Context: an optimization exercise on an open-source flow, tuned for small area. The choices shown serve that exercise and are no tape-out recipe.
The RTL was checked by simulation tests, not by an equivalence proof against the original design.
Some runs may be left out. An edit can pass the tests and still lose a function that they never use.
Power is estimated from default activity; no workload was simulated.

===== design.v =====
module sat(in, out);
	parameter isz = 17;				 
	parameter osz = 12;				 
	input signed [isz-1:0] in;		 
	output reg signed [osz-1:0] out;	 
	wire min =  in[isz-1] & ~&in[isz-2:osz-1];
	wire max = ~in[isz-1] &  |in[isz-2:osz-1];
	always @(min or max or in)
		case({max,min})
			2'b01:		out = {1'b1,{osz-1{1'b0}}};		 
			2'b10:		out = {1'b0,{osz-1{1'b1}}};		 
			default:	out = in[osz-1:0];				 
		endcase
endmodule
module sat_flag(in, out, flag);
	parameter isz = 17;				 
	parameter osz = 12;				 
	input signed [isz-1:0] in;		 
	output reg signed [osz-1:0] out;	 
	output flag;                     
	wire min =  in[isz-1] & ~&in[isz-2:osz-1];
	wire max = ~in[isz-1] &  |in[isz-2:osz-1];
	always @(min or max or in)
		case({max,min})
			2'b01:		out = {1'b1,{osz-1{1'b0}}};		 
			2'b10:		out = {1'b0,{osz-1{1'b1}}};		 
			default:	out = in[osz-1:0];				 
		endcase
    assign flag = max | min;
endmodule
module tuner_slice_1k #(
    parameter dsz = 14,
              psz = 12
)
(
    input clk, reset, shf_90,
    input signed [dsz-1:0] in,
    input [psz-1:0] phs,
    output reg signed [dsz-1:0] out
);
    wire [1:0] p_quad = phs[psz-1:psz-2] + {1'b0,shf_90};
    reg [1:0] quad;
    reg [psz-3:0] addr;
    reg sincos_sign;
    always @(posedge clk)
    begin
        if(reset == 1'b1)
        begin
            quad <= 2'b0;
            addr <= 8'b0;
            sincos_sign <= 1'b0;
        end
        else
        begin
            quad <= p_quad;
            addr <= phs[psz-3:0] ^ {psz-2{p_quad[0]}};
            sincos_sign <= quad[1];
        end
    end
    reg signed [15:0] sine_lut[0:1023];
    reg signed [15:0] sincos_raw;
    initial
    begin
        $readmemh("sine_table_1k.hex", sine_lut);
    end
    always @(posedge clk)
    begin
        sincos_raw <= sine_lut[addr];
    end
    reg signed [15:0] sincos_p, sincos;
    reg sincos_sign_d1;
    always @(posedge clk)
    begin
        if(reset == 1'b1)
        begin
            sincos <= 16'h0000;
            sincos_p <= 16'h0000;
            sincos_sign_d1 <= 0;
        end
        else
        begin
            sincos_sign_d1 <= sincos_sign;
            sincos_p <= sincos_raw;
            sincos <= sincos_sign_d1 ? -sincos_p : sincos_p;
        end
    end
    reg signed [dsz+16-1:0] mult;
    reg signed [dsz+1:0] out_rnd;
    wire signed [dsz-1:0] out_sat;
    sat #(.isz(dsz+1),.osz(dsz))
        u_sat(.in(out_rnd[dsz+1:1]),.out(out_sat));
    always @(posedge clk)
    begin
        if(reset == 1'b1)
        begin
            mult <= 0;
            out_rnd <= 0;
            out <= 0;
        end
        else
        begin
            mult <= in * sincos;
            out_rnd <= mult[dsz+16-1:14] + 1;
            out <= out_sat;
        end
    end
endmodule
module tuner_2 #(
    parameter dsz = 14,
              fsz = 26,
              psz = 12
)
(
    input clk, reset,
    input signed [dsz-1:0] in,
    input [fsz-1:0] frq,
    input ns_ena,
    output signed [dsz-1:0] i_out, q_out
);
    reg [fsz-1:0] acc;
    always @(posedge clk)
    begin
        if(reset == 1'b1)
        begin
            acc <= {fsz{1'b0}};
        end
        else
        begin
            acc <= acc + frq;
        end
    end
    reg [fsz-1:0] ns_acc;
    reg [psz-1:0] phs;
    wire [fsz-1:0] res = ns_acc[fsz-psz-1:0];
    always @(posedge clk)
    begin
        if(reset == 1'b1)
        begin
            ns_acc <= {fsz{1'b0}};
			phs <= 0;
        end
        else
        begin
            ns_acc <= acc + {{psz{res[fsz-psz-1]}},res};
			phs <= ns_ena ? ns_acc[fsz-1:fsz-psz] : acc[fsz-1:fsz-psz];
        end
    end
    tuner_slice_1k #(
        .dsz(dsz),
        .psz(psz)
    )
    u_slice_i(
        .clk(clk),
        .reset(reset),
        .shf_90(1'b1),
        .in(in),
        .phs(phs),
        .out(i_out)
    );
    tuner_slice_1k #(
        .dsz(dsz),
        .psz(psz)
    )
    u_slice_q(
        .clk(clk),
        .reset(reset),
        .shf_90(1'b0),
        .in(in),
        .phs(phs),
        .out(q_out)
    );
endmodule
module cic_dec_4 #(
	parameter NUM_STAGES = 4,						 
	          STG_GSZ = 8,							 
	          ISZ = 10,								 
	          ASZ = (ISZ + (NUM_STAGES * STG_GSZ)),	 
	          LSZ = 23,                              
              HSZ = ASZ - LSZ,                       
              OSZ = ASZ	                             
)
(
	input clk,						 
	input reset,					 
	input ena_out,					 
	input signed [ISZ-1:0] x,	     
	output signed [OSZ-1:0] y,	     
	output valid					 
);	
	wire signed [ASZ-1:0] x_sx = {{ASZ-ISZ{x[ISZ-1]}},x};
    wire signed [LSZ-1:0] x_sx_l = x_sx[LSZ-1:0];
    reg signed [HSZ-1:0] x_sx_h;
    always @(posedge clk)
        x_sx_h <= x_sx[ASZ-1:HSZ];
	reg signed [LSZ:0] integrator_l[0:NUM_STAGES-1];
	reg signed [HSZ-1:0] integrator_h[0:NUM_STAGES-1];
	always @(posedge clk)
	begin
		if(reset == 1'b1)
		begin
			integrator_l[0] <= 0;
			integrator_h[0] <= 0;
		end
		else
		begin
			integrator_l[0] <= integrator_l[0][LSZ-1:0] + x_sx_l;
            integrator_h[0] <= integrator_h[0] + x_sx_h + integrator_l[0][LSZ];
		end
	end
	generate
		genvar i;
		for(i=1;i<NUM_STAGES;i=i+1)
		begin
			always @(posedge clk)
			begin
				if(reset == 1'b1)
                begin
					integrator_l[i] <= 0;
					integrator_h[i] <= 0;
                end
				else
                begin
					integrator_l[i] <= integrator_l[i][LSZ-1:0] + integrator_l[i-1][LSZ-1:0];
					integrator_h[i] <= integrator_h[i] + integrator_h[i-1] + integrator_l[i][LSZ];
                end
			end
		end
	endgenerate
    reg signed [LSZ-1:0] low_pipe;
    always @(posedge clk)
        low_pipe <= integrator_l[NUM_STAGES-1];
    wire signed [ASZ-1:0] integrator_out = {integrator_h[NUM_STAGES-1],low_pipe};
	reg [NUM_STAGES:0] comb_ena;
	reg signed [OSZ-1:0] comb_diff[0:NUM_STAGES];
	reg signed [OSZ-1:0] comb_dly[0:NUM_STAGES];
	always @(posedge clk)
	begin
		if(reset == 1'b1)
		begin
			comb_ena <= {NUM_STAGES+2{1'b0}};
			comb_diff[0] <= {OSZ{1'b0}};
			comb_dly[0] <= {OSZ{1'b0}};
		end
		else
        begin
            if(ena_out == 1'b1)
            begin
                comb_diff[0] <= integrator_out>>>(ASZ-OSZ);
                comb_dly[0] <= comb_diff[0];
            end
            comb_ena <= {comb_ena[NUM_STAGES:0],ena_out};
        end
	end
	generate
		genvar j;
		for(j=1;j<=NUM_STAGES;j=j+1)
		begin
			always @(posedge clk)
			begin
				if(reset == 1'b1)
				begin
					comb_diff[j] <= {OSZ{1'b0}};
					comb_dly[j] <= {OSZ{1'b0}};
				end
				else if(comb_ena[j-1] == 1'b1)
				begin
					comb_diff[j] <= comb_diff[j-1] - comb_dly[j-1];
					comb_dly[j] <= comb_diff[j];
				end
			end
		end
	endgenerate
	assign y = comb_diff[NUM_STAGES];
	assign valid = comb_ena[NUM_STAGES];
endmodule
module fir8dec_par #(
	parameter isz = 16,					 
	          osz = 16,					 
	          psz = 8,					 
              csz = 16,                  
              clen = 246,                
              agrw = 3                   
)
(
	input clk,								 
	input reset,							 
	input ena,								 
	input signed [isz-1:0] iin, qin,    	 
	output reg valid,                   	 
	output reg signed [osz-1:0] iout,qout	 
);	
    reg [psz-1:0] w_addr;
    always @(posedge clk)
    begin
        if(reset == 1'b1)
        begin
            w_addr <= 0;
        end
        else
        begin
            if(ena == 1'b1)
            begin
                w_addr <= w_addr + 1;
            end
        end
    end
    localparam sm_wait = 2'b00;
    localparam sm_mac  = 2'b01;
    localparam sm_dmp  = 2'b10;
    reg [1:0] state;
    reg ena_d1;
    reg coeff_end, mac_ena, dump;
    reg [psz-1:0] r_addr;
    reg [psz-1:0] c_addr;
    always @(posedge clk)
    begin
        if(reset == 1'b1)
        begin
            state <= sm_wait;
            ena_d1 <= 1'b0;
            mac_ena <= 1'b0;
            dump <= 1'b0;
            r_addr <= {psz+1{1'd0}};
            c_addr <= {psz{1'd0}};
            coeff_end <= 1'b0;
        end
        else
        begin
            ena_d1 <= ena;
            case(state)
                sm_wait :
                begin
                    if(ena_d1 & (w_addr[2:0] == 3'b111))
                    begin
                        state <= sm_mac;
                        mac_ena <= 1'b1;
                        r_addr <= w_addr;
                        c_addr <= {psz{1'd0}};
                        coeff_end <= 1'b0;
                    end
                end
                sm_mac :
                begin
                    if(!coeff_end)
                    begin
                        r_addr <= r_addr - 1;
                        c_addr <= c_addr + 1;
						coeff_end <= (c_addr == clen);
                    end
                    else
                    begin
                        state <= sm_dmp;
                        mac_ena <= 1'b0;
                        dump <= 1'b1;
                    end
                end
                sm_dmp :
                begin
                    state <= sm_wait;
                    dump <= 1'b0;
                end
                default :
                begin
                    state <= sm_wait;
                    mac_ena <= 1'b0;
                    dump <= 1'b0;
                end
            endcase
        end
    end
    reg [psz-1:0] r_addr_d;
	reg signed [2*isz-1:0] buf_mem [255:0];
	reg signed [isz-1:0] ird, qrd;
	always @(posedge clk)  
	begin
        if(ena == 1'b1)
        begin
            buf_mem[w_addr] <= {iin,qin};
        end
	end
    reg [255:0] buf_wr;
    always @(posedge clk)
    begin
        if(reset == 1'b1)
            buf_wr <= 256'd0;
        else if(ena == 1'b1)
            buf_wr[w_addr] <= 1'b1;
    end
	always @(posedge clk)  
	begin
        r_addr_d <= r_addr;
		{ird,qrd} <= buf_wr[r_addr_d] ? buf_mem[r_addr_d] : {2*isz{1'b0}};
	end
    reg [psz-1:0] c_addr_d;
    reg signed [csz-1:0] coeff_rom[0:255];
    reg signed [csz-1:0] c_data  ;
    initial
    begin
        $readmemh("fir8dec_coeff.hex", coeff_rom);
    end
    always @(posedge clk)
    begin
        c_addr_d <= c_addr;
        c_data <= coeff_rom[c_addr_d];
    end
    reg [2:0] mac_ena_pipe;
    reg [2:0] dump_pipe;
    reg signed [csz+isz-1:0] imult, qmult;
    reg signed [csz+isz+agrw-1:0] iacc, qacc;
    wire signed [csz+isz+agrw-1:0] rnd_const = 1<<(csz+1);
    wire signed [osz-1:0] isat, qsat;
    sat #(.isz(agrw+osz-2), .osz(osz))
        u_isat(.in(iacc[csz+isz+agrw-1:csz+2]), .out(isat));
    sat #(.isz(agrw+osz-2), .osz(osz))
        u_qsat(.in(qacc[csz+isz+agrw-1:csz+2]), .out(qsat));
    always @(posedge clk)
    begin
        if(reset == 1'b1)
        begin
            mac_ena_pipe <= 3'b000;
            dump_pipe <= 3'b000;
            imult <= {csz+isz{1'b0}};
            qmult <= {csz+isz{1'b0}};
            iacc <= rnd_const;
            qacc <= rnd_const;
            valid <= 1'b0;
			iout <= {osz{1'b0}};
			qout <= {osz{1'b0}};
        end
        else
        begin
            mac_ena_pipe <= {mac_ena_pipe[1:0],mac_ena};
            dump_pipe <= {dump_pipe[1:0],dump};
            imult <= ird * c_data;
            qmult <= qrd * c_data;
            if(mac_ena_pipe[1] == 1'b1)
            begin
                iacc <= iacc + {{agrw{imult[csz+isz-1]}},imult};
                qacc <= qacc + {{agrw{qmult[csz+isz-1]}},qmult};
            end
            else
            begin
                iacc <= rnd_const;
                qacc <= rnd_const;
            end
            if(dump_pipe[1] == 1'b1)
            begin
                iout <= isat;
                qout <= qsat;
            end
            valid <= dump_pipe[1];
        end
    end
endmodule
`default_nettype none
module ddc_14 #(
    parameter isz = 14,  
              fsz = 26,  
              osz = 16,  
              gsz = 8    
)
(
    input clk, reset,
    input signed [isz-1:0] in,
	input [1:0] dr,
	input [fsz-1:0] frq,
    input [3:0] cic_shf,
    input ns_ena,
    output reg [6:0] sathld,
    output valid,
    output signed [osz-1:0] i_out, q_out,
    output diag
);
	reg [gsz-1:0] drate;
	always @(posedge clk)
		case(dr)
			2'b00: drate = 8'd255;		 
			2'b01: drate = 8'd127;		 
			2'b10: drate = 8'd63;		 
			2'b11: drate = 8'd32;		 
			default: drate = 8'd255;
		endcase
    reg [gsz-1:0] dcnt;
    reg ena_cic;
    always @(posedge clk)
    begin
        if(reset == 1'b1)
        begin
            dcnt <= 0;
            ena_cic <= 1'b0;
        end
        else
        begin
			if(dcnt == 0)
			begin
				dcnt <= drate;
				ena_cic <= 1'b1;
			end
			else
			begin
				dcnt <= dcnt - 1;
				ena_cic <= 1'b0;
			end
       end
    end
    wire signed [isz-1:0] tuner_i, tuner_q;
    tuner_2 #(
        .dsz(isz),
        .fsz(fsz)
    )
    u_tuner(
        .clk(clk),
        .reset(reset),
        .in(in),
        .frq(frq),
        .ns_ena(ns_ena),
        .i_out(tuner_i),
        .q_out(tuner_q)
    );
    parameter cicsz = 21;    
    wire cic_v;
    wire signed [cicsz-1:0] cic_i;
    cic_dec_4 #(
        .NUM_STAGES(4),		 
	    .STG_GSZ(gsz),		 
	    .ISZ(isz),           
        .OSZ(cicsz)          
    )
    u_cic_i(
        .clk(clk),				 
        .reset(reset),			 
        .ena_out(ena_cic),		 
        .x(tuner_i),	         
        .y(cic_i),	             
        .valid(cic_v)			 
    );
    assign diag = cic_i[cicsz-1];
    wire signed [cicsz-1:0] cic_q;
    cic_dec_4 #(
        .NUM_STAGES(4),		 
	    .STG_GSZ(gsz),		 
	    .ISZ(isz),           
        .OSZ(cicsz)          
    )
    u_cic_q(
        .clk(clk),				 
        .reset(reset),			 
        .ena_out(ena_cic),		 
        .x(tuner_q),	         
        .y(cic_q),	             
        .valid()			     
    );	
    reg signed [cicsz+6:0] cic_i_shf, cic_q_shf;
    reg signed [osz-1:0] cic_i_trim, cic_q_trim;
    wire signed [osz-1:0] cic_i_sat, cic_q_sat;
    wire isatflg, qsatflg;
    reg satval;
    reg [6:0] satcnt, satsum;
    sat_flag #(.isz(osz+7), .osz(osz))
        u_sat_i(.in(cic_i_shf[cicsz+6:cicsz-osz]), .out(cic_i_sat), .flag(isatflg));
    sat_flag #(.isz(osz+7), .osz(osz))
        u_sat_q(.in(cic_q_shf[cicsz+6:cicsz-osz]), .out(cic_q_sat), .flag(qsatflg));
    always @(posedge clk)
    begin
        cic_i_shf <= cic_i<<<cic_shf;
        cic_q_shf <= cic_q<<<cic_shf;
        cic_i_trim <= cic_i_sat;
        cic_q_trim <= cic_q_sat;
        if(reset == 1'b1)
        begin
            satcnt <= 0;
			satval <= 0;
            satsum <= 0;
            sathld <= 0;
        end
        else
        begin
 			satcnt <= satcnt + 1;
			satval <= isatflg|qsatflg;
            satsum <= satsum + {6'd0,satval};
            if(satcnt == 7'h7f)
            begin
                sathld <= satsum;
                satsum <= 0;
            end
        end
    end
	fir8dec_par #(
        .isz(osz),           
	    .osz(osz)            
    )
	u_fir(
		.clk(clk),								 
		.reset(reset),							 
		.ena(cic_v),							 
		.iin(cic_i_trim), .qin(cic_q_trim),    	 
		.valid(valid),                   		 
		.iout(i_out), .qout(q_out)				 
	);
endmodule
`default_nettype none
module r2p #(
    parameter dsz = 16,  
    parameter psz = 16   
)
(
    input clk, reset,
    input signed [dsz-1:0] x, y,
    input ena,
    output reg valid,
    output reg [dsz-1:0] mag,
    output reg signed [psz-1:0] angle
);
    parameter iterations = 16;
    parameter gsz = 4;       
    parameter k = 39796;     
    reg signed [dsz-1:0] xi, yi;
    reg signed [psz-1:0] ai;
    reg ena_d1;
    always @(posedge clk)
    begin
        if(reset)
        begin
            ena_d1 <= 1'b0;
        end
        else
        begin
            if(ena)
            begin
                xi <= x[dsz-1] ? -x : x;
                yi <= x[dsz-1] ? -y : y;
                ai <= x[dsz-1] ? {1'b1,{dsz-1{1'b0}}} : 0;
            end
            ena_d1 <= ena;
        end
    end
    reg State, run_d1;
    reg [3:0] itr, itr_d1;
    wire run = State;
    always @(posedge clk)
    begin
        if(reset)
        begin
            State <= 0;
            itr <= 0;
            itr_d1 <= 0;
            run_d1 <= 0;
        end
        else
        begin
            case(State)
                1'b0:    
                begin
                    if(ena_d1)
                    begin
                        State <= 1'b1;
                        itr <= 4'd0;
                    end
                end
                1'b1:    
                begin
                    if(&itr)
                        State <= 1'b0;
                    else
                        itr <= itr + 4'd1;
                end
            endcase
            itr_d1 <= itr;
            run_d1 <= run;
        end
    end
    reg signed [psz-1:0] phi;
    reg signed [psz-1:0] LUT[0:iterations-1];
    initial
       $readmemh("r2p_phi_lut.hex", LUT);
    always @(posedge clk)
    begin
        if(reset)
            phi <= 0;
        else
            phi <= LUT[itr];
    end
    reg signed [dsz+gsz+1:0] xacc;
    reg signed [dsz+gsz:0] yacc;
    reg signed [psz-1:0] aacc;
    wire signed [dsz+gsz+1:0] sx = xacc>>>itr_d1;
    wire signed [dsz+gsz:0] sy = yacc>>>itr_d1;
    always @(posedge clk)
    begin
        if(reset)
        begin
            xacc <= 0;
            yacc <= 0;
            aacc <= 0;
        end
        else
        begin
            if(run & ~run_d1)
            begin
                xacc <= xi<<gsz;
                yacc <= yi<<gsz;
                aacc <= ai;
            end
            else if(run_d1)
            begin
                if(yacc[dsz+gsz])
                begin
                    xacc <= xacc - sy;
                    yacc <= yacc + sx;
                    aacc <= aacc - phi;
                end
                else
                begin
                    xacc <= xacc + sy;
                    yacc <= yacc - sx;
                    aacc <= aacc + phi;
                end                
            end
        end
    end
    reg [1:0] done;
    reg [2*dsz:0] mscale;
    wire [dsz:0] uxacc = xacc>>>gsz;
    always @(posedge clk)
    begin
        if(reset)
        begin
            done <= 0;
            mscale <= 0;
            mag <= 0;
            angle <= 0;
            valid <= 0;
        end
        else
        begin
            done <= {done[0],(~run&run_d1)};
            valid <= done[1];
            if(done[0])
                mscale <= uxacc*k;
            if(done[1])
            begin
                angle <= aacc;
                mag <= mscale>>dsz;
            end
        end
    end
endmodule
`default_nettype none
module dcb #(
    parameter dsz = 16,          
    parameter dc_coeff = 10      
)
(
    input clk, reset,
    input signed [dsz-1:0] in,
    input ena,
    output valid,
    output reg signed [dsz-1:0] out
);
    reg signed [dsz+dc_coeff:0] dcb_acc;
    reg signed [dsz:0] dcb_out;
    reg [1:0] valid_pipe;
    always @(posedge clk)
    begin
        if(reset)
        begin
            dcb_acc <= 0;
            dcb_out <= 0;
            valid_pipe <= 0;
        end
        else
        begin
            if(ena)
            begin
                dcb_acc <= dcb_acc + dcb_out;
                dcb_out <= in - (dcb_acc>>>dc_coeff);
            end
            valid_pipe <= {valid_pipe[0],ena};
        end
    end
    wire signed [dsz-1:0] sat_out;
    sat #(
        .isz(dsz+1),
        .osz(dsz)
    )
    u_sat(
        .in(dcb_out),
        .out(sat_out)
    );
    always @(posedge clk)
    begin
        if(reset)
            out <= 0;
        else
            out <= sat_out;
    end
    assign valid = valid_pipe[1];
endmodule
`default_nettype none
module demods #(
    parameter dsz = 16  
)
(
    input clk, reset,
    input signed [dsz-1:0] i, q,
    input ena,
	input [2:0] dtype,
    output reg valid,
    output reg signed [dsz-1:0] l_out, r_out
);
    wire signed [dsz-1:0] mag, angle;
    wire r2p_v;
    r2p #(
        .dsz(dsz),
        .psz(dsz)
    )
    u_r2p(
        .clk(clk),
        .reset(reset),
        .x(i), .y(q),
        .ena(ena),
        .mag(mag), .angle(angle),
        .valid(r2p_v)
    );
    wire signed [dsz-1:0] am;
    wire am_v;
    dcb #(
        .dsz(dsz),
        .dc_coeff(10)
    )
    u_am_dcb(
        .clk(clk),
        .reset(reset),
        .in(mag),
        .ena(r2p_v),
        .out(am),
        .valid(am_v)
    );
    reg signed [dsz-1:0] angle_d1, rfrq;
    reg r2p_v_d1;
    always @(posedge clk)
        if(reset)
        begin
            angle_d1 <= 0;
            rfrq <= 0;
            r2p_v_d1 <= 0;
        end
        else
        begin
            if(r2p_v)
            begin
                angle_d1 <= angle;
                rfrq <= angle - angle_d1;
            end
            r2p_v_d1 <= r2p_v;
        end
    wire signed [dsz-1:0] rfm;
    wire rfm_v;
    dcb #(
        .dsz(dsz),
        .dc_coeff(10)
    )
    u_fm_dcb(
        .clk(clk),
        .reset(reset),
        .in(rfrq),
        .ena(r2p_v_d1),
        .out(rfm),
        .valid(rfm_v)
    );
    reg signed [dsz+2:0] nbfm_de_acc;
    reg nbfm_v;
    always @(posedge clk)
    begin
        if(reset)
        begin
            nbfm_de_acc <= 0;
            nbfm_v <= 0;
        end
        else
        begin
            if(rfm_v)
                nbfm_de_acc <= nbfm_de_acc - (nbfm_de_acc>>7) + rfm;
            nbfm_v <= rfm_v;            
        end
    end
    wire signed [dsz-1:0] nbfm = nbfm_de_acc>>3;
    always @(posedge clk)
    begin
        if(reset)
        begin
            l_out <= 0;
            r_out <= 0;
            valid <= 0;
        end
        else
        begin
            case(dtype)
                3'd0:    
                begin
                    l_out <= am;
                    r_out <= am;
                    valid <= am_v;
                end
                3'd2:    
                begin
                    l_out <= nbfm;
                    r_out <= nbfm;
                    valid <= nbfm_v;
                end
                3'd6:    
                begin
                    l_out <= i;
                    r_out <= q;
                    valid <= ena;
                end
                default:
                begin
                    l_out <= i;
                    r_out <= q;
                    valid <= ena;
                end
            endcase
        end
    end
endmodule
`default_nettype none
module sdr_rx (
    input wire clk,
    input wire reset,
    input wire signed [9:0] adc_in,
    input wire [1:0] dr,
    input wire [25:0] frq,
    input wire [3:0] cic_shf,
    input wire ns_ena,
    input wire [2:0] demod_type,
    output wire [6:0] sathld,
    output wire diag,
    output wire valid,
    output wire signed [15:0] l_out,
    output wire signed [15:0] r_out
);
    wire ddc_valid;
    wire signed [15:0] ddc_i, ddc_q;
    ddc_14 #(
        .isz(10),
        .fsz(26),
        .osz(16)
    )
    u_ddc(
        .clk(clk),
        .reset(reset),
        .in(adc_in),
        .dr(dr),
        .frq(frq),
        .cic_shf(cic_shf),
        .ns_ena(ns_ena),
        .sathld(sathld),
        .valid(ddc_valid),
        .i_out(ddc_i),
        .q_out(ddc_q),
        .diag(diag)
    );
    demods u_demod(
        .clk(clk),
        .reset(reset),
        .i(ddc_i),
        .q(ddc_q),
        .ena(ddc_valid),
        .dtype(demod_type),
        .valid(valid),
        .l_out(l_out),
        .r_out(r_out)
    );
endmodule
`default_nettype wire

===== fir8dec_coeff.hex =====
// memory init data
// Auto-generated by write_memh.py
ffff
0000
0000
0000
0001
0002
0003
0003
0003
0003
0001
ffff
fffd
fffa
fff7
fff6
fff6
fff8
fffd
0003
0009
0010
0016
0018
0017
0011
0007
fffa
ffeb
ffdc
ffd2
ffcd
ffd0
ffdd
fff2
000d
002a
0046
005a
0062
005a
0042
001a
ffe8
ffb2
ff82
ff5f
ff53
ff62
ff8e
ffd3
002a
0085
00d6
010f
0121
0106
00bb
0048
ffbb
ff28
fea6
fe4e
fe33
fe61
fed9
ff8f
006d
0152
021a
029f
02c5
027c
01c2
00aa
ff59
fdff
fcd3
fc0d
fbd6
fc47
fd60
ff03
00fb
02ff
04bc
05e2
0631
0588
03e6
0176
fe87
fb85
f8eb
f72f
f6b2
f7ab
fa1c
fdca
0244
06e7
0afb
0dc6
0eab
0d45
097d
0399
fc37
f44a
ecfe
e794
e540
e6fc
ed67
f8a3
084d
1b7c
30d2
469d
5b05
6c3b
78ae
7f36
7f36
78ae
6c3b
5b05
469d
30d2
1b7c
084d
f8a3
ed67
e6fc
e540
e794
ecfe
f44a
fc37
0399
097d
0d45
0eab
0dc6
0afb
06e7
0244
fdca
fa1c
f7ab
f6b2
f72f
f8eb
fb85
fe87
0176
03e6
0588
0631
05e2
04bc
02ff
00fb
ff03
fd60
fc47
fbd6
fc0d
fcd3
fdff
ff59
00aa
01c2
027c
02c5
029f
021a
0152
006d
ff8f
fed9
fe61
fe33
fe4e
fea6
ff28
ffbb
0048
00bb
0106
0121
010f
00d6
0085
002a
ffd3
ff8e
ff62
ff53
ff5f
ff82
ffb2
ffe8
001a
0042
005a
0062
005a
0046
002a
000d
fff2
ffdd
ffd0
ffcd
ffd2
ffdc
ffeb
fffa
0007
0011
0017
0018
0016
0010
0009
0003
fffd
fff8
fff6
fff6
fff7
fffa
fffd
ffff
0001
0003
0003
0003
0003
0002
0001
0000
0000
0000
ffff
0000
0000
0000
0000
0000
0000
0000
0000
0000
0000

===== r2p_phi_lut.hex =====
// memory init data
// Auto-generated by write_memh.py
2000
12e4
09fb
0511
028b
0146
00a3
0051
0029
0014
000a
0005
0003
0001
0001
0000

===== sine_table_1k.hex =====
// memory init data
// Auto-generated by write_memh.py
0019
004b
007e
00b0
00e2
0114
0147
0179
01ab
01dd
0210
0242
0274
02a7
02d9
030b
033d
0370
03a2
03d4
0406
0438
046b
049d
04cf
0501
0534
0566
0598
05ca
05fc
062f
0661
0693
06c5
06f7
072a
075c
078e
07c0
07f2
0825
0857
0889
08bb
08ed
091f
0951
0984
09b6
09e8
0a1a
0a4c
0a7e
0ab0
0ae2
0b14
0b46
0b78
0bab
0bdd
0c0f
0c41
0c73
0ca5
0cd7
0d09
0d3b
0d6d
0d9f
0dd1
0e03
0e35
0e67
0e99
0eca
0efc
0f2e
0f60
0f92
0fc4
0ff6
1028
105a
108b
10bd
10ef
1121
1153
1185
11b6
11e8
121a
124c
127d
12af
12e1
1312
1344
1376
13a8
13d9
140b
143c
146e
14a0
14d1
1503
1534
1566
1598
15c9
15fb
162c
165e
168f
16c1
16f2
1724
1755
1786
17b8
17e9
181b
184c
187d
18af
18e0
1911
1942
1974
19a5
19d6
1a07
1a39
1a6a
1a9b
1acc
1afd
1b2e
1b60
1b91
1bc2
1bf3
1c24
1c55
1c86
1cb7
1ce8
1d19
1d4a
1d7b
1dac
1ddc
1e0d
1e3e
1e6f
1ea0
1ed1
1f01
1f32
1f63
1f94
1fc4
1ff5
2026
2056
2087
20b7
20e8
2119
2149
217a
21aa
21db
220b
223c
226c
229c
22cd
22fd
232e
235e
238e
23be
23ef
241f
244f
247f
24af
24e0
2510
2540
2570
25a0
25d0
2600
2630
2660
2690
26c0
26f0
2720
274f
277f
27af
27df
280f
283e
286e
289e
28cd
28fd
292d
295c
298c
29bb
29eb
2a1a
2a4a
2a79
2aa8
2ad8
2b07
2b37
2b66
2b95
2bc4
2bf4
2c23
2c52
2c81
2cb0
2cdf
2d0e
2d3d
2d6c
2d9b
2dca
2df9
2e28
2e57
2e86
2eb5
2ee3
2f12
2f41
2f70
2f9e
2fcd
2ffc
302a
3059
3087
30b6
30e4
3113
3141
316f
319e
31cc
31fa
3229
3257
3285
32b3
32e1
330f
333e
336c
339a
33c8
33f6
3423
3451
347f
34ad
34db
3509
3536
3564
3592
35bf
35ed
361a
3648
3676
36a3
36d0
36fe
372b
3759
3786
37b3
37e0
380e
383b
3868
3895
38c2
38ef
391c
3949
3976
39a3
39d0
39fd
3a29
3a56
3a83
3ab0
3adc
3b09
3b35
3b62
3b8e
3bbb
3be7
3c14
3c40
3c6c
3c99
3cc5
3cf1
3d1d
3d4a
3d76
3da2
3dce
3dfa
3e26
3e52
3e7d
3ea9
3ed5
3f01
3f2d
3f58
3f84
3fb0
3fdb
4007
4032
405e
4089
40b5
40e0
410b
4136
4162
418d
41b8
41e3
420e
4239
4264
428f
42ba
42e5
4310
433b
4365
4390
43bb
43e5
4410
443b
4465
448f
44ba
44e4
450f
4539
4563
458d
45b8
45e2
460c
4636
4660
468a
46b4
46de
4707
4731
475b
4785
47ae
47d8
4802
482b
4855
487e
48a7
48d1
48fa
4923
494d
4976
499f
49c8
49f1
4a1a
4a43
4a6c
4a95
4abe
4ae6
4b0f
4b38
4b61
4b89
4bb2
4bda
4c03
4c2b
4c53
4c7c
4ca4
4ccc
4cf4
4d1d
4d45
4d6d
4d95
4dbd
4de5
4e0d
4e34
4e5c
4e84
4eab
4ed3
4efb
4f22
4f4a
4f71
4f99
4fc0
4fe7
500e
5036
505d
5084
50ab
50d2
50f9
5120
5147
516d
5194
51bb
51e2
5208
522f
5255
527c
52a2
52c8
52ef
5315
533b
5361
5387
53ae
53d4
53fa
541f
5445
546b
5491
54b7
54dc
5502
5527
554d
5572
5598
55bd
55e2
5608
562d
5652
5677
569c
56c1
56e6
570b
5730
5754
5779
579e
57c2
57e7
580c
5830
5854
5879
589d
58c1
58e5
590a
592e
5952
5976
599a
59bd
59e1
5a05
5a29
5a4c
5a70
5a94
5ab7
5ada
5afe
5b21
5b44
5b68
5b8b
5bae
5bd1
5bf4
5c17
5c3a
5c5d
5c7f
5ca2
5cc5
5ce7
5d0a
5d2c
5d4f
5d71
5d94
5db6
5dd8
5dfa
5e1c
5e3e
5e60
5e82
5ea4
5ec6
5ee8
5f09
5f2b
5f4d
5f6e
5f90
5fb1
5fd2
5ff4
6015
6036
6057
6078
6099
60ba
60db
60fc
611d
613d
615e
617f
619f
61c0
61e0
6200
6221
6241
6261
6281
62a1
62c1
62e1
6301
6321
6341
6360
6380
63a0
63bf
63df
63fe
641d
643d
645c
647b
649a
64b9
64d8
64f7
6516
6535
6554
6572
6591
65af
65ce
65ec
660b
6629
6647
6666
6684
66a2
66c0
66de
66fc
6719
6737
6755
6772
6790
67ae
67cb
67e8
6806
6823
6840
685d
687a
6897
68b4
68d1
68ee
690b
6927
6944
6961
697d
699a
69b6
69d2
69ee
6a0b
6a27
6a43
6a5f
6a7b
6a97
6ab2
6ace
6aea
6b05
6b21
6b3c
6b58
6b73
6b8e
6baa
6bc5
6be0
6bfb
6c16
6c31
6c4c
6c66
6c81
6c9c
6cb6
6cd1
6ceb
6d06
6d20
6d3a
6d54
6d6e
6d88
6da2
6dbc
6dd6
6df0
6e0a
6e23
6e3d
6e56
6e70
6e89
6ea2
6ebc
6ed5
6eee
6f07
6f20
6f39
6f52
6f6b
6f83
6f9c
6fb4
6fcd
6fe5
6ffe
7016
702e
7046
705f
7077
708f
70a6
70be
70d6
70ee
7105
711d
7134
714c
7163
717a
7192
71a9
71c0
71d7
71ee
7205
721c
7232
7249
7260
7276
728d
72a3
72b9
72d0
72e6
72fc
7312
7328
733e
7354
7369
737f
7395
73aa
73c0
73d5
73eb
7400
7415
742a
743f
7454
7469
747e
7493
74a8
74bc
74d1
74e5
74fa
750e
7522
7537
754b
755f
7573
7587
759b
75ae
75c2
75d6
75e9
75fd
7610
7624
7637
764a
765e
7671
7684
7697
76a9
76bc
76cf
76e2
76f4
7707
7719
772c
773e
7750
7762
7774
7786
7798
77aa
77bc
77ce
77df
77f1
7803
7814
7825
7837
7848
7859
786a
787b
788c
789d
78ae
78be
78cf
78e0
78f0
7901
7911
7921
7931
7941
7952
7962
7971
7981
7991
79a1
79b0
79c0
79cf
79df
79ee
79fd
7a0d
7a1c
7a2b
7a3a
7a49
7a57
7a66
7a75
7a83
7a92
7aa0
7aaf
7abd
7acb
7ad9
7ae7
7af5
7b03
7b11
7b1f
7b2d
7b3a
7b48
7b55
7b63
7b70
7b7d
7b8b
7b98
7ba5
7bb2
7bbf
7bcb
7bd8
7be5
7bf1
7bfe
7c0a
7c17
7c23
7c2f
7c3b
7c47
7c53
7c5f
7c6b
7c77
7c83
7c8e
7c9a
7ca5
7cb1
7cbc
7cc7
7cd2
7cdd
7ce8
7cf3
7cfe
7d09
7d14
7d1e
7d29
7d33
7d3e
7d48
7d52
7d5c
7d67
7d71
7d7b
7d84
7d8e
7d98
7da2
7dab
7db5
7dbe
7dc8
7dd1
7dda
7de3
7dec
7df5
7dfe
7e07
7e10
7e18
7e21
7e29
7e32
7e3a
7e42
7e4b
7e53
7e5b
7e63
7e6b
7e73
7e7a
7e82
7e8a
7e91
7e99
7ea0
7ea7
7eaf
7eb6
7ebd
7ec4
7ecb
7ed2
7ed8
7edf
7ee6
7eec
7ef3
7ef9
7eff
7f05
7f0c
7f12
7f18
7f1e
7f23
7f29
7f2f
7f35
7f3a
7f40
7f45
7f4a
7f50
7f55
7f5a
7f5f
7f64
7f69
7f6d
7f72
7f77
7f7b
7f80
7f84
7f88
7f8d
7f91
7f95
7f99
7f9d
7fa1
7fa4
7fa8
7fac
7faf
7fb3
7fb6
7fb9
7fbd
7fc0
7fc3
7fc6
7fc9
7fcc
7fce
7fd1
7fd4
7fd6
7fd9
7fdb
7fdd
7fe0
7fe2
7fe4
7fe6
7fe8
7fea
7feb
7fed
7fef
7ff0
7ff2
7ff3
7ff5
7ff6
7ff7
7ff8
7ff9
7ffa
7ffb
7ffc
7ffc
7ffd
7ffd
7ffe
7ffe
7fff
7fff
7fff
7fff

===== run.sh =====
#!/bin/bash
# synth_recipe.tcl (not shown) runs the flow's synth.tcl, then flattens the netlist and writes it again
# the make line also repeats each setting of config.mk as NAME=value (left out here)
make -C /OpenROAD-flow-scripts/flow DESIGN_CONFIG=/design/flow/config.mk WORK_HOME=/design/flow/orfs CLKGATE_MAP_FILE= SYNTH_SCRIPT=/design/flow/synth_recipe.tcl finish

===== config.mk =====
export PLATFORM = sky130hd
export DESIGN_NAME = sdr_rx
export DESIGN_NICKNAME = sdr_rx
export VERILOG_FILES = /design/flow/design.v
export SDC_FILE = /design/flow/constraint.sdc
export NUM_CORES = 8
export LEC_CHECK = 0
export CAP_MARGIN = 20
export CORE_MARGIN = 2
export CORE_UTILIZATION = 35
export SLEW_MARGIN = 20
export SYNTH_MEMORY_MAX_BITS = 32768

===== constraint.sdc =====
create_clock -name core_clock -period 12.5 [get_ports {clk}]
set_input_delay 2.5000 -clock core_clock [delete_from_list [all_inputs] [get_ports {clk}]]
set_output_delay 2.5000 -clock core_clock [all_outputs]
set_load 0.01 [all_outputs]

==> impl_metrics.env, run 1 <==
export IMPL_status="no timing/DRC/antenna violations"
export IMPL_drt_pass1_iterations=9
export IMPL_synth_top_family_by_area="multiplexers"
export IMPL_r2r_start="u_ddc.u_fir.ird[6]"
export IMPL_pwr_share_comb_pct=13.2
export IMPL_synth_commonest_cells="8225 x edfxtp_1, 2868 x mux4_2, 2847 x nor2_1"
export IMPL_dr_wl_met3_mm=126
export IMPL_n_tap_cell=18000
export IMPL_synthMuxAreaShare_pct=15.1
export IMPL_start_util_pct=35.1
export IMPL_ys_seq_area_share_pct=60.4
export IMPL_ir_drop_uv=113
export IMPL_cp_max_fo=20
export IMPL_finalWirelength_mm=1430
export IMPL_met3_usage_pct=4.06
export IMPL_cts_sinks=10200
export IMPL_synth_seq_cells=10200
export IMPL_reg2reg_to="u_ddc.u_fir.imult[31]"
export IMPL_cts_root_buf="clkbuf_16"
export IMPL_min_from="u_ddc.u_cic_i.integrator_l[3][22]"
export IMPL_synth_most_common_cell="edfxtp_1"
export IMPL_finalHoldViolations=0
export IMPL_clk_pin_slew_ns=0.06
export IMPL_post_route_period_util_pct=70.1
export IMPL_rsz0062_at_grt="no"
export IMPL_synth_edff_count=8225
export IMPL_seq_share_pct=53.5
export IMPL_endpoint="u_ddc.u_tuner.u_slice_i.mult[25]"
export IMPL_top_layer_used="met5"
export IMPL_synth_area_top_cells="edfxtp_1 52%, mux4_2 14%, dfxtp_1 8.3%, fa_1 4.0%, ha_1 3.3%"
export IMPL_area_growth_pct=12.9
export IMPL_antenna_found_initial=131
export IMPL_stdcell_area_mm2=0.535
export IMPL_finalSetupViolCount=0
export IMPL_grt_max_degree=224
export IMPL_ys_warnings_count=15
export IMPL_die_area_mm2=1.36
export IMPL_synthCells=31700
export IMPL_nMultiInputCombCells=18100
export IMPL_post_place_ws_ns=2.52
export IMPL_die_w_mm=1.17
export IMPL_seq_area_mm2=0.286
export IMPL_fin_crit_ns=8.76
export IMPL_via_per_inst=5.63
export IMPL_power_density_mw_per_mm2=154
export IMPL_cts_hold_buf=0
export IMPL_synthSimpleGateAreaFrac_pct=6.37
export IMPL_cp_required_ns=13.56
export IMPL_grt_pass1_vias=287000
export IMPL_clk_insertion_delay_late_ns=1.30
export IMPL_cts_tree="yes"
export IMPL_wl_met2_mm=669
export IMPL_die_h_mm=1.17
export IMPL_p_leak_nw=178
export IMPL_p_total_w=0.0822
export IMPL_arrival_ns=9.82
export IMPL_crit_start="adc_in[1]"
export IMPL_crit_chain="clkdlybuf4s50_1 > buf_4 > nand2_1 > fa_1 > inv_1 > fa_1 > inv_1 > fa_1 > inv_1 > fa_1 > fa_1 > ha_1 > a21oi_1 > o221ai_1 > a2111oi_0 > o21ai_0 > o41a_1 > a211o_1 > o31ai_1 > xnor2_1 > nor2_1"
export IMPL_wl_met1_mm=580
export IMPL_ys_flop_type="edfxtp_1"
export IMPL_gp_congestion=0.951
export IMPL_io_pins=89
export IMPL_final_net_count=34200
export IMPL_largest_reg_flops=8192
export IMPL_final_core_util_pct=39.6
export IMPL_cp_depth=21
export IMPL_nFillCells=123000
export IMPL_synthAdderAreaFrac_pct=7.34
export IMPL_core_region_area_mm2=1.35
export IMPL_buffers_excl_clock=853
export IMPL_min_to="u_ddc.u_cic_i.low_pipe[22]"
export IMPL_cap_viol_max_count=0
export IMPL_synthXorXnorAreaFrac_pct=1.64
export IMPL_syn_area_per_cell_um2=14.9
export IMPL_post_cts_setup_buffers=0
export IMPL_reg2reg_depth=23
export IMPL_cts_max_path_buffers=6
export IMPL_worstHoldPathCells=0
export IMPL_tns_ns=0
export IMPL_antenna_left=0
export IMPL_synth_top_area_share_pct=52.1
export IMPL_whs_ns=0.363
export IMPL_end_kind="register"
export IMPL_finClkSkew_ns=0.140
export IMPL_vias=286000
export IMPL_hp_class="register to register"
export IMPL_switchingPower_w=0.0218
export IMPL_synth_cell_type_count=96
export IMPL_max_stage_delay_ns=0.88
export IMPL_cts_repair_resized=0
export IMPL_fin_ws_ns=3.74
export IMPL_hpwl_mm=875
export IMPL_r2r_slack_ns=5.10
export IMPL_p_sw_share_pct=26.5
export IMPL_pg_comb_w=0.0109
export IMPL_start_kind="input port"
export IMPL_drive_gt1_share_pct=17.6
export IMPL_grt_first_pass_wirelength_mm=2050
export IMPL_final_clk_cell_share_pct=6.68
export IMPL_layout_commonest_cell="edfxtp_1"
export IMPL_num_rows=427
export IMPL_dp_cells=48800
export IMPL_crit_family="adder cells"
export IMPL_seq_cells=10200
export IMPL_syn_area_mm2=0.474
export IMPL_dominant_cells="registers"
export IMPL_critical_path_class="input port to register"
export IMPL_max_freq_mhz=114
export IMPL_final_cell_mix="8225 x edfxtp_1, 2868 x mux4_2, 2578 x nor2_1"
export IMPL_htree_levels=7
export IMPL_yosys_area_top_type="edfxtp_1"
export IMPL_num_antenna_cells=106
export IMPL_max_slew_margin_pct=13.2
export IMPL_syn_num_nets=34000
export IMPL_top_register="u_ddc.u_fir.buf_mem"
export IMPL_n_all_inverters=1631
export IMPL_multi_input_area_mm2=0.177
export IMPL_tightest_slew_ns=1.30
export IMPL_top_regs="u_ddc.u_fir.buf_mem (8192), u_ddc.u_fir.buf_wr (256)"
export IMPL_slowest_stage="clkdlybuf4s50_1"
export IMPL_drtIter0Drc=34700
export IMPL_drv_slew=0
export IMPL_p_int_w=0.0604
export IMPL_buffer_area_share_pct=1.37
export IMPL_synth_compound_area_share_pct=6.38
export IMPL_cp_buffers_inverters=5
export IMPL_synthArstFlopShare_pct=0
export IMPL_multi_input_area_share_pct=33.0
export IMPL_cts_buffers=1158
export IMPL_port_buffers=88
export IMPL_seq_power_w=0.0389
export IMPL_power_frac_clock_pct=39.5
export IMPL_power_leader="registers"
export IMPL_cp_common_cell="fa_1"
export IMPL_grt_overflow_total=0
export IMPL_drc=0
export IMPL_sequentialPowerShare_pct=47.3
export IMPL_finalNonFillerCells=50900
export IMPL_grt_busiest_layer="met2"
export IMPL_placed_area_mm2=0.499
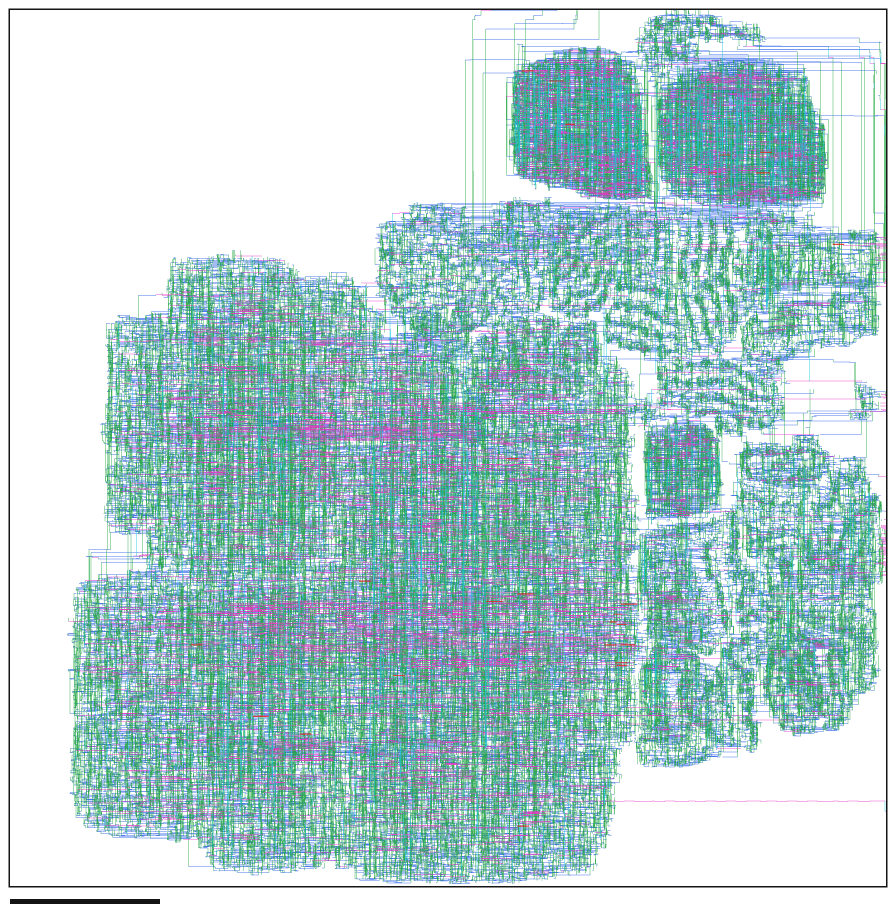
*Wiring by layer, run 1*
Scale bar: 200 um.
metal 3 -> magenta  # wire length 126 mm
metal 4 -> cyan  # wire length 55.1 mm
metal 1 -> blue  # wire length 580 mm
metal 2 -> green  # wire length 669 mm
metal 5 -> red  # wire length 374 um
Tot GR Track Use: 20.3%
WL per Instance: 28.1 um

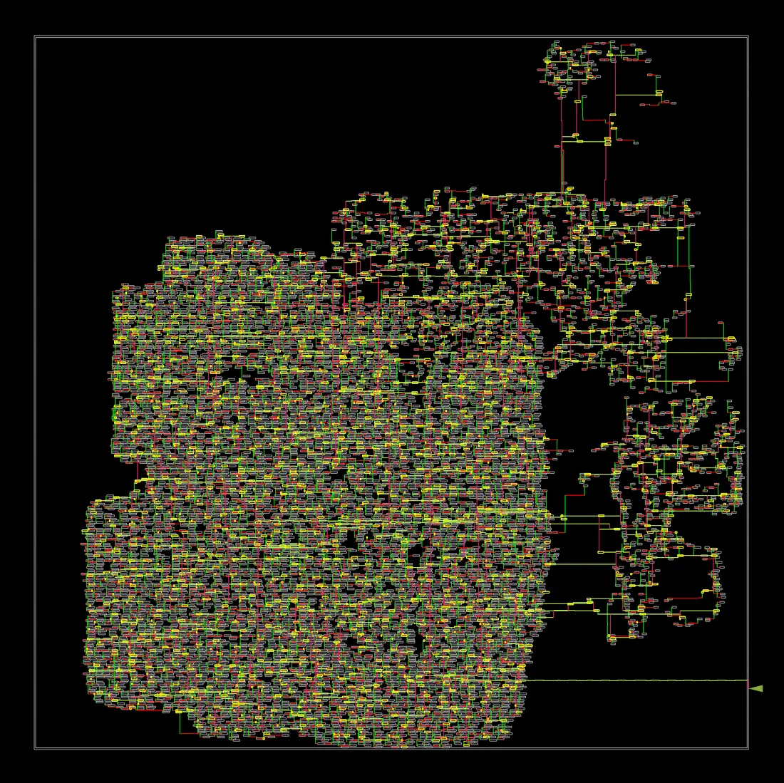
*Clock nets, run 1*
final-layout clock buffer total: 1450
clock group power: 0.0325 W

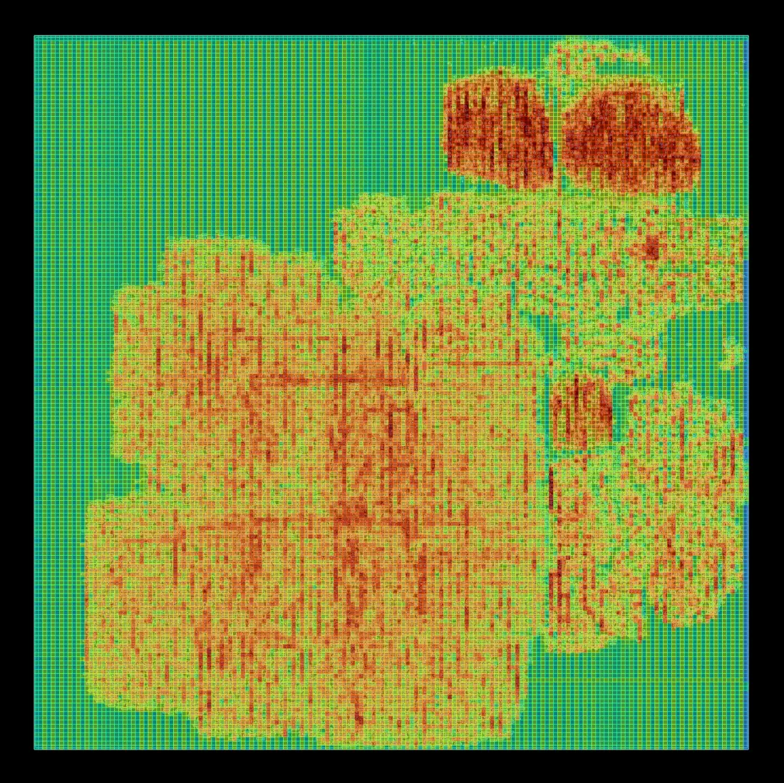
*Track usage over the die, run 1*
met2 Use GR: 32.8%
GR Util met1: 27.5%

### Routed clock nets over the placement, run 1

Scale bar: 200 um.
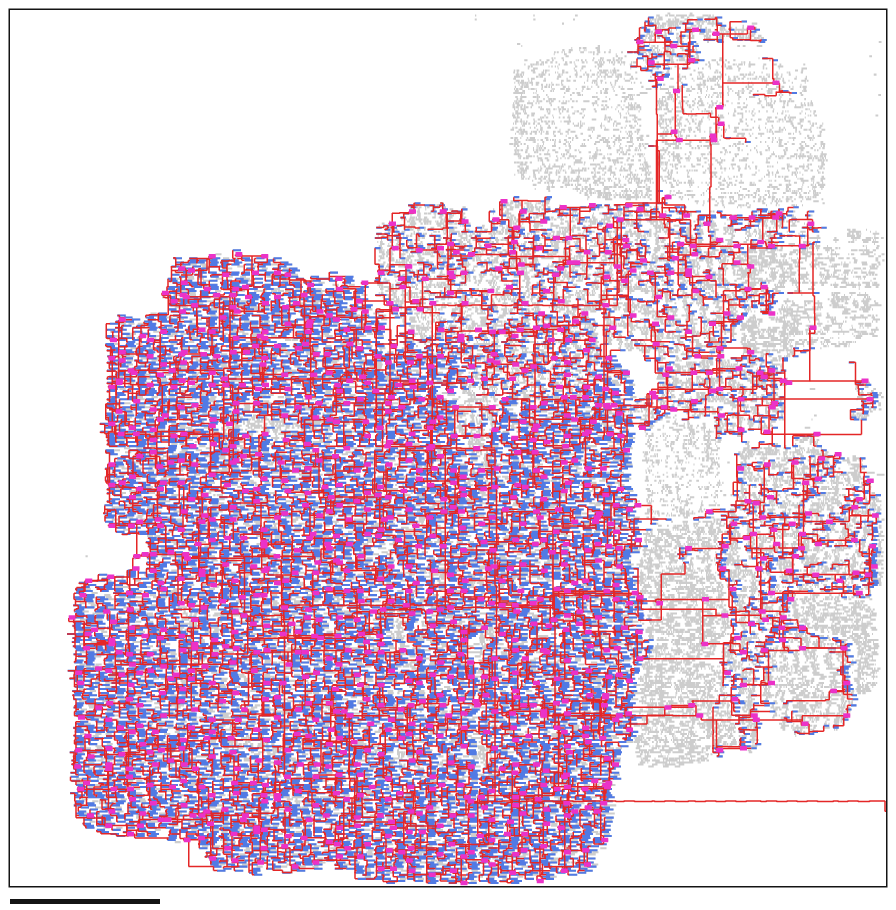

--- run 2 (diff from run 1) ---
--- a/design.v
+++ b/design.v
@@ -277,7 +277,5 @@
 	parameter isz = 16,					 
 	          osz = 16,					 
-	          psz = 8,					 
               csz = 16,                  
-              clen = 246,                
               agrw = 3                   
 )
@@ -288,168 +286,99 @@
 	input signed [isz-1:0] iin, qin,    	 
 	output reg valid,                   	 
-	output reg signed [osz-1:0] iout,qout	 
-);	
-    reg [psz-1:0] w_addr;
+	output signed [osz-1:0] iout,qout	     
+);
+    localparam asz = csz+isz+agrw;
+    localparam signed [asz-1:0] rnd_const = 1<<(csz+1);
+    reg signed [isz-1:0] xi, xq;     
+    reg [2:0] jcnt;                  
+    reg [4:0] d;                     
+    reg lc;                          
+    reg [4:0] pc;
+    reg fst;                         
     always @(posedge clk)
     begin
+        if(ena == 1'b1)
+        begin
+            xi <= iin;
+            xq <= qin;
+        end
         if(reset == 1'b1)
         begin
-            w_addr <= 0;
+            jcnt <= 3'd0;
+            d <= 5'd0;
+            lc <= 1'b0;
+            pc <= 5'd0;
+            fst <= 1'b1;
         end
         else
         begin
             if(ena == 1'b1)
+                jcnt <= jcnt + 3'd1;
+            d <= d + 5'd1 - {4'd0, (ena == 1'b1) && (jcnt == 3'd7)};
+            if(ena == 1'b1)
             begin
-                w_addr <= w_addr + 1;
+                lc <= 1'b1;
+                pc <= 5'd0;
+            end
+            else if(lc == 1'b1)
+            begin
+                pc <= pc + 5'd1;
+                if(pc == 5'd31)
+                begin
+                    lc <= 1'b0;
+                    fst <= 1'b0;
+                end
             end
         end
     end
-    localparam sm_wait = 2'b00;
-    localparam sm_mac  = 2'b01;
-    localparam sm_dmp  = 2'b10;
-    reg [1:0] state;
-    reg ena_d1;
-    reg coeff_end, mac_ena, dump;
-    reg [psz-1:0] r_addr;
-    reg [psz-1:0] c_addr;
+    reg signed [csz-1:0] coeff_rom[0:255];
+    initial
+    begin
+        $readmemh("fir8dec_coeff.hex", coeff_rom);
+    end
+    wire [7:0] c_addr = {d + 5'd2, 3'b000} - {5'd0, jcnt};
+    reg signed [csz-1:0] c_data;
+    reg init, emit;
     always @(posedge clk)
     begin
         if(reset == 1'b1)
         begin
-            state <= sm_wait;
-            ena_d1 <= 1'b0;
-            mac_ena <= 1'b0;
-            dump <= 1'b0;
-            r_addr <= {psz+1{1'd0}};
-            c_addr <= {psz{1'd0}};
-            coeff_end <= 1'b0;
+            c_data <= {csz{1'b0}};
+            init <= 1'b0;
+            emit <= 1'b0;
         end
         else
         begin
-            ena_d1 <= ena;
-            case(state)
-                sm_wait :
-                begin
-                    if(ena_d1 & (w_addr[2:0] == 3'b111))
-                    begin
-                        state <= sm_mac;
-                        mac_ena <= 1'b1;
-                        r_addr <= w_addr;
-                        c_addr <= {psz{1'd0}};
-                        coeff_end <= 1'b0;
-                    end
-                end
-                sm_mac :
-                begin
-                    if(!coeff_end)
-                    begin
-                        r_addr <= r_addr - 1;
-                        c_addr <= c_addr + 1;
-						coeff_end <= (c_addr == clen);
-                    end
-                    else
-                    begin
-                        state <= sm_dmp;
-                        mac_ena <= 1'b0;
-                        dump <= 1'b1;
-                    end
-                end
-                sm_dmp :
-                begin
-                    state <= sm_wait;
-                    dump <= 1'b0;
-                end
-                default :
-                begin
-                    state <= sm_wait;
-                    mac_ena <= 1'b0;
-                    dump <= 1'b0;
-                end
-            endcase
+            c_data <= lc ? coeff_rom[c_addr] : {csz{1'b0}};
+            init <= lc & (fst | (c_addr == 8'd0));
+            emit <= lc & (c_addr == 8'd4);
         end
     end
-    reg [psz-1:0] r_addr_d;
-	reg signed [2*isz-1:0] buf_mem [255:0];
-	reg signed [isz-1:0] ird, qrd;
-	always @(posedge clk)  
-	begin
-        if(ena == 1'b1)
-        begin
-            buf_mem[w_addr] <= {iin,qin};
-        end
-	end
-    reg [255:0] buf_wr;
+    reg signed [asz-1:0] iring[0:31];
+    reg signed [asz-1:0] qring[0:31];
+    wire signed [asz-1:0] ibase = init ? rnd_const : iring[0];
+    wire signed [asz-1:0] qbase = init ? rnd_const : qring[0];
+    integer n;
     always @(posedge clk)
     begin
-        if(reset == 1'b1)
-            buf_wr <= 256'd0;
-        else if(ena == 1'b1)
-            buf_wr[w_addr] <= 1'b1;
-    end
-	always @(posedge clk)  
-	begin
-        r_addr_d <= r_addr;
-		{ird,qrd} <= buf_wr[r_addr_d] ? buf_mem[r_addr_d] : {2*isz{1'b0}};
-	end
-    reg [psz-1:0] c_addr_d;
-    reg signed [csz-1:0] coeff_rom[0:255];
-    reg signed [csz-1:0] c_data  ;
-    initial
-    begin
-        $readmemh("fir8dec_coeff.hex", coeff_rom);
-    end
-    always @(posedge clk)
-    begin
-        c_addr_d <= c_addr;
-        c_data <= coeff_rom[c_addr_d];
+        for(n=0;n<31;n=n+1)
+        begin
+            iring[n] <= iring[n+1];
+            qring[n] <= qring[n+1];
+        end
+        iring[31] <= ibase + xi * c_data;
+        qring[31] <= qbase + xq * c_data;
     end
-    reg [2:0] mac_ena_pipe;
-    reg [2:0] dump_pipe;
-    reg signed [csz+isz-1:0] imult, qmult;
-    reg signed [csz+isz+agrw-1:0] iacc, qacc;
-    wire signed [csz+isz+agrw-1:0] rnd_const = 1<<(csz+1);
-    wire signed [osz-1:0] isat, qsat;
-    sat #(.isz(agrw+osz-2), .osz(osz))
-        u_isat(.in(iacc[csz+isz+agrw-1:csz+2]), .out(isat));
-    sat #(.isz(agrw+osz-2), .osz(osz))
-        u_qsat(.in(qacc[csz+isz+agrw-1:csz+2]), .out(qsat));
     always @(posedge clk)
     begin
         if(reset == 1'b1)
-        begin
-            mac_ena_pipe <= 3'b000;
-            dump_pipe <= 3'b000;
-            imult <= {csz+isz{1'b0}};
-            qmult <= {csz+isz{1'b0}};
-            iacc <= rnd_const;
-            qacc <= rnd_const;
             valid <= 1'b0;
-			iout <= {osz{1'b0}};
-			qout <= {osz{1'b0}};
-        end
         else
-        begin
-            mac_ena_pipe <= {mac_ena_pipe[1:0],mac_ena};
-            dump_pipe <= {dump_pipe[1:0],dump};
-            imult <= ird * c_data;
-            qmult <= qrd * c_data;
-            if(mac_ena_pipe[1] == 1'b1)
-            begin
-                iacc <= iacc + {{agrw{imult[csz+isz-1]}},imult};
-                qacc <= qacc + {{agrw{qmult[csz+isz-1]}},qmult};
-            end
-            else
-            begin
-                iacc <= rnd_const;
-                qacc <= rnd_const;
-            end
-            if(dump_pipe[1] == 1'b1)
-            begin
-                iout <= isat;
-                qout <= qsat;
-            end
-            valid <= dump_pipe[1];
-        end
+            valid <= emit;
     end
+    sat #(.isz(agrw+osz-2), .osz(osz))
+        u_isat(.in(iring[31][asz-1:csz+2]), .out(iout));
+    sat #(.isz(agrw+osz-2), .osz(osz))
+        u_qsat(.in(qring[31][asz-1:csz+2]), .out(qout));
 endmodule
 `default_nettype none
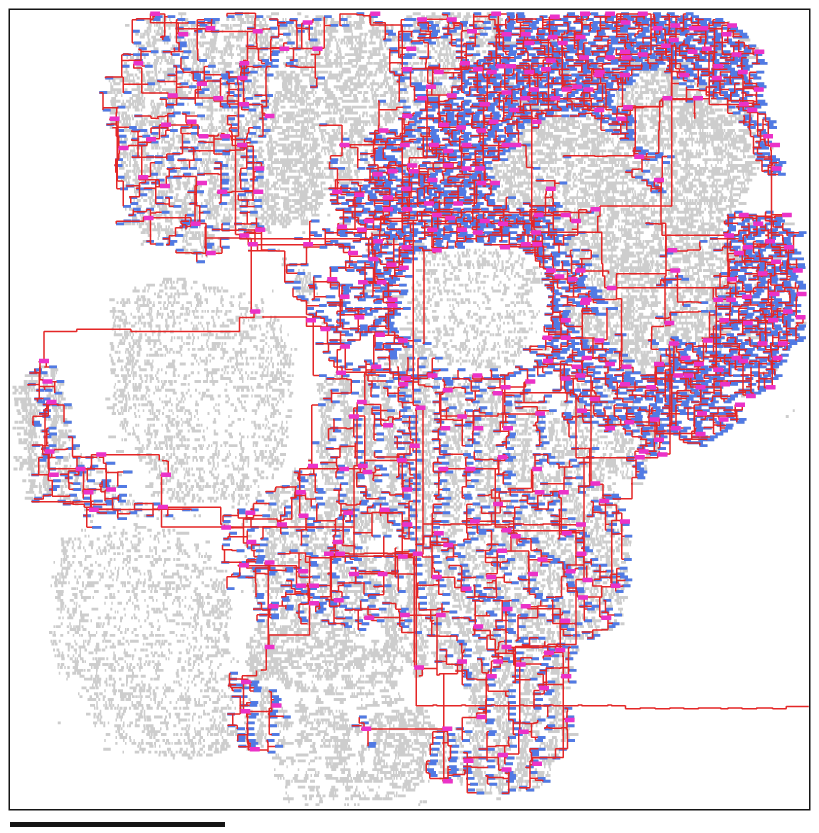
*Routed clock nets over the placement, run 2*
Scale bar: 200 um.
clock wires -> red  # length 45.1 mm
clock drivers -> magenta  # count 382
flip-flops -> blue  # count 3775
routed clock nets = 383
Clk pwr share: 34.2%
clock group power: 0.0120 W
clock latency (worst-skew pair): 1.04 ns
clock skew: 0.121 ns

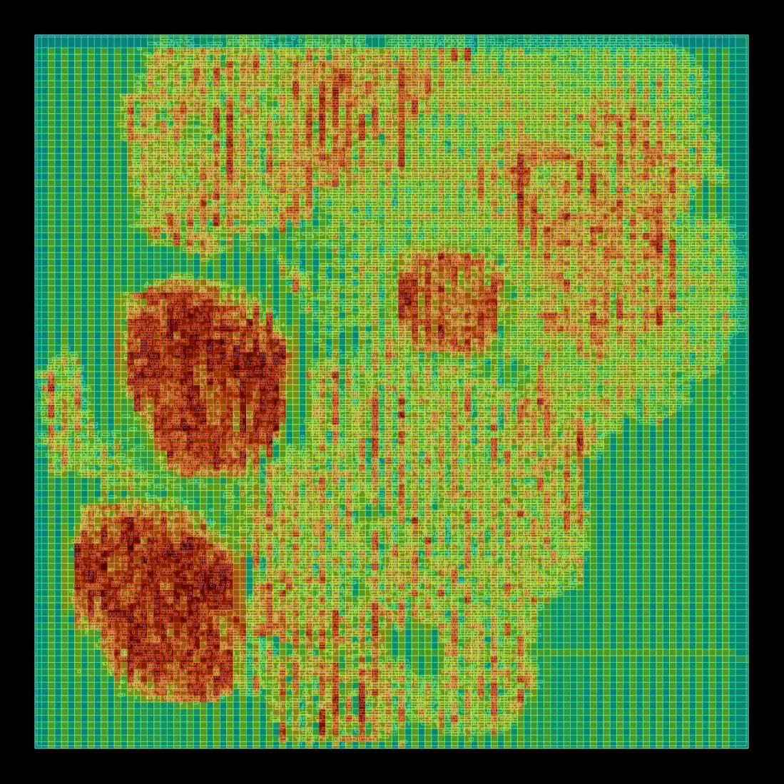
*Track usage over the die, run 2*
GR Util met1: 26.1%
met2 Use GR: 29.6%
busiest layer in global routing: met2

==> run 2 against run 1 <==
Final area decreased by 60%. Clock-buffer cell count fell by 940. Combinational power decreased by 14%. Critical path type unchanged. Non-clock buffer count down 507. Highest routed layer unchanged. Critical path depth increased by 2. Sequential cell count is 6407 lower. First-iteration DRC count fell by 63%. Wire length is 62% lower. Global-route usage fell by 1.1 points. Fmax up 2.4%.
==> impl_metrics.env, run 2 <==
export IMPL_synth_seq_cells=3775
export IMPL_placed_area_mm2=0.200
export IMPL_synthXorXnorAreaFrac_pct=3.73
export IMPL_io_pins=89
export IMPL_ys_seq_area_share_pct=39.7
export IMPL_worstHoldPathCells=0
export IMPL_cts_hold_buf=0
export IMPL_slowest_stage="clkdlybuf4s50_1"
export IMPL_finalWirelength_mm=545
export IMPL_reg2reg_to="u_ddc.u_fir.iring[31][34]"
export IMPL_num_antenna_cells=28
export IMPL_dr_wl_met3_mm=43.1
export IMPL_synthArstFlopShare_pct=0
export IMPL_num_rows=272
export IMPL_drtIter0Drc=12900
export IMPL_cts_max_path_buffers=4
export IMPL_sequentialPowerShare_pct=39.2
export IMPL_cts_root_buf="clkbuf_16"
export IMPL_arrival_ns=9.33
export IMPL_syn_area_per_cell_um2=9.37
export IMPL_end_kind="register"
export IMPL_cp_max_fo=18
export IMPL_finalSetupViolCount=0
export IMPL_ir_drop_uv=133
export IMPL_pwr_share_comb_pct=26.6
export IMPL_n_clock_buffer=510
export IMPL_synth_commonest_cells="3710 x dfxtp_1, 2187 x nor2_1, 1769 x inv_1"
export IMPL_fin_ws_ns=3.94
export IMPL_max_freq_mhz=117
export IMPL_wl_met2_mm=234
export IMPL_max_slew_margin_pct=13.8
export IMPL_whs_ns=0.224
export IMPL_antenna_left=0
export IMPL_core_region_area_mm2=0.548
export IMPL_drc=0
export IMPL_port_buffers=88
export IMPL_fin_crit_ns=8.56
export IMPL_switchingPower_w=0.0118
export IMPL_antenna_found_initial=33
export IMPL_critical_path_class="input port to register"
export IMPL_final_clk_cell_share_pct=6.32
export IMPL_synth_edff_count=65
export IMPL_n_tap_cell=7261
export IMPL_dominant_cells="multi-input gates"
export IMPL_p_total_w=0.0351
export IMPL_die_h_um=745
export IMPL_synth_cell_type_count=88
export IMPL_hp_class="register to register"
export IMPL_finalNonFillerCells=27800
export IMPL_r2r_slack_ns=4.97
export IMPL_p_sw_share_pct=33.5
export IMPL_buffers_excl_clock=346
export IMPL_drive_gt1_share_pct=5.78
export IMPL_synthMuxAreaShare_pct=4.15
export IMPL_htree_levels=5
export IMPL_layout_commonest_cell="dfxtp_1"
export IMPL_power_leader="registers"
export IMPL_die_w_um=745
export IMPL_synthAdderAreaFrac_pct=18.9
export IMPL_final_net_count=22500
export IMPL_n_all_inverters=1782
export IMPL_endpoint="u_ddc.u_tuner.u_slice_q.mult[25]"
export IMPL_final_cell_mix="3678 x dfxtp_1, 2178 x nor2_1, 1762 x inv_1"
export IMPL_stdcell_area_mm2=0.214
export IMPL_drt_pass1_iterations=7
export IMPL_post_route_period_util_pct=68.5
export IMPL_cap_viol_max_count=0
export IMPL_finalHoldViolations=0
export IMPL_via_per_inst=5.21
export IMPL_post_place_ws_ns=2.95
export IMPL_syn_area_mm2=0.192
export IMPL_grt_max_degree=193
export IMPL_seq_power_w=0.0138
export IMPL_wl_per_cell_um=19.6
export IMPL_multi_input_area_share_pct=49.2
export IMPL_power_density_mw_per_mm2=164
export IMPL_synthCells=20500
export IMPL_cp_depth=23
export IMPL_grt_pass1_vias=142000
export IMPL_drv_slew=0
export IMPL_grt_first_pass_wirelength_mm=845
export IMPL_top_layer_used="met5"
export IMPL_synthSimpleGateAreaFrac_pct=13.3
export IMPL_status="no timing/DRC/antenna violations"
export IMPL_p_leak_nw=89.9
export IMPL_pg_comb_w=0.00935
export IMPL_top_regs="u_ddc.u_fir.iring (1120), u_ddc.u_fir.qring (1120)"
export IMPL_seq_share_pct=35.7
export IMPL_clk_pin_slew_ns=0.07
export IMPL_max_stage_delay_ns=0.75
export IMPL_crit_family="adder cells"
export IMPL_crit_start="adc_in[6]"
export IMPL_r2r_start="u_ddc.u_fir.xi[10]"
export IMPL_synth_compound_area_share_pct=14.6
export IMPL_p_int_w=0.0234
export IMPL_buffer_area_share_pct=1.34
export IMPL_cts_repair_resized=0
export IMPL_rsz0062_at_grt="no"
export IMPL_grt_usage_pct=19.2
export IMPL_cts_sinks=3775
export IMPL_hpwl_mm=381
export IMPL_crit_chain="clkdlybuf4s50_1 > buf_4 > and2_1 > fa_1 > inv_1 > fa_1 > inv_1 > fa_1 > inv_1 > fa_1 > fa_1 > inv_1 > ha_1 > or3_1 > a221oi_1 > o211ai_1 > a221oi_1 > o211ai_1 > a311oi_1 > o31ai_1 > a21oi_1 > xnor2_1 > nor2_1"
export IMPL_seq_area_mm2=0.0763
export IMPL_synth_area_top_cells="dfxtp_1 39%, fa_1 11%, ha_1 8.0%, nor2_1 4.3%, a21oi_1 3.6%"
export IMPL_yosys_area_top_type="dfxtp_1"
export IMPL_ys_warnings_count=19
export IMPL_area_growth_pct=11.3
export IMPL_cts_tree="yes"
export IMPL_cp_buffers_inverters=6
export IMPL_post_cts_setup_buffers=0
### Clock nets, run 2

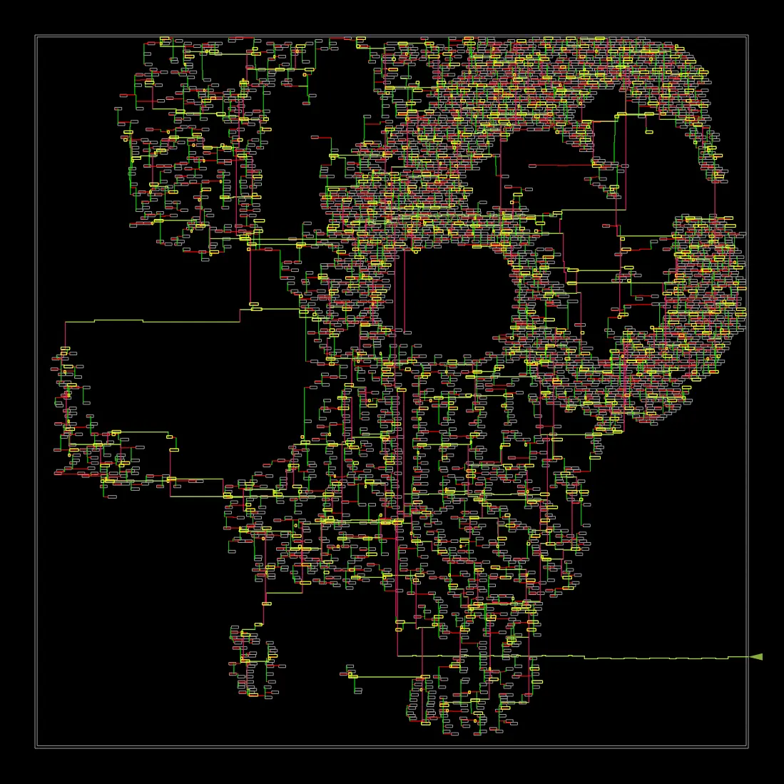

--- run 3 (diff from run 2) ---
--- a/design.v
+++ b/design.v
@@ -13,4 +13,25 @@
 		endcase
 endmodule
+module rca #(
+    parameter W = 8
+)
+(
+    input [W-1:0] a, b,
+    input ci,
+    output [W-1:0] s,
+    output co
+);
+    wire [W:0] c;
+    assign c[0] = ci;
+    genvar i;
+    generate
+        for(i=0;i<W;i=i+1)
+        begin: g
+            assign s[i] = a[i] ^ b[i] ^ c[i];
+            assign c[i+1] = (a[i] & b[i]) | (c[i] & (a[i] ^ b[i]));
+        end
+    endgenerate
+    assign co = c[W];
+endmodule
 module sat_flag(in, out, flag);
 	parameter isz = 17;				 
@@ -172,11 +193,9 @@
 endmodule
 module cic_dec_4 #(
-	parameter NUM_STAGES = 4,						 
-	          STG_GSZ = 8,							 
-	          ISZ = 10,								 
-	          ASZ = (ISZ + (NUM_STAGES * STG_GSZ)),	 
+	parameter ISZ = 10,								 
+	          ASZ = 42,	                             
 	          LSZ = 23,                              
               HSZ = ASZ - LSZ,                       
-              OSZ = ASZ	                             
+              OSZ = 21	                             
 )
 (
@@ -184,93 +203,66 @@
 	input reset,					 
 	input ena_out,					 
+	input [3:0] stp,                 
 	input signed [ISZ-1:0] x,	     
-	output signed [OSZ-1:0] y,	     
-	output valid					 
-);	
-	wire signed [ASZ-1:0] x_sx = {{ASZ-ISZ{x[ISZ-1]}},x};
-    wire signed [LSZ-1:0] x_sx_l = x_sx[LSZ-1:0];
-    reg signed [HSZ-1:0] x_sx_h;
-    always @(posedge clk)
-        x_sx_h <= x_sx[ASZ-1:HSZ];
-	reg signed [LSZ:0] integrator_l[0:NUM_STAGES-1];
-	reg signed [HSZ-1:0] integrator_h[0:NUM_STAGES-1];
+	output reg signed [OSZ-1:0] y	 
+);
+	reg [LSZ:0] il0, il1, il2, il3;
+	reg [HSZ-1:0] ih0, ih1, ih2, ih3;
+    reg xs_d;
+    wire [LSZ-1:0] sl0, sl1, sl2, sl3;
+    wire cl0, cl1, cl2, cl3;
+    wire [HSZ-1:0] sh0, sh1, sh2, sh3;
+    rca #(.W(LSZ)) u_l0(.a(il0[LSZ-1:0]), .b({{LSZ-ISZ{x[ISZ-1]}},x}), .ci(1'b0), .s(sl0), .co(cl0));
+    rca #(.W(LSZ)) u_l1(.a(il1[LSZ-1:0]), .b(il0[LSZ-1:0]), .ci(1'b0), .s(sl1), .co(cl1));
+    rca #(.W(LSZ)) u_l2(.a(il2[LSZ-1:0]), .b(il1[LSZ-1:0]), .ci(1'b0), .s(sl2), .co(cl2));
+    rca #(.W(LSZ)) u_l3(.a(il3[LSZ-1:0]), .b(il2[LSZ-1:0]), .ci(1'b0), .s(sl3), .co(cl3));
+    rca #(.W(HSZ)) u_h0(.a(ih0), .b({HSZ{xs_d}}), .ci(il0[LSZ]), .s(sh0), .co());
+    rca #(.W(HSZ)) u_h1(.a(ih1), .b(ih0), .ci(il1[LSZ]), .s(sh1), .co());
+    rca #(.W(HSZ)) u_h2(.a(ih2), .b(ih1), .ci(il2[LSZ]), .s(sh2), .co());
+    rca #(.W(HSZ)) u_h3(.a(ih3), .b(ih2), .ci(il3[LSZ]), .s(sh3), .co());
 	always @(posedge clk)
 	begin
+        xs_d <= x[ISZ-1];
 		if(reset == 1'b1)
 		begin
-			integrator_l[0] <= 0;
-			integrator_h[0] <= 0;
+			il0 <= 0; il1 <= 0; il2 <= 0; il3 <= 0;
+			ih0 <= 0; ih1 <= 0; ih2 <= 0; ih3 <= 0;
 		end
 		else
 		begin
-			integrator_l[0] <= integrator_l[0][LSZ-1:0] + x_sx_l;
-            integrator_h[0] <= integrator_h[0] + x_sx_h + integrator_l[0][LSZ];
+            il0 <= {cl0, sl0}; il1 <= {cl1, sl1}; il2 <= {cl2, sl2}; il3 <= {cl3, sl3};
+            ih0 <= sh0; ih1 <= sh1; ih2 <= sh2; ih3 <= sh3;
 		end
 	end
-	generate
-		genvar i;
-		for(i=1;i<NUM_STAGES;i=i+1)
-		begin
-			always @(posedge clk)
-			begin
-				if(reset == 1'b1)
-                begin
-					integrator_l[i] <= 0;
-					integrator_h[i] <= 0;
-                end
-				else
-                begin
-					integrator_l[i] <= integrator_l[i][LSZ-1:0] + integrator_l[i-1][LSZ-1:0];
-					integrator_h[i] <= integrator_h[i] + integrator_h[i-1] + integrator_l[i][LSZ];
-                end
-			end
-		end
-	endgenerate
-    reg signed [LSZ-1:0] low_pipe;
+    reg [ASZ-OSZ-HSZ-1:0] low_pipe;
     always @(posedge clk)
-        low_pipe <= integrator_l[NUM_STAGES-1];
-    wire signed [ASZ-1:0] integrator_out = {integrator_h[NUM_STAGES-1],low_pipe};
-	reg [NUM_STAGES:0] comb_ena;
-	reg signed [OSZ-1:0] comb_diff[0:NUM_STAGES];
-	reg signed [OSZ-1:0] comb_dly[0:NUM_STAGES];
+        low_pipe <= il3[LSZ-1:ASZ-OSZ];
+    wire [OSZ-1:0] integrator_top = {ih3, low_pipe};
+	reg [OSZ-1:0] acc;
+	reg [OSZ-1:0] dly0, dly1, dly2, dly3;
+    wire [OSZ-1:0] dif;
+    rca #(.W(OSZ)) u_c(.a(acc), .b(~dly0), .ci(1'b1), .s(dif), .co());
+    wire shift = |stp;
 	always @(posedge clk)
 	begin
+        if(ena_out == 1'b1)
+            acc <= integrator_top;
+        else if(shift)
+            acc <= dif;
 		if(reset == 1'b1)
 		begin
-			comb_ena <= {NUM_STAGES+2{1'b0}};
-			comb_diff[0] <= {OSZ{1'b0}};
-			comb_dly[0] <= {OSZ{1'b0}};
+            dly0 <= 0; dly1 <= 0; dly2 <= 0; dly3 <= 0;
+            y <= 0;
 		end
 		else
         begin
-            if(ena_out == 1'b1)
+            if(shift)
             begin
-                comb_diff[0] <= integrator_out>>>(ASZ-OSZ);
-                comb_dly[0] <= comb_diff[0];
+                dly0 <= dly1; dly1 <= dly2; dly2 <= dly3; dly3 <= acc;
             end
-            comb_ena <= {comb_ena[NUM_STAGES:0],ena_out};
+            if(stp[3])
+                y <= dif;
         end
 	end
-	generate
-		genvar j;
-		for(j=1;j<=NUM_STAGES;j=j+1)
-		begin
-			always @(posedge clk)
-			begin
-				if(reset == 1'b1)
-				begin
-					comb_diff[j] <= {OSZ{1'b0}};
-					comb_dly[j] <= {OSZ{1'b0}};
-				end
-				else if(comb_ena[j-1] == 1'b1)
-				begin
-					comb_diff[j] <= comb_diff[j-1] - comb_dly[j-1];
-					comb_dly[j] <= comb_diff[j];
-				end
-			end
-		end
-	endgenerate
-	assign y = comb_diff[NUM_STAGES];
-	assign valid = comb_ena[NUM_STAGES];
 endmodule
 module fir8dec_par #(
@@ -412,4 +404,7 @@
     reg [gsz-1:0] dcnt;
     reg ena_cic;
+    reg [3:0] comb_stp;
+    wire [gsz-1:0] dcnt_m1;
+    rca #(.W(gsz)) u_dcnt(.a(dcnt), .b({gsz{1'b1}}), .ci(1'b0), .s(dcnt_m1), .co());
     always @(posedge clk)
     begin
@@ -418,4 +413,5 @@
             dcnt <= 0;
             ena_cic <= 1'b0;
+            comb_stp <= 4'd0;
         end
         else
@@ -428,7 +424,8 @@
 			else
 			begin
-				dcnt <= dcnt - 1;
+				dcnt <= dcnt_m1;
 				ena_cic <= 1'b0;
 			end
+            comb_stp <= {comb_stp[2:0], ena_cic};
        end
     end
@@ -447,43 +444,35 @@
         .q_out(tuner_q)
     );
-    parameter cicsz = 21;    
-    wire cic_v;
-    wire signed [cicsz-1:0] cic_i;
-    cic_dec_4 #(
-        .NUM_STAGES(4),		 
-	    .STG_GSZ(gsz),		 
-	    .ISZ(isz),           
-        .OSZ(cicsz)          
-    )
+    parameter cicsz = 21;
+    wire signed [cicsz-1:0] cic_i, cic_q;
+    cic_dec_4 #(.ISZ(isz), .ASZ(isz+4*gsz), .OSZ(cicsz))
     u_cic_i(
-        .clk(clk),				 
-        .reset(reset),			 
-        .ena_out(ena_cic),		 
-        .x(tuner_i),	         
-        .y(cic_i),	             
-        .valid(cic_v)			 
+        .clk(clk),
+        .reset(reset),
+        .ena_out(ena_cic),
+        .stp(comb_stp),
+        .x(tuner_i),
+        .y(cic_i)
     );
     assign diag = cic_i[cicsz-1];
-    wire signed [cicsz-1:0] cic_q;
-    cic_dec_4 #(
-        .NUM_STAGES(4),		 
-	    .STG_GSZ(gsz),		 
-	    .ISZ(isz),           
-        .OSZ(cicsz)          
-    )
+    cic_dec_4 #(.ISZ(isz), .ASZ(isz+4*gsz), .OSZ(cicsz))
     u_cic_q(
-        .clk(clk),				 
-        .reset(reset),			 
-        .ena_out(ena_cic),		 
-        .x(tuner_q),	         
-        .y(cic_q),	             
-        .valid()			     
-    );	
-    reg signed [cicsz+6:0] cic_i_shf, cic_q_shf;
-    reg signed [osz-1:0] cic_i_trim, cic_q_trim;
+        .clk(clk),
+        .reset(reset),
+        .ena_out(ena_cic),
+        .stp(comb_stp),
+        .x(tuner_q),
+        .y(cic_q)
+    );
+    wire signed [cicsz+6:0] cic_i_shf = cic_i<<<cic_shf;
+    wire signed [cicsz+6:0] cic_q_shf = cic_q<<<cic_shf;
     wire signed [osz-1:0] cic_i_sat, cic_q_sat;
     wire isatflg, qsatflg;
+    reg satflg_d;
     reg satval;
     reg [6:0] satcnt, satsum;
+    wire [6:0] satcnt_p1, satsum_p;
+    rca #(.W(7)) u_satcnt(.a(satcnt), .b(7'd0), .ci(1'b1), .s(satcnt_p1), .co());
+    rca #(.W(7)) u_satsum(.a(satsum), .b(7'd0), .ci(satval), .s(satsum_p), .co());
     sat_flag #(.isz(osz+7), .osz(osz))
         u_sat_i(.in(cic_i_shf[cicsz+6:cicsz-osz]), .out(cic_i_sat), .flag(isatflg));
@@ -492,8 +481,5 @@
     always @(posedge clk)
     begin
-        cic_i_shf <= cic_i<<<cic_shf;
-        cic_q_shf <= cic_q<<<cic_shf;
-        cic_i_trim <= cic_i_sat;
-        cic_q_trim <= cic_q_sat;
+        satflg_d <= isatflg|qsatflg;
         if(reset == 1'b1)
         begin
@@ -505,7 +491,7 @@
         else
         begin
- 			satcnt <= satcnt + 1;
-			satval <= isatflg|qsatflg;
-            satsum <= satsum + {6'd0,satval};
+ 			satcnt <= satcnt_p1;
+			satval <= satflg_d;
+            satsum <= satsum_p;
             if(satcnt == 7'h7f)
             begin
@@ -522,6 +508,6 @@
 		.clk(clk),								 
 		.reset(reset),							 
-		.ena(cic_v),							 
-		.iin(cic_i_trim), .qin(cic_q_trim),    	 
+		.ena(comb_stp[3]),						 
+		.iin(cic_i_sat), .qin(cic_q_sat),    	 
 		.valid(valid),                   		 
 		.iout(i_out), .qout(q_out)				 
--- a/config.mk
+++ b/config.mk
@@ -6,4 +6,5 @@
 export NUM_CORES = 8
 export LEC_CHECK = 0
+export ABC_AREA = 1
 export CAP_MARGIN = 20
 export CORE_MARGIN = 2
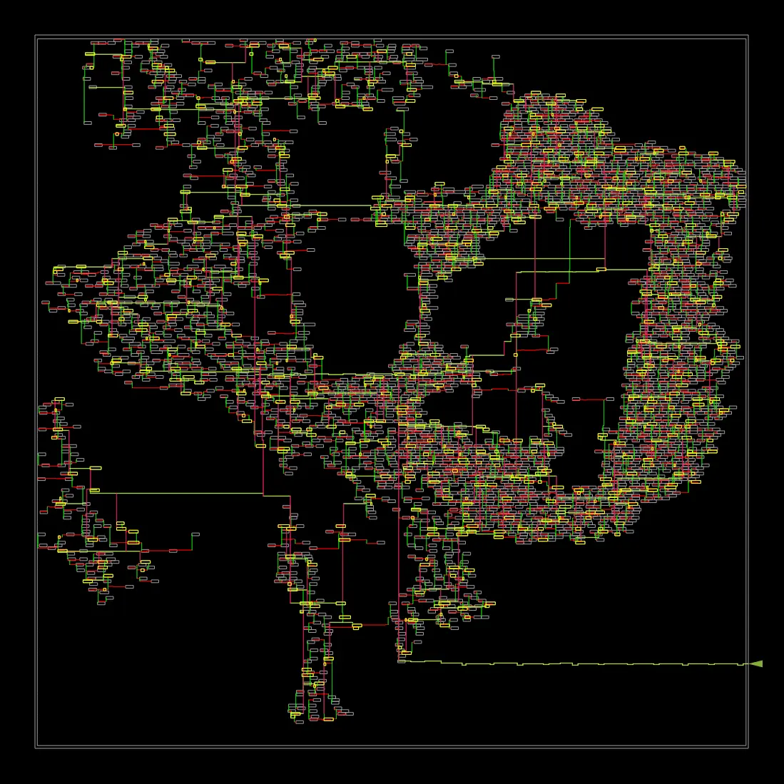
*Clock nets, run 3*
clock latency (worst-skew pair): 1.00 ns
CTS sink cnt: 3571
clock skew: 0.115 ns

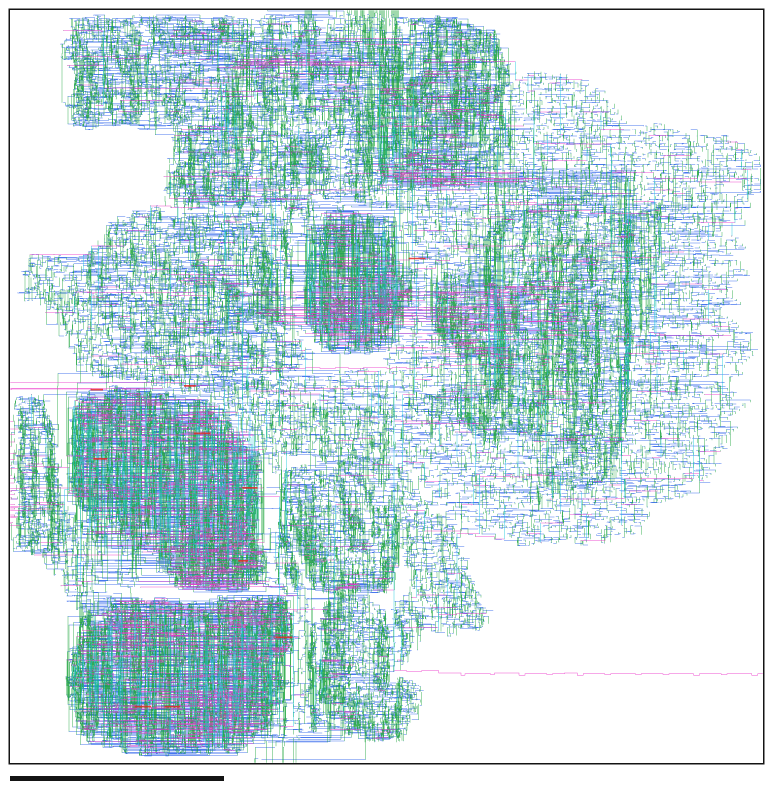
*Wiring by layer, run 3*
Scale bar: 200 um.
metal 1 -> blue  # wire length 222 mm
metal 5 -> red  # wire length 119 um
metal 2 -> green  # wire length 210 mm
metal 3 -> magenta  # wire length 42.3 mm
metal 4 -> cyan  # wire length 24.0 mm
vias post-DR: 129k
Tot GR Track Use: 19.9%

==> run 3 against run 2 <==
Clock-buffer cell count is 24 lower. Synthesized cell count fell by 5.5%. Setup slack worse by 2.0 ns. Via count shrank 11%. Utilization is 0.24 points higher. Fmax decreased by 19%. Critical path depth increased by 4. Largest cell class unchanged.
==> impl_metrics.env, run 3 <==
export IMPL_status="no timing/DRC/antenna violations"
export IMPL_p_total_w=0.0357
export IMPL_max_freq_mhz=94.3
export IMPL_seq_area_mm2=0.0726
export IMPL_pwr_share_comb_pct=24.9
export IMPL_die_w_um=703
export IMPL_wl_per_cell_um=19.2
export IMPL_synth_seq_cells=3571
export IMPL_post_route_period_util_pct=84.8
export IMPL_cp_depth=27
export IMPL_grt_first_pass_wirelength_mm=767
export IMPL_synthXorXnorAreaFrac_pct=1.57
export IMPL_area_growth_pct=11.7
export IMPL_cts_tree="yes"
export IMPL_synthArstFlopShare_pct=0
export IMPL_stdcell_area_mm2=0.191
export IMPL_post_place_ws_ns=1.77
export IMPL_drc=0
export IMPL_dr_wl_met3_mm=42.3
export IMPL_r2r_slack_ns=1.90
export IMPL_n_all_inverters=2937
export IMPL_cts_root_buf="clkbuf_16"
export IMPL_cts_repair_resized=0
export IMPL_tns_ns=0
export IMPL_whs_ns=0.242
export IMPL_finalNonFillerCells=26000
export IMPL_crit_family="adder cells"
export IMPL_power_density_mw_per_mm2=187
export IMPL_finalSetupViolCount=0
export IMPL_n_tap_cell=6450
export IMPL_final_clk_cell_share_pct=6.67
export IMPL_synthMuxAreaShare_pct=0.0644
export IMPL_finalHoldViolations=0
export IMPL_yosys_area_top_type="dfxtp_1"
export IMPL_cp_buffers_inverters=3
export IMPL_p_leak_nw=87.7
export IMPL_nMultiInputCombCells=12100
export IMPL_pg_comb_w=0.00890
export IMPL_syn_area_mm2=0.171
export IMPL_ys_warnings_count=15
export IMPL_top_layer_used="met5"
export IMPL_max_slew_margin_pct=15.5
export IMPL_wl_met2_mm=210
export IMPL_cp_common_cell="fa_1"
export IMPL_layout_commonest_cell="dfxtp_1"
export IMPL_seq_power_w=0.0156
export IMPL_num_rows=256
export IMPL_final_cell_mix="3446 x dfxtp_1, 3421 x nand2_1, 2887 x inv_1"
export IMPL_min_to="u_ddc.u_fir.qring[25][22]"
export IMPL_min_from="u_ddc.u_fir.qring[26][22]"
export IMPL_reg2reg_depth=27
export IMPL_slowest_stage="fa_1"
export IMPL_met3_usage_pct=4.40
export IMPL_power_leader="registers"
export IMPL_grt_max_degree=174
export IMPL_drt_pass1_iterations=8
export IMPL_finalWirelength_mm=499
export IMPL_core_region_area_mm2=0.486
export IMPL_n_clock_buffer=486
export IMPL_start_util_pct=35.2
export IMPL_drtIter0Drc=11300
export IMPL_multi_input_area_share_pct=44.1
export IMPL_dp_cells=25300
export IMPL_ys_seq_area_share_pct=42.5
export IMPL_final_net_count=21400
export IMPL_drv_slew=0
export IMPL_num_antenna_cells=9
export IMPL_cts_hold_buf=0
export IMPL_synth_commonest_cells="3464 x dfxtp_1, 3424 x nand2_1, 2894 x inv_1"
export IMPL_fin_crit_ns=10.60
export IMPL_synth_top_area_share_pct=40.6
export IMPL_placed_area_mm2=0.178
export IMPL_switchingPower_w=0.0119
export IMPL_critical_path_class="register to register"
export IMPL_multi_input_area_mm2=0.0842
export IMPL_synth_compound_area_share_pct=10.7
export IMPL_cts_max_path_buffers=4
export IMPL_die_area_mm2=0.494
export IMPL_cp_max_fo=2
export IMPL_syn_area_per_cell_um2=8.82
export IMPL_end_kind="register"
export IMPL_seq_share_pct=38.0
export IMPL_antenna_left=0
export IMPL_p_sw_share_pct=33.5
export IMPL_synth_most_common_cell="dfxtp_1"
export IMPL_ir_drop_uv=164
export IMPL_synthAdderAreaFrac_pct=21.7
export IMPL_cap_viol_max_count=0
export IMPL_buffers_excl_clock=275
export IMPL_synth_top_family_by_area="adder cells"
export IMPL_grt_busiest_layer="met2"
export IMPL_die_h_um=703
export IMPL_gp_congestion=1.03
export IMPL_port_buffers=88
export IMPL_tightest_slew_ns=1.27
export IMPL_dominant_cells="multi-input gates"
export IMPL_hp_class="register to register"
export IMPL_clk_pin_slew_ns=0.07
export IMPL_reg2reg_to="u_ddc.u_cic_q.il3[22]"
export IMPL_io_pins=89
export IMPL_worstHoldPathCells=0
export IMPL_final_core_util_pct=39.3
export IMPL_synthCells=19400
export IMPL_top_regs="u_ddc.u_fir.iring (1120), u_ddc.u_fir.qring (1120)"
export IMPL_hpwl_mm=360
export IMPL_seq_cells=3571
export IMPL_post_cts_setup_buffers=0
export IMPL_start_kind="register"
export IMPL_synth_cell_type_count=74
export IMPL_powerClk_w=0.0112
export IMPL_arrival_ns=11.47
export IMPL_sequentialPowerShare_pct=43.6
export IMPL_power_frac_clock_pct=31.4
export IMPL_fin_ws_ns=1.90
export IMPL_htree_levels=5
export IMPL_max_stage_delay_ns=0.47
export IMPL_buffer_area_share_pct=1.20
export IMPL_antenna_found_initial=19
export IMPL_crit_start="u_ddc.u_cic_q.il2[0]"
export IMPL_ys_flop_type="dfxtp_1"
export IMPL_synth_edff_count=107
export IMPL_grt_pass1_vias=128000
export IMPL_synth_area_top_cells="dfxtp_1 41%, fa_1 16%, nand2_1 7.5%, inv_1 6.4%, ha_1 5.7%"
export IMPL_grt_util_met1_pct=27.5
export IMPL_grtUsageMet2_pct=30.0
export IMPL_r2r_start="u_ddc.u_cic_q.il2[0]"
export IMPL_grt_overflow_total=0
export IMPL_wl_met1_mm=222
export IMPL_p_int_w=0.0237
export IMPL_synthSimpleGateAreaFrac_pct=15.2
export IMPL_rsz0062_at_grt="no"
export IMPL_endpoint="u_ddc.u_cic_q.il3[22]"
export IMPL_drive_gt1_share_pct=5.23
export IMPL_via_per_inst=4.97
### Routed clock nets over the placement, run 3

Scale bar: 200 um.
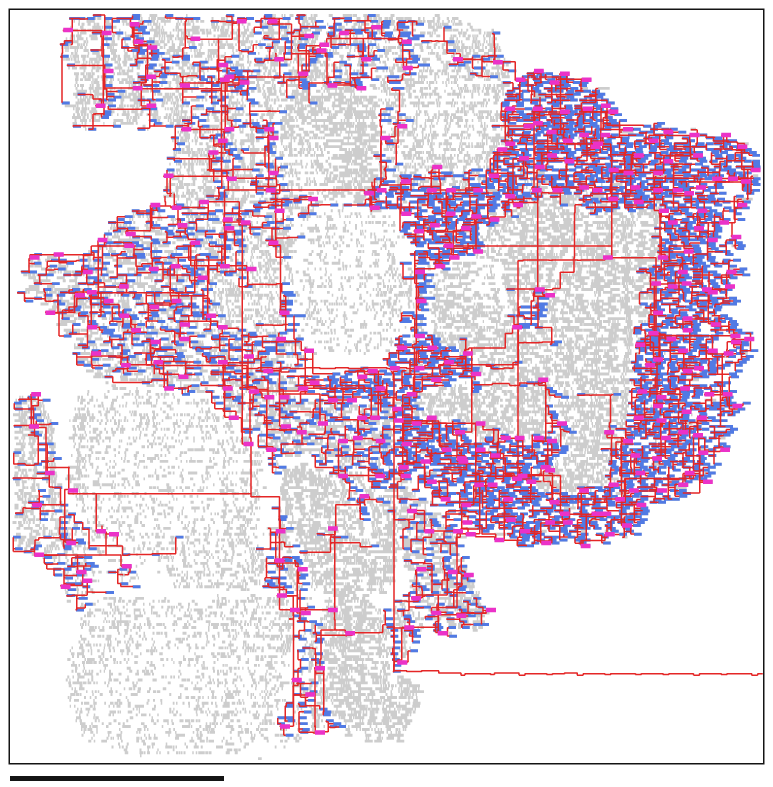

--- run 4: outline of the changes from run 3 ---
design.v: 891 -> 2757 lines; modules unchanged: 7
  tuner_slice_1k: edited, 77 -> 35 lines
  tmul_mac: new, 722 lines
  tuner_2: edited, 65 -> 94 lines
  cic_dec_4: edited, 74 -> 77 lines
  fir8dec_par: edited, 108 -> 111 lines
  booth_mac: new, 1150 lines
  ddc_14: edited, 139 -> 140 lines
==> module tuner_slice_1k as of run 4 <==
module tuner_slice_1k #(
    parameter dsz = 10,
              psz = 12
)
(
    input clk, clr,
    input [psz-3:0] addr,
    input neg,
    input signed [dsz-1:0] in,
    output reg [dsz-1:0] v,
    output reg s
);
    reg signed [15:0] sine_lut[0:1023];
    initial
    begin
        $readmemh("sine_table_1k.hex", sine_lut);
    end
    reg [14:0] t;
    reg neg_d;
    always @(posedge clk)
    begin
        if(clr)
            t <= 15'd0;
        else
            t <= sine_lut[addr][14:0];
        neg_d <= neg;
    end
    wire [24:0] p;
    tmul_mac u_mul(.x(t), .c(in), .base({10'd0, ~neg_d, {14{neg_d}}}), .y(p));
    always @(posedge clk)
    begin
        v <= p[24:15];
        s <= neg_d;
    end
endmodule
==> module fir8dec_par as of run 4 <==
module fir8dec_par #(
	parameter isz = 16,					 
	          osz = 16,					 
              csz = 16,                  
              agrw = 3                   
)
(
	input clk,								 
	input reset,							 
	input ena,								 
	input signed [isz-1:0] iin, qin,    	 
	output reg valid,                   	 
	output signed [osz-1:0] iout,qout	     
);
    localparam asz = csz+isz+agrw;
    localparam signed [asz-1:0] rnd_const = 1<<(csz+1);
    reg signed [isz-1:0] xi, xq;     
    reg [2:0] jcnt;                  
    reg [4:0] d;                     
    reg lc;                          
    reg [4:0] pc;
    reg fst;                         
    always @(posedge clk)
    begin
        if(ena == 1'b1)
        begin
            xi <= iin;
            xq <= qin;
        end
        if(reset == 1'b1)
        begin
            jcnt <= 3'd0;
            d <= 5'd0;
            lc <= 1'b0;
            pc <= 5'd0;
            fst <= 1'b1;
        end
        else
        begin
            if(ena == 1'b1)
                jcnt <= jcnt + 3'd1;
            d <= d + 5'd1 - {4'd0, (ena == 1'b1) && (jcnt == 3'd7)};
            if(ena == 1'b1)
            begin
                lc <= 1'b1;
                pc <= 5'd0;
            end
            else if(lc == 1'b1)
            begin
                pc <= pc + 5'd1;
                if(pc == 5'd31)
                begin
                    lc <= 1'b0;
                    fst <= 1'b0;
                end
            end
        end
    end
    reg signed [csz-1:0] coeff_rom[0:255];
    initial
    begin
        $readmemh("fir8dec_coeff.hex", coeff_rom);
    end
    wire [7:0] c_addr = {d + 5'd2, 3'b000} - {5'd0, jcnt};
    reg signed [csz-1:0] c_data;
    reg init, emit;
    always @(posedge clk)
    begin
        if(reset == 1'b1)
        begin
            c_data <= {csz{1'b0}};
            init <= 1'b0;
            emit <= 1'b0;
        end
        else
        begin
            c_data <= lc ? coeff_rom[c_addr] : {csz{1'b0}};
            init <= lc & (fst | (c_addr == 8'd0));
            emit <= lc & (c_addr == 8'd4);
        end
    end
    reg signed [asz-1:0] iring[0:31];
    reg signed [asz-1:0] qring[0:31];
    wire signed [asz-1:0] ibase = init ? rnd_const : iring[0];
    wire signed [asz-1:0] qbase = init ? rnd_const : qring[0];
    integer n;
    always @(posedge clk)
    begin
        for(n=0;n<31;n=n+1)
        begin
            iring[n] <= iring[n+1];
            qring[n] <= qring[n+1];
        end
        iring[31] <= inext;
        qring[31] <= qnext;
    end
    wire [asz-1:0] inext, qnext;
    booth_mac u_imac(.x(xi), .c(c_data), .base(ibase), .y(inext));
    booth_mac u_qmac(.x(xq), .c(c_data), .base(qbase), .y(qnext));
    always @(posedge clk)
    begin
        if(reset == 1'b1)
            valid <= 1'b0;
        else
            valid <= emit;
    end
    sat #(.isz(agrw+osz-2), .osz(osz))
        u_isat(.in(iring[31][asz-1:csz+2]), .out(iout));
    sat #(.isz(agrw+osz-2), .osz(osz))
        u_qsat(.in(qring[31][asz-1:csz+2]), .out(qout));
endmodule
==> module cic_dec_4 as of run 4 <==
module cic_dec_4 #(
	parameter ISZ = 10,								 
	          ASZ = 42,	                             
	          LSZ = 23,                              
              HSZ = ASZ - LSZ,                       
              OSZ = 21	                             
)
(
	input clk,						 
	input reset,					 
	input ena_out,					 
	input [3:0] stp,                 
	input [ISZ-1:0] xv,	             
	input xs,
	output reg signed [OSZ-1:0] y	 
);
	reg [LSZ:0] il0, il1, il2, il3;
	reg [HSZ-1:0] ih0, ih1, ih2, ih3;
    reg xs_d;
    wire [LSZ-1:0] sl0, sl1, sl2, sl3;
    wire cl0, cl1, cl2, cl3;
    wire [HSZ-1:0] sh0, sh1, sh2, sh3;
    wire xcin = xs & ~(xv == {1'b1, {ISZ-1{1'b0}}});
    rca #(.W(LSZ)) u_l0(.a(il0[LSZ-1:0]), .b({{LSZ-ISZ{xv[ISZ-1]}},xv} ^ {LSZ{xs}}), .ci(xcin), .s(sl0), .co(cl0));
    rca #(.W(LSZ)) u_l1(.a(il1[LSZ-1:0]), .b(il0[LSZ-1:0]), .ci(1'b0), .s(sl1), .co(cl1));
    rca #(.W(LSZ)) u_l2(.a(il2[LSZ-1:0]), .b(il1[LSZ-1:0]), .ci(1'b0), .s(sl2), .co(cl2));
    rca #(.W(LSZ)) u_l3(.a(il3[LSZ-1:0]), .b(il2[LSZ-1:0]), .ci(1'b0), .s(sl3), .co(cl3));
    rca #(.W(HSZ)) u_h0(.a(ih0), .b({HSZ{xs_d}}), .ci(il0[LSZ]), .s(sh0), .co());
    rca #(.W(HSZ)) u_h1(.a(ih1), .b(ih0), .ci(il1[LSZ]), .s(sh1), .co());
    rca #(.W(HSZ)) u_h2(.a(ih2), .b(ih1), .ci(il2[LSZ]), .s(sh2), .co());
    rca #(.W(HSZ)) u_h3(.a(ih3), .b(ih2), .ci(il3[LSZ]), .s(sh3), .co());
	always @(posedge clk)
	begin
		if(reset == 1'b1)
		begin
            xs_d <= 1'b0;
			il0 <= 0; il1 <= 0; il2 <= 0; il3 <= 0;
			ih0 <= 0; ih1 <= 0; ih2 <= 0; ih3 <= 0;
		end
		else
		begin
            xs_d <= xv[ISZ-1] ^ xs;
            il0 <= {cl0, sl0}; il1 <= {cl1, sl1}; il2 <= {cl2, sl2}; il3 <= {cl3, sl3};
            ih0 <= sh0; ih1 <= sh1; ih2 <= sh2; ih3 <= sh3;
		end
	end
    reg [ASZ-OSZ-HSZ-1:0] low_pipe;
    always @(posedge clk)
        low_pipe <= il3[LSZ-1:ASZ-OSZ];
    wire [OSZ-1:0] integrator_top = {ih3, low_pipe};
	reg [OSZ-1:0] acc;
	reg [OSZ-1:0] dly0, dly1, dly2, dly3;
    wire [OSZ-1:0] dif;
    rca #(.W(OSZ)) u_c(.a(acc), .b(~dly0), .ci(1'b1), .s(dif), .co());
    wire shift = |stp;
	always @(posedge clk)
	begin
        if(ena_out == 1'b1)
            acc <= integrator_top;
        else if(shift)
            acc <= dif;
		if(reset == 1'b1)
		begin
            dly0 <= 0; dly1 <= 0; dly2 <= 0; dly3 <= 0;
            y <= 0;
		end
		else
        begin
            if(shift)
            begin
                dly0 <= dly1; dly1 <= dly2; dly2 <= dly3; dly3 <= acc;
            end
            if(stp[3])
                y <= dif;
        end
	end
endmodule
==> module tuner_2 as of run 4 <==
module tuner_2 #(
    parameter dsz = 10,
              fsz = 26,
              psz = 12
)
(
    input clk, reset,
    input signed [dsz-1:0] in,
    input [fsz-1:0] frq,
    input ns_ena,
    output [dsz-1:0] i_v, q_v,       
    output i_s, q_s                  
);
    localparam lsz = fsz - psz;      
    reg [4:0] rd;
    always @(posedge clk)
        rd <= {rd[3:0], reset};
    wire rst_lo = reset | (|rd[3:0]);
    wire rst_hi = rst_lo | rd[4];
    reg [lsz-1:0] acc_l, ns_l;
    reg acc_c, ns_c;
    reg [psz-1:0] acc_h, ns_h;
    wire [lsz-1:0] acc_l_s, ns_l_s;
    wire acc_l_c, ns_l_c;
    wire [psz-1:0] acc_h_s, ns_h_s;
    rca #(.W(lsz)) u_al(.a(acc_l), .b(frq[lsz-1:0]), .ci(1'b0), .s(acc_l_s), .co(acc_l_c));
    rca #(.W(psz)) u_ah(.a(acc_h), .b(frq[fsz-1:lsz]), .ci(acc_c), .s(acc_h_s), .co());
    rca #(.W(lsz)) u_nl(.a(acc_l), .b(ns_l), .ci(1'b0), .s(ns_l_s), .co(ns_l_c));
    rca #(.W(psz)) u_nh(.a(acc_h), .b({psz{1'b0}}), .ci(ns_c), .s(ns_h_s), .co());
    always @(posedge clk)
    begin
        if(rst_lo)
        begin
            acc_l <= 0; acc_c <= 1'b0;
            ns_l <= 0; ns_c <= 1'b0;
        end
        else
        begin
            acc_l <= acc_l_s; acc_c <= acc_l_c;
            ns_l <= ns_l_s; ns_c <= ns_l_c;
        end
        if(rst_hi)
        begin
            acc_h <= 0;
            ns_h <= 0;
        end
        else
        begin
            acc_h <= acc_h_s;
            ns_h <= ns_h_s;
        end
    end
    wire [psz-1:0] phs = ns_ena ? ns_h : acc_h;
    reg [psz-3:0] addr;
    reg sq, si;
    always @(posedge clk)
    begin
        addr <= phs[psz-3:0] ^ {psz-2{phs[psz-2]}};
        sq <= phs[psz-1];
        si <= phs[psz-1] ^ phs[psz-2];
    end
    reg signed [dsz-1:0] in_d1, in_d2;
    always @(posedge clk)
    begin
        in_d1 <= in;
        in_d2 <= in_d1;
    end
    tuner_slice_1k #(
        .dsz(dsz),
        .psz(psz)
    )
    u_slice_i(
        .clk(clk),
        .clr(rst_hi),
        .addr(~addr),
        .neg(si),
        .in(in_d2),
        .v(i_v),
        .s(i_s)
    );
    tuner_slice_1k #(
        .dsz(dsz),
        .psz(psz)
    )
    u_slice_q(
        .clk(clk),
        .clr(rst_hi),
        .addr(addr),
        .neg(sq),
        .in(in_d2),
        .v(q_v),
        .s(q_s)
    );
endmodule
==> module ddc_14 as of run 4 <==
module ddc_14 #(
    parameter isz = 14,  
              fsz = 26,  
              osz = 16,  
              gsz = 8    
)
(
    input clk, reset,
    input signed [isz-1:0] in,
	input [1:0] dr,
	input [fsz-1:0] frq,
    input [3:0] cic_shf,
    input ns_ena,
    output reg [6:0] sathld,
    output valid,
    output signed [osz-1:0] i_out, q_out,
    output diag
);
	reg [gsz-1:0] drate;
	always @(posedge clk)
		case(dr)
			2'b00: drate = 8'd255;		 
			2'b01: drate = 8'd127;		 
			2'b10: drate = 8'd63;		 
			2'b11: drate = 8'd32;		 
			default: drate = 8'd255;
		endcase
    reg [gsz-1:0] dcnt;
    reg ena_cic;
    reg [3:0] comb_stp;
    wire [gsz-1:0] dcnt_m1;
    rca #(.W(gsz)) u_dcnt(.a(dcnt), .b({gsz{1'b1}}), .ci(1'b0), .s(dcnt_m1), .co());
    always @(posedge clk)
    begin
        if(reset == 1'b1)
        begin
            dcnt <= 0;
            ena_cic <= 1'b0;
            comb_stp <= 4'd0;
        end
        else
        begin
			if(dcnt == 0)
			begin
				dcnt <= drate;
				ena_cic <= 1'b1;
			end
			else
			begin
				dcnt <= dcnt_m1;
				ena_cic <= 1'b0;
			end
            comb_stp <= {comb_stp[2:0], ena_cic};
       end
    end
    wire [isz-1:0] tuner_i, tuner_q;
    wire tuner_i_s, tuner_q_s;
    tuner_2 #(
        .dsz(isz),
        .fsz(fsz)
    )
    u_tuner(
        .clk(clk),
        .reset(reset),
        .in(in),
        .frq(frq),
        .ns_ena(ns_ena),
        .i_v(tuner_i), .i_s(tuner_i_s),
        .q_v(tuner_q), .q_s(tuner_q_s)
    );
    parameter cicsz = 21;
    wire signed [cicsz-1:0] cic_i, cic_q;
    cic_dec_4 #(.ISZ(isz), .ASZ(isz+4*gsz), .OSZ(cicsz))
    u_cic_i(
        .clk(clk),
        .reset(reset),
        .ena_out(ena_cic),
        .stp(comb_stp),
        .xv(tuner_i), .xs(tuner_i_s),
        .y(cic_i)
    );
    assign diag = cic_i[cicsz-1];
    cic_dec_4 #(.ISZ(isz), .ASZ(isz+4*gsz), .OSZ(cicsz))
    u_cic_q(
        .clk(clk),
        .reset(reset),
        .ena_out(ena_cic),
        .stp(comb_stp),
        .xv(tuner_q), .xs(tuner_q_s),
        .y(cic_q)
    );
    wire signed [cicsz+6:0] cic_i_shf = cic_i<<<cic_shf;
    wire signed [cicsz+6:0] cic_q_shf = cic_q<<<cic_shf;
    wire signed [osz-1:0] cic_i_sat, cic_q_sat;
    wire isatflg, qsatflg;
    reg satflg_d;
    reg satval;
    reg [6:0] satcnt, satsum;
    wire [6:0] satcnt_p1, satsum_p;
    rca #(.W(7)) u_satcnt(.a(satcnt), .b(7'd0), .ci(1'b1), .s(satcnt_p1), .co());
    rca #(.W(7)) u_satsum(.a(satsum), .b(7'd0), .ci(satval), .s(satsum_p), .co());
    sat_flag #(.isz(osz+7), .osz(osz))
        u_sat_i(.in(cic_i_shf[cicsz+6:cicsz-osz]), .out(cic_i_sat), .flag(isatflg));
    sat_flag #(.isz(osz+7), .osz(osz))
        u_sat_q(.in(cic_q_shf[cicsz+6:cicsz-osz]), .out(cic_q_sat), .flag(qsatflg));
    always @(posedge clk)
    begin
        satflg_d <= isatflg|qsatflg;
        if(reset == 1'b1)
        begin
            satcnt <= 0;
			satval <= 0;
            satsum <= 0;
            sathld <= 0;
        end
        else
        begin
 			satcnt <= satcnt_p1;
			satval <= satflg_d;
            satsum <= satsum_p;
            if(satcnt == 7'h7f)
            begin
                sathld <= satsum;
                satsum <= 0;
            end
        end
    end
	fir8dec_par #(
        .isz(osz),           
	    .osz(osz)            
    )
	u_fir(
		.clk(clk),								 
		.reset(reset),							 
		.ena(comb_stp[3]),						 
		.iin(cic_i_sat), .qin(cic_q_sat),    	 
		.valid(valid),                   		 
		.iout(i_out), .qout(q_out)				 
	);
endmodule
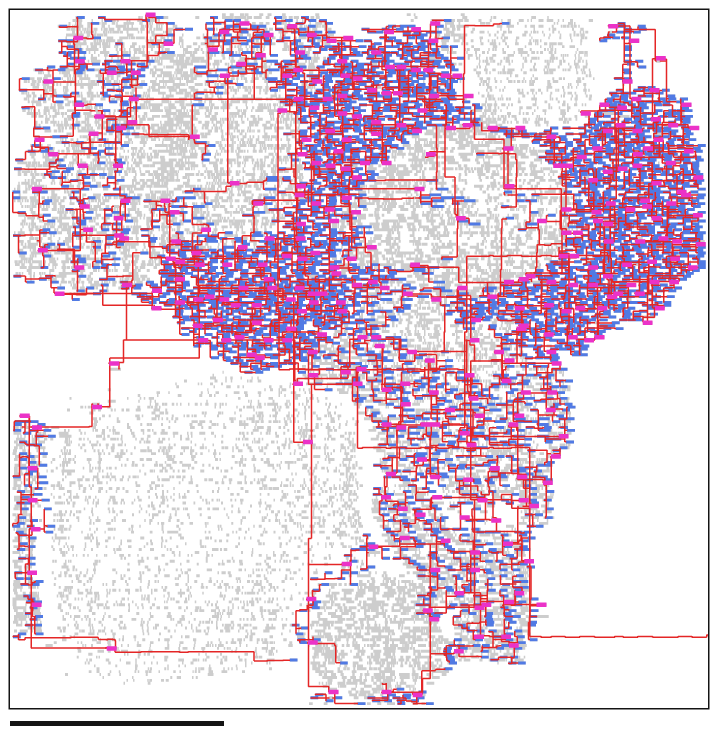
*Routed clock nets over the placement, run 4*
Scale bar: 200 um.
clock drivers -> magenta  # count 344
flip-flops -> blue  # count 3468
clock wires -> red  # length 40.1 mm
routed clock nets = 345
clock group power: 0.0104 W
Clk pwr share: 33.3%
clock latency (worst-skew pair): 0.96 ns

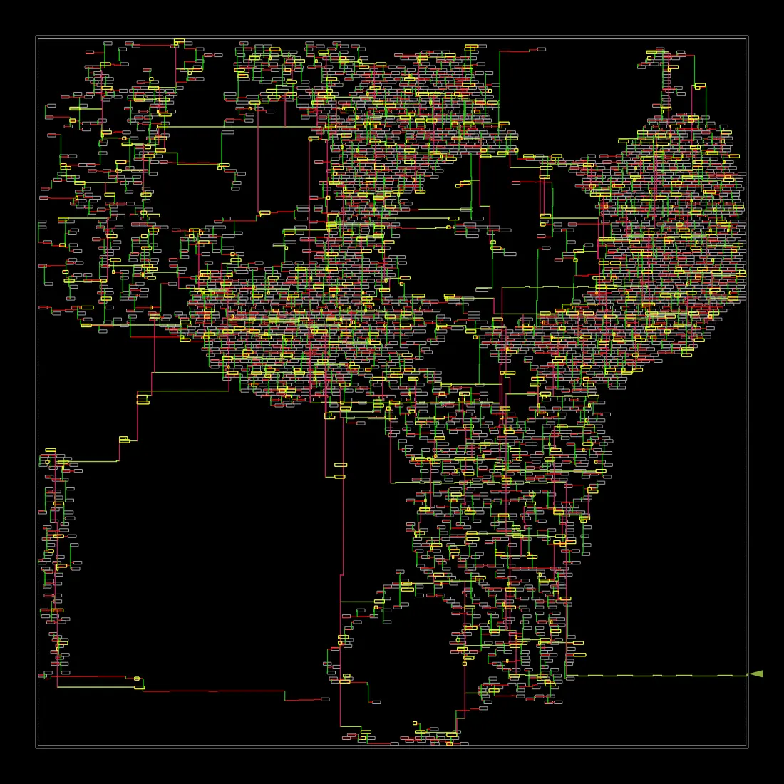
*Clock nets, run 4*
final-layout clock buffer total: 490
CTS sink cnt: 3468
TritonCTS buffer count: 344
clock skew: 0.101 ns

==> run 4 against run 3 <==
Fmax shrank 9.8%. Highest routed layer unchanged. Final cell count down 17%. Wire length is essentially flat. Synthesized area down 14%. Power shrank 13%. Sequential cell count fell by 103. Non-clock buffer count is 70 higher. Via count decreased by 15%. First-iteration DRC count down 6.3%. Clock skew fell by 0.014 ns. Still clean on timing, DRC and antenna. Clock-buffer cell count up 4. Global-route usage rose by 3.1 points.
==> impl_metrics.env, run 4 <==
export IMPL_dp_cells=20800
export IMPL_sequentialPowerShare_pct=49.8
export IMPL_cp_depth=47
export IMPL_die_h_um=653
export IMPL_slowest_stage="o21ai_2"
export IMPL_grt_util_met1_pct=29.8
export IMPL_tightest_slew_ns=1.33
export IMPL_grt_usage_pct=23.0
export IMPL_synthAdderAreaFrac_pct=16.7
export IMPL_end_kind="register"
export IMPL_io_pins=89
export IMPL_finalSetupViolCount=0
export IMPL_cts_repair_resized=0
export IMPL_pg_comb_w=0.00528
export IMPL_worstHoldPathCells=0
export IMPL_synth_cell_type_count=81
export IMPL_die_area_mm2=0.427
export IMPL_r2r_slack_ns=0.75
export IMPL_p_leak_nw=73.8
export IMPL_post_cts_setup_buffers=0
export IMPL_synth_most_common_cell="dfxtp_1"
export IMPL_cp_buffers_inverters=8
export IMPL_fin_ws_ns=0.751
export IMPL_p_sw_share_pct=28.0
export IMPL_finalWirelength_mm=499
export IMPL_cts_root_buf="clkbuf_16"
export IMPL_synth_commonest_cells="3361 x dfxtp_1, 1925 x inv_1, 1892 x nand2_1"
export IMPL_ys_warnings_count=14
export IMPL_stdcell_area_mm2=0.166
export IMPL_final_clk_cell_share_pct=7.01
export IMPL_hp_class="register to register"
export IMPL_final_cell_mix="3351 x dfxtp_1, 1917 x inv_1, 1889 x nand2_1"
export IMPL_finalNonFillerCells=21500
export IMPL_dr_wl_met3_mm=38.7
export IMPL_layout_commonest_cell="dfxtp_1"
export IMPL_ys_flop_type="dfxtp_1"
export IMPL_synth_seq_cells=3468
export IMPL_grt_busiest_layer="met2"
export IMPL_fin_crit_ns=11.75
export IMPL_cts_hold_buf=0
export IMPL_tns_ns=0
export IMPL_n_all_inverters=2024
export IMPL_syn_area_per_cell_um2=9.41
export IMPL_status="no timing/DRC/antenna violations"
export IMPL_power_leader="registers"
export IMPL_yosys_area_top_type="dfxtp_1"
export IMPL_syn_num_nets=17100
export IMPL_endpoint="u_ddc.u_fir.qring[31][34]"
export IMPL_antenna_left=0
export IMPL_area_growth_pct=12.7
export IMPL_via_per_inst=5.11
export IMPL_synth_edff_count=107
export IMPL_ys_seq_area_share_pct=47.8
export IMPL_port_buffers=88
export IMPL_whs_ns=0.252
export IMPL_vias=110000
export IMPL_dominant_cells="registers"
export IMPL_synthArstFlopShare_pct=0
export IMPL_nFillCells=41600
export IMPL_max_stage_delay_ns=0.70
export IMPL_drive_gt1_share_pct=6.54
export IMPL_critical_path_class="register to register"
export IMPL_seq_cells=3468
export IMPL_reg2reg_to="u_ddc.u_fir.qring[31][34]"
export IMPL_crit_family="adder cells"
export IMPL_cp_max_fo=19
export IMPL_start_kind="register"
export IMPL_cp_required_ns=13.34
export IMPL_die_w_um=653
export IMPL_cp_common_cell="fa_1"
export IMPL_seq_share_pct=42.4
export IMPL_post_place_ws_ns=0.618
export IMPL_post_route_period_util_pct=94.0
export IMPL_top_regs="u_ddc.u_fir.iring (1120), u_ddc.u_fir.qring (1120)"
export IMPL_grtUsageMet2_pct=34.8
export IMPL_final_core_util_pct=39.6
export IMPL_met3_usage_pct=4.76
export IMPL_synthCells=15700
export IMPL_seq_power_w=0.0156
export IMPL_crit_start="u_ddc.u_fir.c_data[1]"
export IMPL_reg2reg_depth=47
export IMPL_synthSimpleGateAreaFrac_pct=11.0
export IMPL_start_util_pct=35.1
export IMPL_drtIter0Drc=10600
export IMPL_top_layer_used="met5"
export IMPL_finalHoldViolations=0
export IMPL_gp_congestion=1.07
export IMPL_nMultiInputCombCells=9454
export IMPL_syn_area_mm2=0.147
export IMPL_num_rows=238
export IMPL_antenna_found_initial=35
export IMPL_n_tap_cell=5520
export IMPL_drc=0
export IMPL_synth_area_top_cells="dfxtp_1 46%, fa_1 13%, inv_1 4.9%, nand2_1 4.8%, ha_1 4.1%"
export IMPL_seq_area_mm2=0.0705
export IMPL_wl_met2_mm=213
export IMPL_cap_viol_max_count=0
export IMPL_p_total_w=0.0312
export IMPL_clk_pin_slew_ns=0.07
export IMPL_max_freq_mhz=85.1
export IMPL_buffer_area_share_pct=1.73
export IMPL_cts_max_path_buffers=4
export IMPL_synth_top_family_by_area="adder cells"
export IMPL_multi_input_area_mm2=0.0666
export IMPL_grt_max_degree=155
export IMPL_htree_levels=5
export IMPL_power_density_mw_per_mm2=188
export IMPL_switchingPower_w=0.00876
export IMPL_p_int_w=0.0225
export IMPL_arrival_ns=12.59
export IMPL_ir_drop_uv=179
export IMPL_synthMuxAreaShare_pct=0.452
export IMPL_placed_area_mm2=0.154
export IMPL_grt_first_pass_wirelength_mm=729
export IMPL_grt_pass1_vias=108000
export IMPL_core_region_area_mm2=0.420
export IMPL_drt_pass1_iterations=7
export IMPL_final_net_count=17100
export IMPL_grt_overflow_total=0
export IMPL_r2r_start="u_ddc.u_fir.c_data[1]"
export IMPL_max_slew_margin_pct=11.2
export IMPL_min_to="u_ddc.u_fir.qring[22][15]"
export IMPL_num_antenna_cells=17
export IMPL_buffers_excl_clock=345
export IMPL_wl_met1_mm=209
export IMPL_synthXorXnorAreaFrac_pct=3.96
export IMPL_pwr_share_comb_pct=16.9
export IMPL_min_from="u_ddc.u_fir.qring[23][15]"
export IMPL_synth_top_area_share_pct=45.6
export IMPL_multi_input_area_share_pct=40.1
export IMPL_wl_per_cell_um=23.3
export IMPL_synth_compound_area_share_pct=12.9
export IMPL_hpwl_mm=360
export IMPL_rsz0062_at_grt="no"
export IMPL_cts_tree="yes"
export IMPL_drv_slew=0
### Wiring by layer, run 4

Scale bar: 200 um.
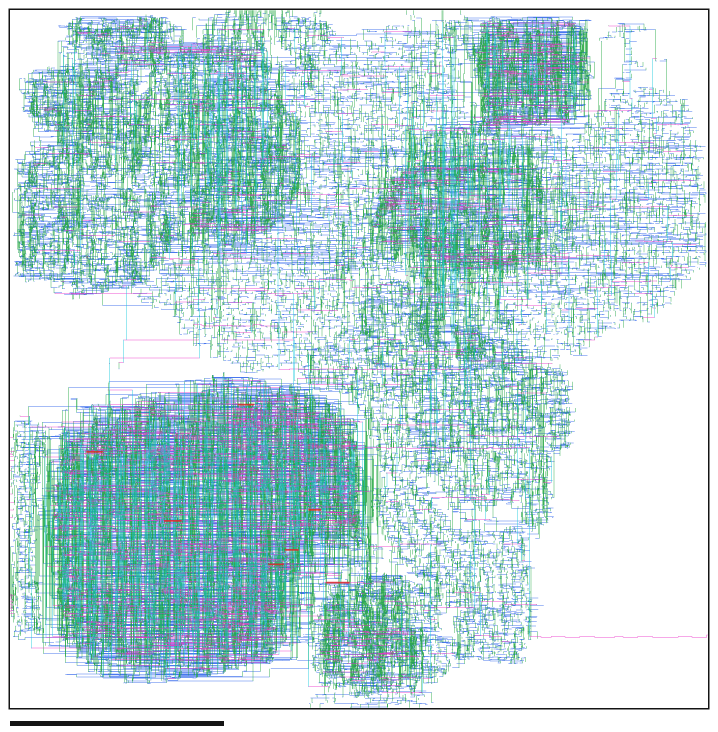

--- run 5 (diff from run 4) ---
--- a/design.v
+++ b/design.v
@@ -34,4 +34,17 @@
     assign co = c[W];
 endmodule
+module rcs #(
+    parameter W = 16,
+              L = 10
+)
+(
+    input [W-1:0] a, b,
+    input ci,
+    output [W-1:0] s
+);
+    wire cl;
+    rca #(.W(L)) u_l(.a(a[L-1:0]), .b(b[L-1:0]), .ci(ci), .s(s[L-1:0]), .co(cl));
+    assign s[W-1:L] = a[W-1:L] + b[W-1:L] + {{W-L-1{1'b0}}, cl};
+endmodule
 module sat_flag(in, out, flag);
 	parameter isz = 17;				 
@@ -2381,165 +2394,144 @@
 endmodule
 `default_nettype none
-module r2p #(
-    parameter dsz = 16,  
-    parameter psz = 16   
+module demods #(
+    parameter dsz = 16  
 )
 (
     input clk, reset,
-    input signed [dsz-1:0] x, y,
+    input signed [dsz-1:0] i, q,
     input ena,
+	input [2:0] dtype,
     output reg valid,
-    output reg [dsz-1:0] mag,
-    output reg signed [psz-1:0] angle
+    output signed [dsz-1:0] l_out, r_out
 );
-    parameter iterations = 16;
-    parameter gsz = 4;       
-    parameter k = 39796;     
-    reg signed [dsz-1:0] xi, yi;
-    reg signed [psz-1:0] ai;
-    reg ena_d1;
+    localparam gsz = 4;              
+    localparam xsz = dsz+gsz+2;      
+    localparam ysz = dsz+gsz+1;      
+    localparam [15:0] k = 16'd39796;  
+    wire am = (dtype == 3'd0);
+    wire fm = (dtype == 3'd2);
+    wire raw = ~am & ~fm;
+    reg act;
+    reg [5:0] c;
+    wire [5:0] c_p1;
+    rca #(.W(6)) u_c(.a(c), .b(6'd0), .ci(1'b1), .s(c_p1), .co());
+    wire ld = ena;                               
+    wire it = act & ~c[5] & ~c[4];               
+    wire ang = act & (c == 6'd16);
+    wire mg = act & (c >= 6'd16) & (c <= 6'd32);
+    wire dc = act & (c == 6'd33);
+    wire de = act & (c == 6'd34);
     always @(posedge clk)
     begin
         if(reset)
         begin
-            ena_d1 <= 1'b0;
+            act <= 1'b0;
+            c <= 6'd0;
+            valid <= 1'b0;
         end
         else
         begin
-            if(ena)
+            if(ena & ~raw)
             begin
-                xi <= x[dsz-1] ? -x : x;
-                yi <= x[dsz-1] ? -y : y;
-                ai <= x[dsz-1] ? {1'b1,{dsz-1{1'b0}}} : 0;
+                act <= 1'b1;
+                c <= 6'd0;
             end
-            ena_d1 <= ena;
+            else if(act)
+            begin
+                c <= c_p1;
+                if(de)
+                    act <= 1'b0;
+            end
+            valid <= (ena & raw) | de;
         end
     end
-    reg State, run_d1;
-    reg [3:0] itr, itr_d1;
-    wire run = State;
-    always @(posedge clk)
-    begin
-        if(reset)
-        begin
-            State <= 0;
-            itr <= 0;
-            itr_d1 <= 0;
-            run_d1 <= 0;
+    reg signed [xsz-1:0] xacc;
+    reg signed [ysz-1:0] yacc;
+    reg signed [dsz-1:0] aacc;
+    wire [3:0] itr = c[3:0];
+    wire signed [xsz-1:0] sx = xacc >>> itr;
+    wire signed [ysz-1:0] sy = yacc >>> itr;
+    reg [dsz-1:0] phi;
+    always @(*)
+        case(itr)
+            4'd0: phi = 16'h2000;
+            4'd1: phi = 16'h12e4;
+            4'd2: phi = 16'h09fb;
+            4'd3: phi = 16'h0511;
+            4'd4: phi = 16'h028b;
+            4'd5: phi = 16'h0146;
+            4'd6: phi = 16'h00a3;
+            4'd7: phi = 16'h0051;
+            4'd8: phi = 16'h0029;
+            4'd9: phi = 16'h0014;
+            4'd10: phi = 16'h000a;
+            4'd11: phi = 16'h0005;
+            4'd12: phi = 16'h0003;
+            4'd13: phi = 16'h0001;
+            4'd14: phi = 16'h0001;
+            default: phi = 16'h0000;
+        endcase
+    reg [dsz-1:0] angle_d1;
+    wire neg = i[dsz-1] & ~raw;
+    wire d = yacc[ysz-1];
+    wire [xsz-1:0] xa = ld ? {xsz{1'b0}} : xacc;
+    wire [xsz-1:0] xb = ld ? {{xsz-dsz-gsz{i[dsz-1]^neg}}, i ^ {dsz{neg}}, {gsz{neg}}}
+                           : {sy[ysz-1], sy} ^ {xsz{d}};
+    wire xc = ld ? neg : d;
+    wire [ysz-1:0] ya = ld ? {ysz{1'b0}} : yacc;
+    wire [ysz-1:0] yb = ld ? {{ysz-dsz-gsz{q[dsz-1]^neg}}, q ^ {dsz{neg}}, {gsz{neg}}}
+                           : sx[ysz-1:0] ^ {ysz{~d}};
+    wire yc = ld ? neg : ~d;
+    wire [dsz-1:0] aa = ld ? {dsz{1'b0}} : aacc;
+    wire [dsz-1:0] ab = ld ? {neg, {dsz-1{1'b0}}} : ang ? ~angle_d1 : phi ^ {dsz{d}};
+    wire ac = ld ? 1'b0 : ang ? 1'b1 : d;
+    wire [xsz-1:0] xs;
+    wire [ysz-1:0] ys;
+    wire [dsz-1:0] as;
+    rcs #(.W(xsz), .L(13)) u_xa(.a(xa), .b(xb), .ci(xc), .s(xs));
+    rcs #(.W(ysz), .L(13)) u_ya(.a(ya), .b(yb), .ci(yc), .s(ys));
+    rca #(.W(dsz)) u_aa(.a(aa), .b(ab), .ci(ac), .s(as), .co());
+    always @(posedge clk)
+    begin
+        if(ld)
+        begin
+            xacc <= {xs[dsz+gsz-1], xs[dsz+gsz-1], xs[dsz+gsz-1:0]};
+            yacc <= {ys[dsz+gsz-1], ys[dsz+gsz-1:0]};
+            aacc <= as;
+        end
+        else if(it)
+        begin
+            xacc <= xs;
+            yacc <= ys;
+            aacc <= as;
         end
-        else
-        begin
-            case(State)
-                1'b0:    
-                begin
-                    if(ena_d1)
-                    begin
-                        State <= 1'b1;
-                        itr <= 4'd0;
-                    end
-                end
-                1'b1:    
-                begin
-                    if(&itr)
-                        State <= 1'b0;
-                    else
-                        itr <= itr + 4'd1;
-                end
-            endcase
-            itr_d1 <= itr;
-            run_d1 <= run;
-        end
-    end
-    reg signed [psz-1:0] phi;
-    reg signed [psz-1:0] LUT[0:iterations-1];
-    initial
-       $readmemh("r2p_phi_lut.hex", LUT);
-    always @(posedge clk)
-    begin
-        if(reset)
-            phi <= 0;
-        else
-            phi <= LUT[itr];
-    end
-    reg signed [dsz+gsz+1:0] xacc;
-    reg signed [dsz+gsz:0] yacc;
-    reg signed [psz-1:0] aacc;
-    wire signed [dsz+gsz+1:0] sx = xacc>>>itr_d1;
-    wire signed [dsz+gsz:0] sy = yacc>>>itr_d1;
-    always @(posedge clk)
-    begin
+        else if(ang)
+            aacc <= as;              
         if(reset)
-        begin
-            xacc <= 0;
-            yacc <= 0;
-            aacc <= 0;
-        end
-        else
-        begin
-            if(run & ~run_d1)
-            begin
-                xacc <= xi<<gsz;
-                yacc <= yi<<gsz;
-                aacc <= ai;
-            end
-            else if(run_d1)
-            begin
-                if(yacc[dsz+gsz])
-                begin
-                    xacc <= xacc - sy;
-                    yacc <= yacc + sx;
-                    aacc <= aacc - phi;
-                end
-                else
-                begin
-                    xacc <= xacc + sy;
-                    yacc <= yacc - sx;
-                    aacc <= aacc + phi;
-                end                
-            end
-        end
+            angle_d1 <= 0;
+        else if(ang)
+            angle_d1 <= aacc;
     end
-    reg [1:0] done;
-    reg [2*dsz:0] mscale;
-    wire [dsz:0] uxacc = xacc>>>gsz;
+    reg [dsz:0] mag;
+    wire [4:0] b = c[4:0];           
+    wire [dsz:0] ux = xacc[dsz+gsz:gsz];
+    wire xbit = c[5] ? ux[dsz] : ux[b[3:0]];
+    wire [dsz:0] mag_s;
+    rca #(.W(dsz+1)) u_mg(.a(mag), .b({1'b0, k & {dsz{xbit}}}), .ci(1'b0), .s(mag_s), .co());
     always @(posedge clk)
     begin
-        if(reset)
-        begin
-            done <= 0;
-            mscale <= 0;
+        if(ld)
             mag <= 0;
-            angle <= 0;
-            valid <= 0;
-        end
-        else
-        begin
-            done <= {done[0],(~run&run_d1)};
-            valid <= done[1];
-            if(done[0])
-                mscale <= uxacc*k;
-            if(done[1])
-            begin
-                angle <= aacc;
-                mag <= mscale>>dsz;
-            end
-        end
+        else if(mg)
+            mag <= c[5] ? mag_s : {1'b0, mag_s[dsz:1]};
     end
-endmodule
-`default_nettype none
-module dcb #(
-    parameter dsz = 16,          
-    parameter dc_coeff = 10      
-)
-(
-    input clk, reset,
-    input signed [dsz-1:0] in,
-    input ena,
-    output valid,
-    output reg signed [dsz-1:0] out
-);
+    localparam dc_coeff = 10;
     reg signed [dsz+dc_coeff:0] dcb_acc;
     reg signed [dsz:0] dcb_out;
-    reg [1:0] valid_pipe;
+    wire [dsz-1:0] dcb_in = am ? mag[dsz-1:0] : aacc;
+    wire [dsz:0] dcb_out_s;
+    wire [dsz+dc_coeff:0] dcb_acc_s;
+    rca #(.W(dsz+1)) u_do(.a({dcb_in[dsz-1], dcb_in}), .b(~dcb_acc[dsz+dc_coeff:dc_coeff]), .ci(1'b1), .s(dcb_out_s), .co());
+    rcs #(.W(dsz+dc_coeff+1), .L(17)) u_da(.a(dcb_acc), .b({{dc_coeff{dcb_out[dsz]}}, dcb_out}), .ci(1'b0), .s(dcb_acc_s));
     always @(posedge clk)
     begin
@@ -2548,161 +2540,30 @@
             dcb_acc <= 0;
             dcb_out <= 0;
-            valid_pipe <= 0;
         end
-        else
+        else if(dc)
         begin
-            if(ena)
-            begin
-                dcb_acc <= dcb_acc + dcb_out;
-                dcb_out <= in - (dcb_acc>>>dc_coeff);
-            end
-            valid_pipe <= {valid_pipe[0],ena};
+            dcb_acc <= dcb_acc_s;
+            dcb_out <= dcb_out_s;
         end
     end
-    wire signed [dsz-1:0] sat_out;
-    sat #(
-        .isz(dsz+1),
-        .osz(dsz)
-    )
-    u_sat(
-        .in(dcb_out),
-        .out(sat_out)
-    );
-    always @(posedge clk)
-    begin
-        if(reset)
-            out <= 0;
-        else
-            out <= sat_out;
-    end
-    assign valid = valid_pipe[1];
-endmodule
-`default_nettype none
-module demods #(
-    parameter dsz = 16  
-)
-(
-    input clk, reset,
-    input signed [dsz-1:0] i, q,
-    input ena,
-	input [2:0] dtype,
-    output reg valid,
-    output reg signed [dsz-1:0] l_out, r_out
-);
-    wire signed [dsz-1:0] mag, angle;
-    wire r2p_v;
-    r2p #(
-        .dsz(dsz),
-        .psz(dsz)
-    )
-    u_r2p(
-        .clk(clk),
-        .reset(reset),
-        .x(i), .y(q),
-        .ena(ena),
-        .mag(mag), .angle(angle),
-        .valid(r2p_v)
-    );
-    wire signed [dsz-1:0] am;
-    wire am_v;
-    dcb #(
-        .dsz(dsz),
-        .dc_coeff(10)
-    )
-    u_am_dcb(
-        .clk(clk),
-        .reset(reset),
-        .in(mag),
-        .ena(r2p_v),
-        .out(am),
-        .valid(am_v)
-    );
-    reg signed [dsz-1:0] angle_d1, rfrq;
-    reg r2p_v_d1;
-    always @(posedge clk)
-        if(reset)
-        begin
-            angle_d1 <= 0;
-            rfrq <= 0;
-            r2p_v_d1 <= 0;
-        end
-        else
-        begin
-            if(r2p_v)
-            begin
-                angle_d1 <= angle;
-                rfrq <= angle - angle_d1;
-            end
-            r2p_v_d1 <= r2p_v;
-        end
-    wire signed [dsz-1:0] rfm;
-    wire rfm_v;
-    dcb #(
-        .dsz(dsz),
-        .dc_coeff(10)
-    )
-    u_fm_dcb(
-        .clk(clk),
-        .reset(reset),
-        .in(rfrq),
-        .ena(r2p_v_d1),
-        .out(rfm),
-        .valid(rfm_v)
-    );
+    wire signed [dsz-1:0] dcb_sat;
+    sat #(.isz(dsz+1), .osz(dsz)) u_sat(.in(dcb_out), .out(dcb_sat));
     reg signed [dsz+2:0] nbfm_de_acc;
-    reg nbfm_v;
+    wire [dsz+2:0] de_t1, de_t2, de_s;
+    wire [dsz+2:0] de_b = ~{7'd0, nbfm_de_acc[dsz+2:7]};
+    wire [dsz+2:0] de_c = {{3{dcb_sat[dsz-1]}}, dcb_sat};
+    assign de_t1 = nbfm_de_acc ^ de_b ^ de_c;
+    assign de_t2 = (nbfm_de_acc & de_b) | (de_c & (nbfm_de_acc ^ de_b));
+    rca #(.W(dsz+3)) u_de(.a(de_t1), .b({de_t2[dsz+1:0], 1'b1}), .ci(1'b0), .s(de_s), .co());
     always @(posedge clk)
     begin
         if(reset)
-        begin
             nbfm_de_acc <= 0;
-            nbfm_v <= 0;
-        end
-        else
-        begin
-            if(rfm_v)
-                nbfm_de_acc <= nbfm_de_acc - (nbfm_de_acc>>7) + rfm;
-            nbfm_v <= rfm_v;            
-        end
-    end
-    wire signed [dsz-1:0] nbfm = nbfm_de_acc>>3;
-    always @(posedge clk)
-    begin
-        if(reset)
-        begin
-            l_out <= 0;
-            r_out <= 0;
-            valid <= 0;
-        end
-        else
-        begin
-            case(dtype)
-                3'd0:    
-                begin
-                    l_out <= am;
-                    r_out <= am;
-                    valid <= am_v;
-                end
-                3'd2:    
-                begin
-                    l_out <= nbfm;
-                    r_out <= nbfm;
-                    valid <= nbfm_v;
-                end
-                3'd6:    
-                begin
-                    l_out <= i;
-                    r_out <= q;
-                    valid <= ena;
-                end
-                default:
-                begin
-                    l_out <= i;
-                    r_out <= q;
-                    valid <= ena;
-                end
-            endcase
-        end
+        else if(de & fm)
+            nbfm_de_acc <= de_s;
     end
+    wire signed [dsz-1:0] dem = am ? dcb_sat : nbfm_de_acc[dsz+2:3];
+    assign l_out = raw ? xacc[dsz+gsz-1:gsz] : dem;
+    assign r_out = raw ? yacc[dsz+gsz-1:gsz] : dem;
 endmodule
 `default_nettype none
removed: r2p_phi_lut.hex
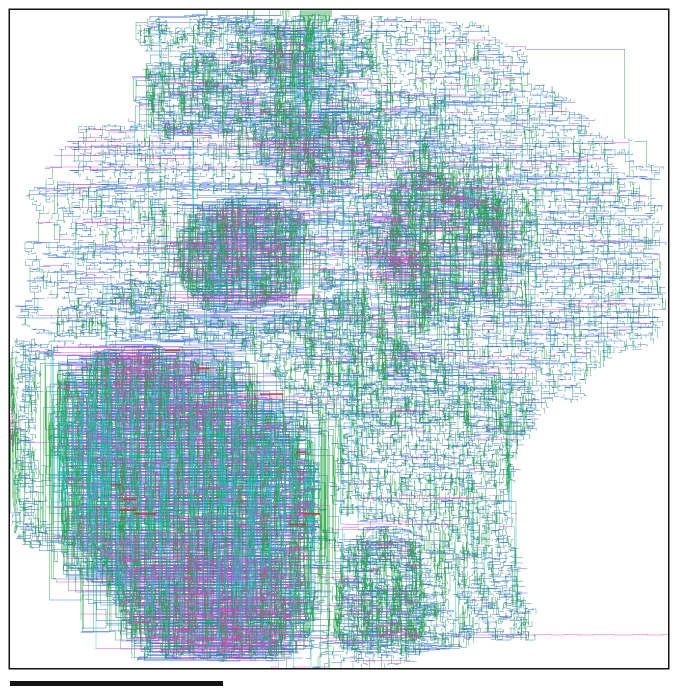
*Wiring by layer, run 5*
Scale bar: 200 um.
metal 2 -> green  # wire length 178 mm
metal 5 -> red  # wire length 131 um
metal 3 -> magenta  # wire length 51.8 mm
metal 1 -> blue  # wire length 201 mm
metal 4 -> cyan  # wire length 26.5 mm
WL per Instance: 24.6 um
Total Wirelength: 457 mm

==> run 5 against run 4 <==
Combinational power fell by 16%. Sequential cell count shrank 199. Clock-buffer cell count decreased by 30.
==> impl_metrics.env, run 5 <==
export IMPL_placed_area_mm2=0.138
export IMPL_p_total_w=0.0291
export IMPL_max_freq_mhz=87.2
export IMPL_post_place_ws_ns=0.895
export IMPL_synth_top_family_by_area="adder cells"
export IMPL_cp_common_cell="fa_1"
export IMPL_multi_input_area_mm2=0.0560
export IMPL_cts_tree="yes"
export IMPL_synth_most_common_cell="dfxtp_1"
export IMPL_htree_levels=5
export IMPL_stdcell_area_mm2=0.149
export IMPL_via_per_inst=5.16
export IMPL_post_cts_setup_buffers=0
export IMPL_layout_commonest_cell="dfxtp_1"
export IMPL_tightest_slew_ns=1.28
export IMPL_synthSimpleGateAreaFrac_pct=9.80
export IMPL_endpoint="u_ddc.u_fir.iring[31][34]"
export IMPL_tns_ns=0
export IMPL_min_to="u_ddc.u_fir.iring[7][1]"
export IMPL_cts_buffers=325
export IMPL_dp_cells=18000
export IMPL_die_w_um=617
export IMPL_die_h_um=617
export IMPL_ys_warnings_count=10
export IMPL_start_kind="register"
export IMPL_sequentialPowerShare_pct=50.9
export IMPL_r2r_slack_ns=1.03
export IMPL_cts_repair_resized=0
export IMPL_crit_family="adder cells"
export IMPL_synth_top_area_share_pct=47.8
export IMPL_reg2reg_to="u_ddc.u_fir.iring[31][34]"
export IMPL_hp_class="register to register"
export IMPL_wl_met1_mm=201
export IMPL_synth_commonest_cells="3136 x dfxtp_1, 1550 x nand2_1, 1513 x inv_1"
export IMPL_buffers_excl_clock=316
export IMPL_finClkSkew_ns=0.100
export IMPL_syn_area_mm2=0.131
export IMPL_fin_crit_ns=11.47
export IMPL_status="no timing/DRC/antenna violations"
export IMPL_slowest_stage="fa_1"
export IMPL_arrival_ns=12.28
export IMPL_io_pins=89
export IMPL_post_route_period_util_pct=91.8
export IMPL_seq_area_mm2=0.0668
export IMPL_n_all_inverters=1608
export IMPL_buffer_area_share_pct=1.79
export IMPL_max_stage_delay_ns=0.44
export IMPL_nMultiInputCombCells=7785
export IMPL_end_kind="register"
export IMPL_power_leader="registers"
export IMPL_p_sw_share_pct=27.6
export IMPL_p_int_w=0.0211
export IMPL_power_frac_clock_pct=33.9
export IMPL_top_regs="u_ddc.u_fir.iring (1120), u_ddc.u_fir.qring (1120), u_demod.dcb_acc (27)"
export IMPL_grt_pass1_vias=93300
export IMPL_clk_pin_slew_ns=0.07
export IMPL_wl_met2_mm=178
export IMPL_synthCells=13300
export IMPL_max_slew_margin_pct=14.4
export IMPL_pwr_share_comb_pct=15.2
export IMPL_core_region_area_mm2=0.373
export IMPL_powerClk_w=0.00987
export IMPL_cts_max_path_buffers=4
export IMPL_synthXorXnorAreaFrac_pct=3.55
export IMPL_n_tap_cell=4972
export IMPL_synthMuxAreaShare_pct=0.541
export IMPL_fin_ws_ns=1.03
export IMPL_antenna_left=0
export IMPL_syn_num_nets=14500
export IMPL_grt_max_degree=168
export IMPL_start_util_pct=35.2
export IMPL_rsz0062_at_grt="no"
export IMPL_num_antenna_cells=45
export IMPL_cp_depth=51
export IMPL_syn_area_per_cell_um2=9.84
export IMPL_num_rows=224
export IMPL_clk_insertion_delay_late_ns=0.94
export IMPL_yosys_area_top_type="dfxtp_1"
export IMPL_finalSetupViolCount=0
export IMPL_pg_comb_w=0.00443
export IMPL_synth_compound_area_share_pct=12.3
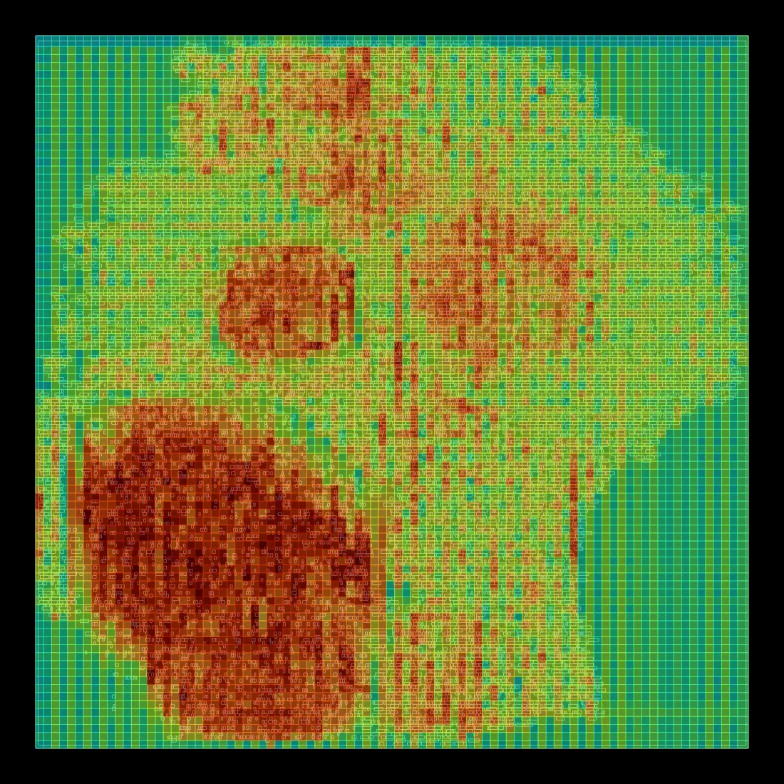
*Track usage over the die, run 5*
met2 Use GR: 32.2%
Tot GR Track Use: 23.6%
met3 usage: 7.75%
GR Util met1: 33.2%
busiest layer in global routing: met1

### Clock nets, run 5

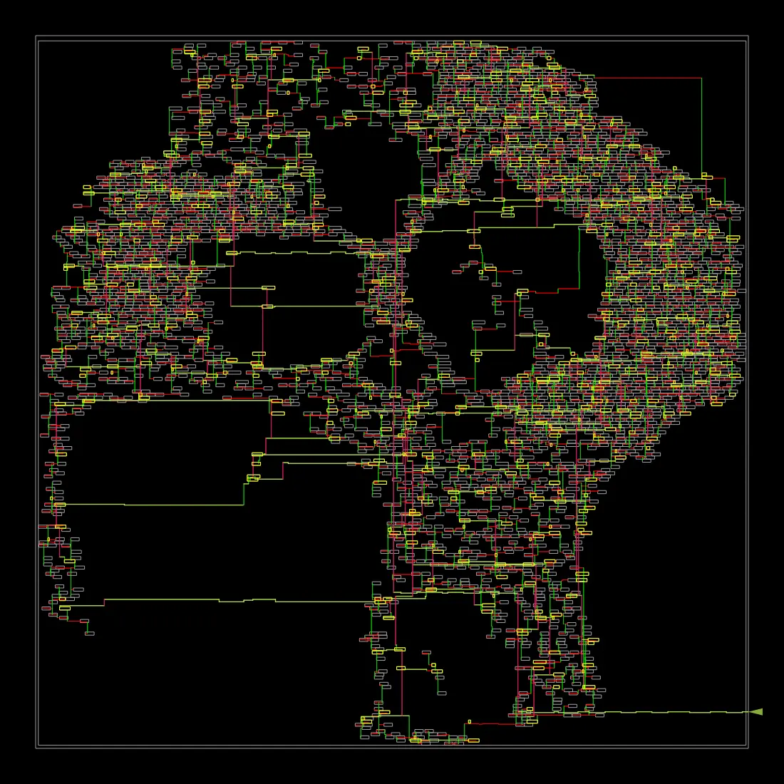

--- run 6: outline of the changes from run 5 ---
design.v: 2618 -> 4947 lines; modules unchanged: 10
  tuner_slice_1k: edited, 35 -> 30 lines
  sine_oct: new, 2327 lines
  tuner_2: edited, 94 -> 98 lines
  fir8dec_par: edited, 111 -> 114 lines
==> module tuner_slice_1k as of run 6 <==
module tuner_slice_1k #(
    parameter dsz = 10,
              psz = 12
)
(
    input clk, clr,
    input [14:0] tv,
    input neg,
    input signed [dsz-1:0] in,
    output reg [dsz-1:0] v,
    output reg s
);
    reg [14:0] t;
    reg neg_d;
    always @(posedge clk)
    begin
        if(clr)
            t <= 15'd0;
        else
            t <= tv;
        neg_d <= neg;
    end
    wire [24:0] p;
    tmul_mac u_mul(.x(t), .c(in), .base({10'd0, ~neg_d, {14{neg_d}}}), .y(p));
    always @(posedge clk)
    begin
        v <= p[24:15];
        s <= neg_d;
    end
endmodule
==> module fir8dec_par as of run 6 <==
module fir8dec_par #(
	parameter isz = 16,					 
	          osz = 16,					 
              csz = 16,                  
              agrw = 3                   
)
(
	input clk,								 
	input reset,							 
	input ena,								 
	input signed [isz-1:0] iin, qin,    	 
	output reg valid,                   	 
	output signed [osz-1:0] iout,qout	     
);
    localparam asz = csz+isz+agrw;
    localparam signed [asz-1:0] rnd_const = 1<<(csz+1);
    reg signed [isz-1:0] xi, xq;     
    reg [2:0] jcnt;                  
    reg [4:0] d;                     
    reg lc;                          
    reg [4:0] pc;
    reg fst;                         
    always @(posedge clk)
    begin
        if(ena == 1'b1)
        begin
            xi <= iin;
            xq <= qin;
        end
        if(reset == 1'b1)
        begin
            jcnt <= 3'd0;
            d <= 5'd0;
            lc <= 1'b0;
            pc <= 5'd0;
            fst <= 1'b1;
        end
        else
        begin
            if(ena == 1'b1)
                jcnt <= jcnt + 3'd1;
            d <= d + 5'd1 - {4'd0, (ena == 1'b1) && (jcnt == 3'd7)};
            if(ena == 1'b1)
            begin
                lc <= 1'b1;
                pc <= 5'd0;
            end
            else if(lc == 1'b1)
            begin
                pc <= pc + 5'd1;
                if(pc == 5'd31)
                begin
                    lc <= 1'b0;
                    fst <= 1'b0;
                end
            end
        end
    end
    reg signed [csz-1:0] coeff_rom[0:255];
    initial
    begin
        $readmemh("fir8dec_coeff.hex", coeff_rom);
    end
    wire [7:0] c_addr = {d + 5'd2, 3'b000} - {5'd0, jcnt};
    wire [7:0] c_mirror = 8'd245 - c_addr;
    wire [6:0] c_fold = (c_addr <= 8'd122) ? c_addr[6:0] : c_mirror[6:0];
    wire c_zero = (c_addr >= 8'd246);
    reg signed [csz-1:0] c_data;
    reg init, emit;
    always @(posedge clk)
    begin
        if(reset == 1'b1)
        begin
            c_data <= {csz{1'b0}};
            init <= 1'b0;
            emit <= 1'b0;
        end
        else
        begin
            c_data <= (lc & ~c_zero) ? coeff_rom[{1'b0, c_fold}] : {csz{1'b0}};
            init <= lc & (fst | (c_addr == 8'd0));
            emit <= lc & (c_addr == 8'd4);
        end
    end
    reg signed [asz-1:0] iring[0:31];
    reg signed [asz-1:0] qring[0:31];
    wire signed [asz-1:0] ibase = init ? rnd_const : iring[0];
    wire signed [asz-1:0] qbase = init ? rnd_const : qring[0];
    integer n;
    always @(posedge clk)
    begin
        for(n=0;n<31;n=n+1)
        begin
            iring[n] <= iring[n+1];
            qring[n] <= qring[n+1];
        end
        iring[31] <= inext;
        qring[31] <= qnext;
    end
    wire [asz-1:0] inext, qnext;
    booth_mac u_imac(.x(xi), .c(c_data), .base(ibase), .y(inext));
    booth_mac u_qmac(.x(xq), .c(c_data), .base(qbase), .y(qnext));
    always @(posedge clk)
    begin
        if(reset == 1'b1)
            valid <= 1'b0;
        else
            valid <= emit;
    end
    sat #(.isz(agrw+osz-2), .osz(osz))
        u_isat(.in(iring[31][asz-1:csz+2]), .out(iout));
    sat #(.isz(agrw+osz-2), .osz(osz))
        u_qsat(.in(qring[31][asz-1:csz+2]), .out(qout));
endmodule
==> module tuner_2 as of run 6 <==
module tuner_2 #(
    parameter dsz = 10,
              fsz = 26,
              psz = 12
)
(
    input clk, reset,
    input signed [dsz-1:0] in,
    input [fsz-1:0] frq,
    input ns_ena,
    output [dsz-1:0] i_v, q_v,       
    output i_s, q_s                  
);
    localparam lsz = fsz - psz;      
    reg [4:0] rd;
    always @(posedge clk)
        rd <= {rd[3:0], reset};
    wire rst_lo = reset | (|rd[3:0]);
    wire rst_hi = rst_lo | rd[4];
    reg [lsz-1:0] acc_l, ns_l;
    reg acc_c, ns_c;
    reg [psz-1:0] acc_h, ns_h;
    wire [lsz-1:0] acc_l_s, ns_l_s;
    wire acc_l_c, ns_l_c;
    wire [psz-1:0] acc_h_s, ns_h_s;
    rca #(.W(lsz)) u_al(.a(acc_l), .b(frq[lsz-1:0]), .ci(1'b0), .s(acc_l_s), .co(acc_l_c));
    rca #(.W(psz)) u_ah(.a(acc_h), .b(frq[fsz-1:lsz]), .ci(acc_c), .s(acc_h_s), .co());
    rca #(.W(lsz)) u_nl(.a(acc_l), .b(ns_l), .ci(1'b0), .s(ns_l_s), .co(ns_l_c));
    rca #(.W(psz)) u_nh(.a(acc_h), .b({psz{1'b0}}), .ci(ns_c), .s(ns_h_s), .co());
    always @(posedge clk)
    begin
        if(rst_lo)
        begin
            acc_l <= 0; acc_c <= 1'b0;
            ns_l <= 0; ns_c <= 1'b0;
        end
        else
        begin
            acc_l <= acc_l_s; acc_c <= acc_l_c;
            ns_l <= ns_l_s; ns_c <= ns_l_c;
        end
        if(rst_hi)
        begin
            acc_h <= 0;
            ns_h <= 0;
        end
        else
        begin
            acc_h <= acc_h_s;
            ns_h <= ns_h_s;
        end
    end
    wire [psz-1:0] phs = ns_ena ? ns_h : acc_h;
    reg [psz-4:0] x;
    reg sw;
    reg sq, si;
    always @(posedge clk)
    begin
        x <= phs[psz-4:0] ^ {psz-3{phs[psz-3]}};
        sw <= phs[psz-3] ^ phs[psz-2];
        sq <= phs[psz-1];
        si <= phs[psz-1] ^ phs[psz-2];
    end
    wire [14:0] t_lo, t_hi;
    sine_oct u_rom(.x(x), .lo(t_lo), .hi(t_hi));
    reg signed [dsz-1:0] in_d1, in_d2;
    always @(posedge clk)
    begin
        in_d1 <= in;
        in_d2 <= in_d1;
    end
    tuner_slice_1k #(
        .dsz(dsz),
        .psz(psz)
    )
    u_slice_i(
        .clk(clk),
        .clr(rst_hi),
        .tv(sw ? t_lo : t_hi),
        .neg(si),
        .in(in_d2),
        .v(i_v),
        .s(i_s)
    );
    tuner_slice_1k #(
        .dsz(dsz),
        .psz(psz)
    )
    u_slice_q(
        .clk(clk),
        .clr(rst_hi),
        .tv(sw ? t_hi : t_lo),
        .neg(sq),
        .in(in_d2),
        .v(q_v),
        .s(q_s)
    );
endmodule
removed: sine_table_1k.hex
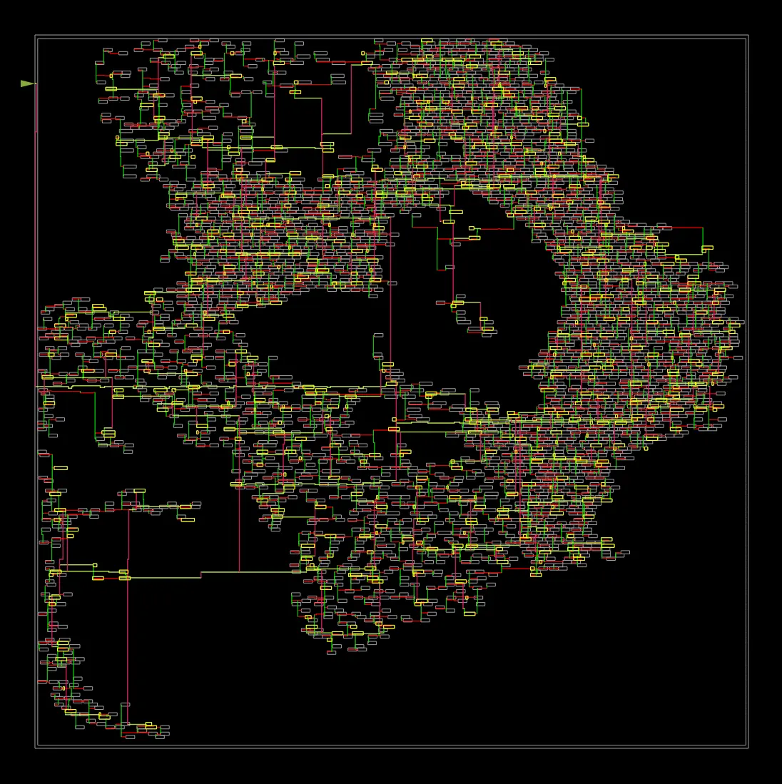
*Clock nets, run 6*
TritonCTS buffer count: 325
final-layout clock buffer total: 466
number of flip-flops and latches: 3269
clock latency (worst-skew pair): 0.92 ns
clock group power: 0.00996 W

==> run 6 against run 5 <==
First-iteration DRC count is 40% lower. Synthesized cell count is 11% lower. Critical path depth stayed put. Clock skew is 0.035 ns lower. Clock-buffer cell count is 6 higher. Sequential power hardly changed. Via count is 17% lower. Sequential share of layout area is 2.5 points higher. Wire length is 32% lower. Setup slack better by 0.072 ns. Critical path type unchanged.
==> impl_metrics.env, run 6 <==
export IMPL_switchingPower_w=0.00806
export IMPL_drv_slew=0
export IMPL_dp_cells=16300
export IMPL_final_cell_mix="3127 x dfxtp_1, 1456 x inv_1, 1172 x nor2_1"
export IMPL_arrival_ns=12.18
export IMPL_core_region_area_mm2=0.352
export IMPL_cp_depth=51
export IMPL_final_core_util_pct=40.0
export IMPL_synth_commonest_cells="3136 x dfxtp_1, 1461 x inv_1, 1179 x nor2_1"
export IMPL_multi_input_area_mm2=0.0493
export IMPL_critical_path_class="register to register"
export IMPL_n_all_inverters=1533
export IMPL_rsz0062_at_grt="no"
export IMPL_fin_crit_ns=11.40
export IMPL_power_density_mw_per_mm2=208
export IMPL_yosys_area_top_type="dfxtp_1"
export IMPL_synth_edff_count=133
export IMPL_cts_hold_buf=0
export IMPL_met3_usage_pct=3.28
export IMPL_syn_area_per_cell_um2=10.5
export IMPL_grt_busiest_layer="met2"
export IMPL_max_stage_delay_ns=0.44
export IMPL_cts_repair_resized=0
export IMPL_synth_compound_area_share_pct=9.50
export IMPL_grt_overflow_total=0
export IMPL_crit_start="u_ddc.u_fir.c_data[1]"
export IMPL_stdcell_area_mm2=0.141
export IMPL_p_total_w=0.0294
export IMPL_min_from="u_ddc.u_fir.iring[7][13]"
export IMPL_post_place_ws_ns=1.06
export IMPL_synthSimpleGateAreaFrac_pct=8.48
export IMPL_max_slew_margin_pct=16.0
export IMPL_grt_usage_pct=17.1
export IMPL_syn_num_nets=13000
export IMPL_dominant_cells="registers"
export IMPL_antenna_found_initial=19
export IMPL_top_regs="u_ddc.u_fir.iring (1120), u_ddc.u_fir.qring (1120), u_demod.dcb_acc (27)"
export IMPL_start_util_pct=35.1
export IMPL_dr_wl_met3_mm=21.6
export IMPL_ys_seq_area_share_pct=53.9
export IMPL_synthMuxAreaShare_pct=0.483
export IMPL_seq_power_w=0.0147
export IMPL_ir_drop_uv=151
export IMPL_tightest_slew_ns=1.24
export IMPL_endpoint="u_ddc.u_fir.iring[31][34]"
export IMPL_die_area_mm2=0.359
export IMPL_pg_comb_w=0.00479
export IMPL_multi_input_area_share_pct=35.0
export IMPL_whs_ns=0.272
export IMPL_via_per_inst=4.69
export IMPL_cts_sinks=3269
export IMPL_min_to="u_ddc.u_fir.iring[6][13]"
export IMPL_synth_top_area_share_pct=50.7
export IMPL_gp_congestion=0.995
export IMPL_r2r_slack_ns=1.10
export IMPL_clk_pin_slew_ns=0.06
export IMPL_nMultiInputCombCells=6499
export IMPL_ys_warnings_count=10
export IMPL_p_int_w=0.0214
export IMPL_reg2reg_depth=51
export IMPL_synth_seq_cells=3269
export IMPL_reg2reg_to="u_ddc.u_fir.iring[31][34]"
export IMPL_finalNonFillerCells=16900
export IMPL_finalSetupViolCount=0
export IMPL_n_tap_cell=4730
export IMPL_placed_area_mm2=0.130
export IMPL_pwr_share_comb_pct=16.3
export IMPL_final_clk_cell_share_pct=7.98
export IMPL_hp_class="register to register"
export IMPL_antenna_left=0
export IMPL_synthXorXnorAreaFrac_pct=3.93
export IMPL_cap_viol_max_count=0
export IMPL_grt_max_degree=123
export IMPL_fin_ws_ns=1.10
export IMPL_synthArstFlopShare_pct=0
export IMPL_die_h_um=599
export IMPL_cp_required_ns=13.28
export IMPL_buffer_area_share_pct=1.43
export IMPL_finClkSkew_ns=0.0651
export IMPL_status="no timing/DRC/antenna violations"
export IMPL_htree_levels=5
export IMPL_synth_most_common_cell="dfxtp_1"
export IMPL_wl_met1_mm=142
export IMPL_p_sw_share_pct=27.4
export IMPL_synth_top_family_by_area="adder cells"
export IMPL_synth_area_top_cells="dfxtp_1 51%, fa_1 15%, inv_1 4.4%, o21ai_0 3.8%, nor2_1 3.6%"
export IMPL_r2r_start="u_ddc.u_fir.c_data[1]"
export IMPL_crit_family="adder cells"
export IMPL_finalHoldViolations=0
export IMPL_num_antenna_cells=9
export IMPL_grt_util_met1_pct=24.1
export IMPL_post_route_period_util_pct=91.2
export IMPL_num_rows=218
export IMPL_power_leader="registers"
export IMPL_cts_max_path_buffers=4
export IMPL_cp_buffers_inverters=12
export IMPL_die_w_um=599
export IMPL_post_cts_setup_buffers=0
export IMPL_cts_root_buf="clkbuf_16"
export IMPL_p_leak_nw=60.9
export IMPL_layout_commonest_cell="dfxtp_1"
export IMPL_buffers_excl_clock=240
export IMPL_grt_pass1_vias=78500
export IMPL_top_layer_used="met5"
export IMPL_end_kind="register"
export IMPL_nFillCells=34300
export IMPL_syn_area_mm2=0.124
export IMPL_drt_pass1_iterations=6
export IMPL_tns_ns=0
export IMPL_drive_gt1_share_pct=6.72
export IMPL_cp_common_cell="fa_1"
export IMPL_sequentialPowerShare_pct=49.9
export IMPL_seq_area_mm2=0.0668
export IMPL_wl_met2_mm=131
export IMPL_drtIter0Drc=6546
export IMPL_drc=0
export IMPL_max_freq_mhz=87.7
export IMPL_io_pins=89
export IMPL_synthCells=11800
export IMPL_start_kind="register"
export IMPL_grtUsageMet2_pct=25.7
export IMPL_slowest_stage="dfxtp_1"
export IMPL_power_frac_clock_pct=33.8
export IMPL_cts_tree="yes"
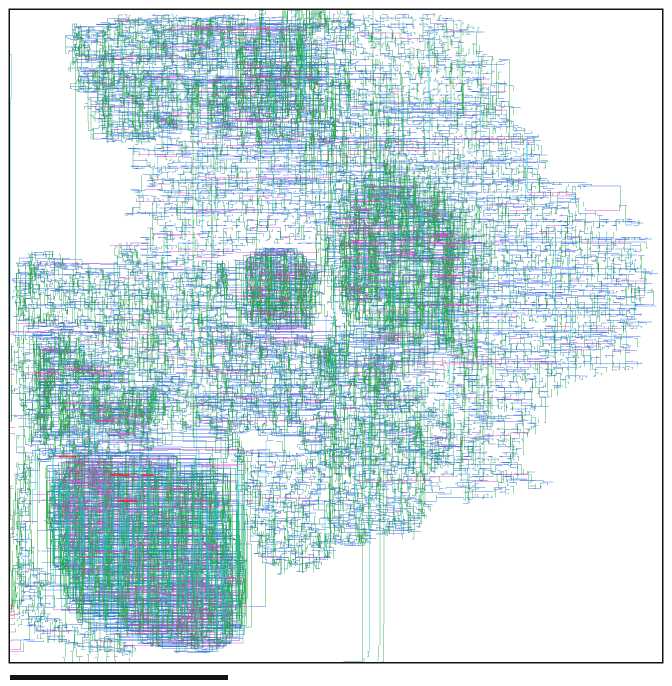
*Wiring by layer, run 6*
Scale bar: 200 um.
metal 1 -> blue  # wire length 142 mm
metal 5 -> red  # wire length 56.1 um
metal 3 -> magenta  # wire length 21.6 mm
metal 2 -> green  # wire length 131 mm
metal 4 -> cyan  # wire length 13600 um
WL per Instance: 18.3 um
Total Wirelength: 309 mm
vias post-DR: 79.2k

### Track usage over the die, run 6

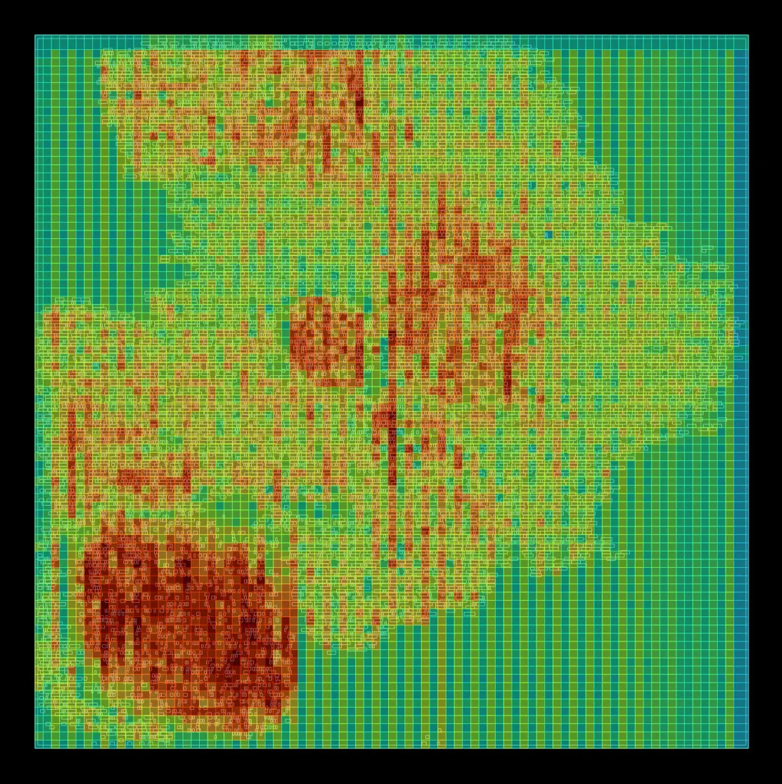

--- run 7 (diff from run 6) ---
--- a/design.v
+++ b/design.v
@@ -3341,12 +3341,9 @@
     always @(posedge clk)
     begin
-        if(ena == 1'b1)
-        begin
-            xi <= iin;
-            xq <= qin;
-        end
+        xi <= iin;
+        xq <= qin;
         if(reset == 1'b1)
         begin
-            jcnt <= 3'd0;
+            jcnt <= 3'd1;
             d <= 5'd0;
             lc <= 1'b0;
--- a/config.mk
+++ b/config.mk
@@ -10,4 +10,6 @@
 export CORE_MARGIN = 2
 export CORE_UTILIZATION = 35
+export CTS_CLUSTER_DIAMETER = 100
+export CTS_CLUSTER_SIZE = 24
 export SLEW_MARGIN = 20
 export SYNTH_MEMORY_MAX_BITS = 32768
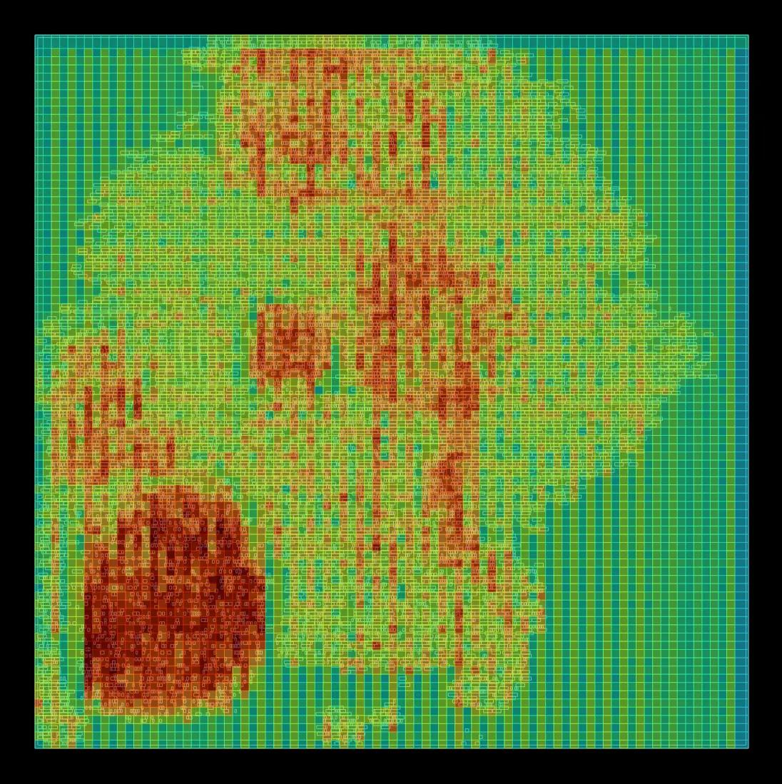
*Track usage over the die, run 7*
busiest layer in global routing: met2
WL per Instance: 18.7 um
met3 usage: 3.14%

==> run 7 against run 6 <==
Still clean. Sequential share of layout area rose by 2.2 points. Sequential cell count unchanged. Clock skew grew 0.025 ns. Wire length is 0.64% lower. Sequential power about the same. Non-clock buffer count decreased by 7. Fmax decreased by 0.49%. Critical path depth did not move. Die area fell by 0.32%. Clock-buffer cell count is 270 lower. First-iteration DRC count rose by 3.9%. Power is 13% lower.
==> impl_metrics.env, run 7 <==
export IMPL_status="no timing/DRC/antenna violations"
export IMPL_dr_wl_met3_mm=23.8
export IMPL_synthSimpleGateAreaFrac_pct=8.42
export IMPL_grtUsageMet2_pct=25.6
export IMPL_synthCells=11800
export IMPL_powerClk_w=0.00593
export IMPL_multi_input_area_mm2=0.0493
export IMPL_syn_num_nets=13000
export IMPL_min_to="u_ddc.u_fir.iring[19][9]"
export IMPL_crit_family="adder cells"
export IMPL_n_all_inverters=1522
export IMPL_cts_max_path_buffers=4
export IMPL_p_leak_nw=57.9
export IMPL_die_h_um=598
export IMPL_synthArstFlopShare_pct=0
export IMPL_synth_edff_count=101
export IMPL_cp_depth=51
export IMPL_antenna_found_initial=34
export IMPL_cts_sinks=3269
export IMPL_cp_common_cell="fa_1"
export IMPL_tightest_slew_ns=1.10
export IMPL_die_area_mm2=0.357
export IMPL_critical_path_class="register to register"
export IMPL_start_util_pct=35.1
export IMPL_cts_buffers=170
export IMPL_p_sw_share_pct=29.2
export IMPL_core_region_area_mm2=0.352
export IMPL_clk_pin_slew_ns=0.09
export IMPL_buffer_area_share_pct=1.50
export IMPL_grt_max_degree=180
export IMPL_dominant_cells="registers"
export IMPL_finalSetupViolCount=0
export IMPL_wl_met2_mm=129
export IMPL_reg2reg_to="u_ddc.u_fir.qring[31][34]"
export IMPL_nMultiInputCombCells=6503
export IMPL_wl_met1_mm=139
export IMPL_clk_insertion_delay_late_ns=0.91
export IMPL_cts_root_buf="clkbuf_16"
export IMPL_synth_top_family_by_area="adder cells"
export IMPL_layout_commonest_cell="dfxtp_1"
export IMPL_p_int_w=0.0182
export IMPL_slowest_stage="fa_1"
export IMPL_switchingPower_w=0.00750
export IMPL_cts_hold_buf=0
export IMPL_synth_commonest_cells="3168 x dfxtp_1, 1457 x inv_1, 1186 x nor2_1"
export IMPL_multi_input_area_share_pct=36.7
export IMPL_max_slew_margin_pct=26.0
export IMPL_synthMuxAreaShare_pct=0.534
export IMPL_post_cts_setup_buffers=0
export IMPL_io_pins=89
export IMPL_synth_most_common_cell="dfxtp_1"
export IMPL_drv_slew=0
export IMPL_top_regs="u_ddc.u_fir.iring (1120), u_ddc.u_fir.qring (1120), u_demod.dcb_acc (27)"
export IMPL_placed_area_mm2=0.129
export IMPL_cp_required_ns=13.32
export IMPL_power_frac_clock_pct=23.1
export IMPL_tns_ns=0
export IMPL_num_antenna_cells=8
export IMPL_min_from="u_ddc.u_fir.iring[20][9]"
export IMPL_final_cell_mix="3161 x dfxtp_1, 1452 x inv_1, 1178 x nor2_1"
export IMPL_r2r_start="u_ddc.u_fir.c_data[1]"
export IMPL_htree_levels=4
export IMPL_endpoint="u_ddc.u_fir.qring[31][34]"
export IMPL_cts_repair_resized=0
export IMPL_synthXorXnorAreaFrac_pct=3.92
export IMPL_stdcell_area_mm2=0.134
export IMPL_grt_overflow_total=0
export IMPL_buffers_excl_clock=233
export IMPL_fin_ws_ns=1.05
export IMPL_hp_class="register to register"
export IMPL_finClkSkew_ns=0.0899
export IMPL_whs_ns=0.260
export IMPL_arrival_ns=12.27
export IMPL_grt_util_met1_pct=24.0
export IMPL_num_rows=218
export IMPL_via_per_inst=4.76
export IMPL_nFillCells=34600
export IMPL_pg_comb_w=0.00496
export IMPL_top_layer_used="met5"
export IMPL_power_density_mw_per_mm2=192
export IMPL_final_clk_cell_share_pct=3.72
export IMPL_finalHoldViolations=0
export IMPL_drt_pass1_iterations=6
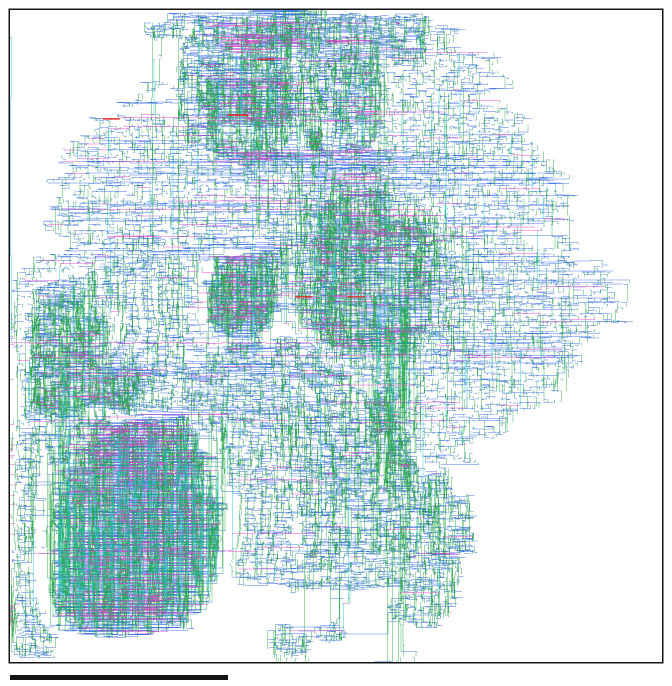
*Wiring by layer, run 7*
Scale bar: 200 um.
metal 3 -> magenta  # wire length 23.8 mm
metal 2 -> green  # wire length 129 mm
metal 5 -> red  # wire length 72.7 um
metal 1 -> blue  # wire length 139 mm
metal 4 -> cyan  # wire length 14300 um
vias post-DR: 78.1k
Total Wirelength: 307 mm
Tot GR Track Use: 17.0%

### Routed clock nets over the placement, run 7

Scale bar: 200 um.
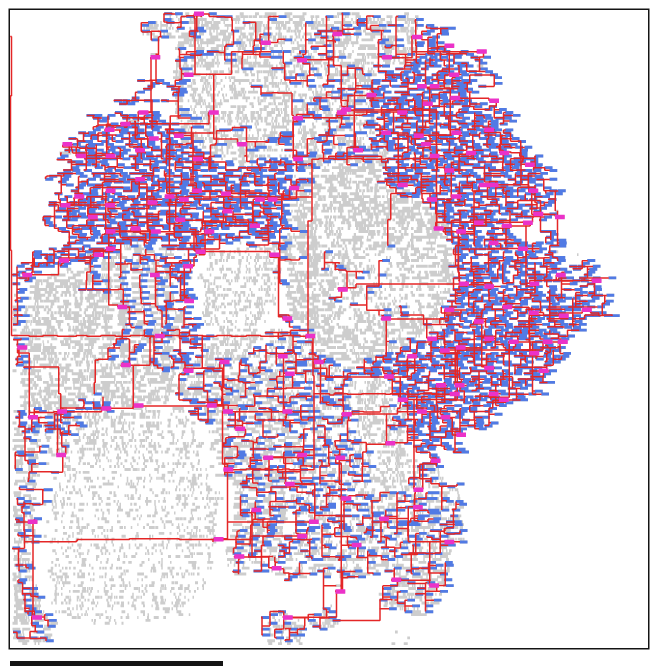

--- run 8 (diff from run 7) ---
--- a/design.v
+++ b/design.v
@@ -3254,5 +3254,5 @@
 	input [ISZ-1:0] xv,	             
 	input xs,
-	output reg signed [OSZ-1:0] y	 
+	output signed [OSZ-1:0] y	     
 );
 	reg [LSZ:0] il0, il1, il2, il3;
@@ -3292,28 +3292,22 @@
 	reg [OSZ-1:0] acc;
 	reg [OSZ-1:0] dly0, dly1, dly2, dly3;
+    wire [OSZ-1:0] aop = ena_out ? integrator_top : acc;
     wire [OSZ-1:0] dif;
-    rca #(.W(OSZ)) u_c(.a(acc), .b(~dly0), .ci(1'b1), .s(dif), .co());
-    wire shift = |stp;
+    rca #(.W(OSZ)) u_c(.a(aop), .b(~dly0), .ci(1'b1), .s(dif), .co());
+    wire shift = ena_out | stp[0] | stp[1] | stp[2];
 	always @(posedge clk)
 	begin
-        if(ena_out == 1'b1)
-            acc <= integrator_top;
-        else if(shift)
+        if(shift)
             acc <= dif;
 		if(reset == 1'b1)
 		begin
             dly0 <= 0; dly1 <= 0; dly2 <= 0; dly3 <= 0;
-            y <= 0;
 		end
-		else
+		else if(shift)
         begin
-            if(shift)
-            begin
-                dly0 <= dly1; dly1 <= dly2; dly2 <= dly3; dly3 <= acc;
-            end
-            if(stp[3])
-                y <= dif;
+            dly0 <= dly1; dly1 <= dly2; dly2 <= dly3; dly3 <= aop;
         end
 	end
+    assign y = acc;
 endmodule
 module fir8dec_par #(
@@ -3341,6 +3335,9 @@
     always @(posedge clk)
     begin
-        xi <= iin;
-        xq <= qin;
+        if(ena == 1'b1)
+        begin
+            xi <= iin;
+            xq <= qin;
+        end
         if(reset == 1'b1)
         begin
@@ -4660,5 +4657,11 @@
         .y(cic_i)
     );
-    assign diag = cic_i[cicsz-1];
+    reg diag_r;
+    always @(posedge clk)
+        if(reset == 1'b1)
+            diag_r <= 1'b0;
+        else if(comb_stp[3])
+            diag_r <= cic_i[cicsz-1];
+    assign diag = diag_r;
     cic_dec_4 #(.ISZ(isz), .ASZ(isz+4*gsz), .OSZ(cicsz))
     u_cic_q(
@@ -4684,7 +4687,12 @@
     sat_flag #(.isz(osz+7), .osz(osz))
         u_sat_q(.in(cic_q_shf[cicsz+6:cicsz-osz]), .out(cic_q_sat), .flag(qsatflg));
+    reg satflg;
     always @(posedge clk)
     begin
-        satflg_d <= isatflg|qsatflg;
+        if(reset == 1'b1)
+            satflg <= 1'b0;
+        else if(comb_stp[3])
+            satflg <= isatflg|qsatflg;
+        satflg_d <= satflg;
         if(reset == 1'b1)
         begin
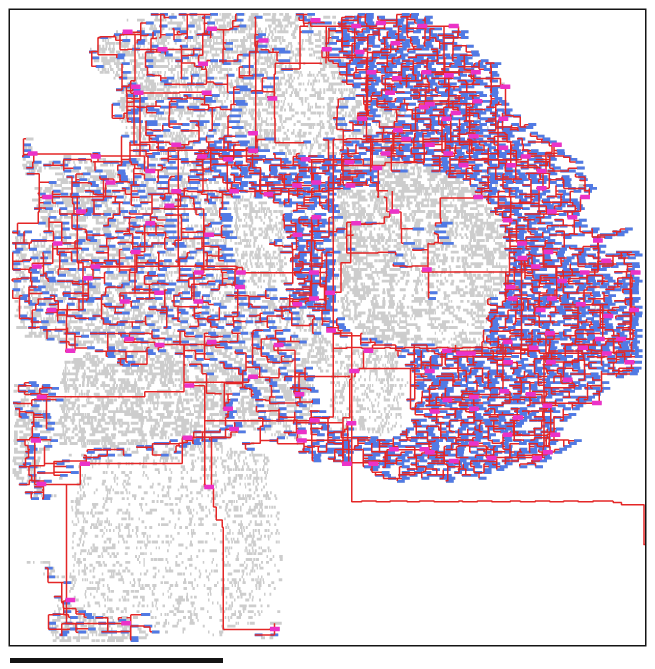
*Routed clock nets over the placement, run 8*
Scale bar: 200 um.
clock drivers -> magenta  # count 171
flip-flops -> blue  # count 3229
clock wires -> red  # length 32.9 mm
routed clock nets = 172
clock latency (worst-skew pair): 0.91 ns
clock skew: 0.108 ns

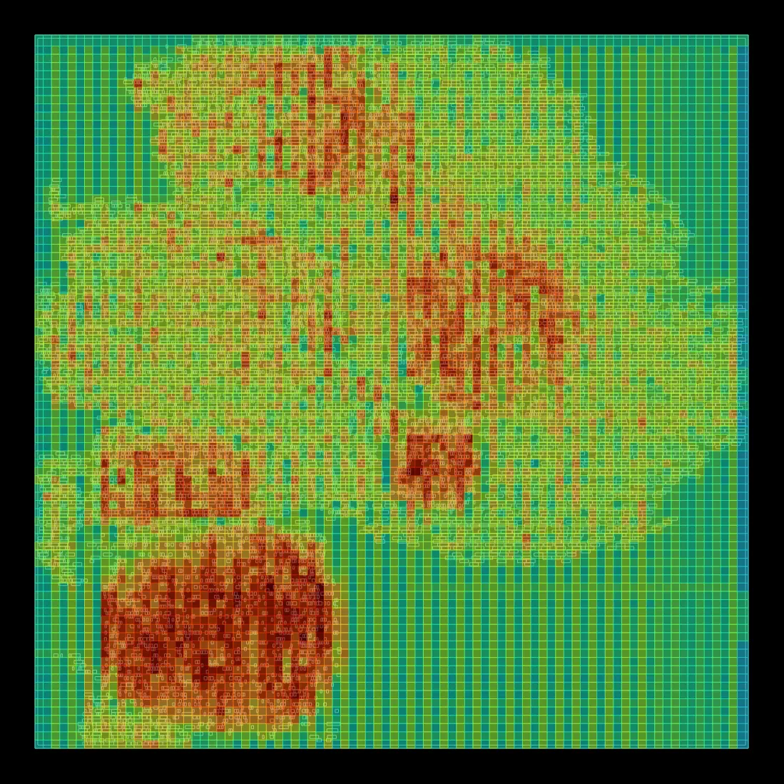
*Track usage over the die, run 8*
final core occ: 38.3%
WL per Instance: 18.7 um

==> run 8 against run 7 <==
Still clean on timing, DRC and antenna. Global-route usage fell by 0.071 points. Power increased by 0.41%. Hold slack lost 0.011 ns. Sequential cell count shrank 40. Utilization increased by 0.12 points. Die area decreased by 0.71%. Sequential power about the same. Combinational power up 2%. Non-clock buffer count increased by 15. Clock skew rose by 0.018 ns. Synthesized cell count fell by 1.1%. Critical path type unchanged. Largest cell class unchanged.
==> impl_metrics.env, run 8 <==
export IMPL_multi_input_area_share_pct=36.7
export IMPL_grt_util_met1_pct=24.4
export IMPL_synth_area_top_cells="dfxtp_1 51%, fa_1 15%, inv_1 4.5%, o21ai_0 3.9%, nor2_1 3.6%"
export IMPL_final_net_count=12800
export IMPL_seq_area_mm2=0.0660
export IMPL_num_antenna_cells=7
export IMPL_dr_wl_met3_mm=21.3
export IMPL_fin_crit_ns=11.40
export IMPL_io_pins=89
export IMPL_status="no timing/DRC/antenna violations"
export IMPL_max_slew_margin_pct=20.8
export IMPL_synth_most_common_cell="dfxtp_1"
export IMPL_antenna_left=0
export IMPL_synth_cell_type_count=61
export IMPL_n_tap_cell=4599
export IMPL_htree_levels=4
export IMPL_finalNonFillerCells=16300
export IMPL_die_h_um=596
export IMPL_num_rows=217
export IMPL_wl_met2_mm=127
export IMPL_synthSimpleGateAreaFrac_pct=8.42
export IMPL_nMultiInputCombCells=6436
export IMPL_grt_pass1_vias=75600
export IMPL_post_place_ws_ns=0.938
export IMPL_yosys_area_top_type="dfxtp_1"
export IMPL_cp_depth=47
export IMPL_r2r_slack_ns=1.10
export IMPL_ir_drop_uv=132
export IMPL_final_clk_cell_share_pct=3.78
export IMPL_crit_family="adder cells"
export IMPL_pwr_share_comb_pct=19.7
export IMPL_grtUsageMet2_pct=25.1
export IMPL_reg2reg_to="u_ddc.u_fir.qring[31][34]"
export IMPL_seq_power_w=0.0148
export IMPL_vias=77200
export IMPL_start_util_pct=35.1
export IMPL_finalWirelength_mm=304
export IMPL_wl_met1_mm=142
export IMPL_drt_pass1_iterations=6
export IMPL_buffer_area_share_pct=1.58
export IMPL_worstHoldPathCells=0
export IMPL_p_total_w=0.0258
export IMPL_synth_commonest_cells="3096 x dfxtp_1, 1455 x inv_1, 1188 x nor2_1"
export IMPL_endpoint="u_ddc.u_fir.qring[31][34]"
export IMPL_synthCells=11700
export IMPL_drtIter0Drc=6889
export IMPL_sequentialPowerShare_pct=57.2
export IMPL_n_all_inverters=1507
export IMPL_syn_area_per_cell_um2=10.5
export IMPL_crit_start="u_ddc.u_fir.c_data[1]"
export IMPL_p_sw_share_pct=29.3
export IMPL_cts_repair_resized=0
export IMPL_grt_overflow_total=0
export IMPL_post_cts_setup_buffers=0
export IMPL_fin_ws_ns=1.10
export IMPL_syn_area_mm2=0.123
export IMPL_cp_required_ns=13.32
export IMPL_port_buffers=88
export IMPL_power_frac_clock_pct=23.2
export IMPL_seq_share_pct=49.4
export IMPL_top_layer_used="met5"
export IMPL_p_leak_nw=57.9
export IMPL_dp_cells=16000
export IMPL_clk_pin_slew_ns=0.09
export IMPL_synthAdderAreaFrac_pct=17.5
export IMPL_cap_viol_max_count=0
export IMPL_drive_gt1_share_pct=4.00
export IMPL_power_density_mw_per_mm2=193
export IMPL_synth_top_family_by_area="adder cells"
export IMPL_rsz0062_at_grt="no"
export IMPL_grt_first_pass_wirelength_mm=466
export IMPL_met3_usage_pct=3.11
export IMPL_end_kind="register"
export IMPL_tns_ns=0
export IMPL_cp_max_fo=15
export IMPL_reg2reg_depth=47
export IMPL_top_regs="u_ddc.u_fir.iring (1120), u_ddc.u_fir.qring (1120), u_demod.dcb_acc (27)"
export IMPL_cts_root_buf="clkbuf_16"
export IMPL_max_freq_mhz=87.7
export IMPL_die_w_um=596
export IMPL_r2r_start="u_ddc.u_fir.c_data[1]"
export IMPL_area_growth_pct=9.00
export IMPL_max_stage_delay_ns=0.61
export IMPL_ys_flop_type="dfxtp_1"
export IMPL_power_leader="registers"
export IMPL_cp_common_cell="fa_1"
export IMPL_core_region_area_mm2=0.349
export IMPL_grt_busiest_layer="met2"
export IMPL_final_cell_mix="3090 x dfxtp_1, 1449 x inv_1, 1180 x nor2_1"
export IMPL_slowest_stage="o21ai_2"
export IMPL_gp_congestion=1.01
export IMPL_cts_buffers=171
export IMPL_finalSetupViolCount=0
export IMPL_cts_max_path_buffers=4
export IMPL_synth_compound_area_share_pct=9.42
export IMPL_via_per_inst=4.75
export IMPL_synthXorXnorAreaFrac_pct=3.94
export IMPL_buffers_excl_clock=248
export IMPL_synth_edff_count=133
export IMPL_min_from="u_ddc.u_fir.iring[29][16]"
export IMPL_post_route_period_util_pct=91.2
export IMPL_stdcell_area_mm2=0.134
export IMPL_cp_buffers_inverters=8
export IMPL_whs_ns=0.249
export IMPL_n_clock_buffer=198
export IMPL_grt_max_degree=156
export IMPL_layout_commonest_cell="dfxtp_1"
export IMPL_arrival_ns=12.22
export IMPL_hp_class="register to register"
export IMPL_synthMuxAreaShare_pct=0.537
export IMPL_synth_top_area_share_pct=50.6
export IMPL_tightest_slew_ns=1.18
export IMPL_pg_comb_w=0.00508
export IMPL_dominant_cells="registers"
export IMPL_switchingPower_w=0.00757
export IMPL_syn_num_nets=12900
export IMPL_finalHoldViolations=0
export IMPL_drv_slew=0
export IMPL_start_kind="register"
export IMPL_ys_seq_area_share_pct=53.8
export IMPL_nFillCells=34300
export IMPL_hpwl_mm=220
export IMPL_synthArstFlopShare_pct=0
export IMPL_multi_input_area_mm2=0.0490
export IMPL_cts_sinks=3229
export IMPL_synth_seq_cells=3229
export IMPL_ys_warnings_count=10
export IMPL_antenna_found_initial=14
export IMPL_powerClk_w=0.00598
export IMPL_cts_hold_buf=0
export IMPL_min_to="u_ddc.u_fir.iring[28][16]"
export IMPL_p_int_w=0.0182
export IMPL_seq_cells=3229
export IMPL_drc=0
export IMPL_die_area_mm2=0.355
export IMPL_grt_usage_pct=16.9
export IMPL_placed_area_mm2=0.128
export IMPL_critical_path_class="register to register"
export IMPL_cts_tree="yes"
### Wiring by layer, run 8

Scale bar: 200 um.
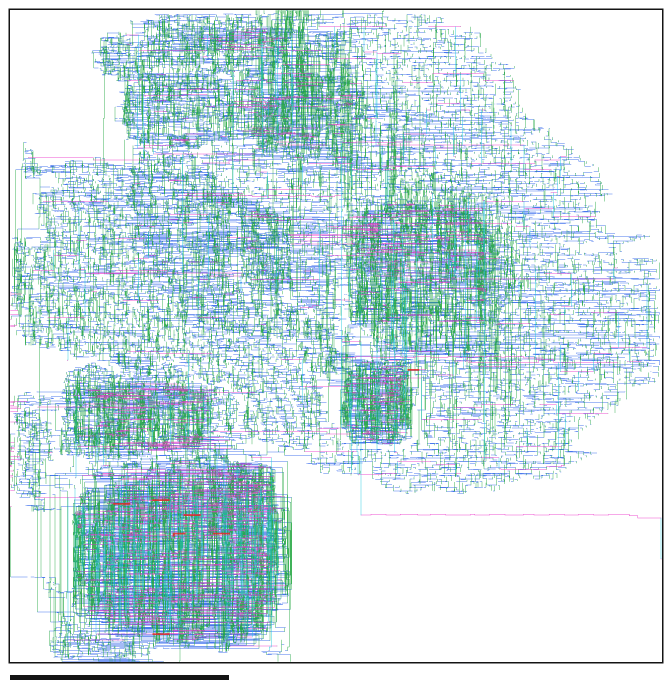

--- run 9 (diff from run 8) ---
==> flow/run.sh (new file) <==
#!/bin/bash
# Layout flow: the standard flow (standard.sh) with two changes.
#  1. Synthesis maps the logic with an area-oriented ABC script
#     (flow/abc_area_map.script) in place of ORFS's; the rest of synthesis
#     (synth_recipe.tcl and ORFS's synth.tcl) is unchanged, so the registers
#     are the standard synthesis's.
#  2. Clock tree synthesis clusters up to 24 sinks within 100 um per leaf
#     buffer and inserts no dummy loads.
# Logs: synth.log (synthesis), standard.log (the rest, via standard.sh);
# ORFS's own per-step logs are under orfs/logs.
set -euo pipefail
W=$(pwd)

# ORFS's synth.tcl, with our ABC script in place of the one ABC_AREA picks
sed 's#^source \$::env(SCRIPTS_DIR)/synth_preamble.tcl$#&\nset abc_args [lreplace $abc_args 1 1 '"$W"'/flow/abc_area_map.script]#' \
    "$FLOW_HOME/scripts/synth.tcl" > "$W/synth_custom.tcl"
grep -q 'abc_area_map.script' "$W/synth_custom.tcl"
sed 's#^source \$::env(SCRIPTS_DIR)/synth.tcl$#source '"$W"'/synth_custom.tcl#' synth_recipe.tcl > "$W/synth_recipe_custom.tcl"
grep -q 'synth_custom.tcl' "$W/synth_recipe_custom.tcl"

# standard.sh's make command, with our synthesis script, for synthesis only
MK=$(grep -m1 '^make -C' standard.sh)
MK=${MK%\"\$\{@:-finish\}\"}
MK=$(echo "$MK" | sed "s#SYNTH_SCRIPT=[^ ]*#SYNTH_SCRIPT=$W/synth_recipe_custom.tcl#")
eval "$MK synth" > synth.log 2>&1

# the rest of the standard flow
export CTS_ARGS="-sink_clustering_enable -repair_clock_nets -sink_clustering_size 24 -sink_clustering_max_diameter 100 -dont_use_dummy_load"
bash standard.sh > standard.log 2>&1
==> flow/abc_area_map.script (new file) <==
strash
balance
rewrite
refactor
balance
rewrite
rewrite -z
balance
refactor -z
rewrite -z
balance
dch
amap
topo
stime -c
buffer -c
upsize -c
dnsize -c
==> standard.sh (new file) <==
#!/bin/bash
# synth_recipe.tcl (not shown) runs the flow's synth.tcl, then flattens the netlist and writes it again
# the make line also repeats each setting of config.mk as NAME=value (left out here)
make -C /OpenROAD-flow-scripts/flow DESIGN_CONFIG=/design/flow/config.mk WORK_HOME=/design/flow/orfs CLKGATE_MAP_FILE= SYNTH_SCRIPT=/design/flow/synth_recipe.tcl "${@:-finish}"
--- a/config.mk
+++ b/config.mk
@@ -10,6 +10,4 @@
 export CORE_MARGIN = 2
 export CORE_UTILIZATION = 35
-export CTS_CLUSTER_DIAMETER = 100
-export CTS_CLUSTER_SIZE = 24
 export SLEW_MARGIN = 20
 export SYNTH_MEMORY_MAX_BITS = 32768
removed: run.sh
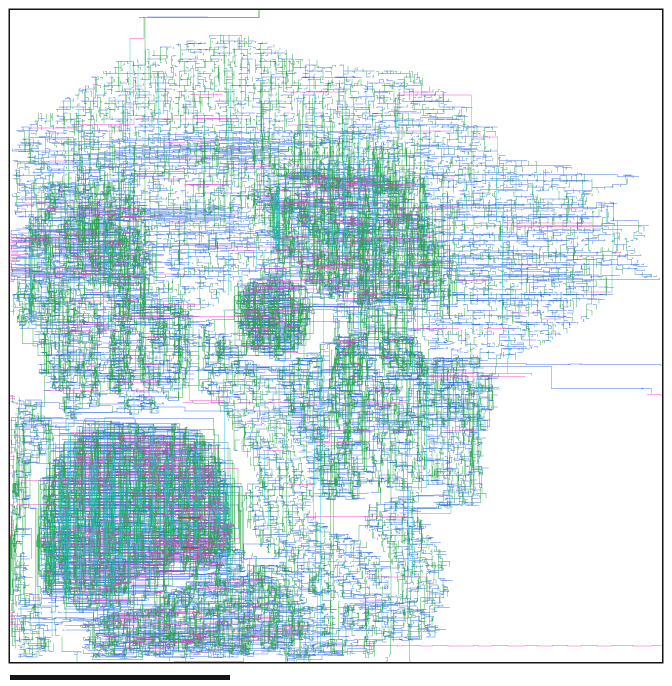
*Wiring by layer, run 9*
Scale bar: 200 um.
metal 2 -> green  # wire length 122 mm
metal 1 -> blue  # wire length 135 mm
metal 3 -> magenta  # wire length 21.1 mm
metal 5 -> red  # wire length 32.2 um
metal 4 -> cyan  # wire length 13900 um
vias post-DR: 76.6k
Total Wirelength: 292 mm
WL per Instance: 18.9 um

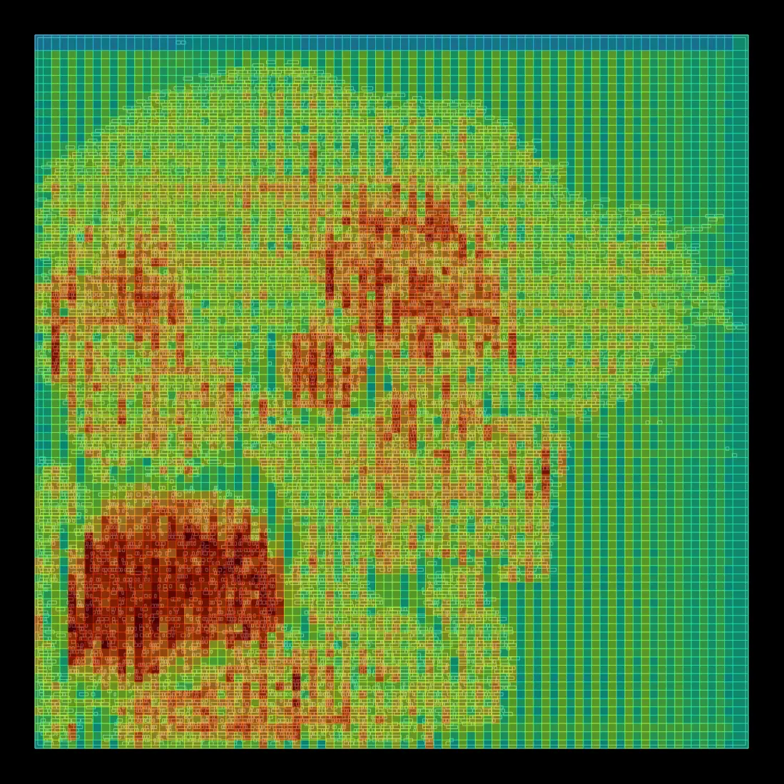
*Track usage over the die, run 9*
GR Util met1: 23.9%
met2 Use GR: 24.4%

==> run 9 against run 8 <==
Synthesized cell count shrank 5.9%. Power shrank 1.6%. First-iteration DRC count grew 12%. Via count shrank 0.75%. Highest routed layer unchanged. Final area shrank 1.9%.
==> impl_metrics.env, run 9 <==
export IMPL_clk_insertion_delay_late_ns=0.89
export IMPL_dp_cells=15200
export IMPL_port_buffers=88
export IMPL_nMultiInputCombCells=6224
export IMPL_n_all_inverters=955
export IMPL_seq_share_pct=50.3
export IMPL_power_frac_clock_pct=21.2
export IMPL_ir_drop_uv=137
export IMPL_post_route_period_util_pct=91.5
export IMPL_synth_top_family_by_area="adder cells"
export IMPL_max_stage_delay_ns=0.50
export IMPL_ys_seq_area_share_pct=54.4
export IMPL_num_rows=216
export IMPL_clk_pin_slew_ns=0.09
export IMPL_crit_start="u_ddc.u_fir.c_data[3]"
export IMPL_power_leader="registers"
export IMPL_met3_usage_pct=2.79
export IMPL_die_area_mm2=0.351
export IMPL_grt_pass1_vias=74200
export IMPL_start_util_pct=35.1
export IMPL_tns_ns=0
export IMPL_seq_cells=3229
export IMPL_antenna_found_initial=14
export IMPL_finalSetupViolCount=0
export IMPL_cts_buffers=164
export IMPL_buffer_area_share_pct=1.67
export IMPL_syn_area_mm2=0.121
export IMPL_cap_viol_max_count=0
export IMPL_start_kind="register"
export IMPL_min_from="u_ddc.u_fir.qring[18][6]"
export IMPL_power_density_mw_per_mm2=194
export IMPL_end_kind="register"
export IMPL_status="no timing/DRC/antenna violations"
export IMPL_placed_area_mm2=0.127
export IMPL_cts_root_buf="clkbuf_16"
export IMPL_slowest_stage="dfxtp_1"
export IMPL_p_leak_nw=52.9
export IMPL_cp_depth=49
export IMPL_wl_met2_mm=122
export IMPL_dominant_cells="registers"
export IMPL_synth_seq_cells=3229
export IMPL_ys_warnings_count=10
export IMPL_syn_num_nets=12200
export IMPL_pwr_share_comb_pct=22.3
export IMPL_syn_area_per_cell_um2=11.0
export IMPL_whs_ns=0.273
export IMPL_synthAdderAreaFrac_pct=17.7
export IMPL_final_net_count=12000
export IMPL_synthXorXnorAreaFrac_pct=0.0217
export IMPL_cts_hold_buf=0
export IMPL_stdcell_area_mm2=0.131
export IMPL_finClkSkew_ns=0.112
export IMPL_synth_compound_area_share_pct=13.9
export IMPL_synth_cell_type_count=80
export IMPL_grt_first_pass_wirelength_mm=451
export IMPL_seq_power_w=0.0144
export IMPL_multi_input_area_mm2=0.0495
export IMPL_hpwl_mm=209
export IMPL_yosys_area_top_type="dfxtp_1"
export IMPL_multi_input_area_share_pct=37.7
export IMPL_drtIter0Drc=7725
export IMPL_via_per_inst=4.97
export IMPL_final_cell_mix="3089 x dfxtp_1, 1320 x nor2_1, 926 x fa_1"
export IMPL_p_sw_share_pct=29.6
export IMPL_hp_class="register to register"
export IMPL_drv_slew=0
export IMPL_finalHoldViolations=0
export IMPL_switchingPower_w=0.00753
export IMPL_drc=0
export IMPL_r2r_start="u_ddc.u_fir.c_data[3]"
export IMPL_antenna_left=0
export IMPL_num_antenna_cells=6
export IMPL_ys_flop_type="dfxtp_1"
export IMPL_max_freq_mhz=87.4
export IMPL_layout_commonest_cell="dfxtp_1"
export IMPL_final_core_util_pct=37.9
export IMPL_cp_buffers_inverters=10
export IMPL_nFillCells=33800
export IMPL_post_cts_setup_buffers=0
export IMPL_cp_max_fo=11
export IMPL_rsz0062_at_grt="no"
export IMPL_synthArstFlopShare_pct=0
export IMPL_htree_levels=4
export IMPL_cp_required_ns=13.31
export IMPL_n_tap_cell=4578
export IMPL_arrival_ns=12.25
export IMPL_cts_tree="yes"
export IMPL_endpoint="u_ddc.u_fir.qring[31][34]"
export IMPL_wl_met1_mm=135
export IMPL_tightest_slew_ns=1.24
export IMPL_final_clk_cell_share_pct=3.13
export IMPL_drt_pass1_iterations=6
export IMPL_p_int_w=0.0179
export IMPL_cts_max_path_buffers=4
export IMPL_crit_family="adder cells"
export IMPL_max_slew_margin_pct=16.2
export IMPL_reg2reg_depth=49
export IMPL_grt_max_degree=118
export IMPL_fin_crit_ns=11.44
export IMPL_synthMuxAreaShare_pct=0
export IMPL_r2r_slack_ns=1.06
export IMPL_min_to="u_ddc.u_fir.qring[17][6]"
export IMPL_gp_congestion=1.04
export IMPL_pg_comb_w=0.00567
export IMPL_top_layer_used="met5"
export IMPL_area_growth_pct=8.16
export IMPL_critical_path_class="register to register"
export IMPL_seq_area_mm2=0.0660
export IMPL_buffers_excl_clock=260
export IMPL_core_region_area_mm2=0.345
export IMPL_cts_repair_resized=0
export IMPL_p_total_w=0.0254
export IMPL_synth_most_common_cell="dfxtp_1"
export IMPL_reg2reg_to="u_ddc.u_fir.qring[31][34]"
export IMPL_synthCells=11000
export IMPL_synth_top_area_share_pct=51.1
export IMPL_post_place_ws_ns=0.967
export IMPL_sequentialPowerShare_pct=56.5
export IMPL_io_pins=89
export IMPL_synth_edff_count=133
export IMPL_grt_usage_pct=16.5
### Routed clock nets over the placement, run 9

Scale bar: 200 um.
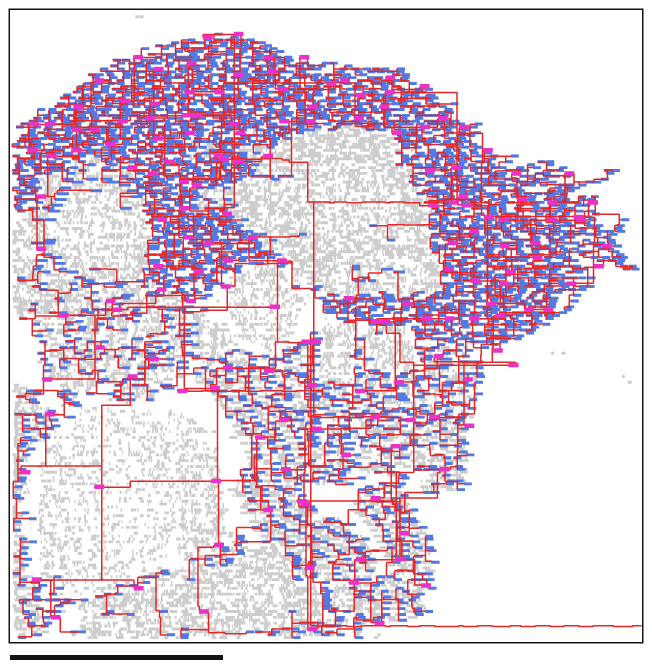

--- run 10 (diff from run 9) ---
--- a/flow/run.sh
+++ b/flow/run.sh
@@ -5,6 +5,6 @@
 #     (synth_recipe.tcl and ORFS's synth.tcl) is unchanged, so the registers
 #     are the standard synthesis's.
-#  2. Clock tree synthesis clusters up to 24 sinks within 100 um per leaf
-#     buffer and inserts no dummy loads.
+#  2. Clock tree synthesis clusters up to 28 sinks within 90 um per leaf
+#     buffer, uses clkbuf_8 above the leaves and inserts no dummy loads.
 # Logs: synth.log (synthesis), standard.log (the rest, via standard.sh);
 # ORFS's own per-step logs are under orfs/logs.
@@ -26,4 +26,4 @@
 
 # the rest of the standard flow
-export CTS_ARGS="-sink_clustering_enable -repair_clock_nets -sink_clustering_size 24 -sink_clustering_max_diameter 100 -dont_use_dummy_load"
+export CTS_ARGS="-sink_clustering_enable -repair_clock_nets -sink_clustering_size 28 -sink_clustering_max_diameter 90 -tree_buf sky130_fd_sc_hd__clkbuf_8 -dont_use_dummy_load"
 bash standard.sh > standard.log 2>&1
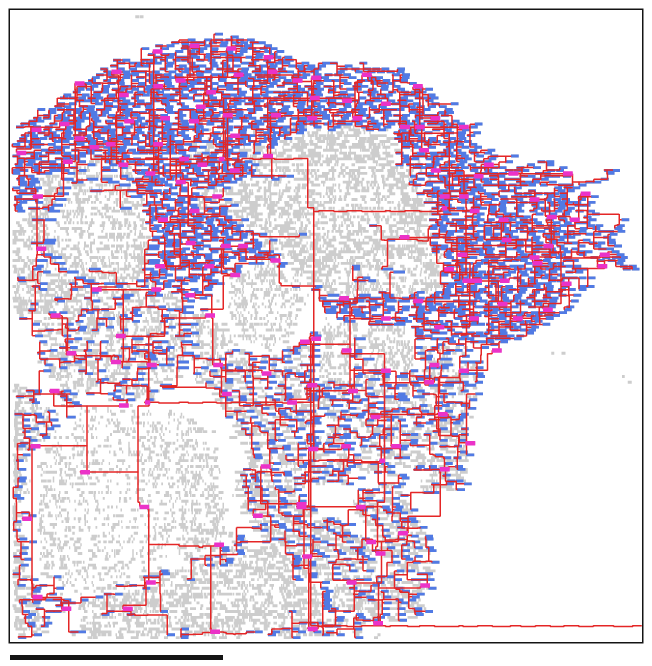
*Routed clock nets over the placement, run 10*
Scale bar: 200 um.
flip-flops -> blue  # count 3229
clock wires -> red  # length 31.6 mm
clock drivers -> magenta  # count 153
flops lie = spread over the die
routed clock nets = 154
clock group power: 0.00515 W
Clk pwr share: 20.5%
clock latency (worst-skew pair): 0.90 ns
clock skew: 0.0932 ns

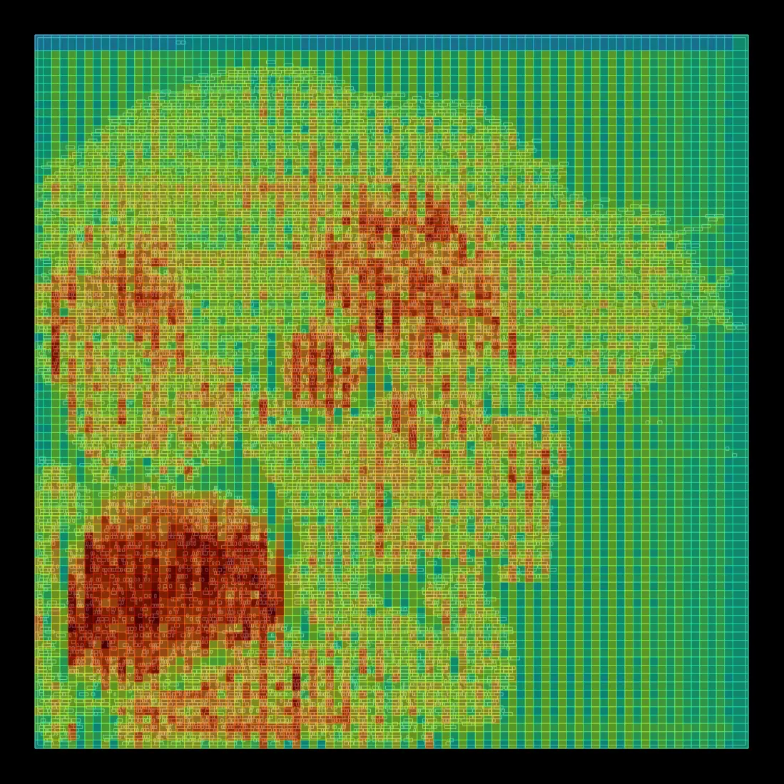
*Track usage over the die, run 10*
WL per Instance: 18.9 um
final core occ: 37.9%

==> run 10 against run 9 <==
Register-to-register slack barely moved. Combinational power barely moved. Sequential power barely moved. Sequential cell count did not move. Clock power fell by 4.5%. Critical endpoint unchanged. Power fell by 0.94%. Final area fell by 0.24%. Clock-buffer cell count fell by 11. Setup slack improved by 0.0018 ns. Synthesized cell count did not move. Final cell count barely moved.
==> impl_metrics.env, run 10 <==
export IMPL_status="no timing/DRC/antenna violations"
export IMPL_ys_flop_type="dfxtp_1"
export IMPL_drv_slew=0
export IMPL_cp_required_ns=13.34
export IMPL_area_growth_pct=7.90
export IMPL_drt_pass1_iterations=6
export IMPL_seq_share_pct=50.5
export IMPL_cts_tree="yes"
export IMPL_ir_drop_uv=194
export IMPL_final_clk_cell_share_pct=2.89
export IMPL_syn_area_mm2=0.121
export IMPL_reg2reg_to="u_ddc.u_fir.qring[31][34]"
export IMPL_cp_depth=49
export IMPL_dominant_cells="registers"
export IMPL_cp_max_fo=11
export IMPL_tns_ns=0
export IMPL_start_kind="register"
export IMPL_min_from="u_ddc.u_fir.iring[14][5]"
export IMPL_buffer_area_share_pct=1.67
export IMPL_htree_levels=4
export IMPL_final_cell_mix="3089 x dfxtp_1, 1320 x nor2_1, 926 x fa_1"
export IMPL_cts_root_buf="clkbuf_16"
export IMPL_grt_max_degree=118
export IMPL_synthCells=11000
export IMPL_tightest_slew_ns=1.25
export IMPL_sequentialPowerShare_pct=57.0
export IMPL_cts_max_path_buffers=4
export IMPL_max_freq_mhz=87.4
export IMPL_ys_seq_area_share_pct=54.4
export IMPL_vias=76800
export IMPL_seq_cells=3229
export IMPL_synthXorXnorAreaFrac_pct=0.0217
export IMPL_arrival_ns=12.28
export IMPL_ys_warnings_count=10
export IMPL_synth_top_area_share_pct=51.1
export IMPL_seq_power_w=0.0144
export IMPL_synth_cell_type_count=80
export IMPL_hp_class="register to register"
export IMPL_n_tap_cell=4578
export IMPL_multi_input_area_share_pct=37.8
export IMPL_final_net_count=12000
export IMPL_critical_path_class="register to register"
export IMPL_synth_seq_cells=3229
export IMPL_p_sw_share_pct=29.7
export IMPL_top_layer_used="met4"
export IMPL_grt_usage_pct=16.4
export IMPL_crit_family="adder cells"
export IMPL_synth_edff_count=133
export IMPL_drtIter0Drc=7801
export IMPL_min_to="u_ddc.u_fir.iring[13][5]"
export IMPL_cts_hold_buf=0
export IMPL_grt_util_met1_pct=23.9
export IMPL_r2r_start="u_ddc.u_fir.c_data[3]"
export IMPL_num_rows=216
export IMPL_p_total_w=0.0252
export IMPL_crit_start="u_ddc.u_fir.c_data[3]"
export IMPL_yosys_area_top_type="dfxtp_1"
export IMPL_r2r_slack_ns=1.06
export IMPL_pg_comb_w=0.00567
export IMPL_post_cts_setup_buffers=0
export IMPL_synthArstFlopShare_pct=0
export IMPL_pwr_share_comb_pct=22.5
export IMPL_seq_area_mm2=0.0660
export IMPL_die_area_mm2=0.351
export IMPL_antenna_found_initial=14
export IMPL_gp_congestion=1.04
export IMPL_hpwl_mm=209
export IMPL_cts_repair_resized=0
export IMPL_wl_met2_mm=121
export IMPL_p_int_w=0.0177
export IMPL_cts_buffers=153
export IMPL_port_buffers=88
export IMPL_syn_num_nets=12200
export IMPL_io_pins=89
export IMPL_wl_met1_mm=134
export IMPL_multi_input_area_mm2=0.0495
export IMPL_fin_crit_ns=11.44
export IMPL_finalWirelength_mm=291
export IMPL_layout_commonest_cell="dfxtp_1"
export IMPL_n_all_inverters=955
export IMPL_switchingPower_w=0.00747
export IMPL_met3_usage_pct=2.61
export IMPL_clk_pin_slew_ns=0.10
export IMPL_nMultiInputCombCells=6224
export IMPL_dp_cells=15200
export IMPL_stdcell_area_mm2=0.131
export IMPL_cp_buffers_inverters=10
### Clock nets, run 10

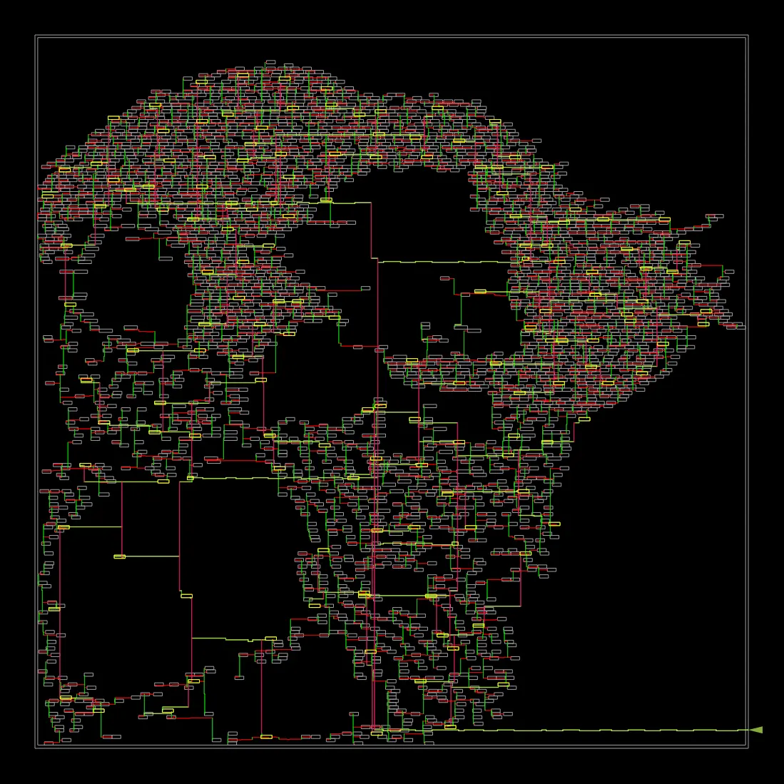

--- run 11 (diff from run 10) ---
--- a/flow/run.sh
+++ b/flow/run.sh
@@ -1,5 +1,6 @@
 #!/bin/bash
 # Layout flow: the standard flow (standard.sh) with two changes.
-#  1. Synthesis maps the logic with an area-oriented ABC script
+#  1. Synthesis maps the logic with an area-oriented ABC script, without
+#     buffering (the placement-time repair buffers what needs it),
 #     (flow/abc_area_map.script) in place of ORFS's; the rest of synthesis
 #     (synth_recipe.tcl and ORFS's synth.tcl) is unchanged, so the registers
==> flow/abc_area_map.script (replaced) <==
strash
balance
rewrite
refactor
balance
rewrite
rewrite -z
balance
refactor -z
rewrite -z
balance
dch
amap
topo
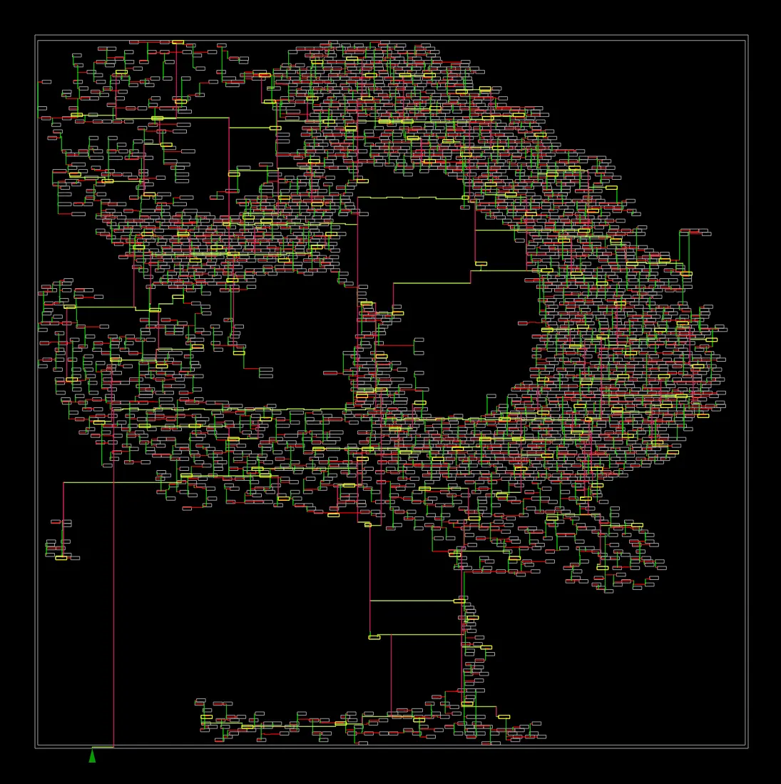
*Clock nets, run 11*
clock latency (worst-skew pair): 0.91 ns
clock skew: 0.0972 ns
final-layout clock buffer total: 155
TritonCTS buffer count: 155

==> run 11 against run 10 <==
Die area fell by 2.0%. Via count decreased by 0.22%. Synthesized cell count is 5.4% lower. Fmax down 1.9%. Register-to-register slack got worse by 0.23 ns. Critical path depth did not move. First-iteration DRC count fell by 5.7%. Sequential cell count unchanged. Setup slack worse by 0.23 ns. Final area up 0.13%. Clock-buffer cell count up 2. Critical path type unchanged. Largest power group unchanged.
==> impl_metrics.env, run 11 <==
export IMPL_status="no timing/DRC/antenna violations"
export IMPL_hp_class="register to register"
export IMPL_pwr_share_comb_pct=22.9
export IMPL_antenna_found_initial=20
export IMPL_dominant_cells="registers"
export IMPL_tns_ns=0
export IMPL_wl_per_cell_um=19.7
export IMPL_area_growth_pct=10.2
export IMPL_drv_slew=0
export IMPL_seq_power_w=0.0143
export IMPL_yosys_area_top_type="dfxtp_1"
export IMPL_synth_compound_area_share_pct=14.1
export IMPL_grt_pass1_vias=74000
export IMPL_cts_root_buf="clkbuf_16"
export IMPL_finalSetupViolCount=0
export IMPL_synthXorXnorAreaFrac_pct=0.0221
export IMPL_num_rows=213
export IMPL_placed_area_mm2=0.127
export IMPL_synthArstFlopShare_pct=0
export IMPL_grt_overflow_total=0
export IMPL_crit_family="adder cells"
export IMPL_finalNonFillerCells=15400
export IMPL_p_int_w=0.0177
export IMPL_r2r_start="u_ddc.u_fir.c_data[1]"
export IMPL_ys_seq_area_share_pct=55.5
export IMPL_ir_drop_uv=126
export IMPL_p_total_w=0.0253
export IMPL_post_place_ws_ns=0.691
export IMPL_drc=0
export IMPL_port_buffers=88
export IMPL_syn_num_nets=11600
export IMPL_worstHoldPathCells=0
export IMPL_cp_common_cell="fa_1"
export IMPL_cp_max_fo=11
export IMPL_ys_flop_type="dfxtp_1"
export IMPL_grt_first_pass_wirelength_mm=465
export IMPL_dp_cells=15200
export IMPL_final_core_util_pct=38.8
export IMPL_clk_pin_slew_ns=0.11
export IMPL_seq_area_mm2=0.0660
export IMPL_r2r_slack_ns=0.84
export IMPL_seq_share_pct=50.4
export IMPL_power_frac_clock_pct=20.5
export IMPL_synthSimpleGateAreaFrac_pct=9.22
export IMPL_htree_levels=4
export IMPL_cp_required_ns=13.33
export IMPL_synth_seq_cells=3229
export IMPL_die_w_um=587
export IMPL_crit_start="u_ddc.u_fir.c_data[1]"
export IMPL_synth_top_area_share_pct=52.2
export IMPL_cap_viol_max_count=0
export IMPL_post_cts_setup_buffers=0
export IMPL_grt_util_met1_pct=26.4
export IMPL_hpwl_mm=216
export IMPL_slowest_stage="fa_1"
export IMPL_via_per_inst=4.98
export IMPL_p_leak_nw=49.9
export IMPL_cts_max_path_buffers=4
export IMPL_wl_met1_mm=148
export IMPL_synthAdderAreaFrac_pct=18.1
export IMPL_wl_met2_mm=123
export IMPL_ys_warnings_count=10
export IMPL_die_h_um=587
export IMPL_n_all_inverters=955
export IMPL_layout_commonest_cell="dfxtp_1"
export IMPL_p_sw_share_pct=29.9
export IMPL_fin_crit_ns=11.66
export IMPL_cp_depth=49
export IMPL_grtUsageMet2_pct=24.8
export IMPL_io_pins=89
export IMPL_buffers_excl_clock=292
export IMPL_power_density_mw_per_mm2=193
export IMPL_final_cell_mix="3086 x dfxtp_1, 1325 x nor2_1, 944 x clkinv_1"
export IMPL_rsz0062_at_grt="no"
export IMPL_nMultiInputCombCells=6224
export IMPL_syn_area_per_cell_um2=11.4
export IMPL_synth_top_family_by_area="adder cells"
export IMPL_reg2reg_to="u_ddc.u_fir.qring[31][34]"
export IMPL_top_layer_used="met5"
export IMPL_max_freq_mhz=85.7
export IMPL_cts_sinks=3229
export IMPL_tightest_slew_ns=1.23
export IMPL_cts_repair_resized=0
export IMPL_seq_cells=3229
export IMPL_critical_path_class="register to register"
export IMPL_min_from="u_ddc.u_fir.iring[15][20]"
export IMPL_stdcell_area_mm2=0.131
export IMPL_synth_area_top_cells="dfxtp_1 52%, fa_1 16%, nor2_1 4.2%, edfxtp_1 3.4%, o22ai_1 3.2%"
export IMPL_start_kind="register"
export IMPL_pg_comb_w=0.00580
export IMPL_die_area_mm2=0.344
export IMPL_synth_most_common_cell="dfxtp_1"
export IMPL_end_kind="register"
export IMPL_cts_tree="yes"
export IMPL_arrival_ns=12.49
export IMPL_cp_buffers_inverters=9
export IMPL_n_tap_cell=4515
export IMPL_met3_usage_pct=2.71
export IMPL_sequentialPowerShare_pct=56.6
export IMPL_gp_congestion=1.01
export IMPL_max_slew_margin_pct=16.7
export IMPL_dr_wl_met3_mm=21.4
export IMPL_drt_pass1_iterations=6
export IMPL_endpoint="u_ddc.u_fir.qring[31][34]"
export IMPL_reg2reg_depth=49
export IMPL_start_util_pct=35.2
export IMPL_switchingPower_w=0.00758
export IMPL_syn_area_mm2=0.119
export IMPL_top_regs="u_ddc.u_fir.iring (1120), u_ddc.u_fir.qring (1120), u_demod.dcb_acc (27)"
export IMPL_drive_gt1_share_pct=3.71
export IMPL_synth_edff_count=133
export IMPL_drtIter0Drc=7354
export IMPL_final_net_count=12100
export IMPL_core_region_area_mm2=0.337
export IMPL_synthCells=10400
export IMPL_final_clk_cell_share_pct=2.93
export IMPL_num_antenna_cells=13
export IMPL_vias=76600
export IMPL_finalWirelength_mm=303
export IMPL_multi_input_area_mm2=0.0494
export IMPL_synthMuxAreaShare_pct=0
export IMPL_synth_cell_type_count=60
export IMPL_post_route_period_util_pct=93.3
export IMPL_antenna_left=0
export IMPL_min_to="u_ddc.u_fir.iring[14][20]"
export IMPL_fin_ws_ns=0.838
export IMPL_nFillCells=32600
export IMPL_cts_hold_buf=0
export IMPL_grt_usage_pct=17.4
export IMPL_grt_max_degree=199
export IMPL_buffer_area_share_pct=1.86
export IMPL_finalHoldViolations=0
export IMPL_multi_input_area_share_pct=37.7
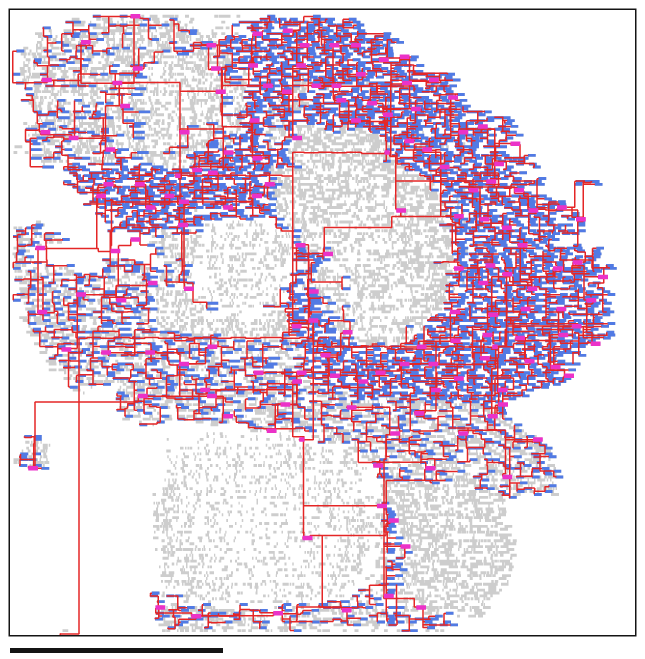
*Routed clock nets over the placement, run 11*
Scale bar: 200 um.
clock drivers -> magenta  # count 155
clock wires -> red  # length 31.3 mm
flip-flops -> blue  # count 3229
routed clock nets = 156
clock group power: 0.00518 W

### Wiring by layer, run 11

Scale bar: 200 um.
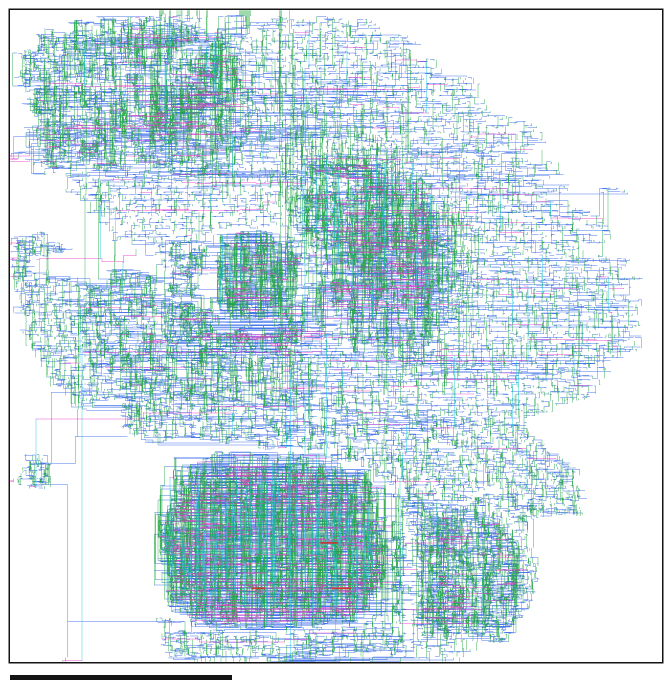

--- run 12 (diff from run 11) ---
--- a/flow/run.sh
+++ b/flow/run.sh
@@ -1,11 +1,11 @@
 #!/bin/bash
 # Layout flow: the standard flow (standard.sh) with two changes.
-#  1. Synthesis maps the logic with an area-oriented ABC script, without
-#     buffering (the placement-time repair buffers what needs it),
+#  1. Synthesis maps the logic with an area-oriented ABC script
 #     (flow/abc_area_map.script) in place of ORFS's; the rest of synthesis
 #     (synth_recipe.tcl and ORFS's synth.tcl) is unchanged, so the registers
 #     are the standard synthesis's.
 #  2. Clock tree synthesis clusters up to 28 sinks within 90 um per leaf
-#     buffer, uses clkbuf_8 above the leaves and inserts no dummy loads.
+#     buffer (clkbuf_16), uses clkbuf_4 above the leaves and inserts no
+#     dummy loads.
 # Logs: synth.log (synthesis), standard.log (the rest, via standard.sh);
 # ORFS's own per-step logs are under orfs/logs.
@@ -27,4 +27,4 @@
 
 # the rest of the standard flow
-export CTS_ARGS="-sink_clustering_enable -repair_clock_nets -sink_clustering_size 28 -sink_clustering_max_diameter 90 -tree_buf sky130_fd_sc_hd__clkbuf_8 -dont_use_dummy_load"
+export CTS_ARGS="-sink_clustering_enable -repair_clock_nets -sink_clustering_size 28 -sink_clustering_max_diameter 90 -sink_clustering_buffer sky130_fd_sc_hd__clkbuf_16 -buf_list sky130_fd_sc_hd__clkbuf_4 -dont_use_dummy_load"
 bash standard.sh > standard.log 2>&1
--- a/flow/abc_area_map.script
+++ b/flow/abc_area_map.script
@@ -13,2 +13,6 @@
 amap
 topo
+stime -c
+buffer -c
+upsize -c
+dnsize -c
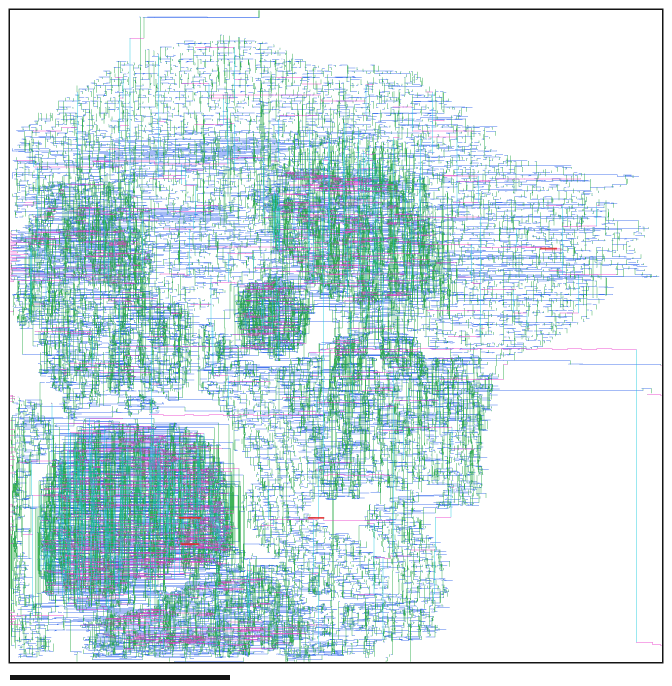
*Wiring by layer, run 12*
Scale bar: 200 um.
metal 3 -> magenta  # wire length 20.7 mm
metal 5 -> red  # wire length 59.8 um
metal 2 -> green  # wire length 122 mm
metal 4 -> cyan  # wire length 13400 um
metal 1 -> blue  # wire length 135 mm
Total Wirelength: 291 mm
WL per Instance: 18.9 um
vias post-DR: 76.8k

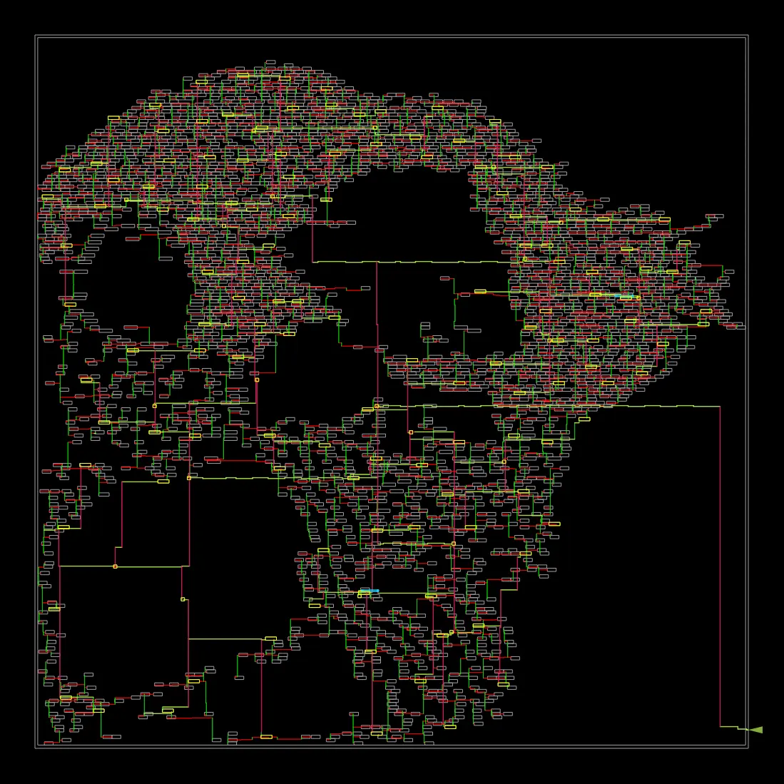
*Clock nets, run 12*
final-layout clock buffer total: 153
clock group power: 0.00489 W
CTS sink cnt: 3229
number of flip-flops and latches: 3229

==> run 12 against run 11 <==
Clock power down 5.6%. Combinational power fell by 2%. Wire length shrank 3.9%. Fmax rose by 2.6%. Hold slack worse by 0.075 ns. Global-route usage is 0.94 points lower. Sequential power barely moved. Register-to-register slack improved by 0.29 ns. Final cell count increased by 0.18%. Critical endpoint unchanged. Largest cell class unchanged. Largest power group unchanged. Highest routed layer unchanged.
==> impl_metrics.env, run 12 <==
export IMPL_status="no timing/DRC/antenna violations"
export IMPL_syn_area_per_cell_um2=11.0
export IMPL_die_h_um=592
export IMPL_placed_area_mm2=0.127
export IMPL_end_kind="register"
export IMPL_synthXorXnorAreaFrac_pct=0.0217
export IMPL_nMultiInputCombCells=6224
export IMPL_synth_seq_cells=3229
export IMPL_r2r_start="u_ddc.u_fir.c_data[3]"
export IMPL_port_buffers=88
export IMPL_cts_repair_resized=0
export IMPL_hpwl_mm=209
export IMPL_multi_input_area_share_pct=37.9
export IMPL_dp_cells=15200
export IMPL_wl_met1_mm=135
export IMPL_r2r_slack_ns=1.13
export IMPL_start_util_pct=35.1
export IMPL_finalNonFillerCells=15400
export IMPL_dominant_cells="registers"
export IMPL_finClkSkew_ns=0.224
export IMPL_synth_most_common_cell="dfxtp_1"
export IMPL_htree_levels=4
export IMPL_cp_common_cell="fa_1"
export IMPL_cp_max_fo=11
export IMPL_drv_slew=0
export IMPL_finalHoldViolations=0
export IMPL_ys_warnings_count=10
export IMPL_clk_insertion_delay_late_ns=1.42
export IMPL_reg2reg_depth=49
export IMPL_arrival_ns=12.72
export IMPL_cts_buffers=153
export IMPL_via_per_inst=4.98
export IMPL_hp_class="register to register"
export IMPL_num_antenna_cells=11
export IMPL_tns_ns=0
export IMPL_ir_drop_uv=196
export IMPL_min_from="u_ddc.u_fir.iring[5][10]"
export IMPL_multi_input_area_mm2=0.0495
export IMPL_n_tap_cell=4578
export IMPL_max_freq_mhz=87.9
export IMPL_cts_max_path_buffers=4
export IMPL_critical_path_class="register to register"
export IMPL_synth_cell_type_count=80
export IMPL_post_place_ws_ns=0.967
export IMPL_die_w_um=592
export IMPL_grtUsageMet2_pct=24.3
export IMPL_p_leak_nw=52.6
export IMPL_start_kind="register"
export IMPL_drc=0
export IMPL_ys_seq_area_share_pct=54.4
export IMPL_max_slew_margin_pct=18.8
export IMPL_grt_overflow_total=0
export IMPL_tightest_slew_ns=1.20
export IMPL_switchingPower_w=0.00745
export IMPL_num_rows=216
export IMPL_syn_num_nets=12200
export IMPL_grt_pass1_vias=74000
export IMPL_post_cts_setup_buffers=0
export IMPL_cp_required_ns=13.85
export IMPL_nFillCells=33900
export IMPL_cap_viol_max_count=0
export IMPL_synthCells=11000
export IMPL_synthMuxAreaShare_pct=0
export IMPL_cts_root_buf="clkbuf_4"
export IMPL_slowest_stage="dfxtp_1"
export IMPL_drive_gt1_share_pct=5.91
export IMPL_layout_commonest_cell="dfxtp_1"
export IMPL_p_total_w=0.0249
export IMPL_cts_hold_buf=0
export IMPL_fin_ws_ns=1.13
export IMPL_cp_buffers_inverters=10
export IMPL_ys_flop_type="dfxtp_1"
export IMPL_sequentialPowerShare_pct=57.6
export IMPL_crit_start="u_ddc.u_fir.c_data[3]"
export IMPL_seq_power_w=0.0143
export IMPL_post_route_period_util_pct=91.0
export IMPL_seq_area_mm2=0.0660
export IMPL_top_regs="u_ddc.u_fir.iring (1120), u_ddc.u_fir.qring (1120), u_demod.dcb_acc (27)"
export IMPL_area_growth_pct=7.63
export IMPL_cts_tree="yes"
export IMPL_grt_util_met1_pct=23.9
export IMPL_wl_met2_mm=122
export IMPL_drtIter0Drc=7883
export IMPL_synth_edff_count=133
export IMPL_final_core_util_pct=37.8
export IMPL_crit_family="adder cells"
export IMPL_synth_compound_area_share_pct=13.9
export IMPL_power_frac_clock_pct=19.6
export IMPL_grt_first_pass_wirelength_mm=449
export IMPL_synth_top_family_by_area="adder cells"
export IMPL_final_net_count=12000
export IMPL_worstHoldPathCells=0
export IMPL_fin_crit_ns=11.37
export IMPL_synthAdderAreaFrac_pct=17.7
export IMPL_stdcell_area_mm2=0.130
export IMPL_synth_top_area_share_pct=51.1
export IMPL_min_to="u_ddc.u_fir.iring[4][10]"
export IMPL_synth_area_top_cells="dfxtp_1 51%, fa_1 15%, nor2_1 4.1%, edfxtp_1 3.3%, o22ai_1 3.1%"
export IMPL_met3_usage_pct=2.66
export IMPL_pwr_share_comb_pct=22.8
export IMPL_rsz0062_at_grt="no"
export IMPL_clk_pin_slew_ns=0.10
--- run 13 (diff from run 12) ---
--- a/design.v
+++ b/design.v
@@ -3195,22 +3195,13 @@
     end
     wire [psz-1:0] phs = ns_ena ? ns_h : acc_h;
-    reg [psz-4:0] x;
-    reg sw;
-    reg sq, si;
-    always @(posedge clk)
-    begin
-        x <= phs[psz-4:0] ^ {psz-3{phs[psz-3]}};
-        sw <= phs[psz-3] ^ phs[psz-2];
-        sq <= phs[psz-1];
-        si <= phs[psz-1] ^ phs[psz-2];
-    end
+    wire [psz-4:0] x = phs[psz-4:0] ^ {psz-3{phs[psz-3]}};
+    wire sw = phs[psz-3] ^ phs[psz-2];
+    wire sq = phs[psz-1];
+    wire si = phs[psz-1] ^ phs[psz-2];
     wire [14:0] t_lo, t_hi;
     sine_oct u_rom(.x(x), .lo(t_lo), .hi(t_hi));
-    reg signed [dsz-1:0] in_d1, in_d2;
+    reg signed [dsz-1:0] in_d1;
     always @(posedge clk)
-    begin
         in_d1 <= in;
-        in_d2 <= in_d1;
-    end
     tuner_slice_1k #(
         .dsz(dsz),
@@ -3219,8 +3210,8 @@
     u_slice_i(
         .clk(clk),
-        .clr(rst_hi),
+        .clr(rst_lo),
         .tv(sw ? t_lo : t_hi),
         .neg(si),
-        .in(in_d2),
+        .in(in_d1),
         .v(i_v),
         .s(i_s)
@@ -3232,8 +3223,8 @@
     u_slice_q(
         .clk(clk),
-        .clr(rst_hi),
+        .clr(rst_lo),
         .tv(sw ? t_hi : t_lo),
         .neg(sq),
-        .in(in_d2),
+        .in(in_d1),
         .v(q_v),
         .s(q_s)
@@ -3295,5 +3286,5 @@
     wire [OSZ-1:0] dif;
     rca #(.W(OSZ)) u_c(.a(aop), .b(~dly0), .ci(1'b1), .s(dif), .co());
-    wire shift = ena_out | stp[0] | stp[1] | stp[2];
+    wire shift = ena_out | stp[0] | stp[1] | stp[2];    
 	always @(posedge clk)
 	begin
@@ -4605,4 +4596,5 @@
     reg [gsz-1:0] dcnt;
     reg ena_cic;
+    wire ena_pre = (dcnt == 0);      
     reg [3:0] comb_stp;
     wire [gsz-1:0] dcnt_m1;
@@ -4652,6 +4644,6 @@
         .clk(clk),
         .reset(reset),
-        .ena_out(ena_cic),
-        .stp(comb_stp),
+        .ena_out(ena_pre),
+        .stp({comb_stp[2:0], ena_cic}),
         .xv(tuner_i), .xs(tuner_i_s),
         .y(cic_i)
@@ -4668,6 +4660,6 @@
         .clk(clk),
         .reset(reset),
-        .ena_out(ena_cic),
-        .stp(comb_stp),
+        .ena_out(ena_pre),
+        .stp({comb_stp[2:0], ena_cic}),
         .xv(tuner_q), .xs(tuner_q_s),
         .y(cic_q)
@@ -4817,13 +4809,20 @@
                            : sx[ysz-1:0] ^ {ysz{~d}};
     wire yc = ld ? neg : ~d;
-    wire [dsz-1:0] aa = ld ? {dsz{1'b0}} : aacc;
-    wire [dsz-1:0] ab = ld ? {neg, {dsz-1{1'b0}}} : ang ? ~angle_d1 : phi ^ {dsz{d}};
-    wire ac = ld ? 1'b0 : ang ? 1'b1 : d;
+    wire [4:0] b = c[4:0];           
+    wire [dsz:0] ux = xacc[dsz+gsz:gsz];
+    wire xbit = c[5] ? ux[dsz] : ux[b[3:0]];
+    wire mg_am = mg & am;
+    wire ang_fm = ang & ~am;
+    wire [dsz-1:0] aa = (ld | (mg_am & ~c[5] & (b[3:0] == 4'd0))) ? {dsz{1'b0}} : aacc;
+    wire [dsz-1:0] ab = ld ? {neg, {dsz-1{1'b0}}} : ang_fm ? ~angle_d1 :
+                        mg_am ? (k & {dsz{xbit}}) : phi ^ {dsz{d}};
+    wire ac = ld ? 1'b0 : ang_fm ? 1'b1 : mg_am ? 1'b0 : d;
     wire [xsz-1:0] xs;
     wire [ysz-1:0] ys;
     wire [dsz-1:0] as;
+    wire aco;
     rcs #(.W(xsz), .L(13)) u_xa(.a(xa), .b(xb), .ci(xc), .s(xs));
     rcs #(.W(ysz), .L(13)) u_ya(.a(ya), .b(yb), .ci(yc), .s(ys));
-    rca #(.W(dsz)) u_aa(.a(aa), .b(ab), .ci(ac), .s(as), .co());
+    rca #(.W(dsz)) u_aa(.a(aa), .b(ab), .ci(ac), .s(as), .co(aco));
     always @(posedge clk)
     begin
@@ -4840,28 +4839,17 @@
             aacc <= as;
         end
-        else if(ang)
+        else if(ang_fm)
             aacc <= as;              
+        else if(mg_am)
+            aacc <= c[5] ? as : {aco, as[dsz-1:1]};
         if(reset)
             angle_d1 <= 0;
-        else if(ang)
+        else if(ang_fm)
             angle_d1 <= aacc;
     end
-    reg [dsz:0] mag;
-    wire [4:0] b = c[4:0];           
-    wire [dsz:0] ux = xacc[dsz+gsz:gsz];
-    wire xbit = c[5] ? ux[dsz] : ux[b[3:0]];
-    wire [dsz:0] mag_s;
-    rca #(.W(dsz+1)) u_mg(.a(mag), .b({1'b0, k & {dsz{xbit}}}), .ci(1'b0), .s(mag_s), .co());
-    always @(posedge clk)
-    begin
-        if(ld)
-            mag <= 0;
-        else if(mg)
-            mag <= c[5] ? mag_s : {1'b0, mag_s[dsz:1]};
-    end
     localparam dc_coeff = 10;
     reg signed [dsz+dc_coeff:0] dcb_acc;
     reg signed [dsz:0] dcb_out;
-    wire [dsz-1:0] dcb_in = am ? mag[dsz-1:0] : aacc;
+    wire [dsz-1:0] dcb_in = aacc;   
     wire [dsz:0] dcb_out_s;
     wire [dsz+dc_coeff:0] dcb_acc_s;
--- a/config.mk
+++ b/config.mk
@@ -9,5 +9,5 @@
 export CAP_MARGIN = 20
 export CORE_MARGIN = 2
-export CORE_UTILIZATION = 35
+export CORE_UTILIZATION = 70
 export SLEW_MARGIN = 20
 export SYNTH_MEMORY_MAX_BITS = 32768
==> run 13 against run 12 <==
The flow now stops in global routing (5_1_grt). Synthesized area decreased by 0.92%. Synthesized cell count decreased by 1.6%.
==> impl_metrics.env, run 13 <==
export IMPL_synthMuxAreaShare_pct=0
export IMPL_port_buffers=88
export IMPL_synth_edff_count=133
export IMPL_die_h_um=418
export IMPL_synth_top_area_share_pct=51.0
export IMPL_synthAdderAreaFrac_pct=17.7
export IMPL_synth_cell_type_count=81
export IMPL_placed_area_mm2=0.123
export IMPL_synth_most_common_cell="dfxtp_1"
export IMPL_post_place_ws_ns=-1.01
export IMPL_cts_max_path_buffers=3
export IMPL_syn_area_mm2=0.120
export IMPL_synth_area_top_cells="dfxtp_1 51%, fa_1 15%, nor2_1 3.9%, edfxtp_1 3.3%, o22ai_1 3.3%"
export IMPL_ys_flop_type="dfxtp_1"
export IMPL_io_pins=89
export IMPL_yosys_area_top_type="dfxtp_1"
export IMPL_synthSimpleGateAreaFrac_pct=9.11
export IMPL_cts_hold_buf=0
export IMPL_synthArstFlopShare_pct=0
export IMPL_start_util_pct=70.2
export IMPL_cts_repair_resized=69
export IMPL_syn_area_per_cell_um2=11.1
export IMPL_grt_max_degree=132
export IMPL_ys_seq_area_share_pct=54.3
export IMPL_status="aborted with a tool error"
export IMPL_synth_top_family_by_area="adder cells"
export IMPL_firstError="[ERROR GRT-0116] Global routing finished with congestion. Check the congestion regions in the DRC Viewer."
export IMPL_num_rows=152
export IMPL_ys_warnings_count=10
export IMPL_cts_buffers=139
export IMPL_synth_commonest_cells="3057 x dfxtp_1, 1232 x nor2_1, 919 x fa_1"
export IMPL_hpwl_mm=282
export IMPL_syn_num_nets=12000
export IMPL_htree_levels=4
export IMPL_cts_sinks=3190
export IMPL_die_w_um=418
export IMPL_synth_compound_area_share_pct=13.9
export IMPL_synthXorXnorAreaFrac_pct=0.0219
export IMPL_cts_root_buf="clkbuf_4"
export IMPL_synthCells=10800
export IMPL_gp_congestion=1.08
export IMPL_dp_cells=12700
export IMPL_stop_stage="global routing (5_1_grt)"
export IMPL_post_cts_setup_buffers=6
export IMPL_synth_seq_cells=3190
--- run 14 (diff from run 13) ---
--- a/config.mk
+++ b/config.mk
@@ -9,5 +9,5 @@
 export CAP_MARGIN = 20
 export CORE_MARGIN = 2
-export CORE_UTILIZATION = 70
+export CORE_UTILIZATION = 55
 export SLEW_MARGIN = 20
 export SYNTH_MEMORY_MAX_BITS = 32768
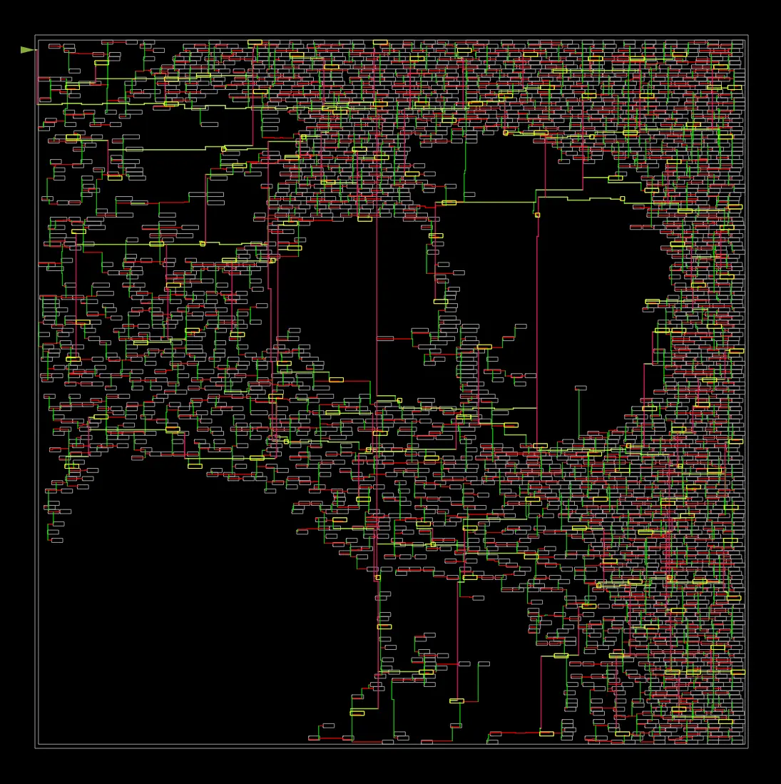
*Clock nets, run 14*
clock group power: 0.00478 W
TritonCTS buffer count: 147

==> run 14 against run 13 <==
The run now finishes clean. Synthesized area is the same. Synthesized cell count is the same.
==> impl_metrics.env, run 14 <==
export IMPL_status="no timing/DRC/antenna violations"
export IMPL_wl_met2_mm=136
export IMPL_syn_num_nets=12000
export IMPL_htree_levels=4
export IMPL_final_net_count=11900
export IMPL_max_stage_delay_ns=0.49
export IMPL_grt_pass1_vias=77700
export IMPL_n_clock_buffer=147
export IMPL_seq_share_pct=51.3
export IMPL_drc=0
export IMPL_drive_gt1_share_pct=6.54
export IMPL_finalNonFillerCells=13500
export IMPL_p_int_w=0.0173
export IMPL_grt_util_met1_pct=40.6
export IMPL_syn_area_per_cell_um2=11.1
export IMPL_end_kind="register"
export IMPL_final_cell_mix="3053 x dfxtp_1, 1226 x nor2_1, 919 x fa_1"
export IMPL_die_h_um=471
export IMPL_cp_depth=50
export IMPL_power_frac_clock_pct=19.0
export IMPL_final_core_util_pct=58.5
export IMPL_synthArstFlopShare_pct=0
export IMPL_dominant_cells="registers"
export IMPL_seq_cells=3190
export IMPL_r2r_slack_ns=0.77
export IMPL_clk_insertion_delay_late_ns=1.42
export IMPL_seq_area_mm2=0.0652
export IMPL_r2r_start="u_ddc.u_fir.c_data[1]"
export IMPL_layout_commonest_cell="dfxtp_1"
export IMPL_pg_comb_w=0.00626
export IMPL_p_leak_nw=52.3
export IMPL_drtIter0Drc=7590
export IMPL_wl_met1_mm=141
export IMPL_ir_drop_uv=156
export IMPL_cp_max_fo=27
export IMPL_fin_ws_ns=0.769
export IMPL_top_layer_used="met5"
export IMPL_port_buffers=88
export IMPL_grt_overflow_total=0
export IMPL_synthSimpleGateAreaFrac_pct=9.11
export IMPL_dr_wl_met3_mm=25.5
export IMPL_placed_area_mm2=0.124
export IMPL_ys_seq_area_share_pct=54.3
export IMPL_pwr_share_comb_pct=24.9
export IMPL_p_sw_share_pct=31.1
export IMPL_ys_warnings_count=10
export IMPL_cts_tree="yes"
export IMPL_dp_cells=13400
export IMPL_die_area_mm2=0.222
export IMPL_synthCells=10800
export IMPL_num_rows=171
export IMPL_nMultiInputCombCells=6088
export IMPL_cts_sinks=3190
export IMPL_hpwl_mm=225
export IMPL_slowest_stage="fa_1"
export IMPL_clk_pin_slew_ns=0.11
export IMPL_synthXorXnorAreaFrac_pct=0.0219
export IMPL_synth_area_top_cells="dfxtp_1 51%, fa_1 15%, nor2_1 3.9%, edfxtp_1 3.3%, o22ai_1 3.3%"
export IMPL_via_per_inst=5.74
export IMPL_cts_root_buf="clkbuf_4"
export IMPL_gp_congestion=1.05
export IMPL_finalWirelength_mm=316
export IMPL_core_region_area_mm2=0.217
export IMPL_rsz0062_at_grt="no"
export IMPL_tightest_slew_ns=1.22
export IMPL_area_growth_pct=5.88
export IMPL_multi_input_area_share_pct=38.6
export IMPL_arrival_ns=13.03
export IMPL_max_slew_margin_pct=17.5
export IMPL_p_total_w=0.0252
export IMPL_grt_first_pass_wirelength_mm=482
export IMPL_synth_top_area_share_pct=51.0
export IMPL_power_leader="registers"
export IMPL_synth_most_common_cell="dfxtp_1"
export IMPL_worstHoldPathCells=0
export IMPL_tns_ns=0
export IMPL_synthMuxAreaShare_pct=0
export IMPL_antenna_left=0
export IMPL_synth_compound_area_share_pct=13.9
export IMPL_grt_busiest_layer="met2"
export IMPL_stdcell_area_mm2=0.127
export IMPL_crit_start="u_ddc.u_fir.c_data[1]"
export IMPL_synth_commonest_cells="3057 x dfxtp_1, 1232 x nor2_1, 919 x fa_1"
export IMPL_vias=77600
export IMPL_cts_max_path_buffers=3
export IMPL_sequentialPowerShare_pct=56.1
export IMPL_power_density_mw_per_mm2=198
export IMPL_antenna_found_initial=22
export IMPL_synth_edff_count=133
export IMPL_n_all_inverters=971
export IMPL_crit_family="adder cells"
export IMPL_finClkSkew_ns=0.242
export IMPL_drv_slew=0
export IMPL_post_place_ws_ns=0.811
export IMPL_syn_area_mm2=0.120
export IMPL_drt_pass1_iterations=7
export IMPL_io_pins=89
export IMPL_endpoint="u_ddc.u_fir.iring[31][34]"
export IMPL_cp_required_ns=13.80
export IMPL_fin_crit_ns=11.73
export IMPL_cp_common_cell="fa_1"
export IMPL_ys_flop_type="dfxtp_1"
export IMPL_min_from="u_ddc.u_fir.iring[13][27]"
export IMPL_num_antenna_cells=14
export IMPL_hp_class="register to register"
export IMPL_grt_max_degree=198
export IMPL_synthAdderAreaFrac_pct=17.7
export IMPL_cts_hold_buf=0
export IMPL_critical_path_class="register to register"
export IMPL_reg2reg_to="u_ddc.u_fir.iring[31][34]"
export IMPL_start_kind="register"
export IMPL_grt_usage_pct=28.4
export IMPL_n_tap_cell=2854
export IMPL_synth_seq_cells=3190
export IMPL_multi_input_area_mm2=0.0491
export IMPL_buffer_area_share_pct=1.74
export IMPL_top_regs="u_ddc.u_fir.iring (1120), u_ddc.u_fir.qring (1120), u_demod.dcb_acc (27)"
export IMPL_reg2reg_depth=50
export IMPL_final_clk_cell_share_pct=2.66
export IMPL_switchingPower_w=0.00784
export IMPL_min_to="u_ddc.u_fir.iring[12][27]"
export IMPL_cts_repair_resized=0
export IMPL_start_util_pct=55.3
export IMPL_cp_buffers_inverters=11
export IMPL_post_route_period_util_pct=93.8
export IMPL_finalSetupViolCount=0
export IMPL_yosys_area_top_type="dfxtp_1"
export IMPL_die_w_um=471
export IMPL_buffers_excl_clock=262
export IMPL_synth_top_family_by_area="adder cells"
export IMPL_finalHoldViolations=0
export IMPL_seq_power_w=0.0141
export IMPL_max_freq_mhz=85.2
export IMPL_nFillCells=17800
export IMPL_whs_ns=0.150
export IMPL_synth_cell_type_count=81
export IMPL_post_cts_setup_buffers=0
export IMPL_cap_viol_max_count=0
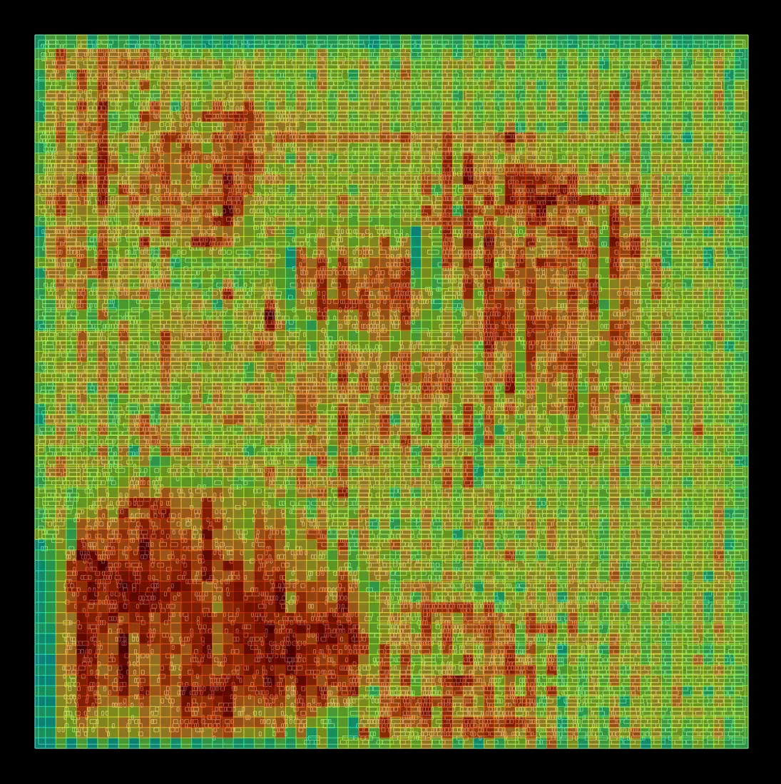
*Track usage over the die, run 14*
WL per Instance: 23.4 um
met2 Use GR: 42.5%
met3 usage: 5.92%

### Routed clock nets over the placement, run 14

Scale bar: 100 um.
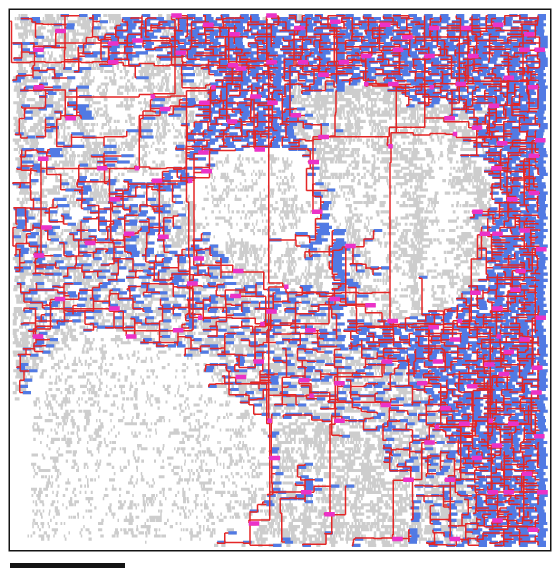

--- run 15 (diff from run 14) ---
--- a/config.mk
+++ b/config.mk
@@ -9,5 +9,5 @@
 export CAP_MARGIN = 20
 export CORE_MARGIN = 2
-export CORE_UTILIZATION = 55
+export CORE_UTILIZATION = 35
 export SLEW_MARGIN = 20
 export SYNTH_MEMORY_MAX_BITS = 32768
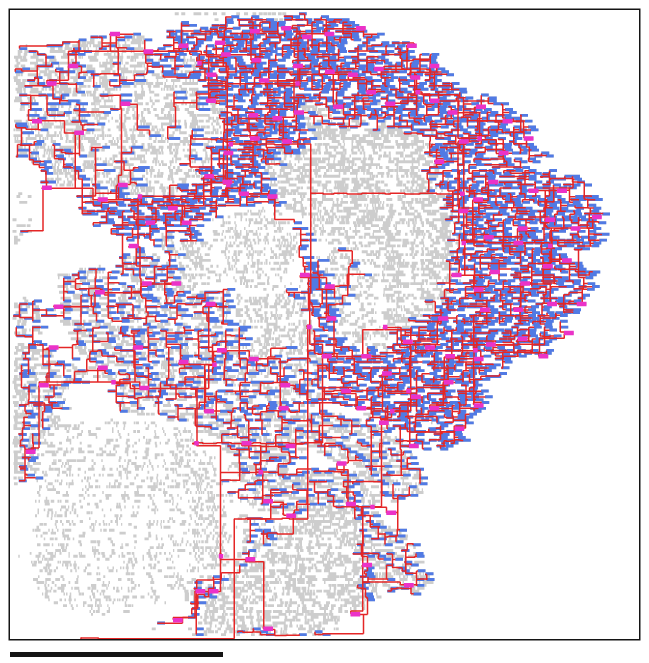
*Routed clock nets over the placement, run 15*
Scale bar: 200 um.
clock drivers -> magenta  # count 152
clock wires -> red  # length 30.4 mm
flip-flops -> blue  # count 3190
routed clock nets = 153
clock skew: 0.313 ns
clock latency (worst-skew pair): 1.49 ns
Clk pwr share: 19.3%
clock group power: 0.00481 W

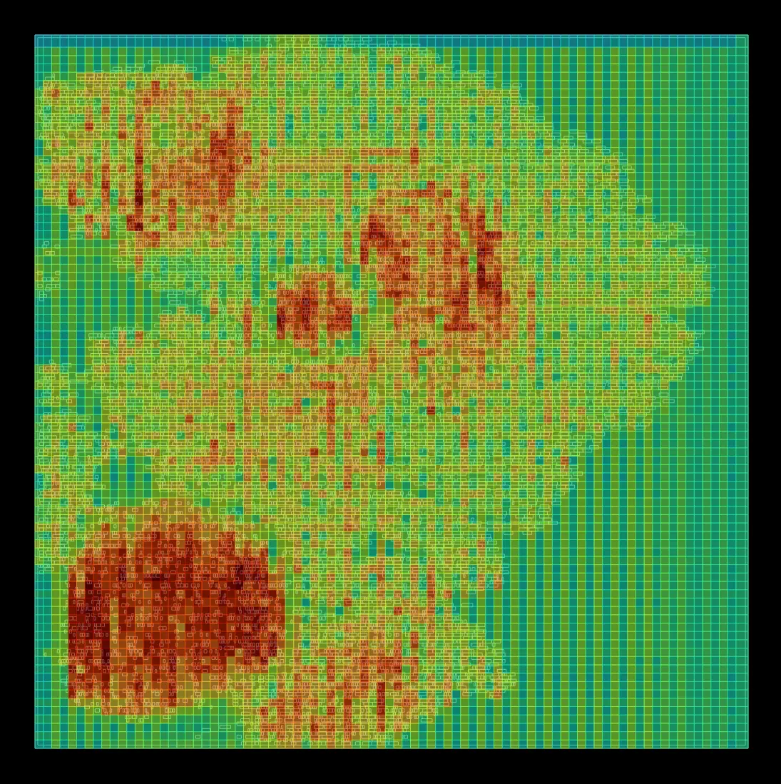
*Track usage over the die, run 15*
Tot GR Track Use: 17.0%
final core occ: 37.8%
met2 Use GR: 25.0%
GR Util met1: 24.9%
met3 usage: 2.58%

==> run 15 against run 14 <==
Still clean. Sequential cell count unchanged. Setup slack better by 0.28 ns. Utilization down 21 points. Non-clock buffer count down 13. Power down 0.83%. Wire length down 5.8%. Clock skew up 0.072 ns. Critical path type unchanged.
==> impl_metrics.env, run 15 <==
export IMPL_cts_repair_resized=0
export IMPL_drt_pass1_iterations=7
export IMPL_multi_input_area_share_pct=38.0
export IMPL_reg2reg_to="u_ddc.u_fir.qring[31][34]"
export IMPL_cp_max_fo=8
export IMPL_seq_power_w=0.0140
export IMPL_nFillCells=33600
export IMPL_max_slew_margin_pct=23.7
export IMPL_cts_sinks=3190
export IMPL_multi_input_area_mm2=0.0491
export IMPL_tightest_slew_ns=1.13
export IMPL_power_density_mw_per_mm2=193
export IMPL_p_sw_share_pct=30.7
export IMPL_cp_depth=49
export IMPL_area_growth_pct=7.60
export IMPL_crit_family="adder cells"
export IMPL_fin_crit_ns=11.45
export IMPL_min_to="u_ddc.u_fir.qring[15][30]"
export IMPL_wl_met1_mm=140
export IMPL_nMultiInputCombCells=6088
export IMPL_core_region_area_mm2=0.342
export IMPL_rsz0062_at_grt="no"
export IMPL_max_stage_delay_ns=0.48
export IMPL_syn_area_per_cell_um2=11.1
export IMPL_vias=75800
export IMPL_grt_overflow_total=0
export IMPL_stdcell_area_mm2=0.129
export IMPL_cap_viol_max_count=0
export IMPL_fin_ws_ns=1.05
export IMPL_cts_root_buf="clkbuf_4"
export IMPL_post_place_ws_ns=0.544
export IMPL_n_clock_buffer=152
export IMPL_p_int_w=0.0173
export IMPL_pg_comb_w=0.00610
export IMPL_synth_edff_count=133
export IMPL_synth_top_family_by_area="adder cells"
export IMPL_seq_share_pct=50.5
export IMPL_port_buffers=88
export IMPL_buffers_excl_clock=249
export IMPL_n_tap_cell=4557
export IMPL_synth_compound_area_share_pct=13.9
export IMPL_synth_top_area_share_pct=51.0
export IMPL_tns_ns=0
export IMPL_start_kind="register"
export IMPL_wl_per_cell_um=19.6
export IMPL_layout_commonest_cell="dfxtp_1"
export IMPL_end_kind="register"
export IMPL_synthArstFlopShare_pct=0
export IMPL_synth_area_top_cells="dfxtp_1 51%, fa_1 15%, nor2_1 3.9%, edfxtp_1 3.3%, o22ai_1 3.3%"
export IMPL_dp_cells=15100
export IMPL_status="no timing/DRC/antenna violations"
export IMPL_synthMuxAreaShare_pct=0
export IMPL_synthSimpleGateAreaFrac_pct=9.11
export IMPL_antenna_found_initial=26
export IMPL_htree_levels=4
export IMPL_final_clk_cell_share_pct=2.66
export IMPL_reg2reg_depth=49
export IMPL_ys_warnings_count=10
export IMPL_synth_most_common_cell="dfxtp_1"
export IMPL_r2r_slack_ns=1.05
export IMPL_p_total_w=0.0250
export IMPL_synth_cell_type_count=81
### Clock nets, run 15

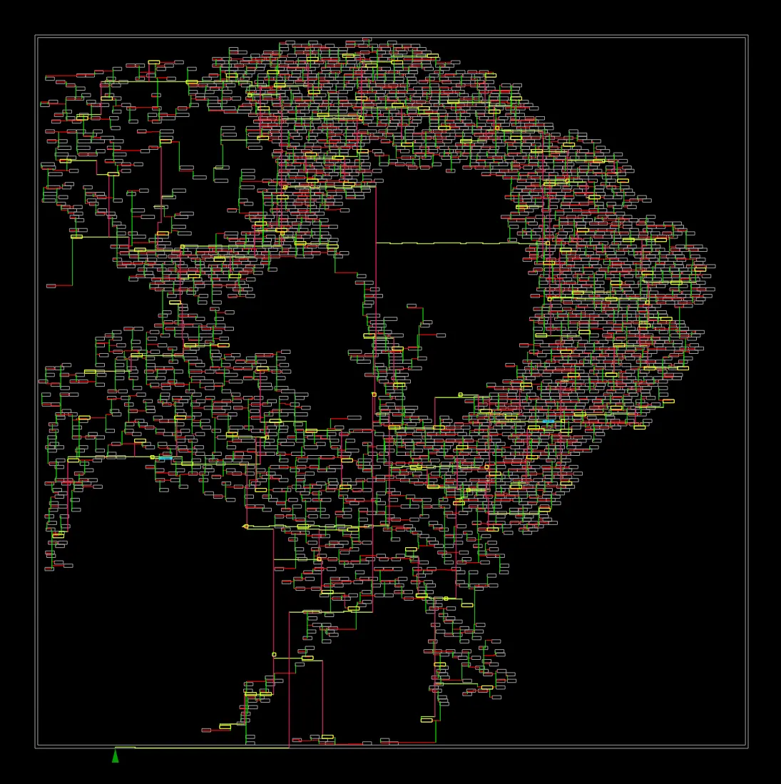

--- run 16 (diff from run 15) ---
--- a/design.v
+++ b/design.v
@@ -3286,16 +3286,13 @@
     wire [OSZ-1:0] dif;
     rca #(.W(OSZ)) u_c(.a(aop), .b(~dly0), .ci(1'b1), .s(dif), .co());
-    wire shift = ena_out | stp[0] | stp[1] | stp[2];    
+    wire shift = ena_out | stp[0] | stp[1] | stp[2];
 	always @(posedge clk)
 	begin
         if(shift)
             acc <= dif;
-		if(reset == 1'b1)
-		begin
-            dly0 <= 0; dly1 <= 0; dly2 <= 0; dly3 <= 0;
-		end
-		else if(shift)
+		if(shift | reset)
         begin
-            dly0 <= dly1; dly1 <= dly2; dly2 <= dly3; dly3 <= aop;
+            dly0 <= dly1; dly1 <= dly2; dly2 <= dly3;
+            dly3 <= aop & {OSZ{~reset}};
         end
 	end
@@ -3373,16 +3370,7 @@
     always @(posedge clk)
     begin
-        if(reset == 1'b1)
-        begin
-            c_data <= {csz{1'b0}};
-            init <= 1'b0;
-            emit <= 1'b0;
-        end
-        else
-        begin
-            c_data <= (lc & ~c_zero) ? coeff_rom[{1'b0, c_fold}] : {csz{1'b0}};
-            init <= lc & (fst | (c_addr == 8'd0));
-            emit <= lc & (c_addr == 8'd4);
-        end
+        c_data <= (lc & ~c_zero) ? coeff_rom[{1'b0, c_fold}] : {csz{1'b0}};
+        init <= lc & (fst | (c_addr == 8'd0));
+        emit <= lc & (c_addr == 8'd4);
     end
     reg signed [asz-1:0] iring[0:31];
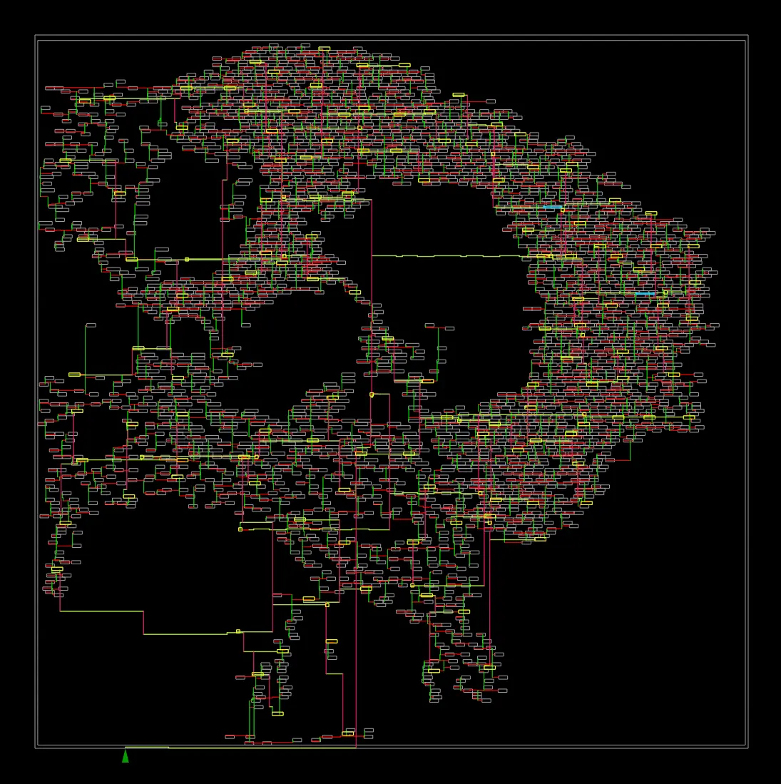
*Clock nets, run 16*
CTS sink cnt: 3190
clock latency (worst-skew pair): 1.56 ns
final-layout clock buffer total: 152
TritonCTS buffer count: 152

==> run 16 against run 15 <==
Still clean. Sequential share of layout area up 1.3 points. Final area about the same. Fmax down 2.6%. Clock power about the same. Combinational power about the same. Critical path depth up 1. Clock skew up 0.041 ns. Synthesized area down 0.13%. Setup slack worse by 0.30 ns. Critical path type unchanged. Largest cell class unchanged.
==> impl_metrics.env, run 16 <==
export IMPL_ys_warnings_count=10
export IMPL_fin_ws_ns=0.747
export IMPL_finClkSkew_ns=0.354
export IMPL_finalHoldViolations=0
export IMPL_stdcell_area_mm2=0.129
export IMPL_r2r_start="u_ddc.u_fir.c_data[1]"
export IMPL_area_growth_pct=7.84
export IMPL_synth_edff_count=301
export IMPL_multi_input_area_share_pct=36.7
export IMPL_drtIter0Drc=7313
export IMPL_power_frac_clock_pct=18.3
export IMPL_crit_family="adder cells"
export IMPL_end_kind="register"
export IMPL_worstHoldPathCells=0
export IMPL_synth_commonest_cells="2889 x dfxtp_1, 1259 x nor2_1, 919 x fa_1"
export IMPL_reg2reg_to="u_ddc.u_fir.iring[31][34]"
export IMPL_final_clk_cell_share_pct=2.66
export IMPL_grt_first_pass_wirelength_mm=449
export IMPL_cap_viol_max_count=0
export IMPL_endpoint="u_ddc.u_fir.iring[31][34]"
export IMPL_placed_area_mm2=0.126
export IMPL_clk_pin_slew_ns=0.10
export IMPL_buffers_excl_clock=256
export IMPL_cp_depth=50
export IMPL_drive_gt1_share_pct=5.20
export IMPL_status="no timing/DRC/antenna violations"
export IMPL_drt_pass1_iterations=6
export IMPL_syn_area_mm2=0.120
export IMPL_synthSimpleGateAreaFrac_pct=9.07
export IMPL_synth_top_family_by_area="adder cells"
export IMPL_synth_seq_cells=3190
export IMPL_num_antenna_cells=18
export IMPL_port_buffers=88
export IMPL_n_all_inverters=986
export IMPL_die_h_um=589
export IMPL_dominant_cells="registers"
export IMPL_tns_ns=0
export IMPL_synthAdderAreaFrac_pct=17.8
export IMPL_cp_required_ns=13.67
export IMPL_arrival_ns=12.92
export IMPL_power_density_mw_per_mm2=203
export IMPL_start_kind="register"
export IMPL_final_core_util_pct=38.0
export IMPL_fin_crit_ns=11.75
export IMPL_final_cell_mix="2884 x dfxtp_1, 1251 x nor2_1, 919 x fa_1"
export IMPL_ys_flop_type="dfxtp_1"
export IMPL_powerClk_w=0.00483
export IMPL_synth_most_common_cell="dfxtp_1"
export IMPL_post_cts_setup_buffers=0
export IMPL_pwr_share_comb_pct=23.2
export IMPL_met3_usage_pct=2.46
export IMPL_core_region_area_mm2=0.340
export IMPL_finalNonFillerCells=15100
export IMPL_grt_pass1_vias=72400
export IMPL_p_total_w=0.0263
export IMPL_min_from="u_ddc.u_fir.iring[15][22]"
export IMPL_cts_max_path_buffers=4
export IMPL_syn_area_per_cell_um2=11.3
export IMPL_antenna_found_initial=20
export IMPL_slowest_stage="fa_1"
export IMPL_r2r_slack_ns=0.75
export IMPL_max_freq_mhz=85.1
export IMPL_p_int_w=0.0185
export IMPL_grt_max_degree=97
export IMPL_rsz0062_at_grt="no"
export IMPL_grt_busiest_layer="met2"
export IMPL_multi_input_area_mm2=0.0474
export IMPL_io_pins=89
export IMPL_max_stage_delay_ns=0.48
export IMPL_max_slew_margin_pct=22.1
export IMPL_whs_ns=0.0471
export IMPL_die_w_um=589
export IMPL_post_place_ws_ns=0.627
export IMPL_vias=74800
export IMPL_gp_congestion=1.03
export IMPL_tightest_slew_ns=1.17
export IMPL_start_util_pct=35.2
export IMPL_cts_repair_resized=0
export IMPL_final_net_count=11700
export IMPL_seq_area_mm2=0.0669
export IMPL_switchingPower_w=0.00781
export IMPL_nMultiInputCombCells=5938
export IMPL_wl_met1_mm=136
export IMPL_synth_top_area_share_pct=48.2
export IMPL_synth_cell_type_count=81
export IMPL_seq_power_w=0.0154
export IMPL_drc=0
export IMPL_nFillCells=33000
export IMPL_synth_compound_area_share_pct=12.6
export IMPL_layout_commonest_cell="dfxtp_1"
export IMPL_seq_cells=3190
export IMPL_synth_area_top_cells="dfxtp_1 48%, fa_1 15%, edfxtp_1 7.5%, nor2_1 3.9%, o22ai_1 3.2%"
export IMPL_grt_overflow_total=0
export IMPL_power_leader="registers"
export IMPL_cts_root_buf="clkbuf_4"
export IMPL_cp_buffers_inverters=11
export IMPL_synthArstFlopShare_pct=0
export IMPL_wl_met2_mm=122
export IMPL_post_route_period_util_pct=94.0
export IMPL_antenna_left=0
export IMPL_htree_levels=4
export IMPL_min_to="u_ddc.u_fir.iring[14][22]"
export IMPL_ys_seq_area_share_pct=55.8
export IMPL_reg2reg_depth=50
export IMPL_dr_wl_met3_mm=21.0
export IMPL_pg_comb_w=0.00609
export IMPL_synthMuxAreaShare_pct=0
export IMPL_n_tap_cell=4536
export IMPL_cp_common_cell="fa_1"
export IMPL_p_sw_share_pct=29.7
export IMPL_synthXorXnorAreaFrac_pct=0.0146
export IMPL_via_per_inst=4.96
export IMPL_finalWirelength_mm=292
export IMPL_seq_share_pct=51.7
export IMPL_cp_max_fo=31
export IMPL_dp_cells=14900
export IMPL_hp_class="register to register"
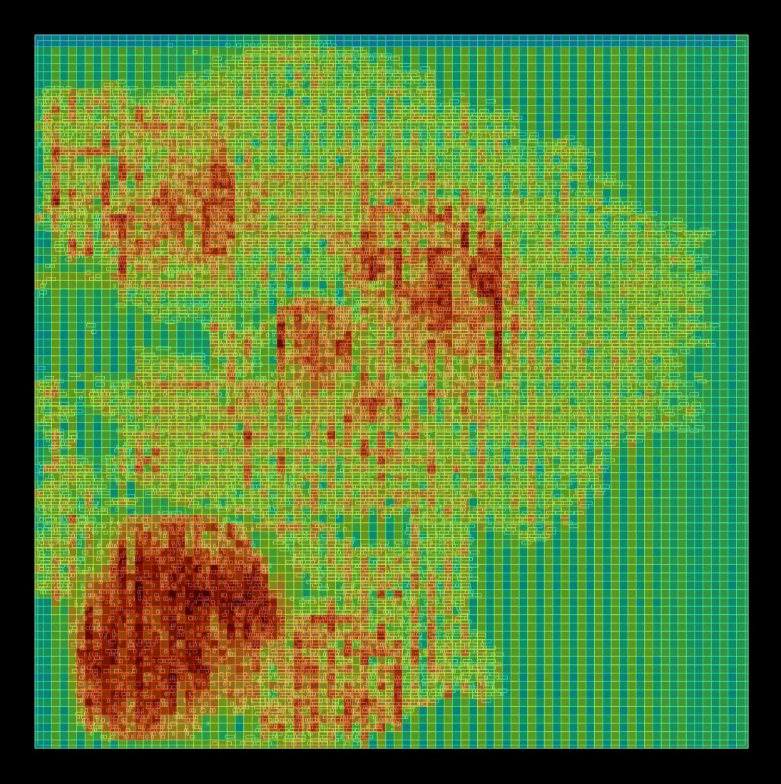
*Track usage over the die, run 16*
WL per Instance: 19.3 um
met2 Use GR: 24.5%
Tot GR Track Use: 16.6%
GR Util met1: 24.3%

### Wiring by layer, run 16

Scale bar: 200 um.
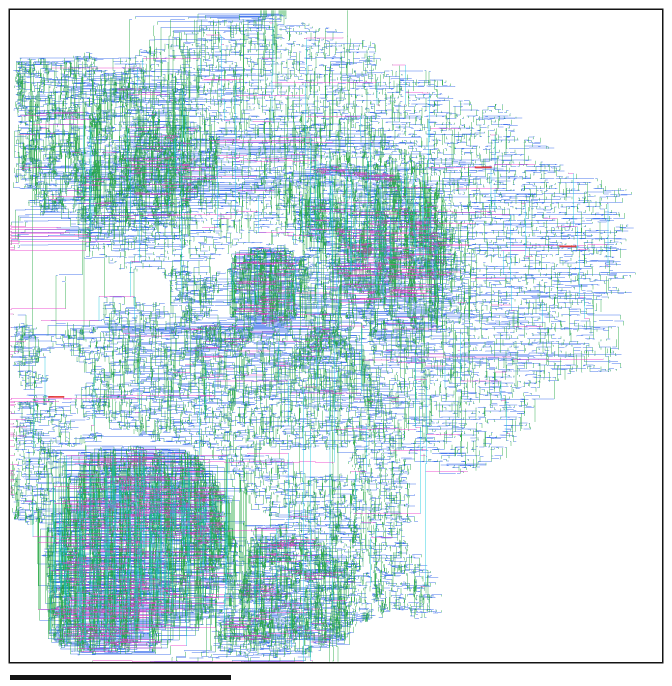

--- run 17 (diff from run 16) ---
--- a/design.v
+++ b/design.v
@@ -4574,5 +4574,5 @@
 );
 	reg [gsz-1:0] drate;
-	always @(posedge clk)
+	always @(*)
 		case(dr)
 			2'b00: drate = 8'd255;		 
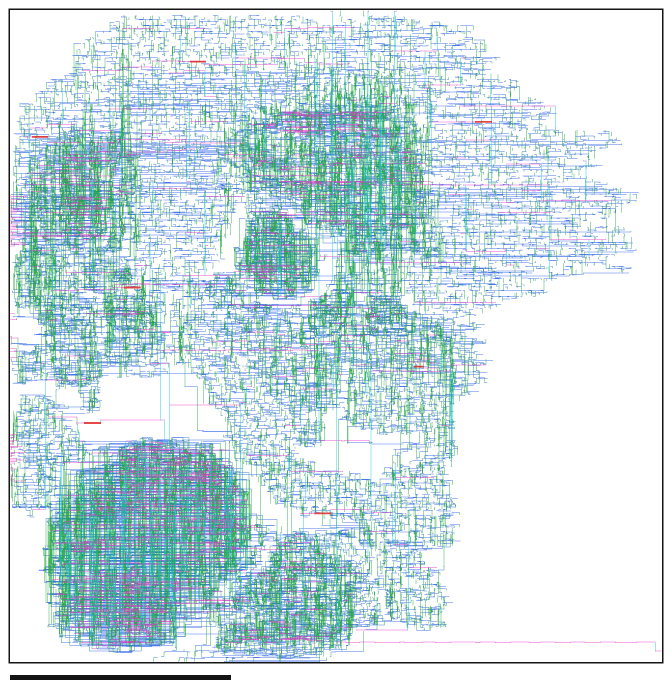
*Wiring by layer, run 17*
Scale bar: 200 um.
metal 4 -> cyan  # wire length 15000 um
metal 5 -> red  # wire length 88.3 um
metal 3 -> magenta  # wire length 19800 um
metal 2 -> green  # wire length 123 mm
metal 1 -> blue  # wire length 132 mm
Tot GR Track Use: 16.6%
WL per Instance: 19.2 um

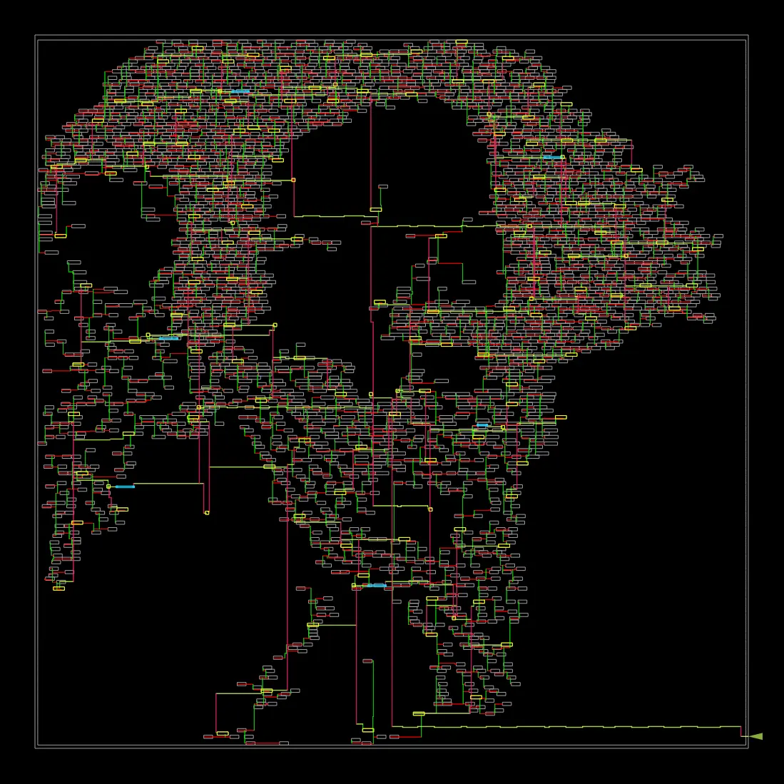
*Clock nets, run 17*
CTS sink cnt: 3187
final-layout clock buffer total: 154

==> run 17 against run 16 <==
Largest cell class unchanged. Via count shrank 1.0%. Register-to-register slack better by 0.07 ns. Setup slack better by 0.070 ns. Sequential cell count is 3 lower. Wire length decreased by 0.56%. Hold slack better by 0.10 ns. Still clean on timing, DRC and antenna. Non-clock buffer count up 14. Clock power hardly changed. Global-route usage fell by 0.076 points. Highest routed layer unchanged. Final area barely moved.
==> impl_metrics.env, run 17 <==
export IMPL_status="no timing/DRC/antenna violations"
export IMPL_grt_util_met1_pct=23.3
export IMPL_grt_busiest_layer="met2"
export IMPL_drt_pass1_iterations=6
export IMPL_ys_seq_area_share_pct=55.8
export IMPL_syn_area_mm2=0.120
export IMPL_layout_commonest_cell="dfxtp_1"
export IMPL_max_stage_delay_ns=0.54
export IMPL_tightest_slew_ns=1.18
export IMPL_seq_cells=3187
export IMPL_finalHoldViolations=0
export IMPL_drive_gt1_share_pct=5.29
export IMPL_rsz0062_at_grt="no"
export IMPL_start_kind="register"
export IMPL_cp_buffers_inverters=8
export IMPL_final_clk_cell_share_pct=2.70
export IMPL_top_regs="u_ddc.u_fir.iring (1120), u_ddc.u_fir.qring (1120), u_demod.dcb_acc (27)"
export IMPL_fin_crit_ns=11.68
export IMPL_htree_levels=4
export IMPL_critical_path_class="register to register"
export IMPL_synth_compound_area_share_pct=12.5
export IMPL_clk_pin_slew_ns=0.10
export IMPL_pg_comb_w=0.00634
export IMPL_n_tap_cell=4536
export IMPL_synth_area_top_cells="dfxtp_1 48%, fa_1 15%, edfxtp_1 7.5%, nor2_1 4.0%, o22ai_1 3.2%"
export IMPL_synth_seq_cells=3187
export IMPL_worstHoldPathCells=0
export IMPL_min_from="u_ddc.u_fir.qring[16][2]"
export IMPL_start_util_pct=35.2
export IMPL_finalWirelength_mm=290
export IMPL_power_leader="registers"
export IMPL_final_cell_mix="2883 x dfxtp_1, 1265 x nor2_1, 919 x fa_1"
export IMPL_multi_input_area_mm2=0.0473
export IMPL_pwr_share_comb_pct=23.9
export IMPL_p_int_w=0.0186
export IMPL_r2r_start="u_ddc.u_fir.c_data[3]"
export IMPL_synthSimpleGateAreaFrac_pct=9.14
export IMPL_post_route_period_util_pct=93.5
export IMPL_reg2reg_to="u_ddc.u_fir.iring[31][34]"
export IMPL_gp_congestion=0.990
export IMPL_hpwl_mm=208
export IMPL_nMultiInputCombCells=5969
export IMPL_die_w_um=589
export IMPL_seq_area_mm2=0.0668
export IMPL_reg2reg_depth=47
export IMPL_tns_ns=0
export IMPL_wl_met2_mm=123
export IMPL_ys_warnings_count=10
export IMPL_post_place_ws_ns=0.710
export IMPL_post_cts_setup_buffers=0
export IMPL_fin_ws_ns=0.817
export IMPL_num_rows=214
export IMPL_synth_cell_type_count=75
export IMPL_clk_insertion_delay_late_ns=1.44
export IMPL_nFillCells=33000
export IMPL_antenna_found_initial=17
export IMPL_stdcell_area_mm2=0.129
export IMPL_grt_pass1_vias=72600
export IMPL_power_density_mw_per_mm2=206
export IMPL_p_total_w=0.0266
export IMPL_power_frac_clock_pct=18.3
export IMPL_n_all_inverters=981
export IMPL_finalNonFillerCells=15100
export IMPL_hp_class="register to register"
export IMPL_vias=74000
export IMPL_syn_num_nets=11900
export IMPL_grt_first_pass_wirelength_mm=446
export IMPL_synth_edff_count=301
export IMPL_p_sw_share_pct=30.1
export IMPL_buffer_area_share_pct=1.78
export IMPL_r2r_slack_ns=0.82
export IMPL_drc=0
export IMPL_whs_ns=0.151
export IMPL_switchingPower_w=0.00799
export IMPL_synthXorXnorAreaFrac_pct=0.00731
export IMPL_area_growth_pct=7.98
export IMPL_antenna_left=0
export IMPL_cp_common_cell="fa_1"
export IMPL_seq_share_pct=51.7
export IMPL_top_layer_used="met5"
export IMPL_sequentialPowerShare_pct=57.9
export IMPL_max_freq_mhz=85.6
export IMPL_p_leak_nw=52.4
export IMPL_crit_family="adder cells"
export IMPL_min_to="u_ddc.u_fir.qring[15][2]"
export IMPL_synthMuxAreaShare_pct=0
export IMPL_grt_overflow_total=0
export IMPL_synthAdderAreaFrac_pct=17.8
export IMPL_cts_max_path_buffers=4
export IMPL_core_region_area_mm2=0.340
export IMPL_final_net_count=11800
export IMPL_arrival_ns=12.96
export IMPL_endpoint="u_ddc.u_fir.iring[31][34]"
export IMPL_via_per_inst=4.90
export IMPL_port_buffers=88
export IMPL_io_pins=89
export IMPL_finClkSkew_ns=0.185
export IMPL_die_area_mm2=0.347
export IMPL_synth_most_common_cell="dfxtp_1"
export IMPL_ys_flop_type="dfxtp_1"
export IMPL_dp_cells=14900
export IMPL_cts_root_buf="clkbuf_4"
export IMPL_cp_max_fo=19
export IMPL_synth_commonest_cells="2886 x dfxtp_1, 1274 x nor2_1, 919 x fa_1"
export IMPL_dominant_cells="registers"
export IMPL_cp_depth=47
export IMPL_synthArstFlopShare_pct=0
export IMPL_synth_top_family_by_area="adder cells"
export IMPL_final_core_util_pct=38.0
export IMPL_buffers_excl_clock=270
export IMPL_cap_viol_max_count=0
export IMPL_die_h_um=589
export IMPL_slowest_stage="inv_1"
export IMPL_cp_required_ns=13.78
export IMPL_powerClk_w=0.00486
export IMPL_synth_top_area_share_pct=48.2
export IMPL_cts_buffers=154
export IMPL_seq_power_w=0.0154
export IMPL_num_antenna_cells=13
export IMPL_end_kind="register"
export IMPL_multi_input_area_share_pct=36.6
export IMPL_drtIter0Drc=6331
export IMPL_wl_met1_mm=132
export IMPL_placed_area_mm2=0.126
export IMPL_grt_max_degree=173
export IMPL_dr_wl_met3_mm=19.8
export IMPL_syn_area_per_cell_um2=11.2
export IMPL_max_slew_margin_pct=20.6
export IMPL_cts_repair_resized=0
export IMPL_grtUsageMet2_pct=24.9
export IMPL_met3_usage_pct=2.76

Setup slack of run 17, layout unchanged: 0.817 ns with ideal ports, 0.817 ns with driving cells assumed (clock clkbuf_16, inputs buf_2), 0.817 ns with port delays also shifted by the 1.424 ns mid clock arrival.
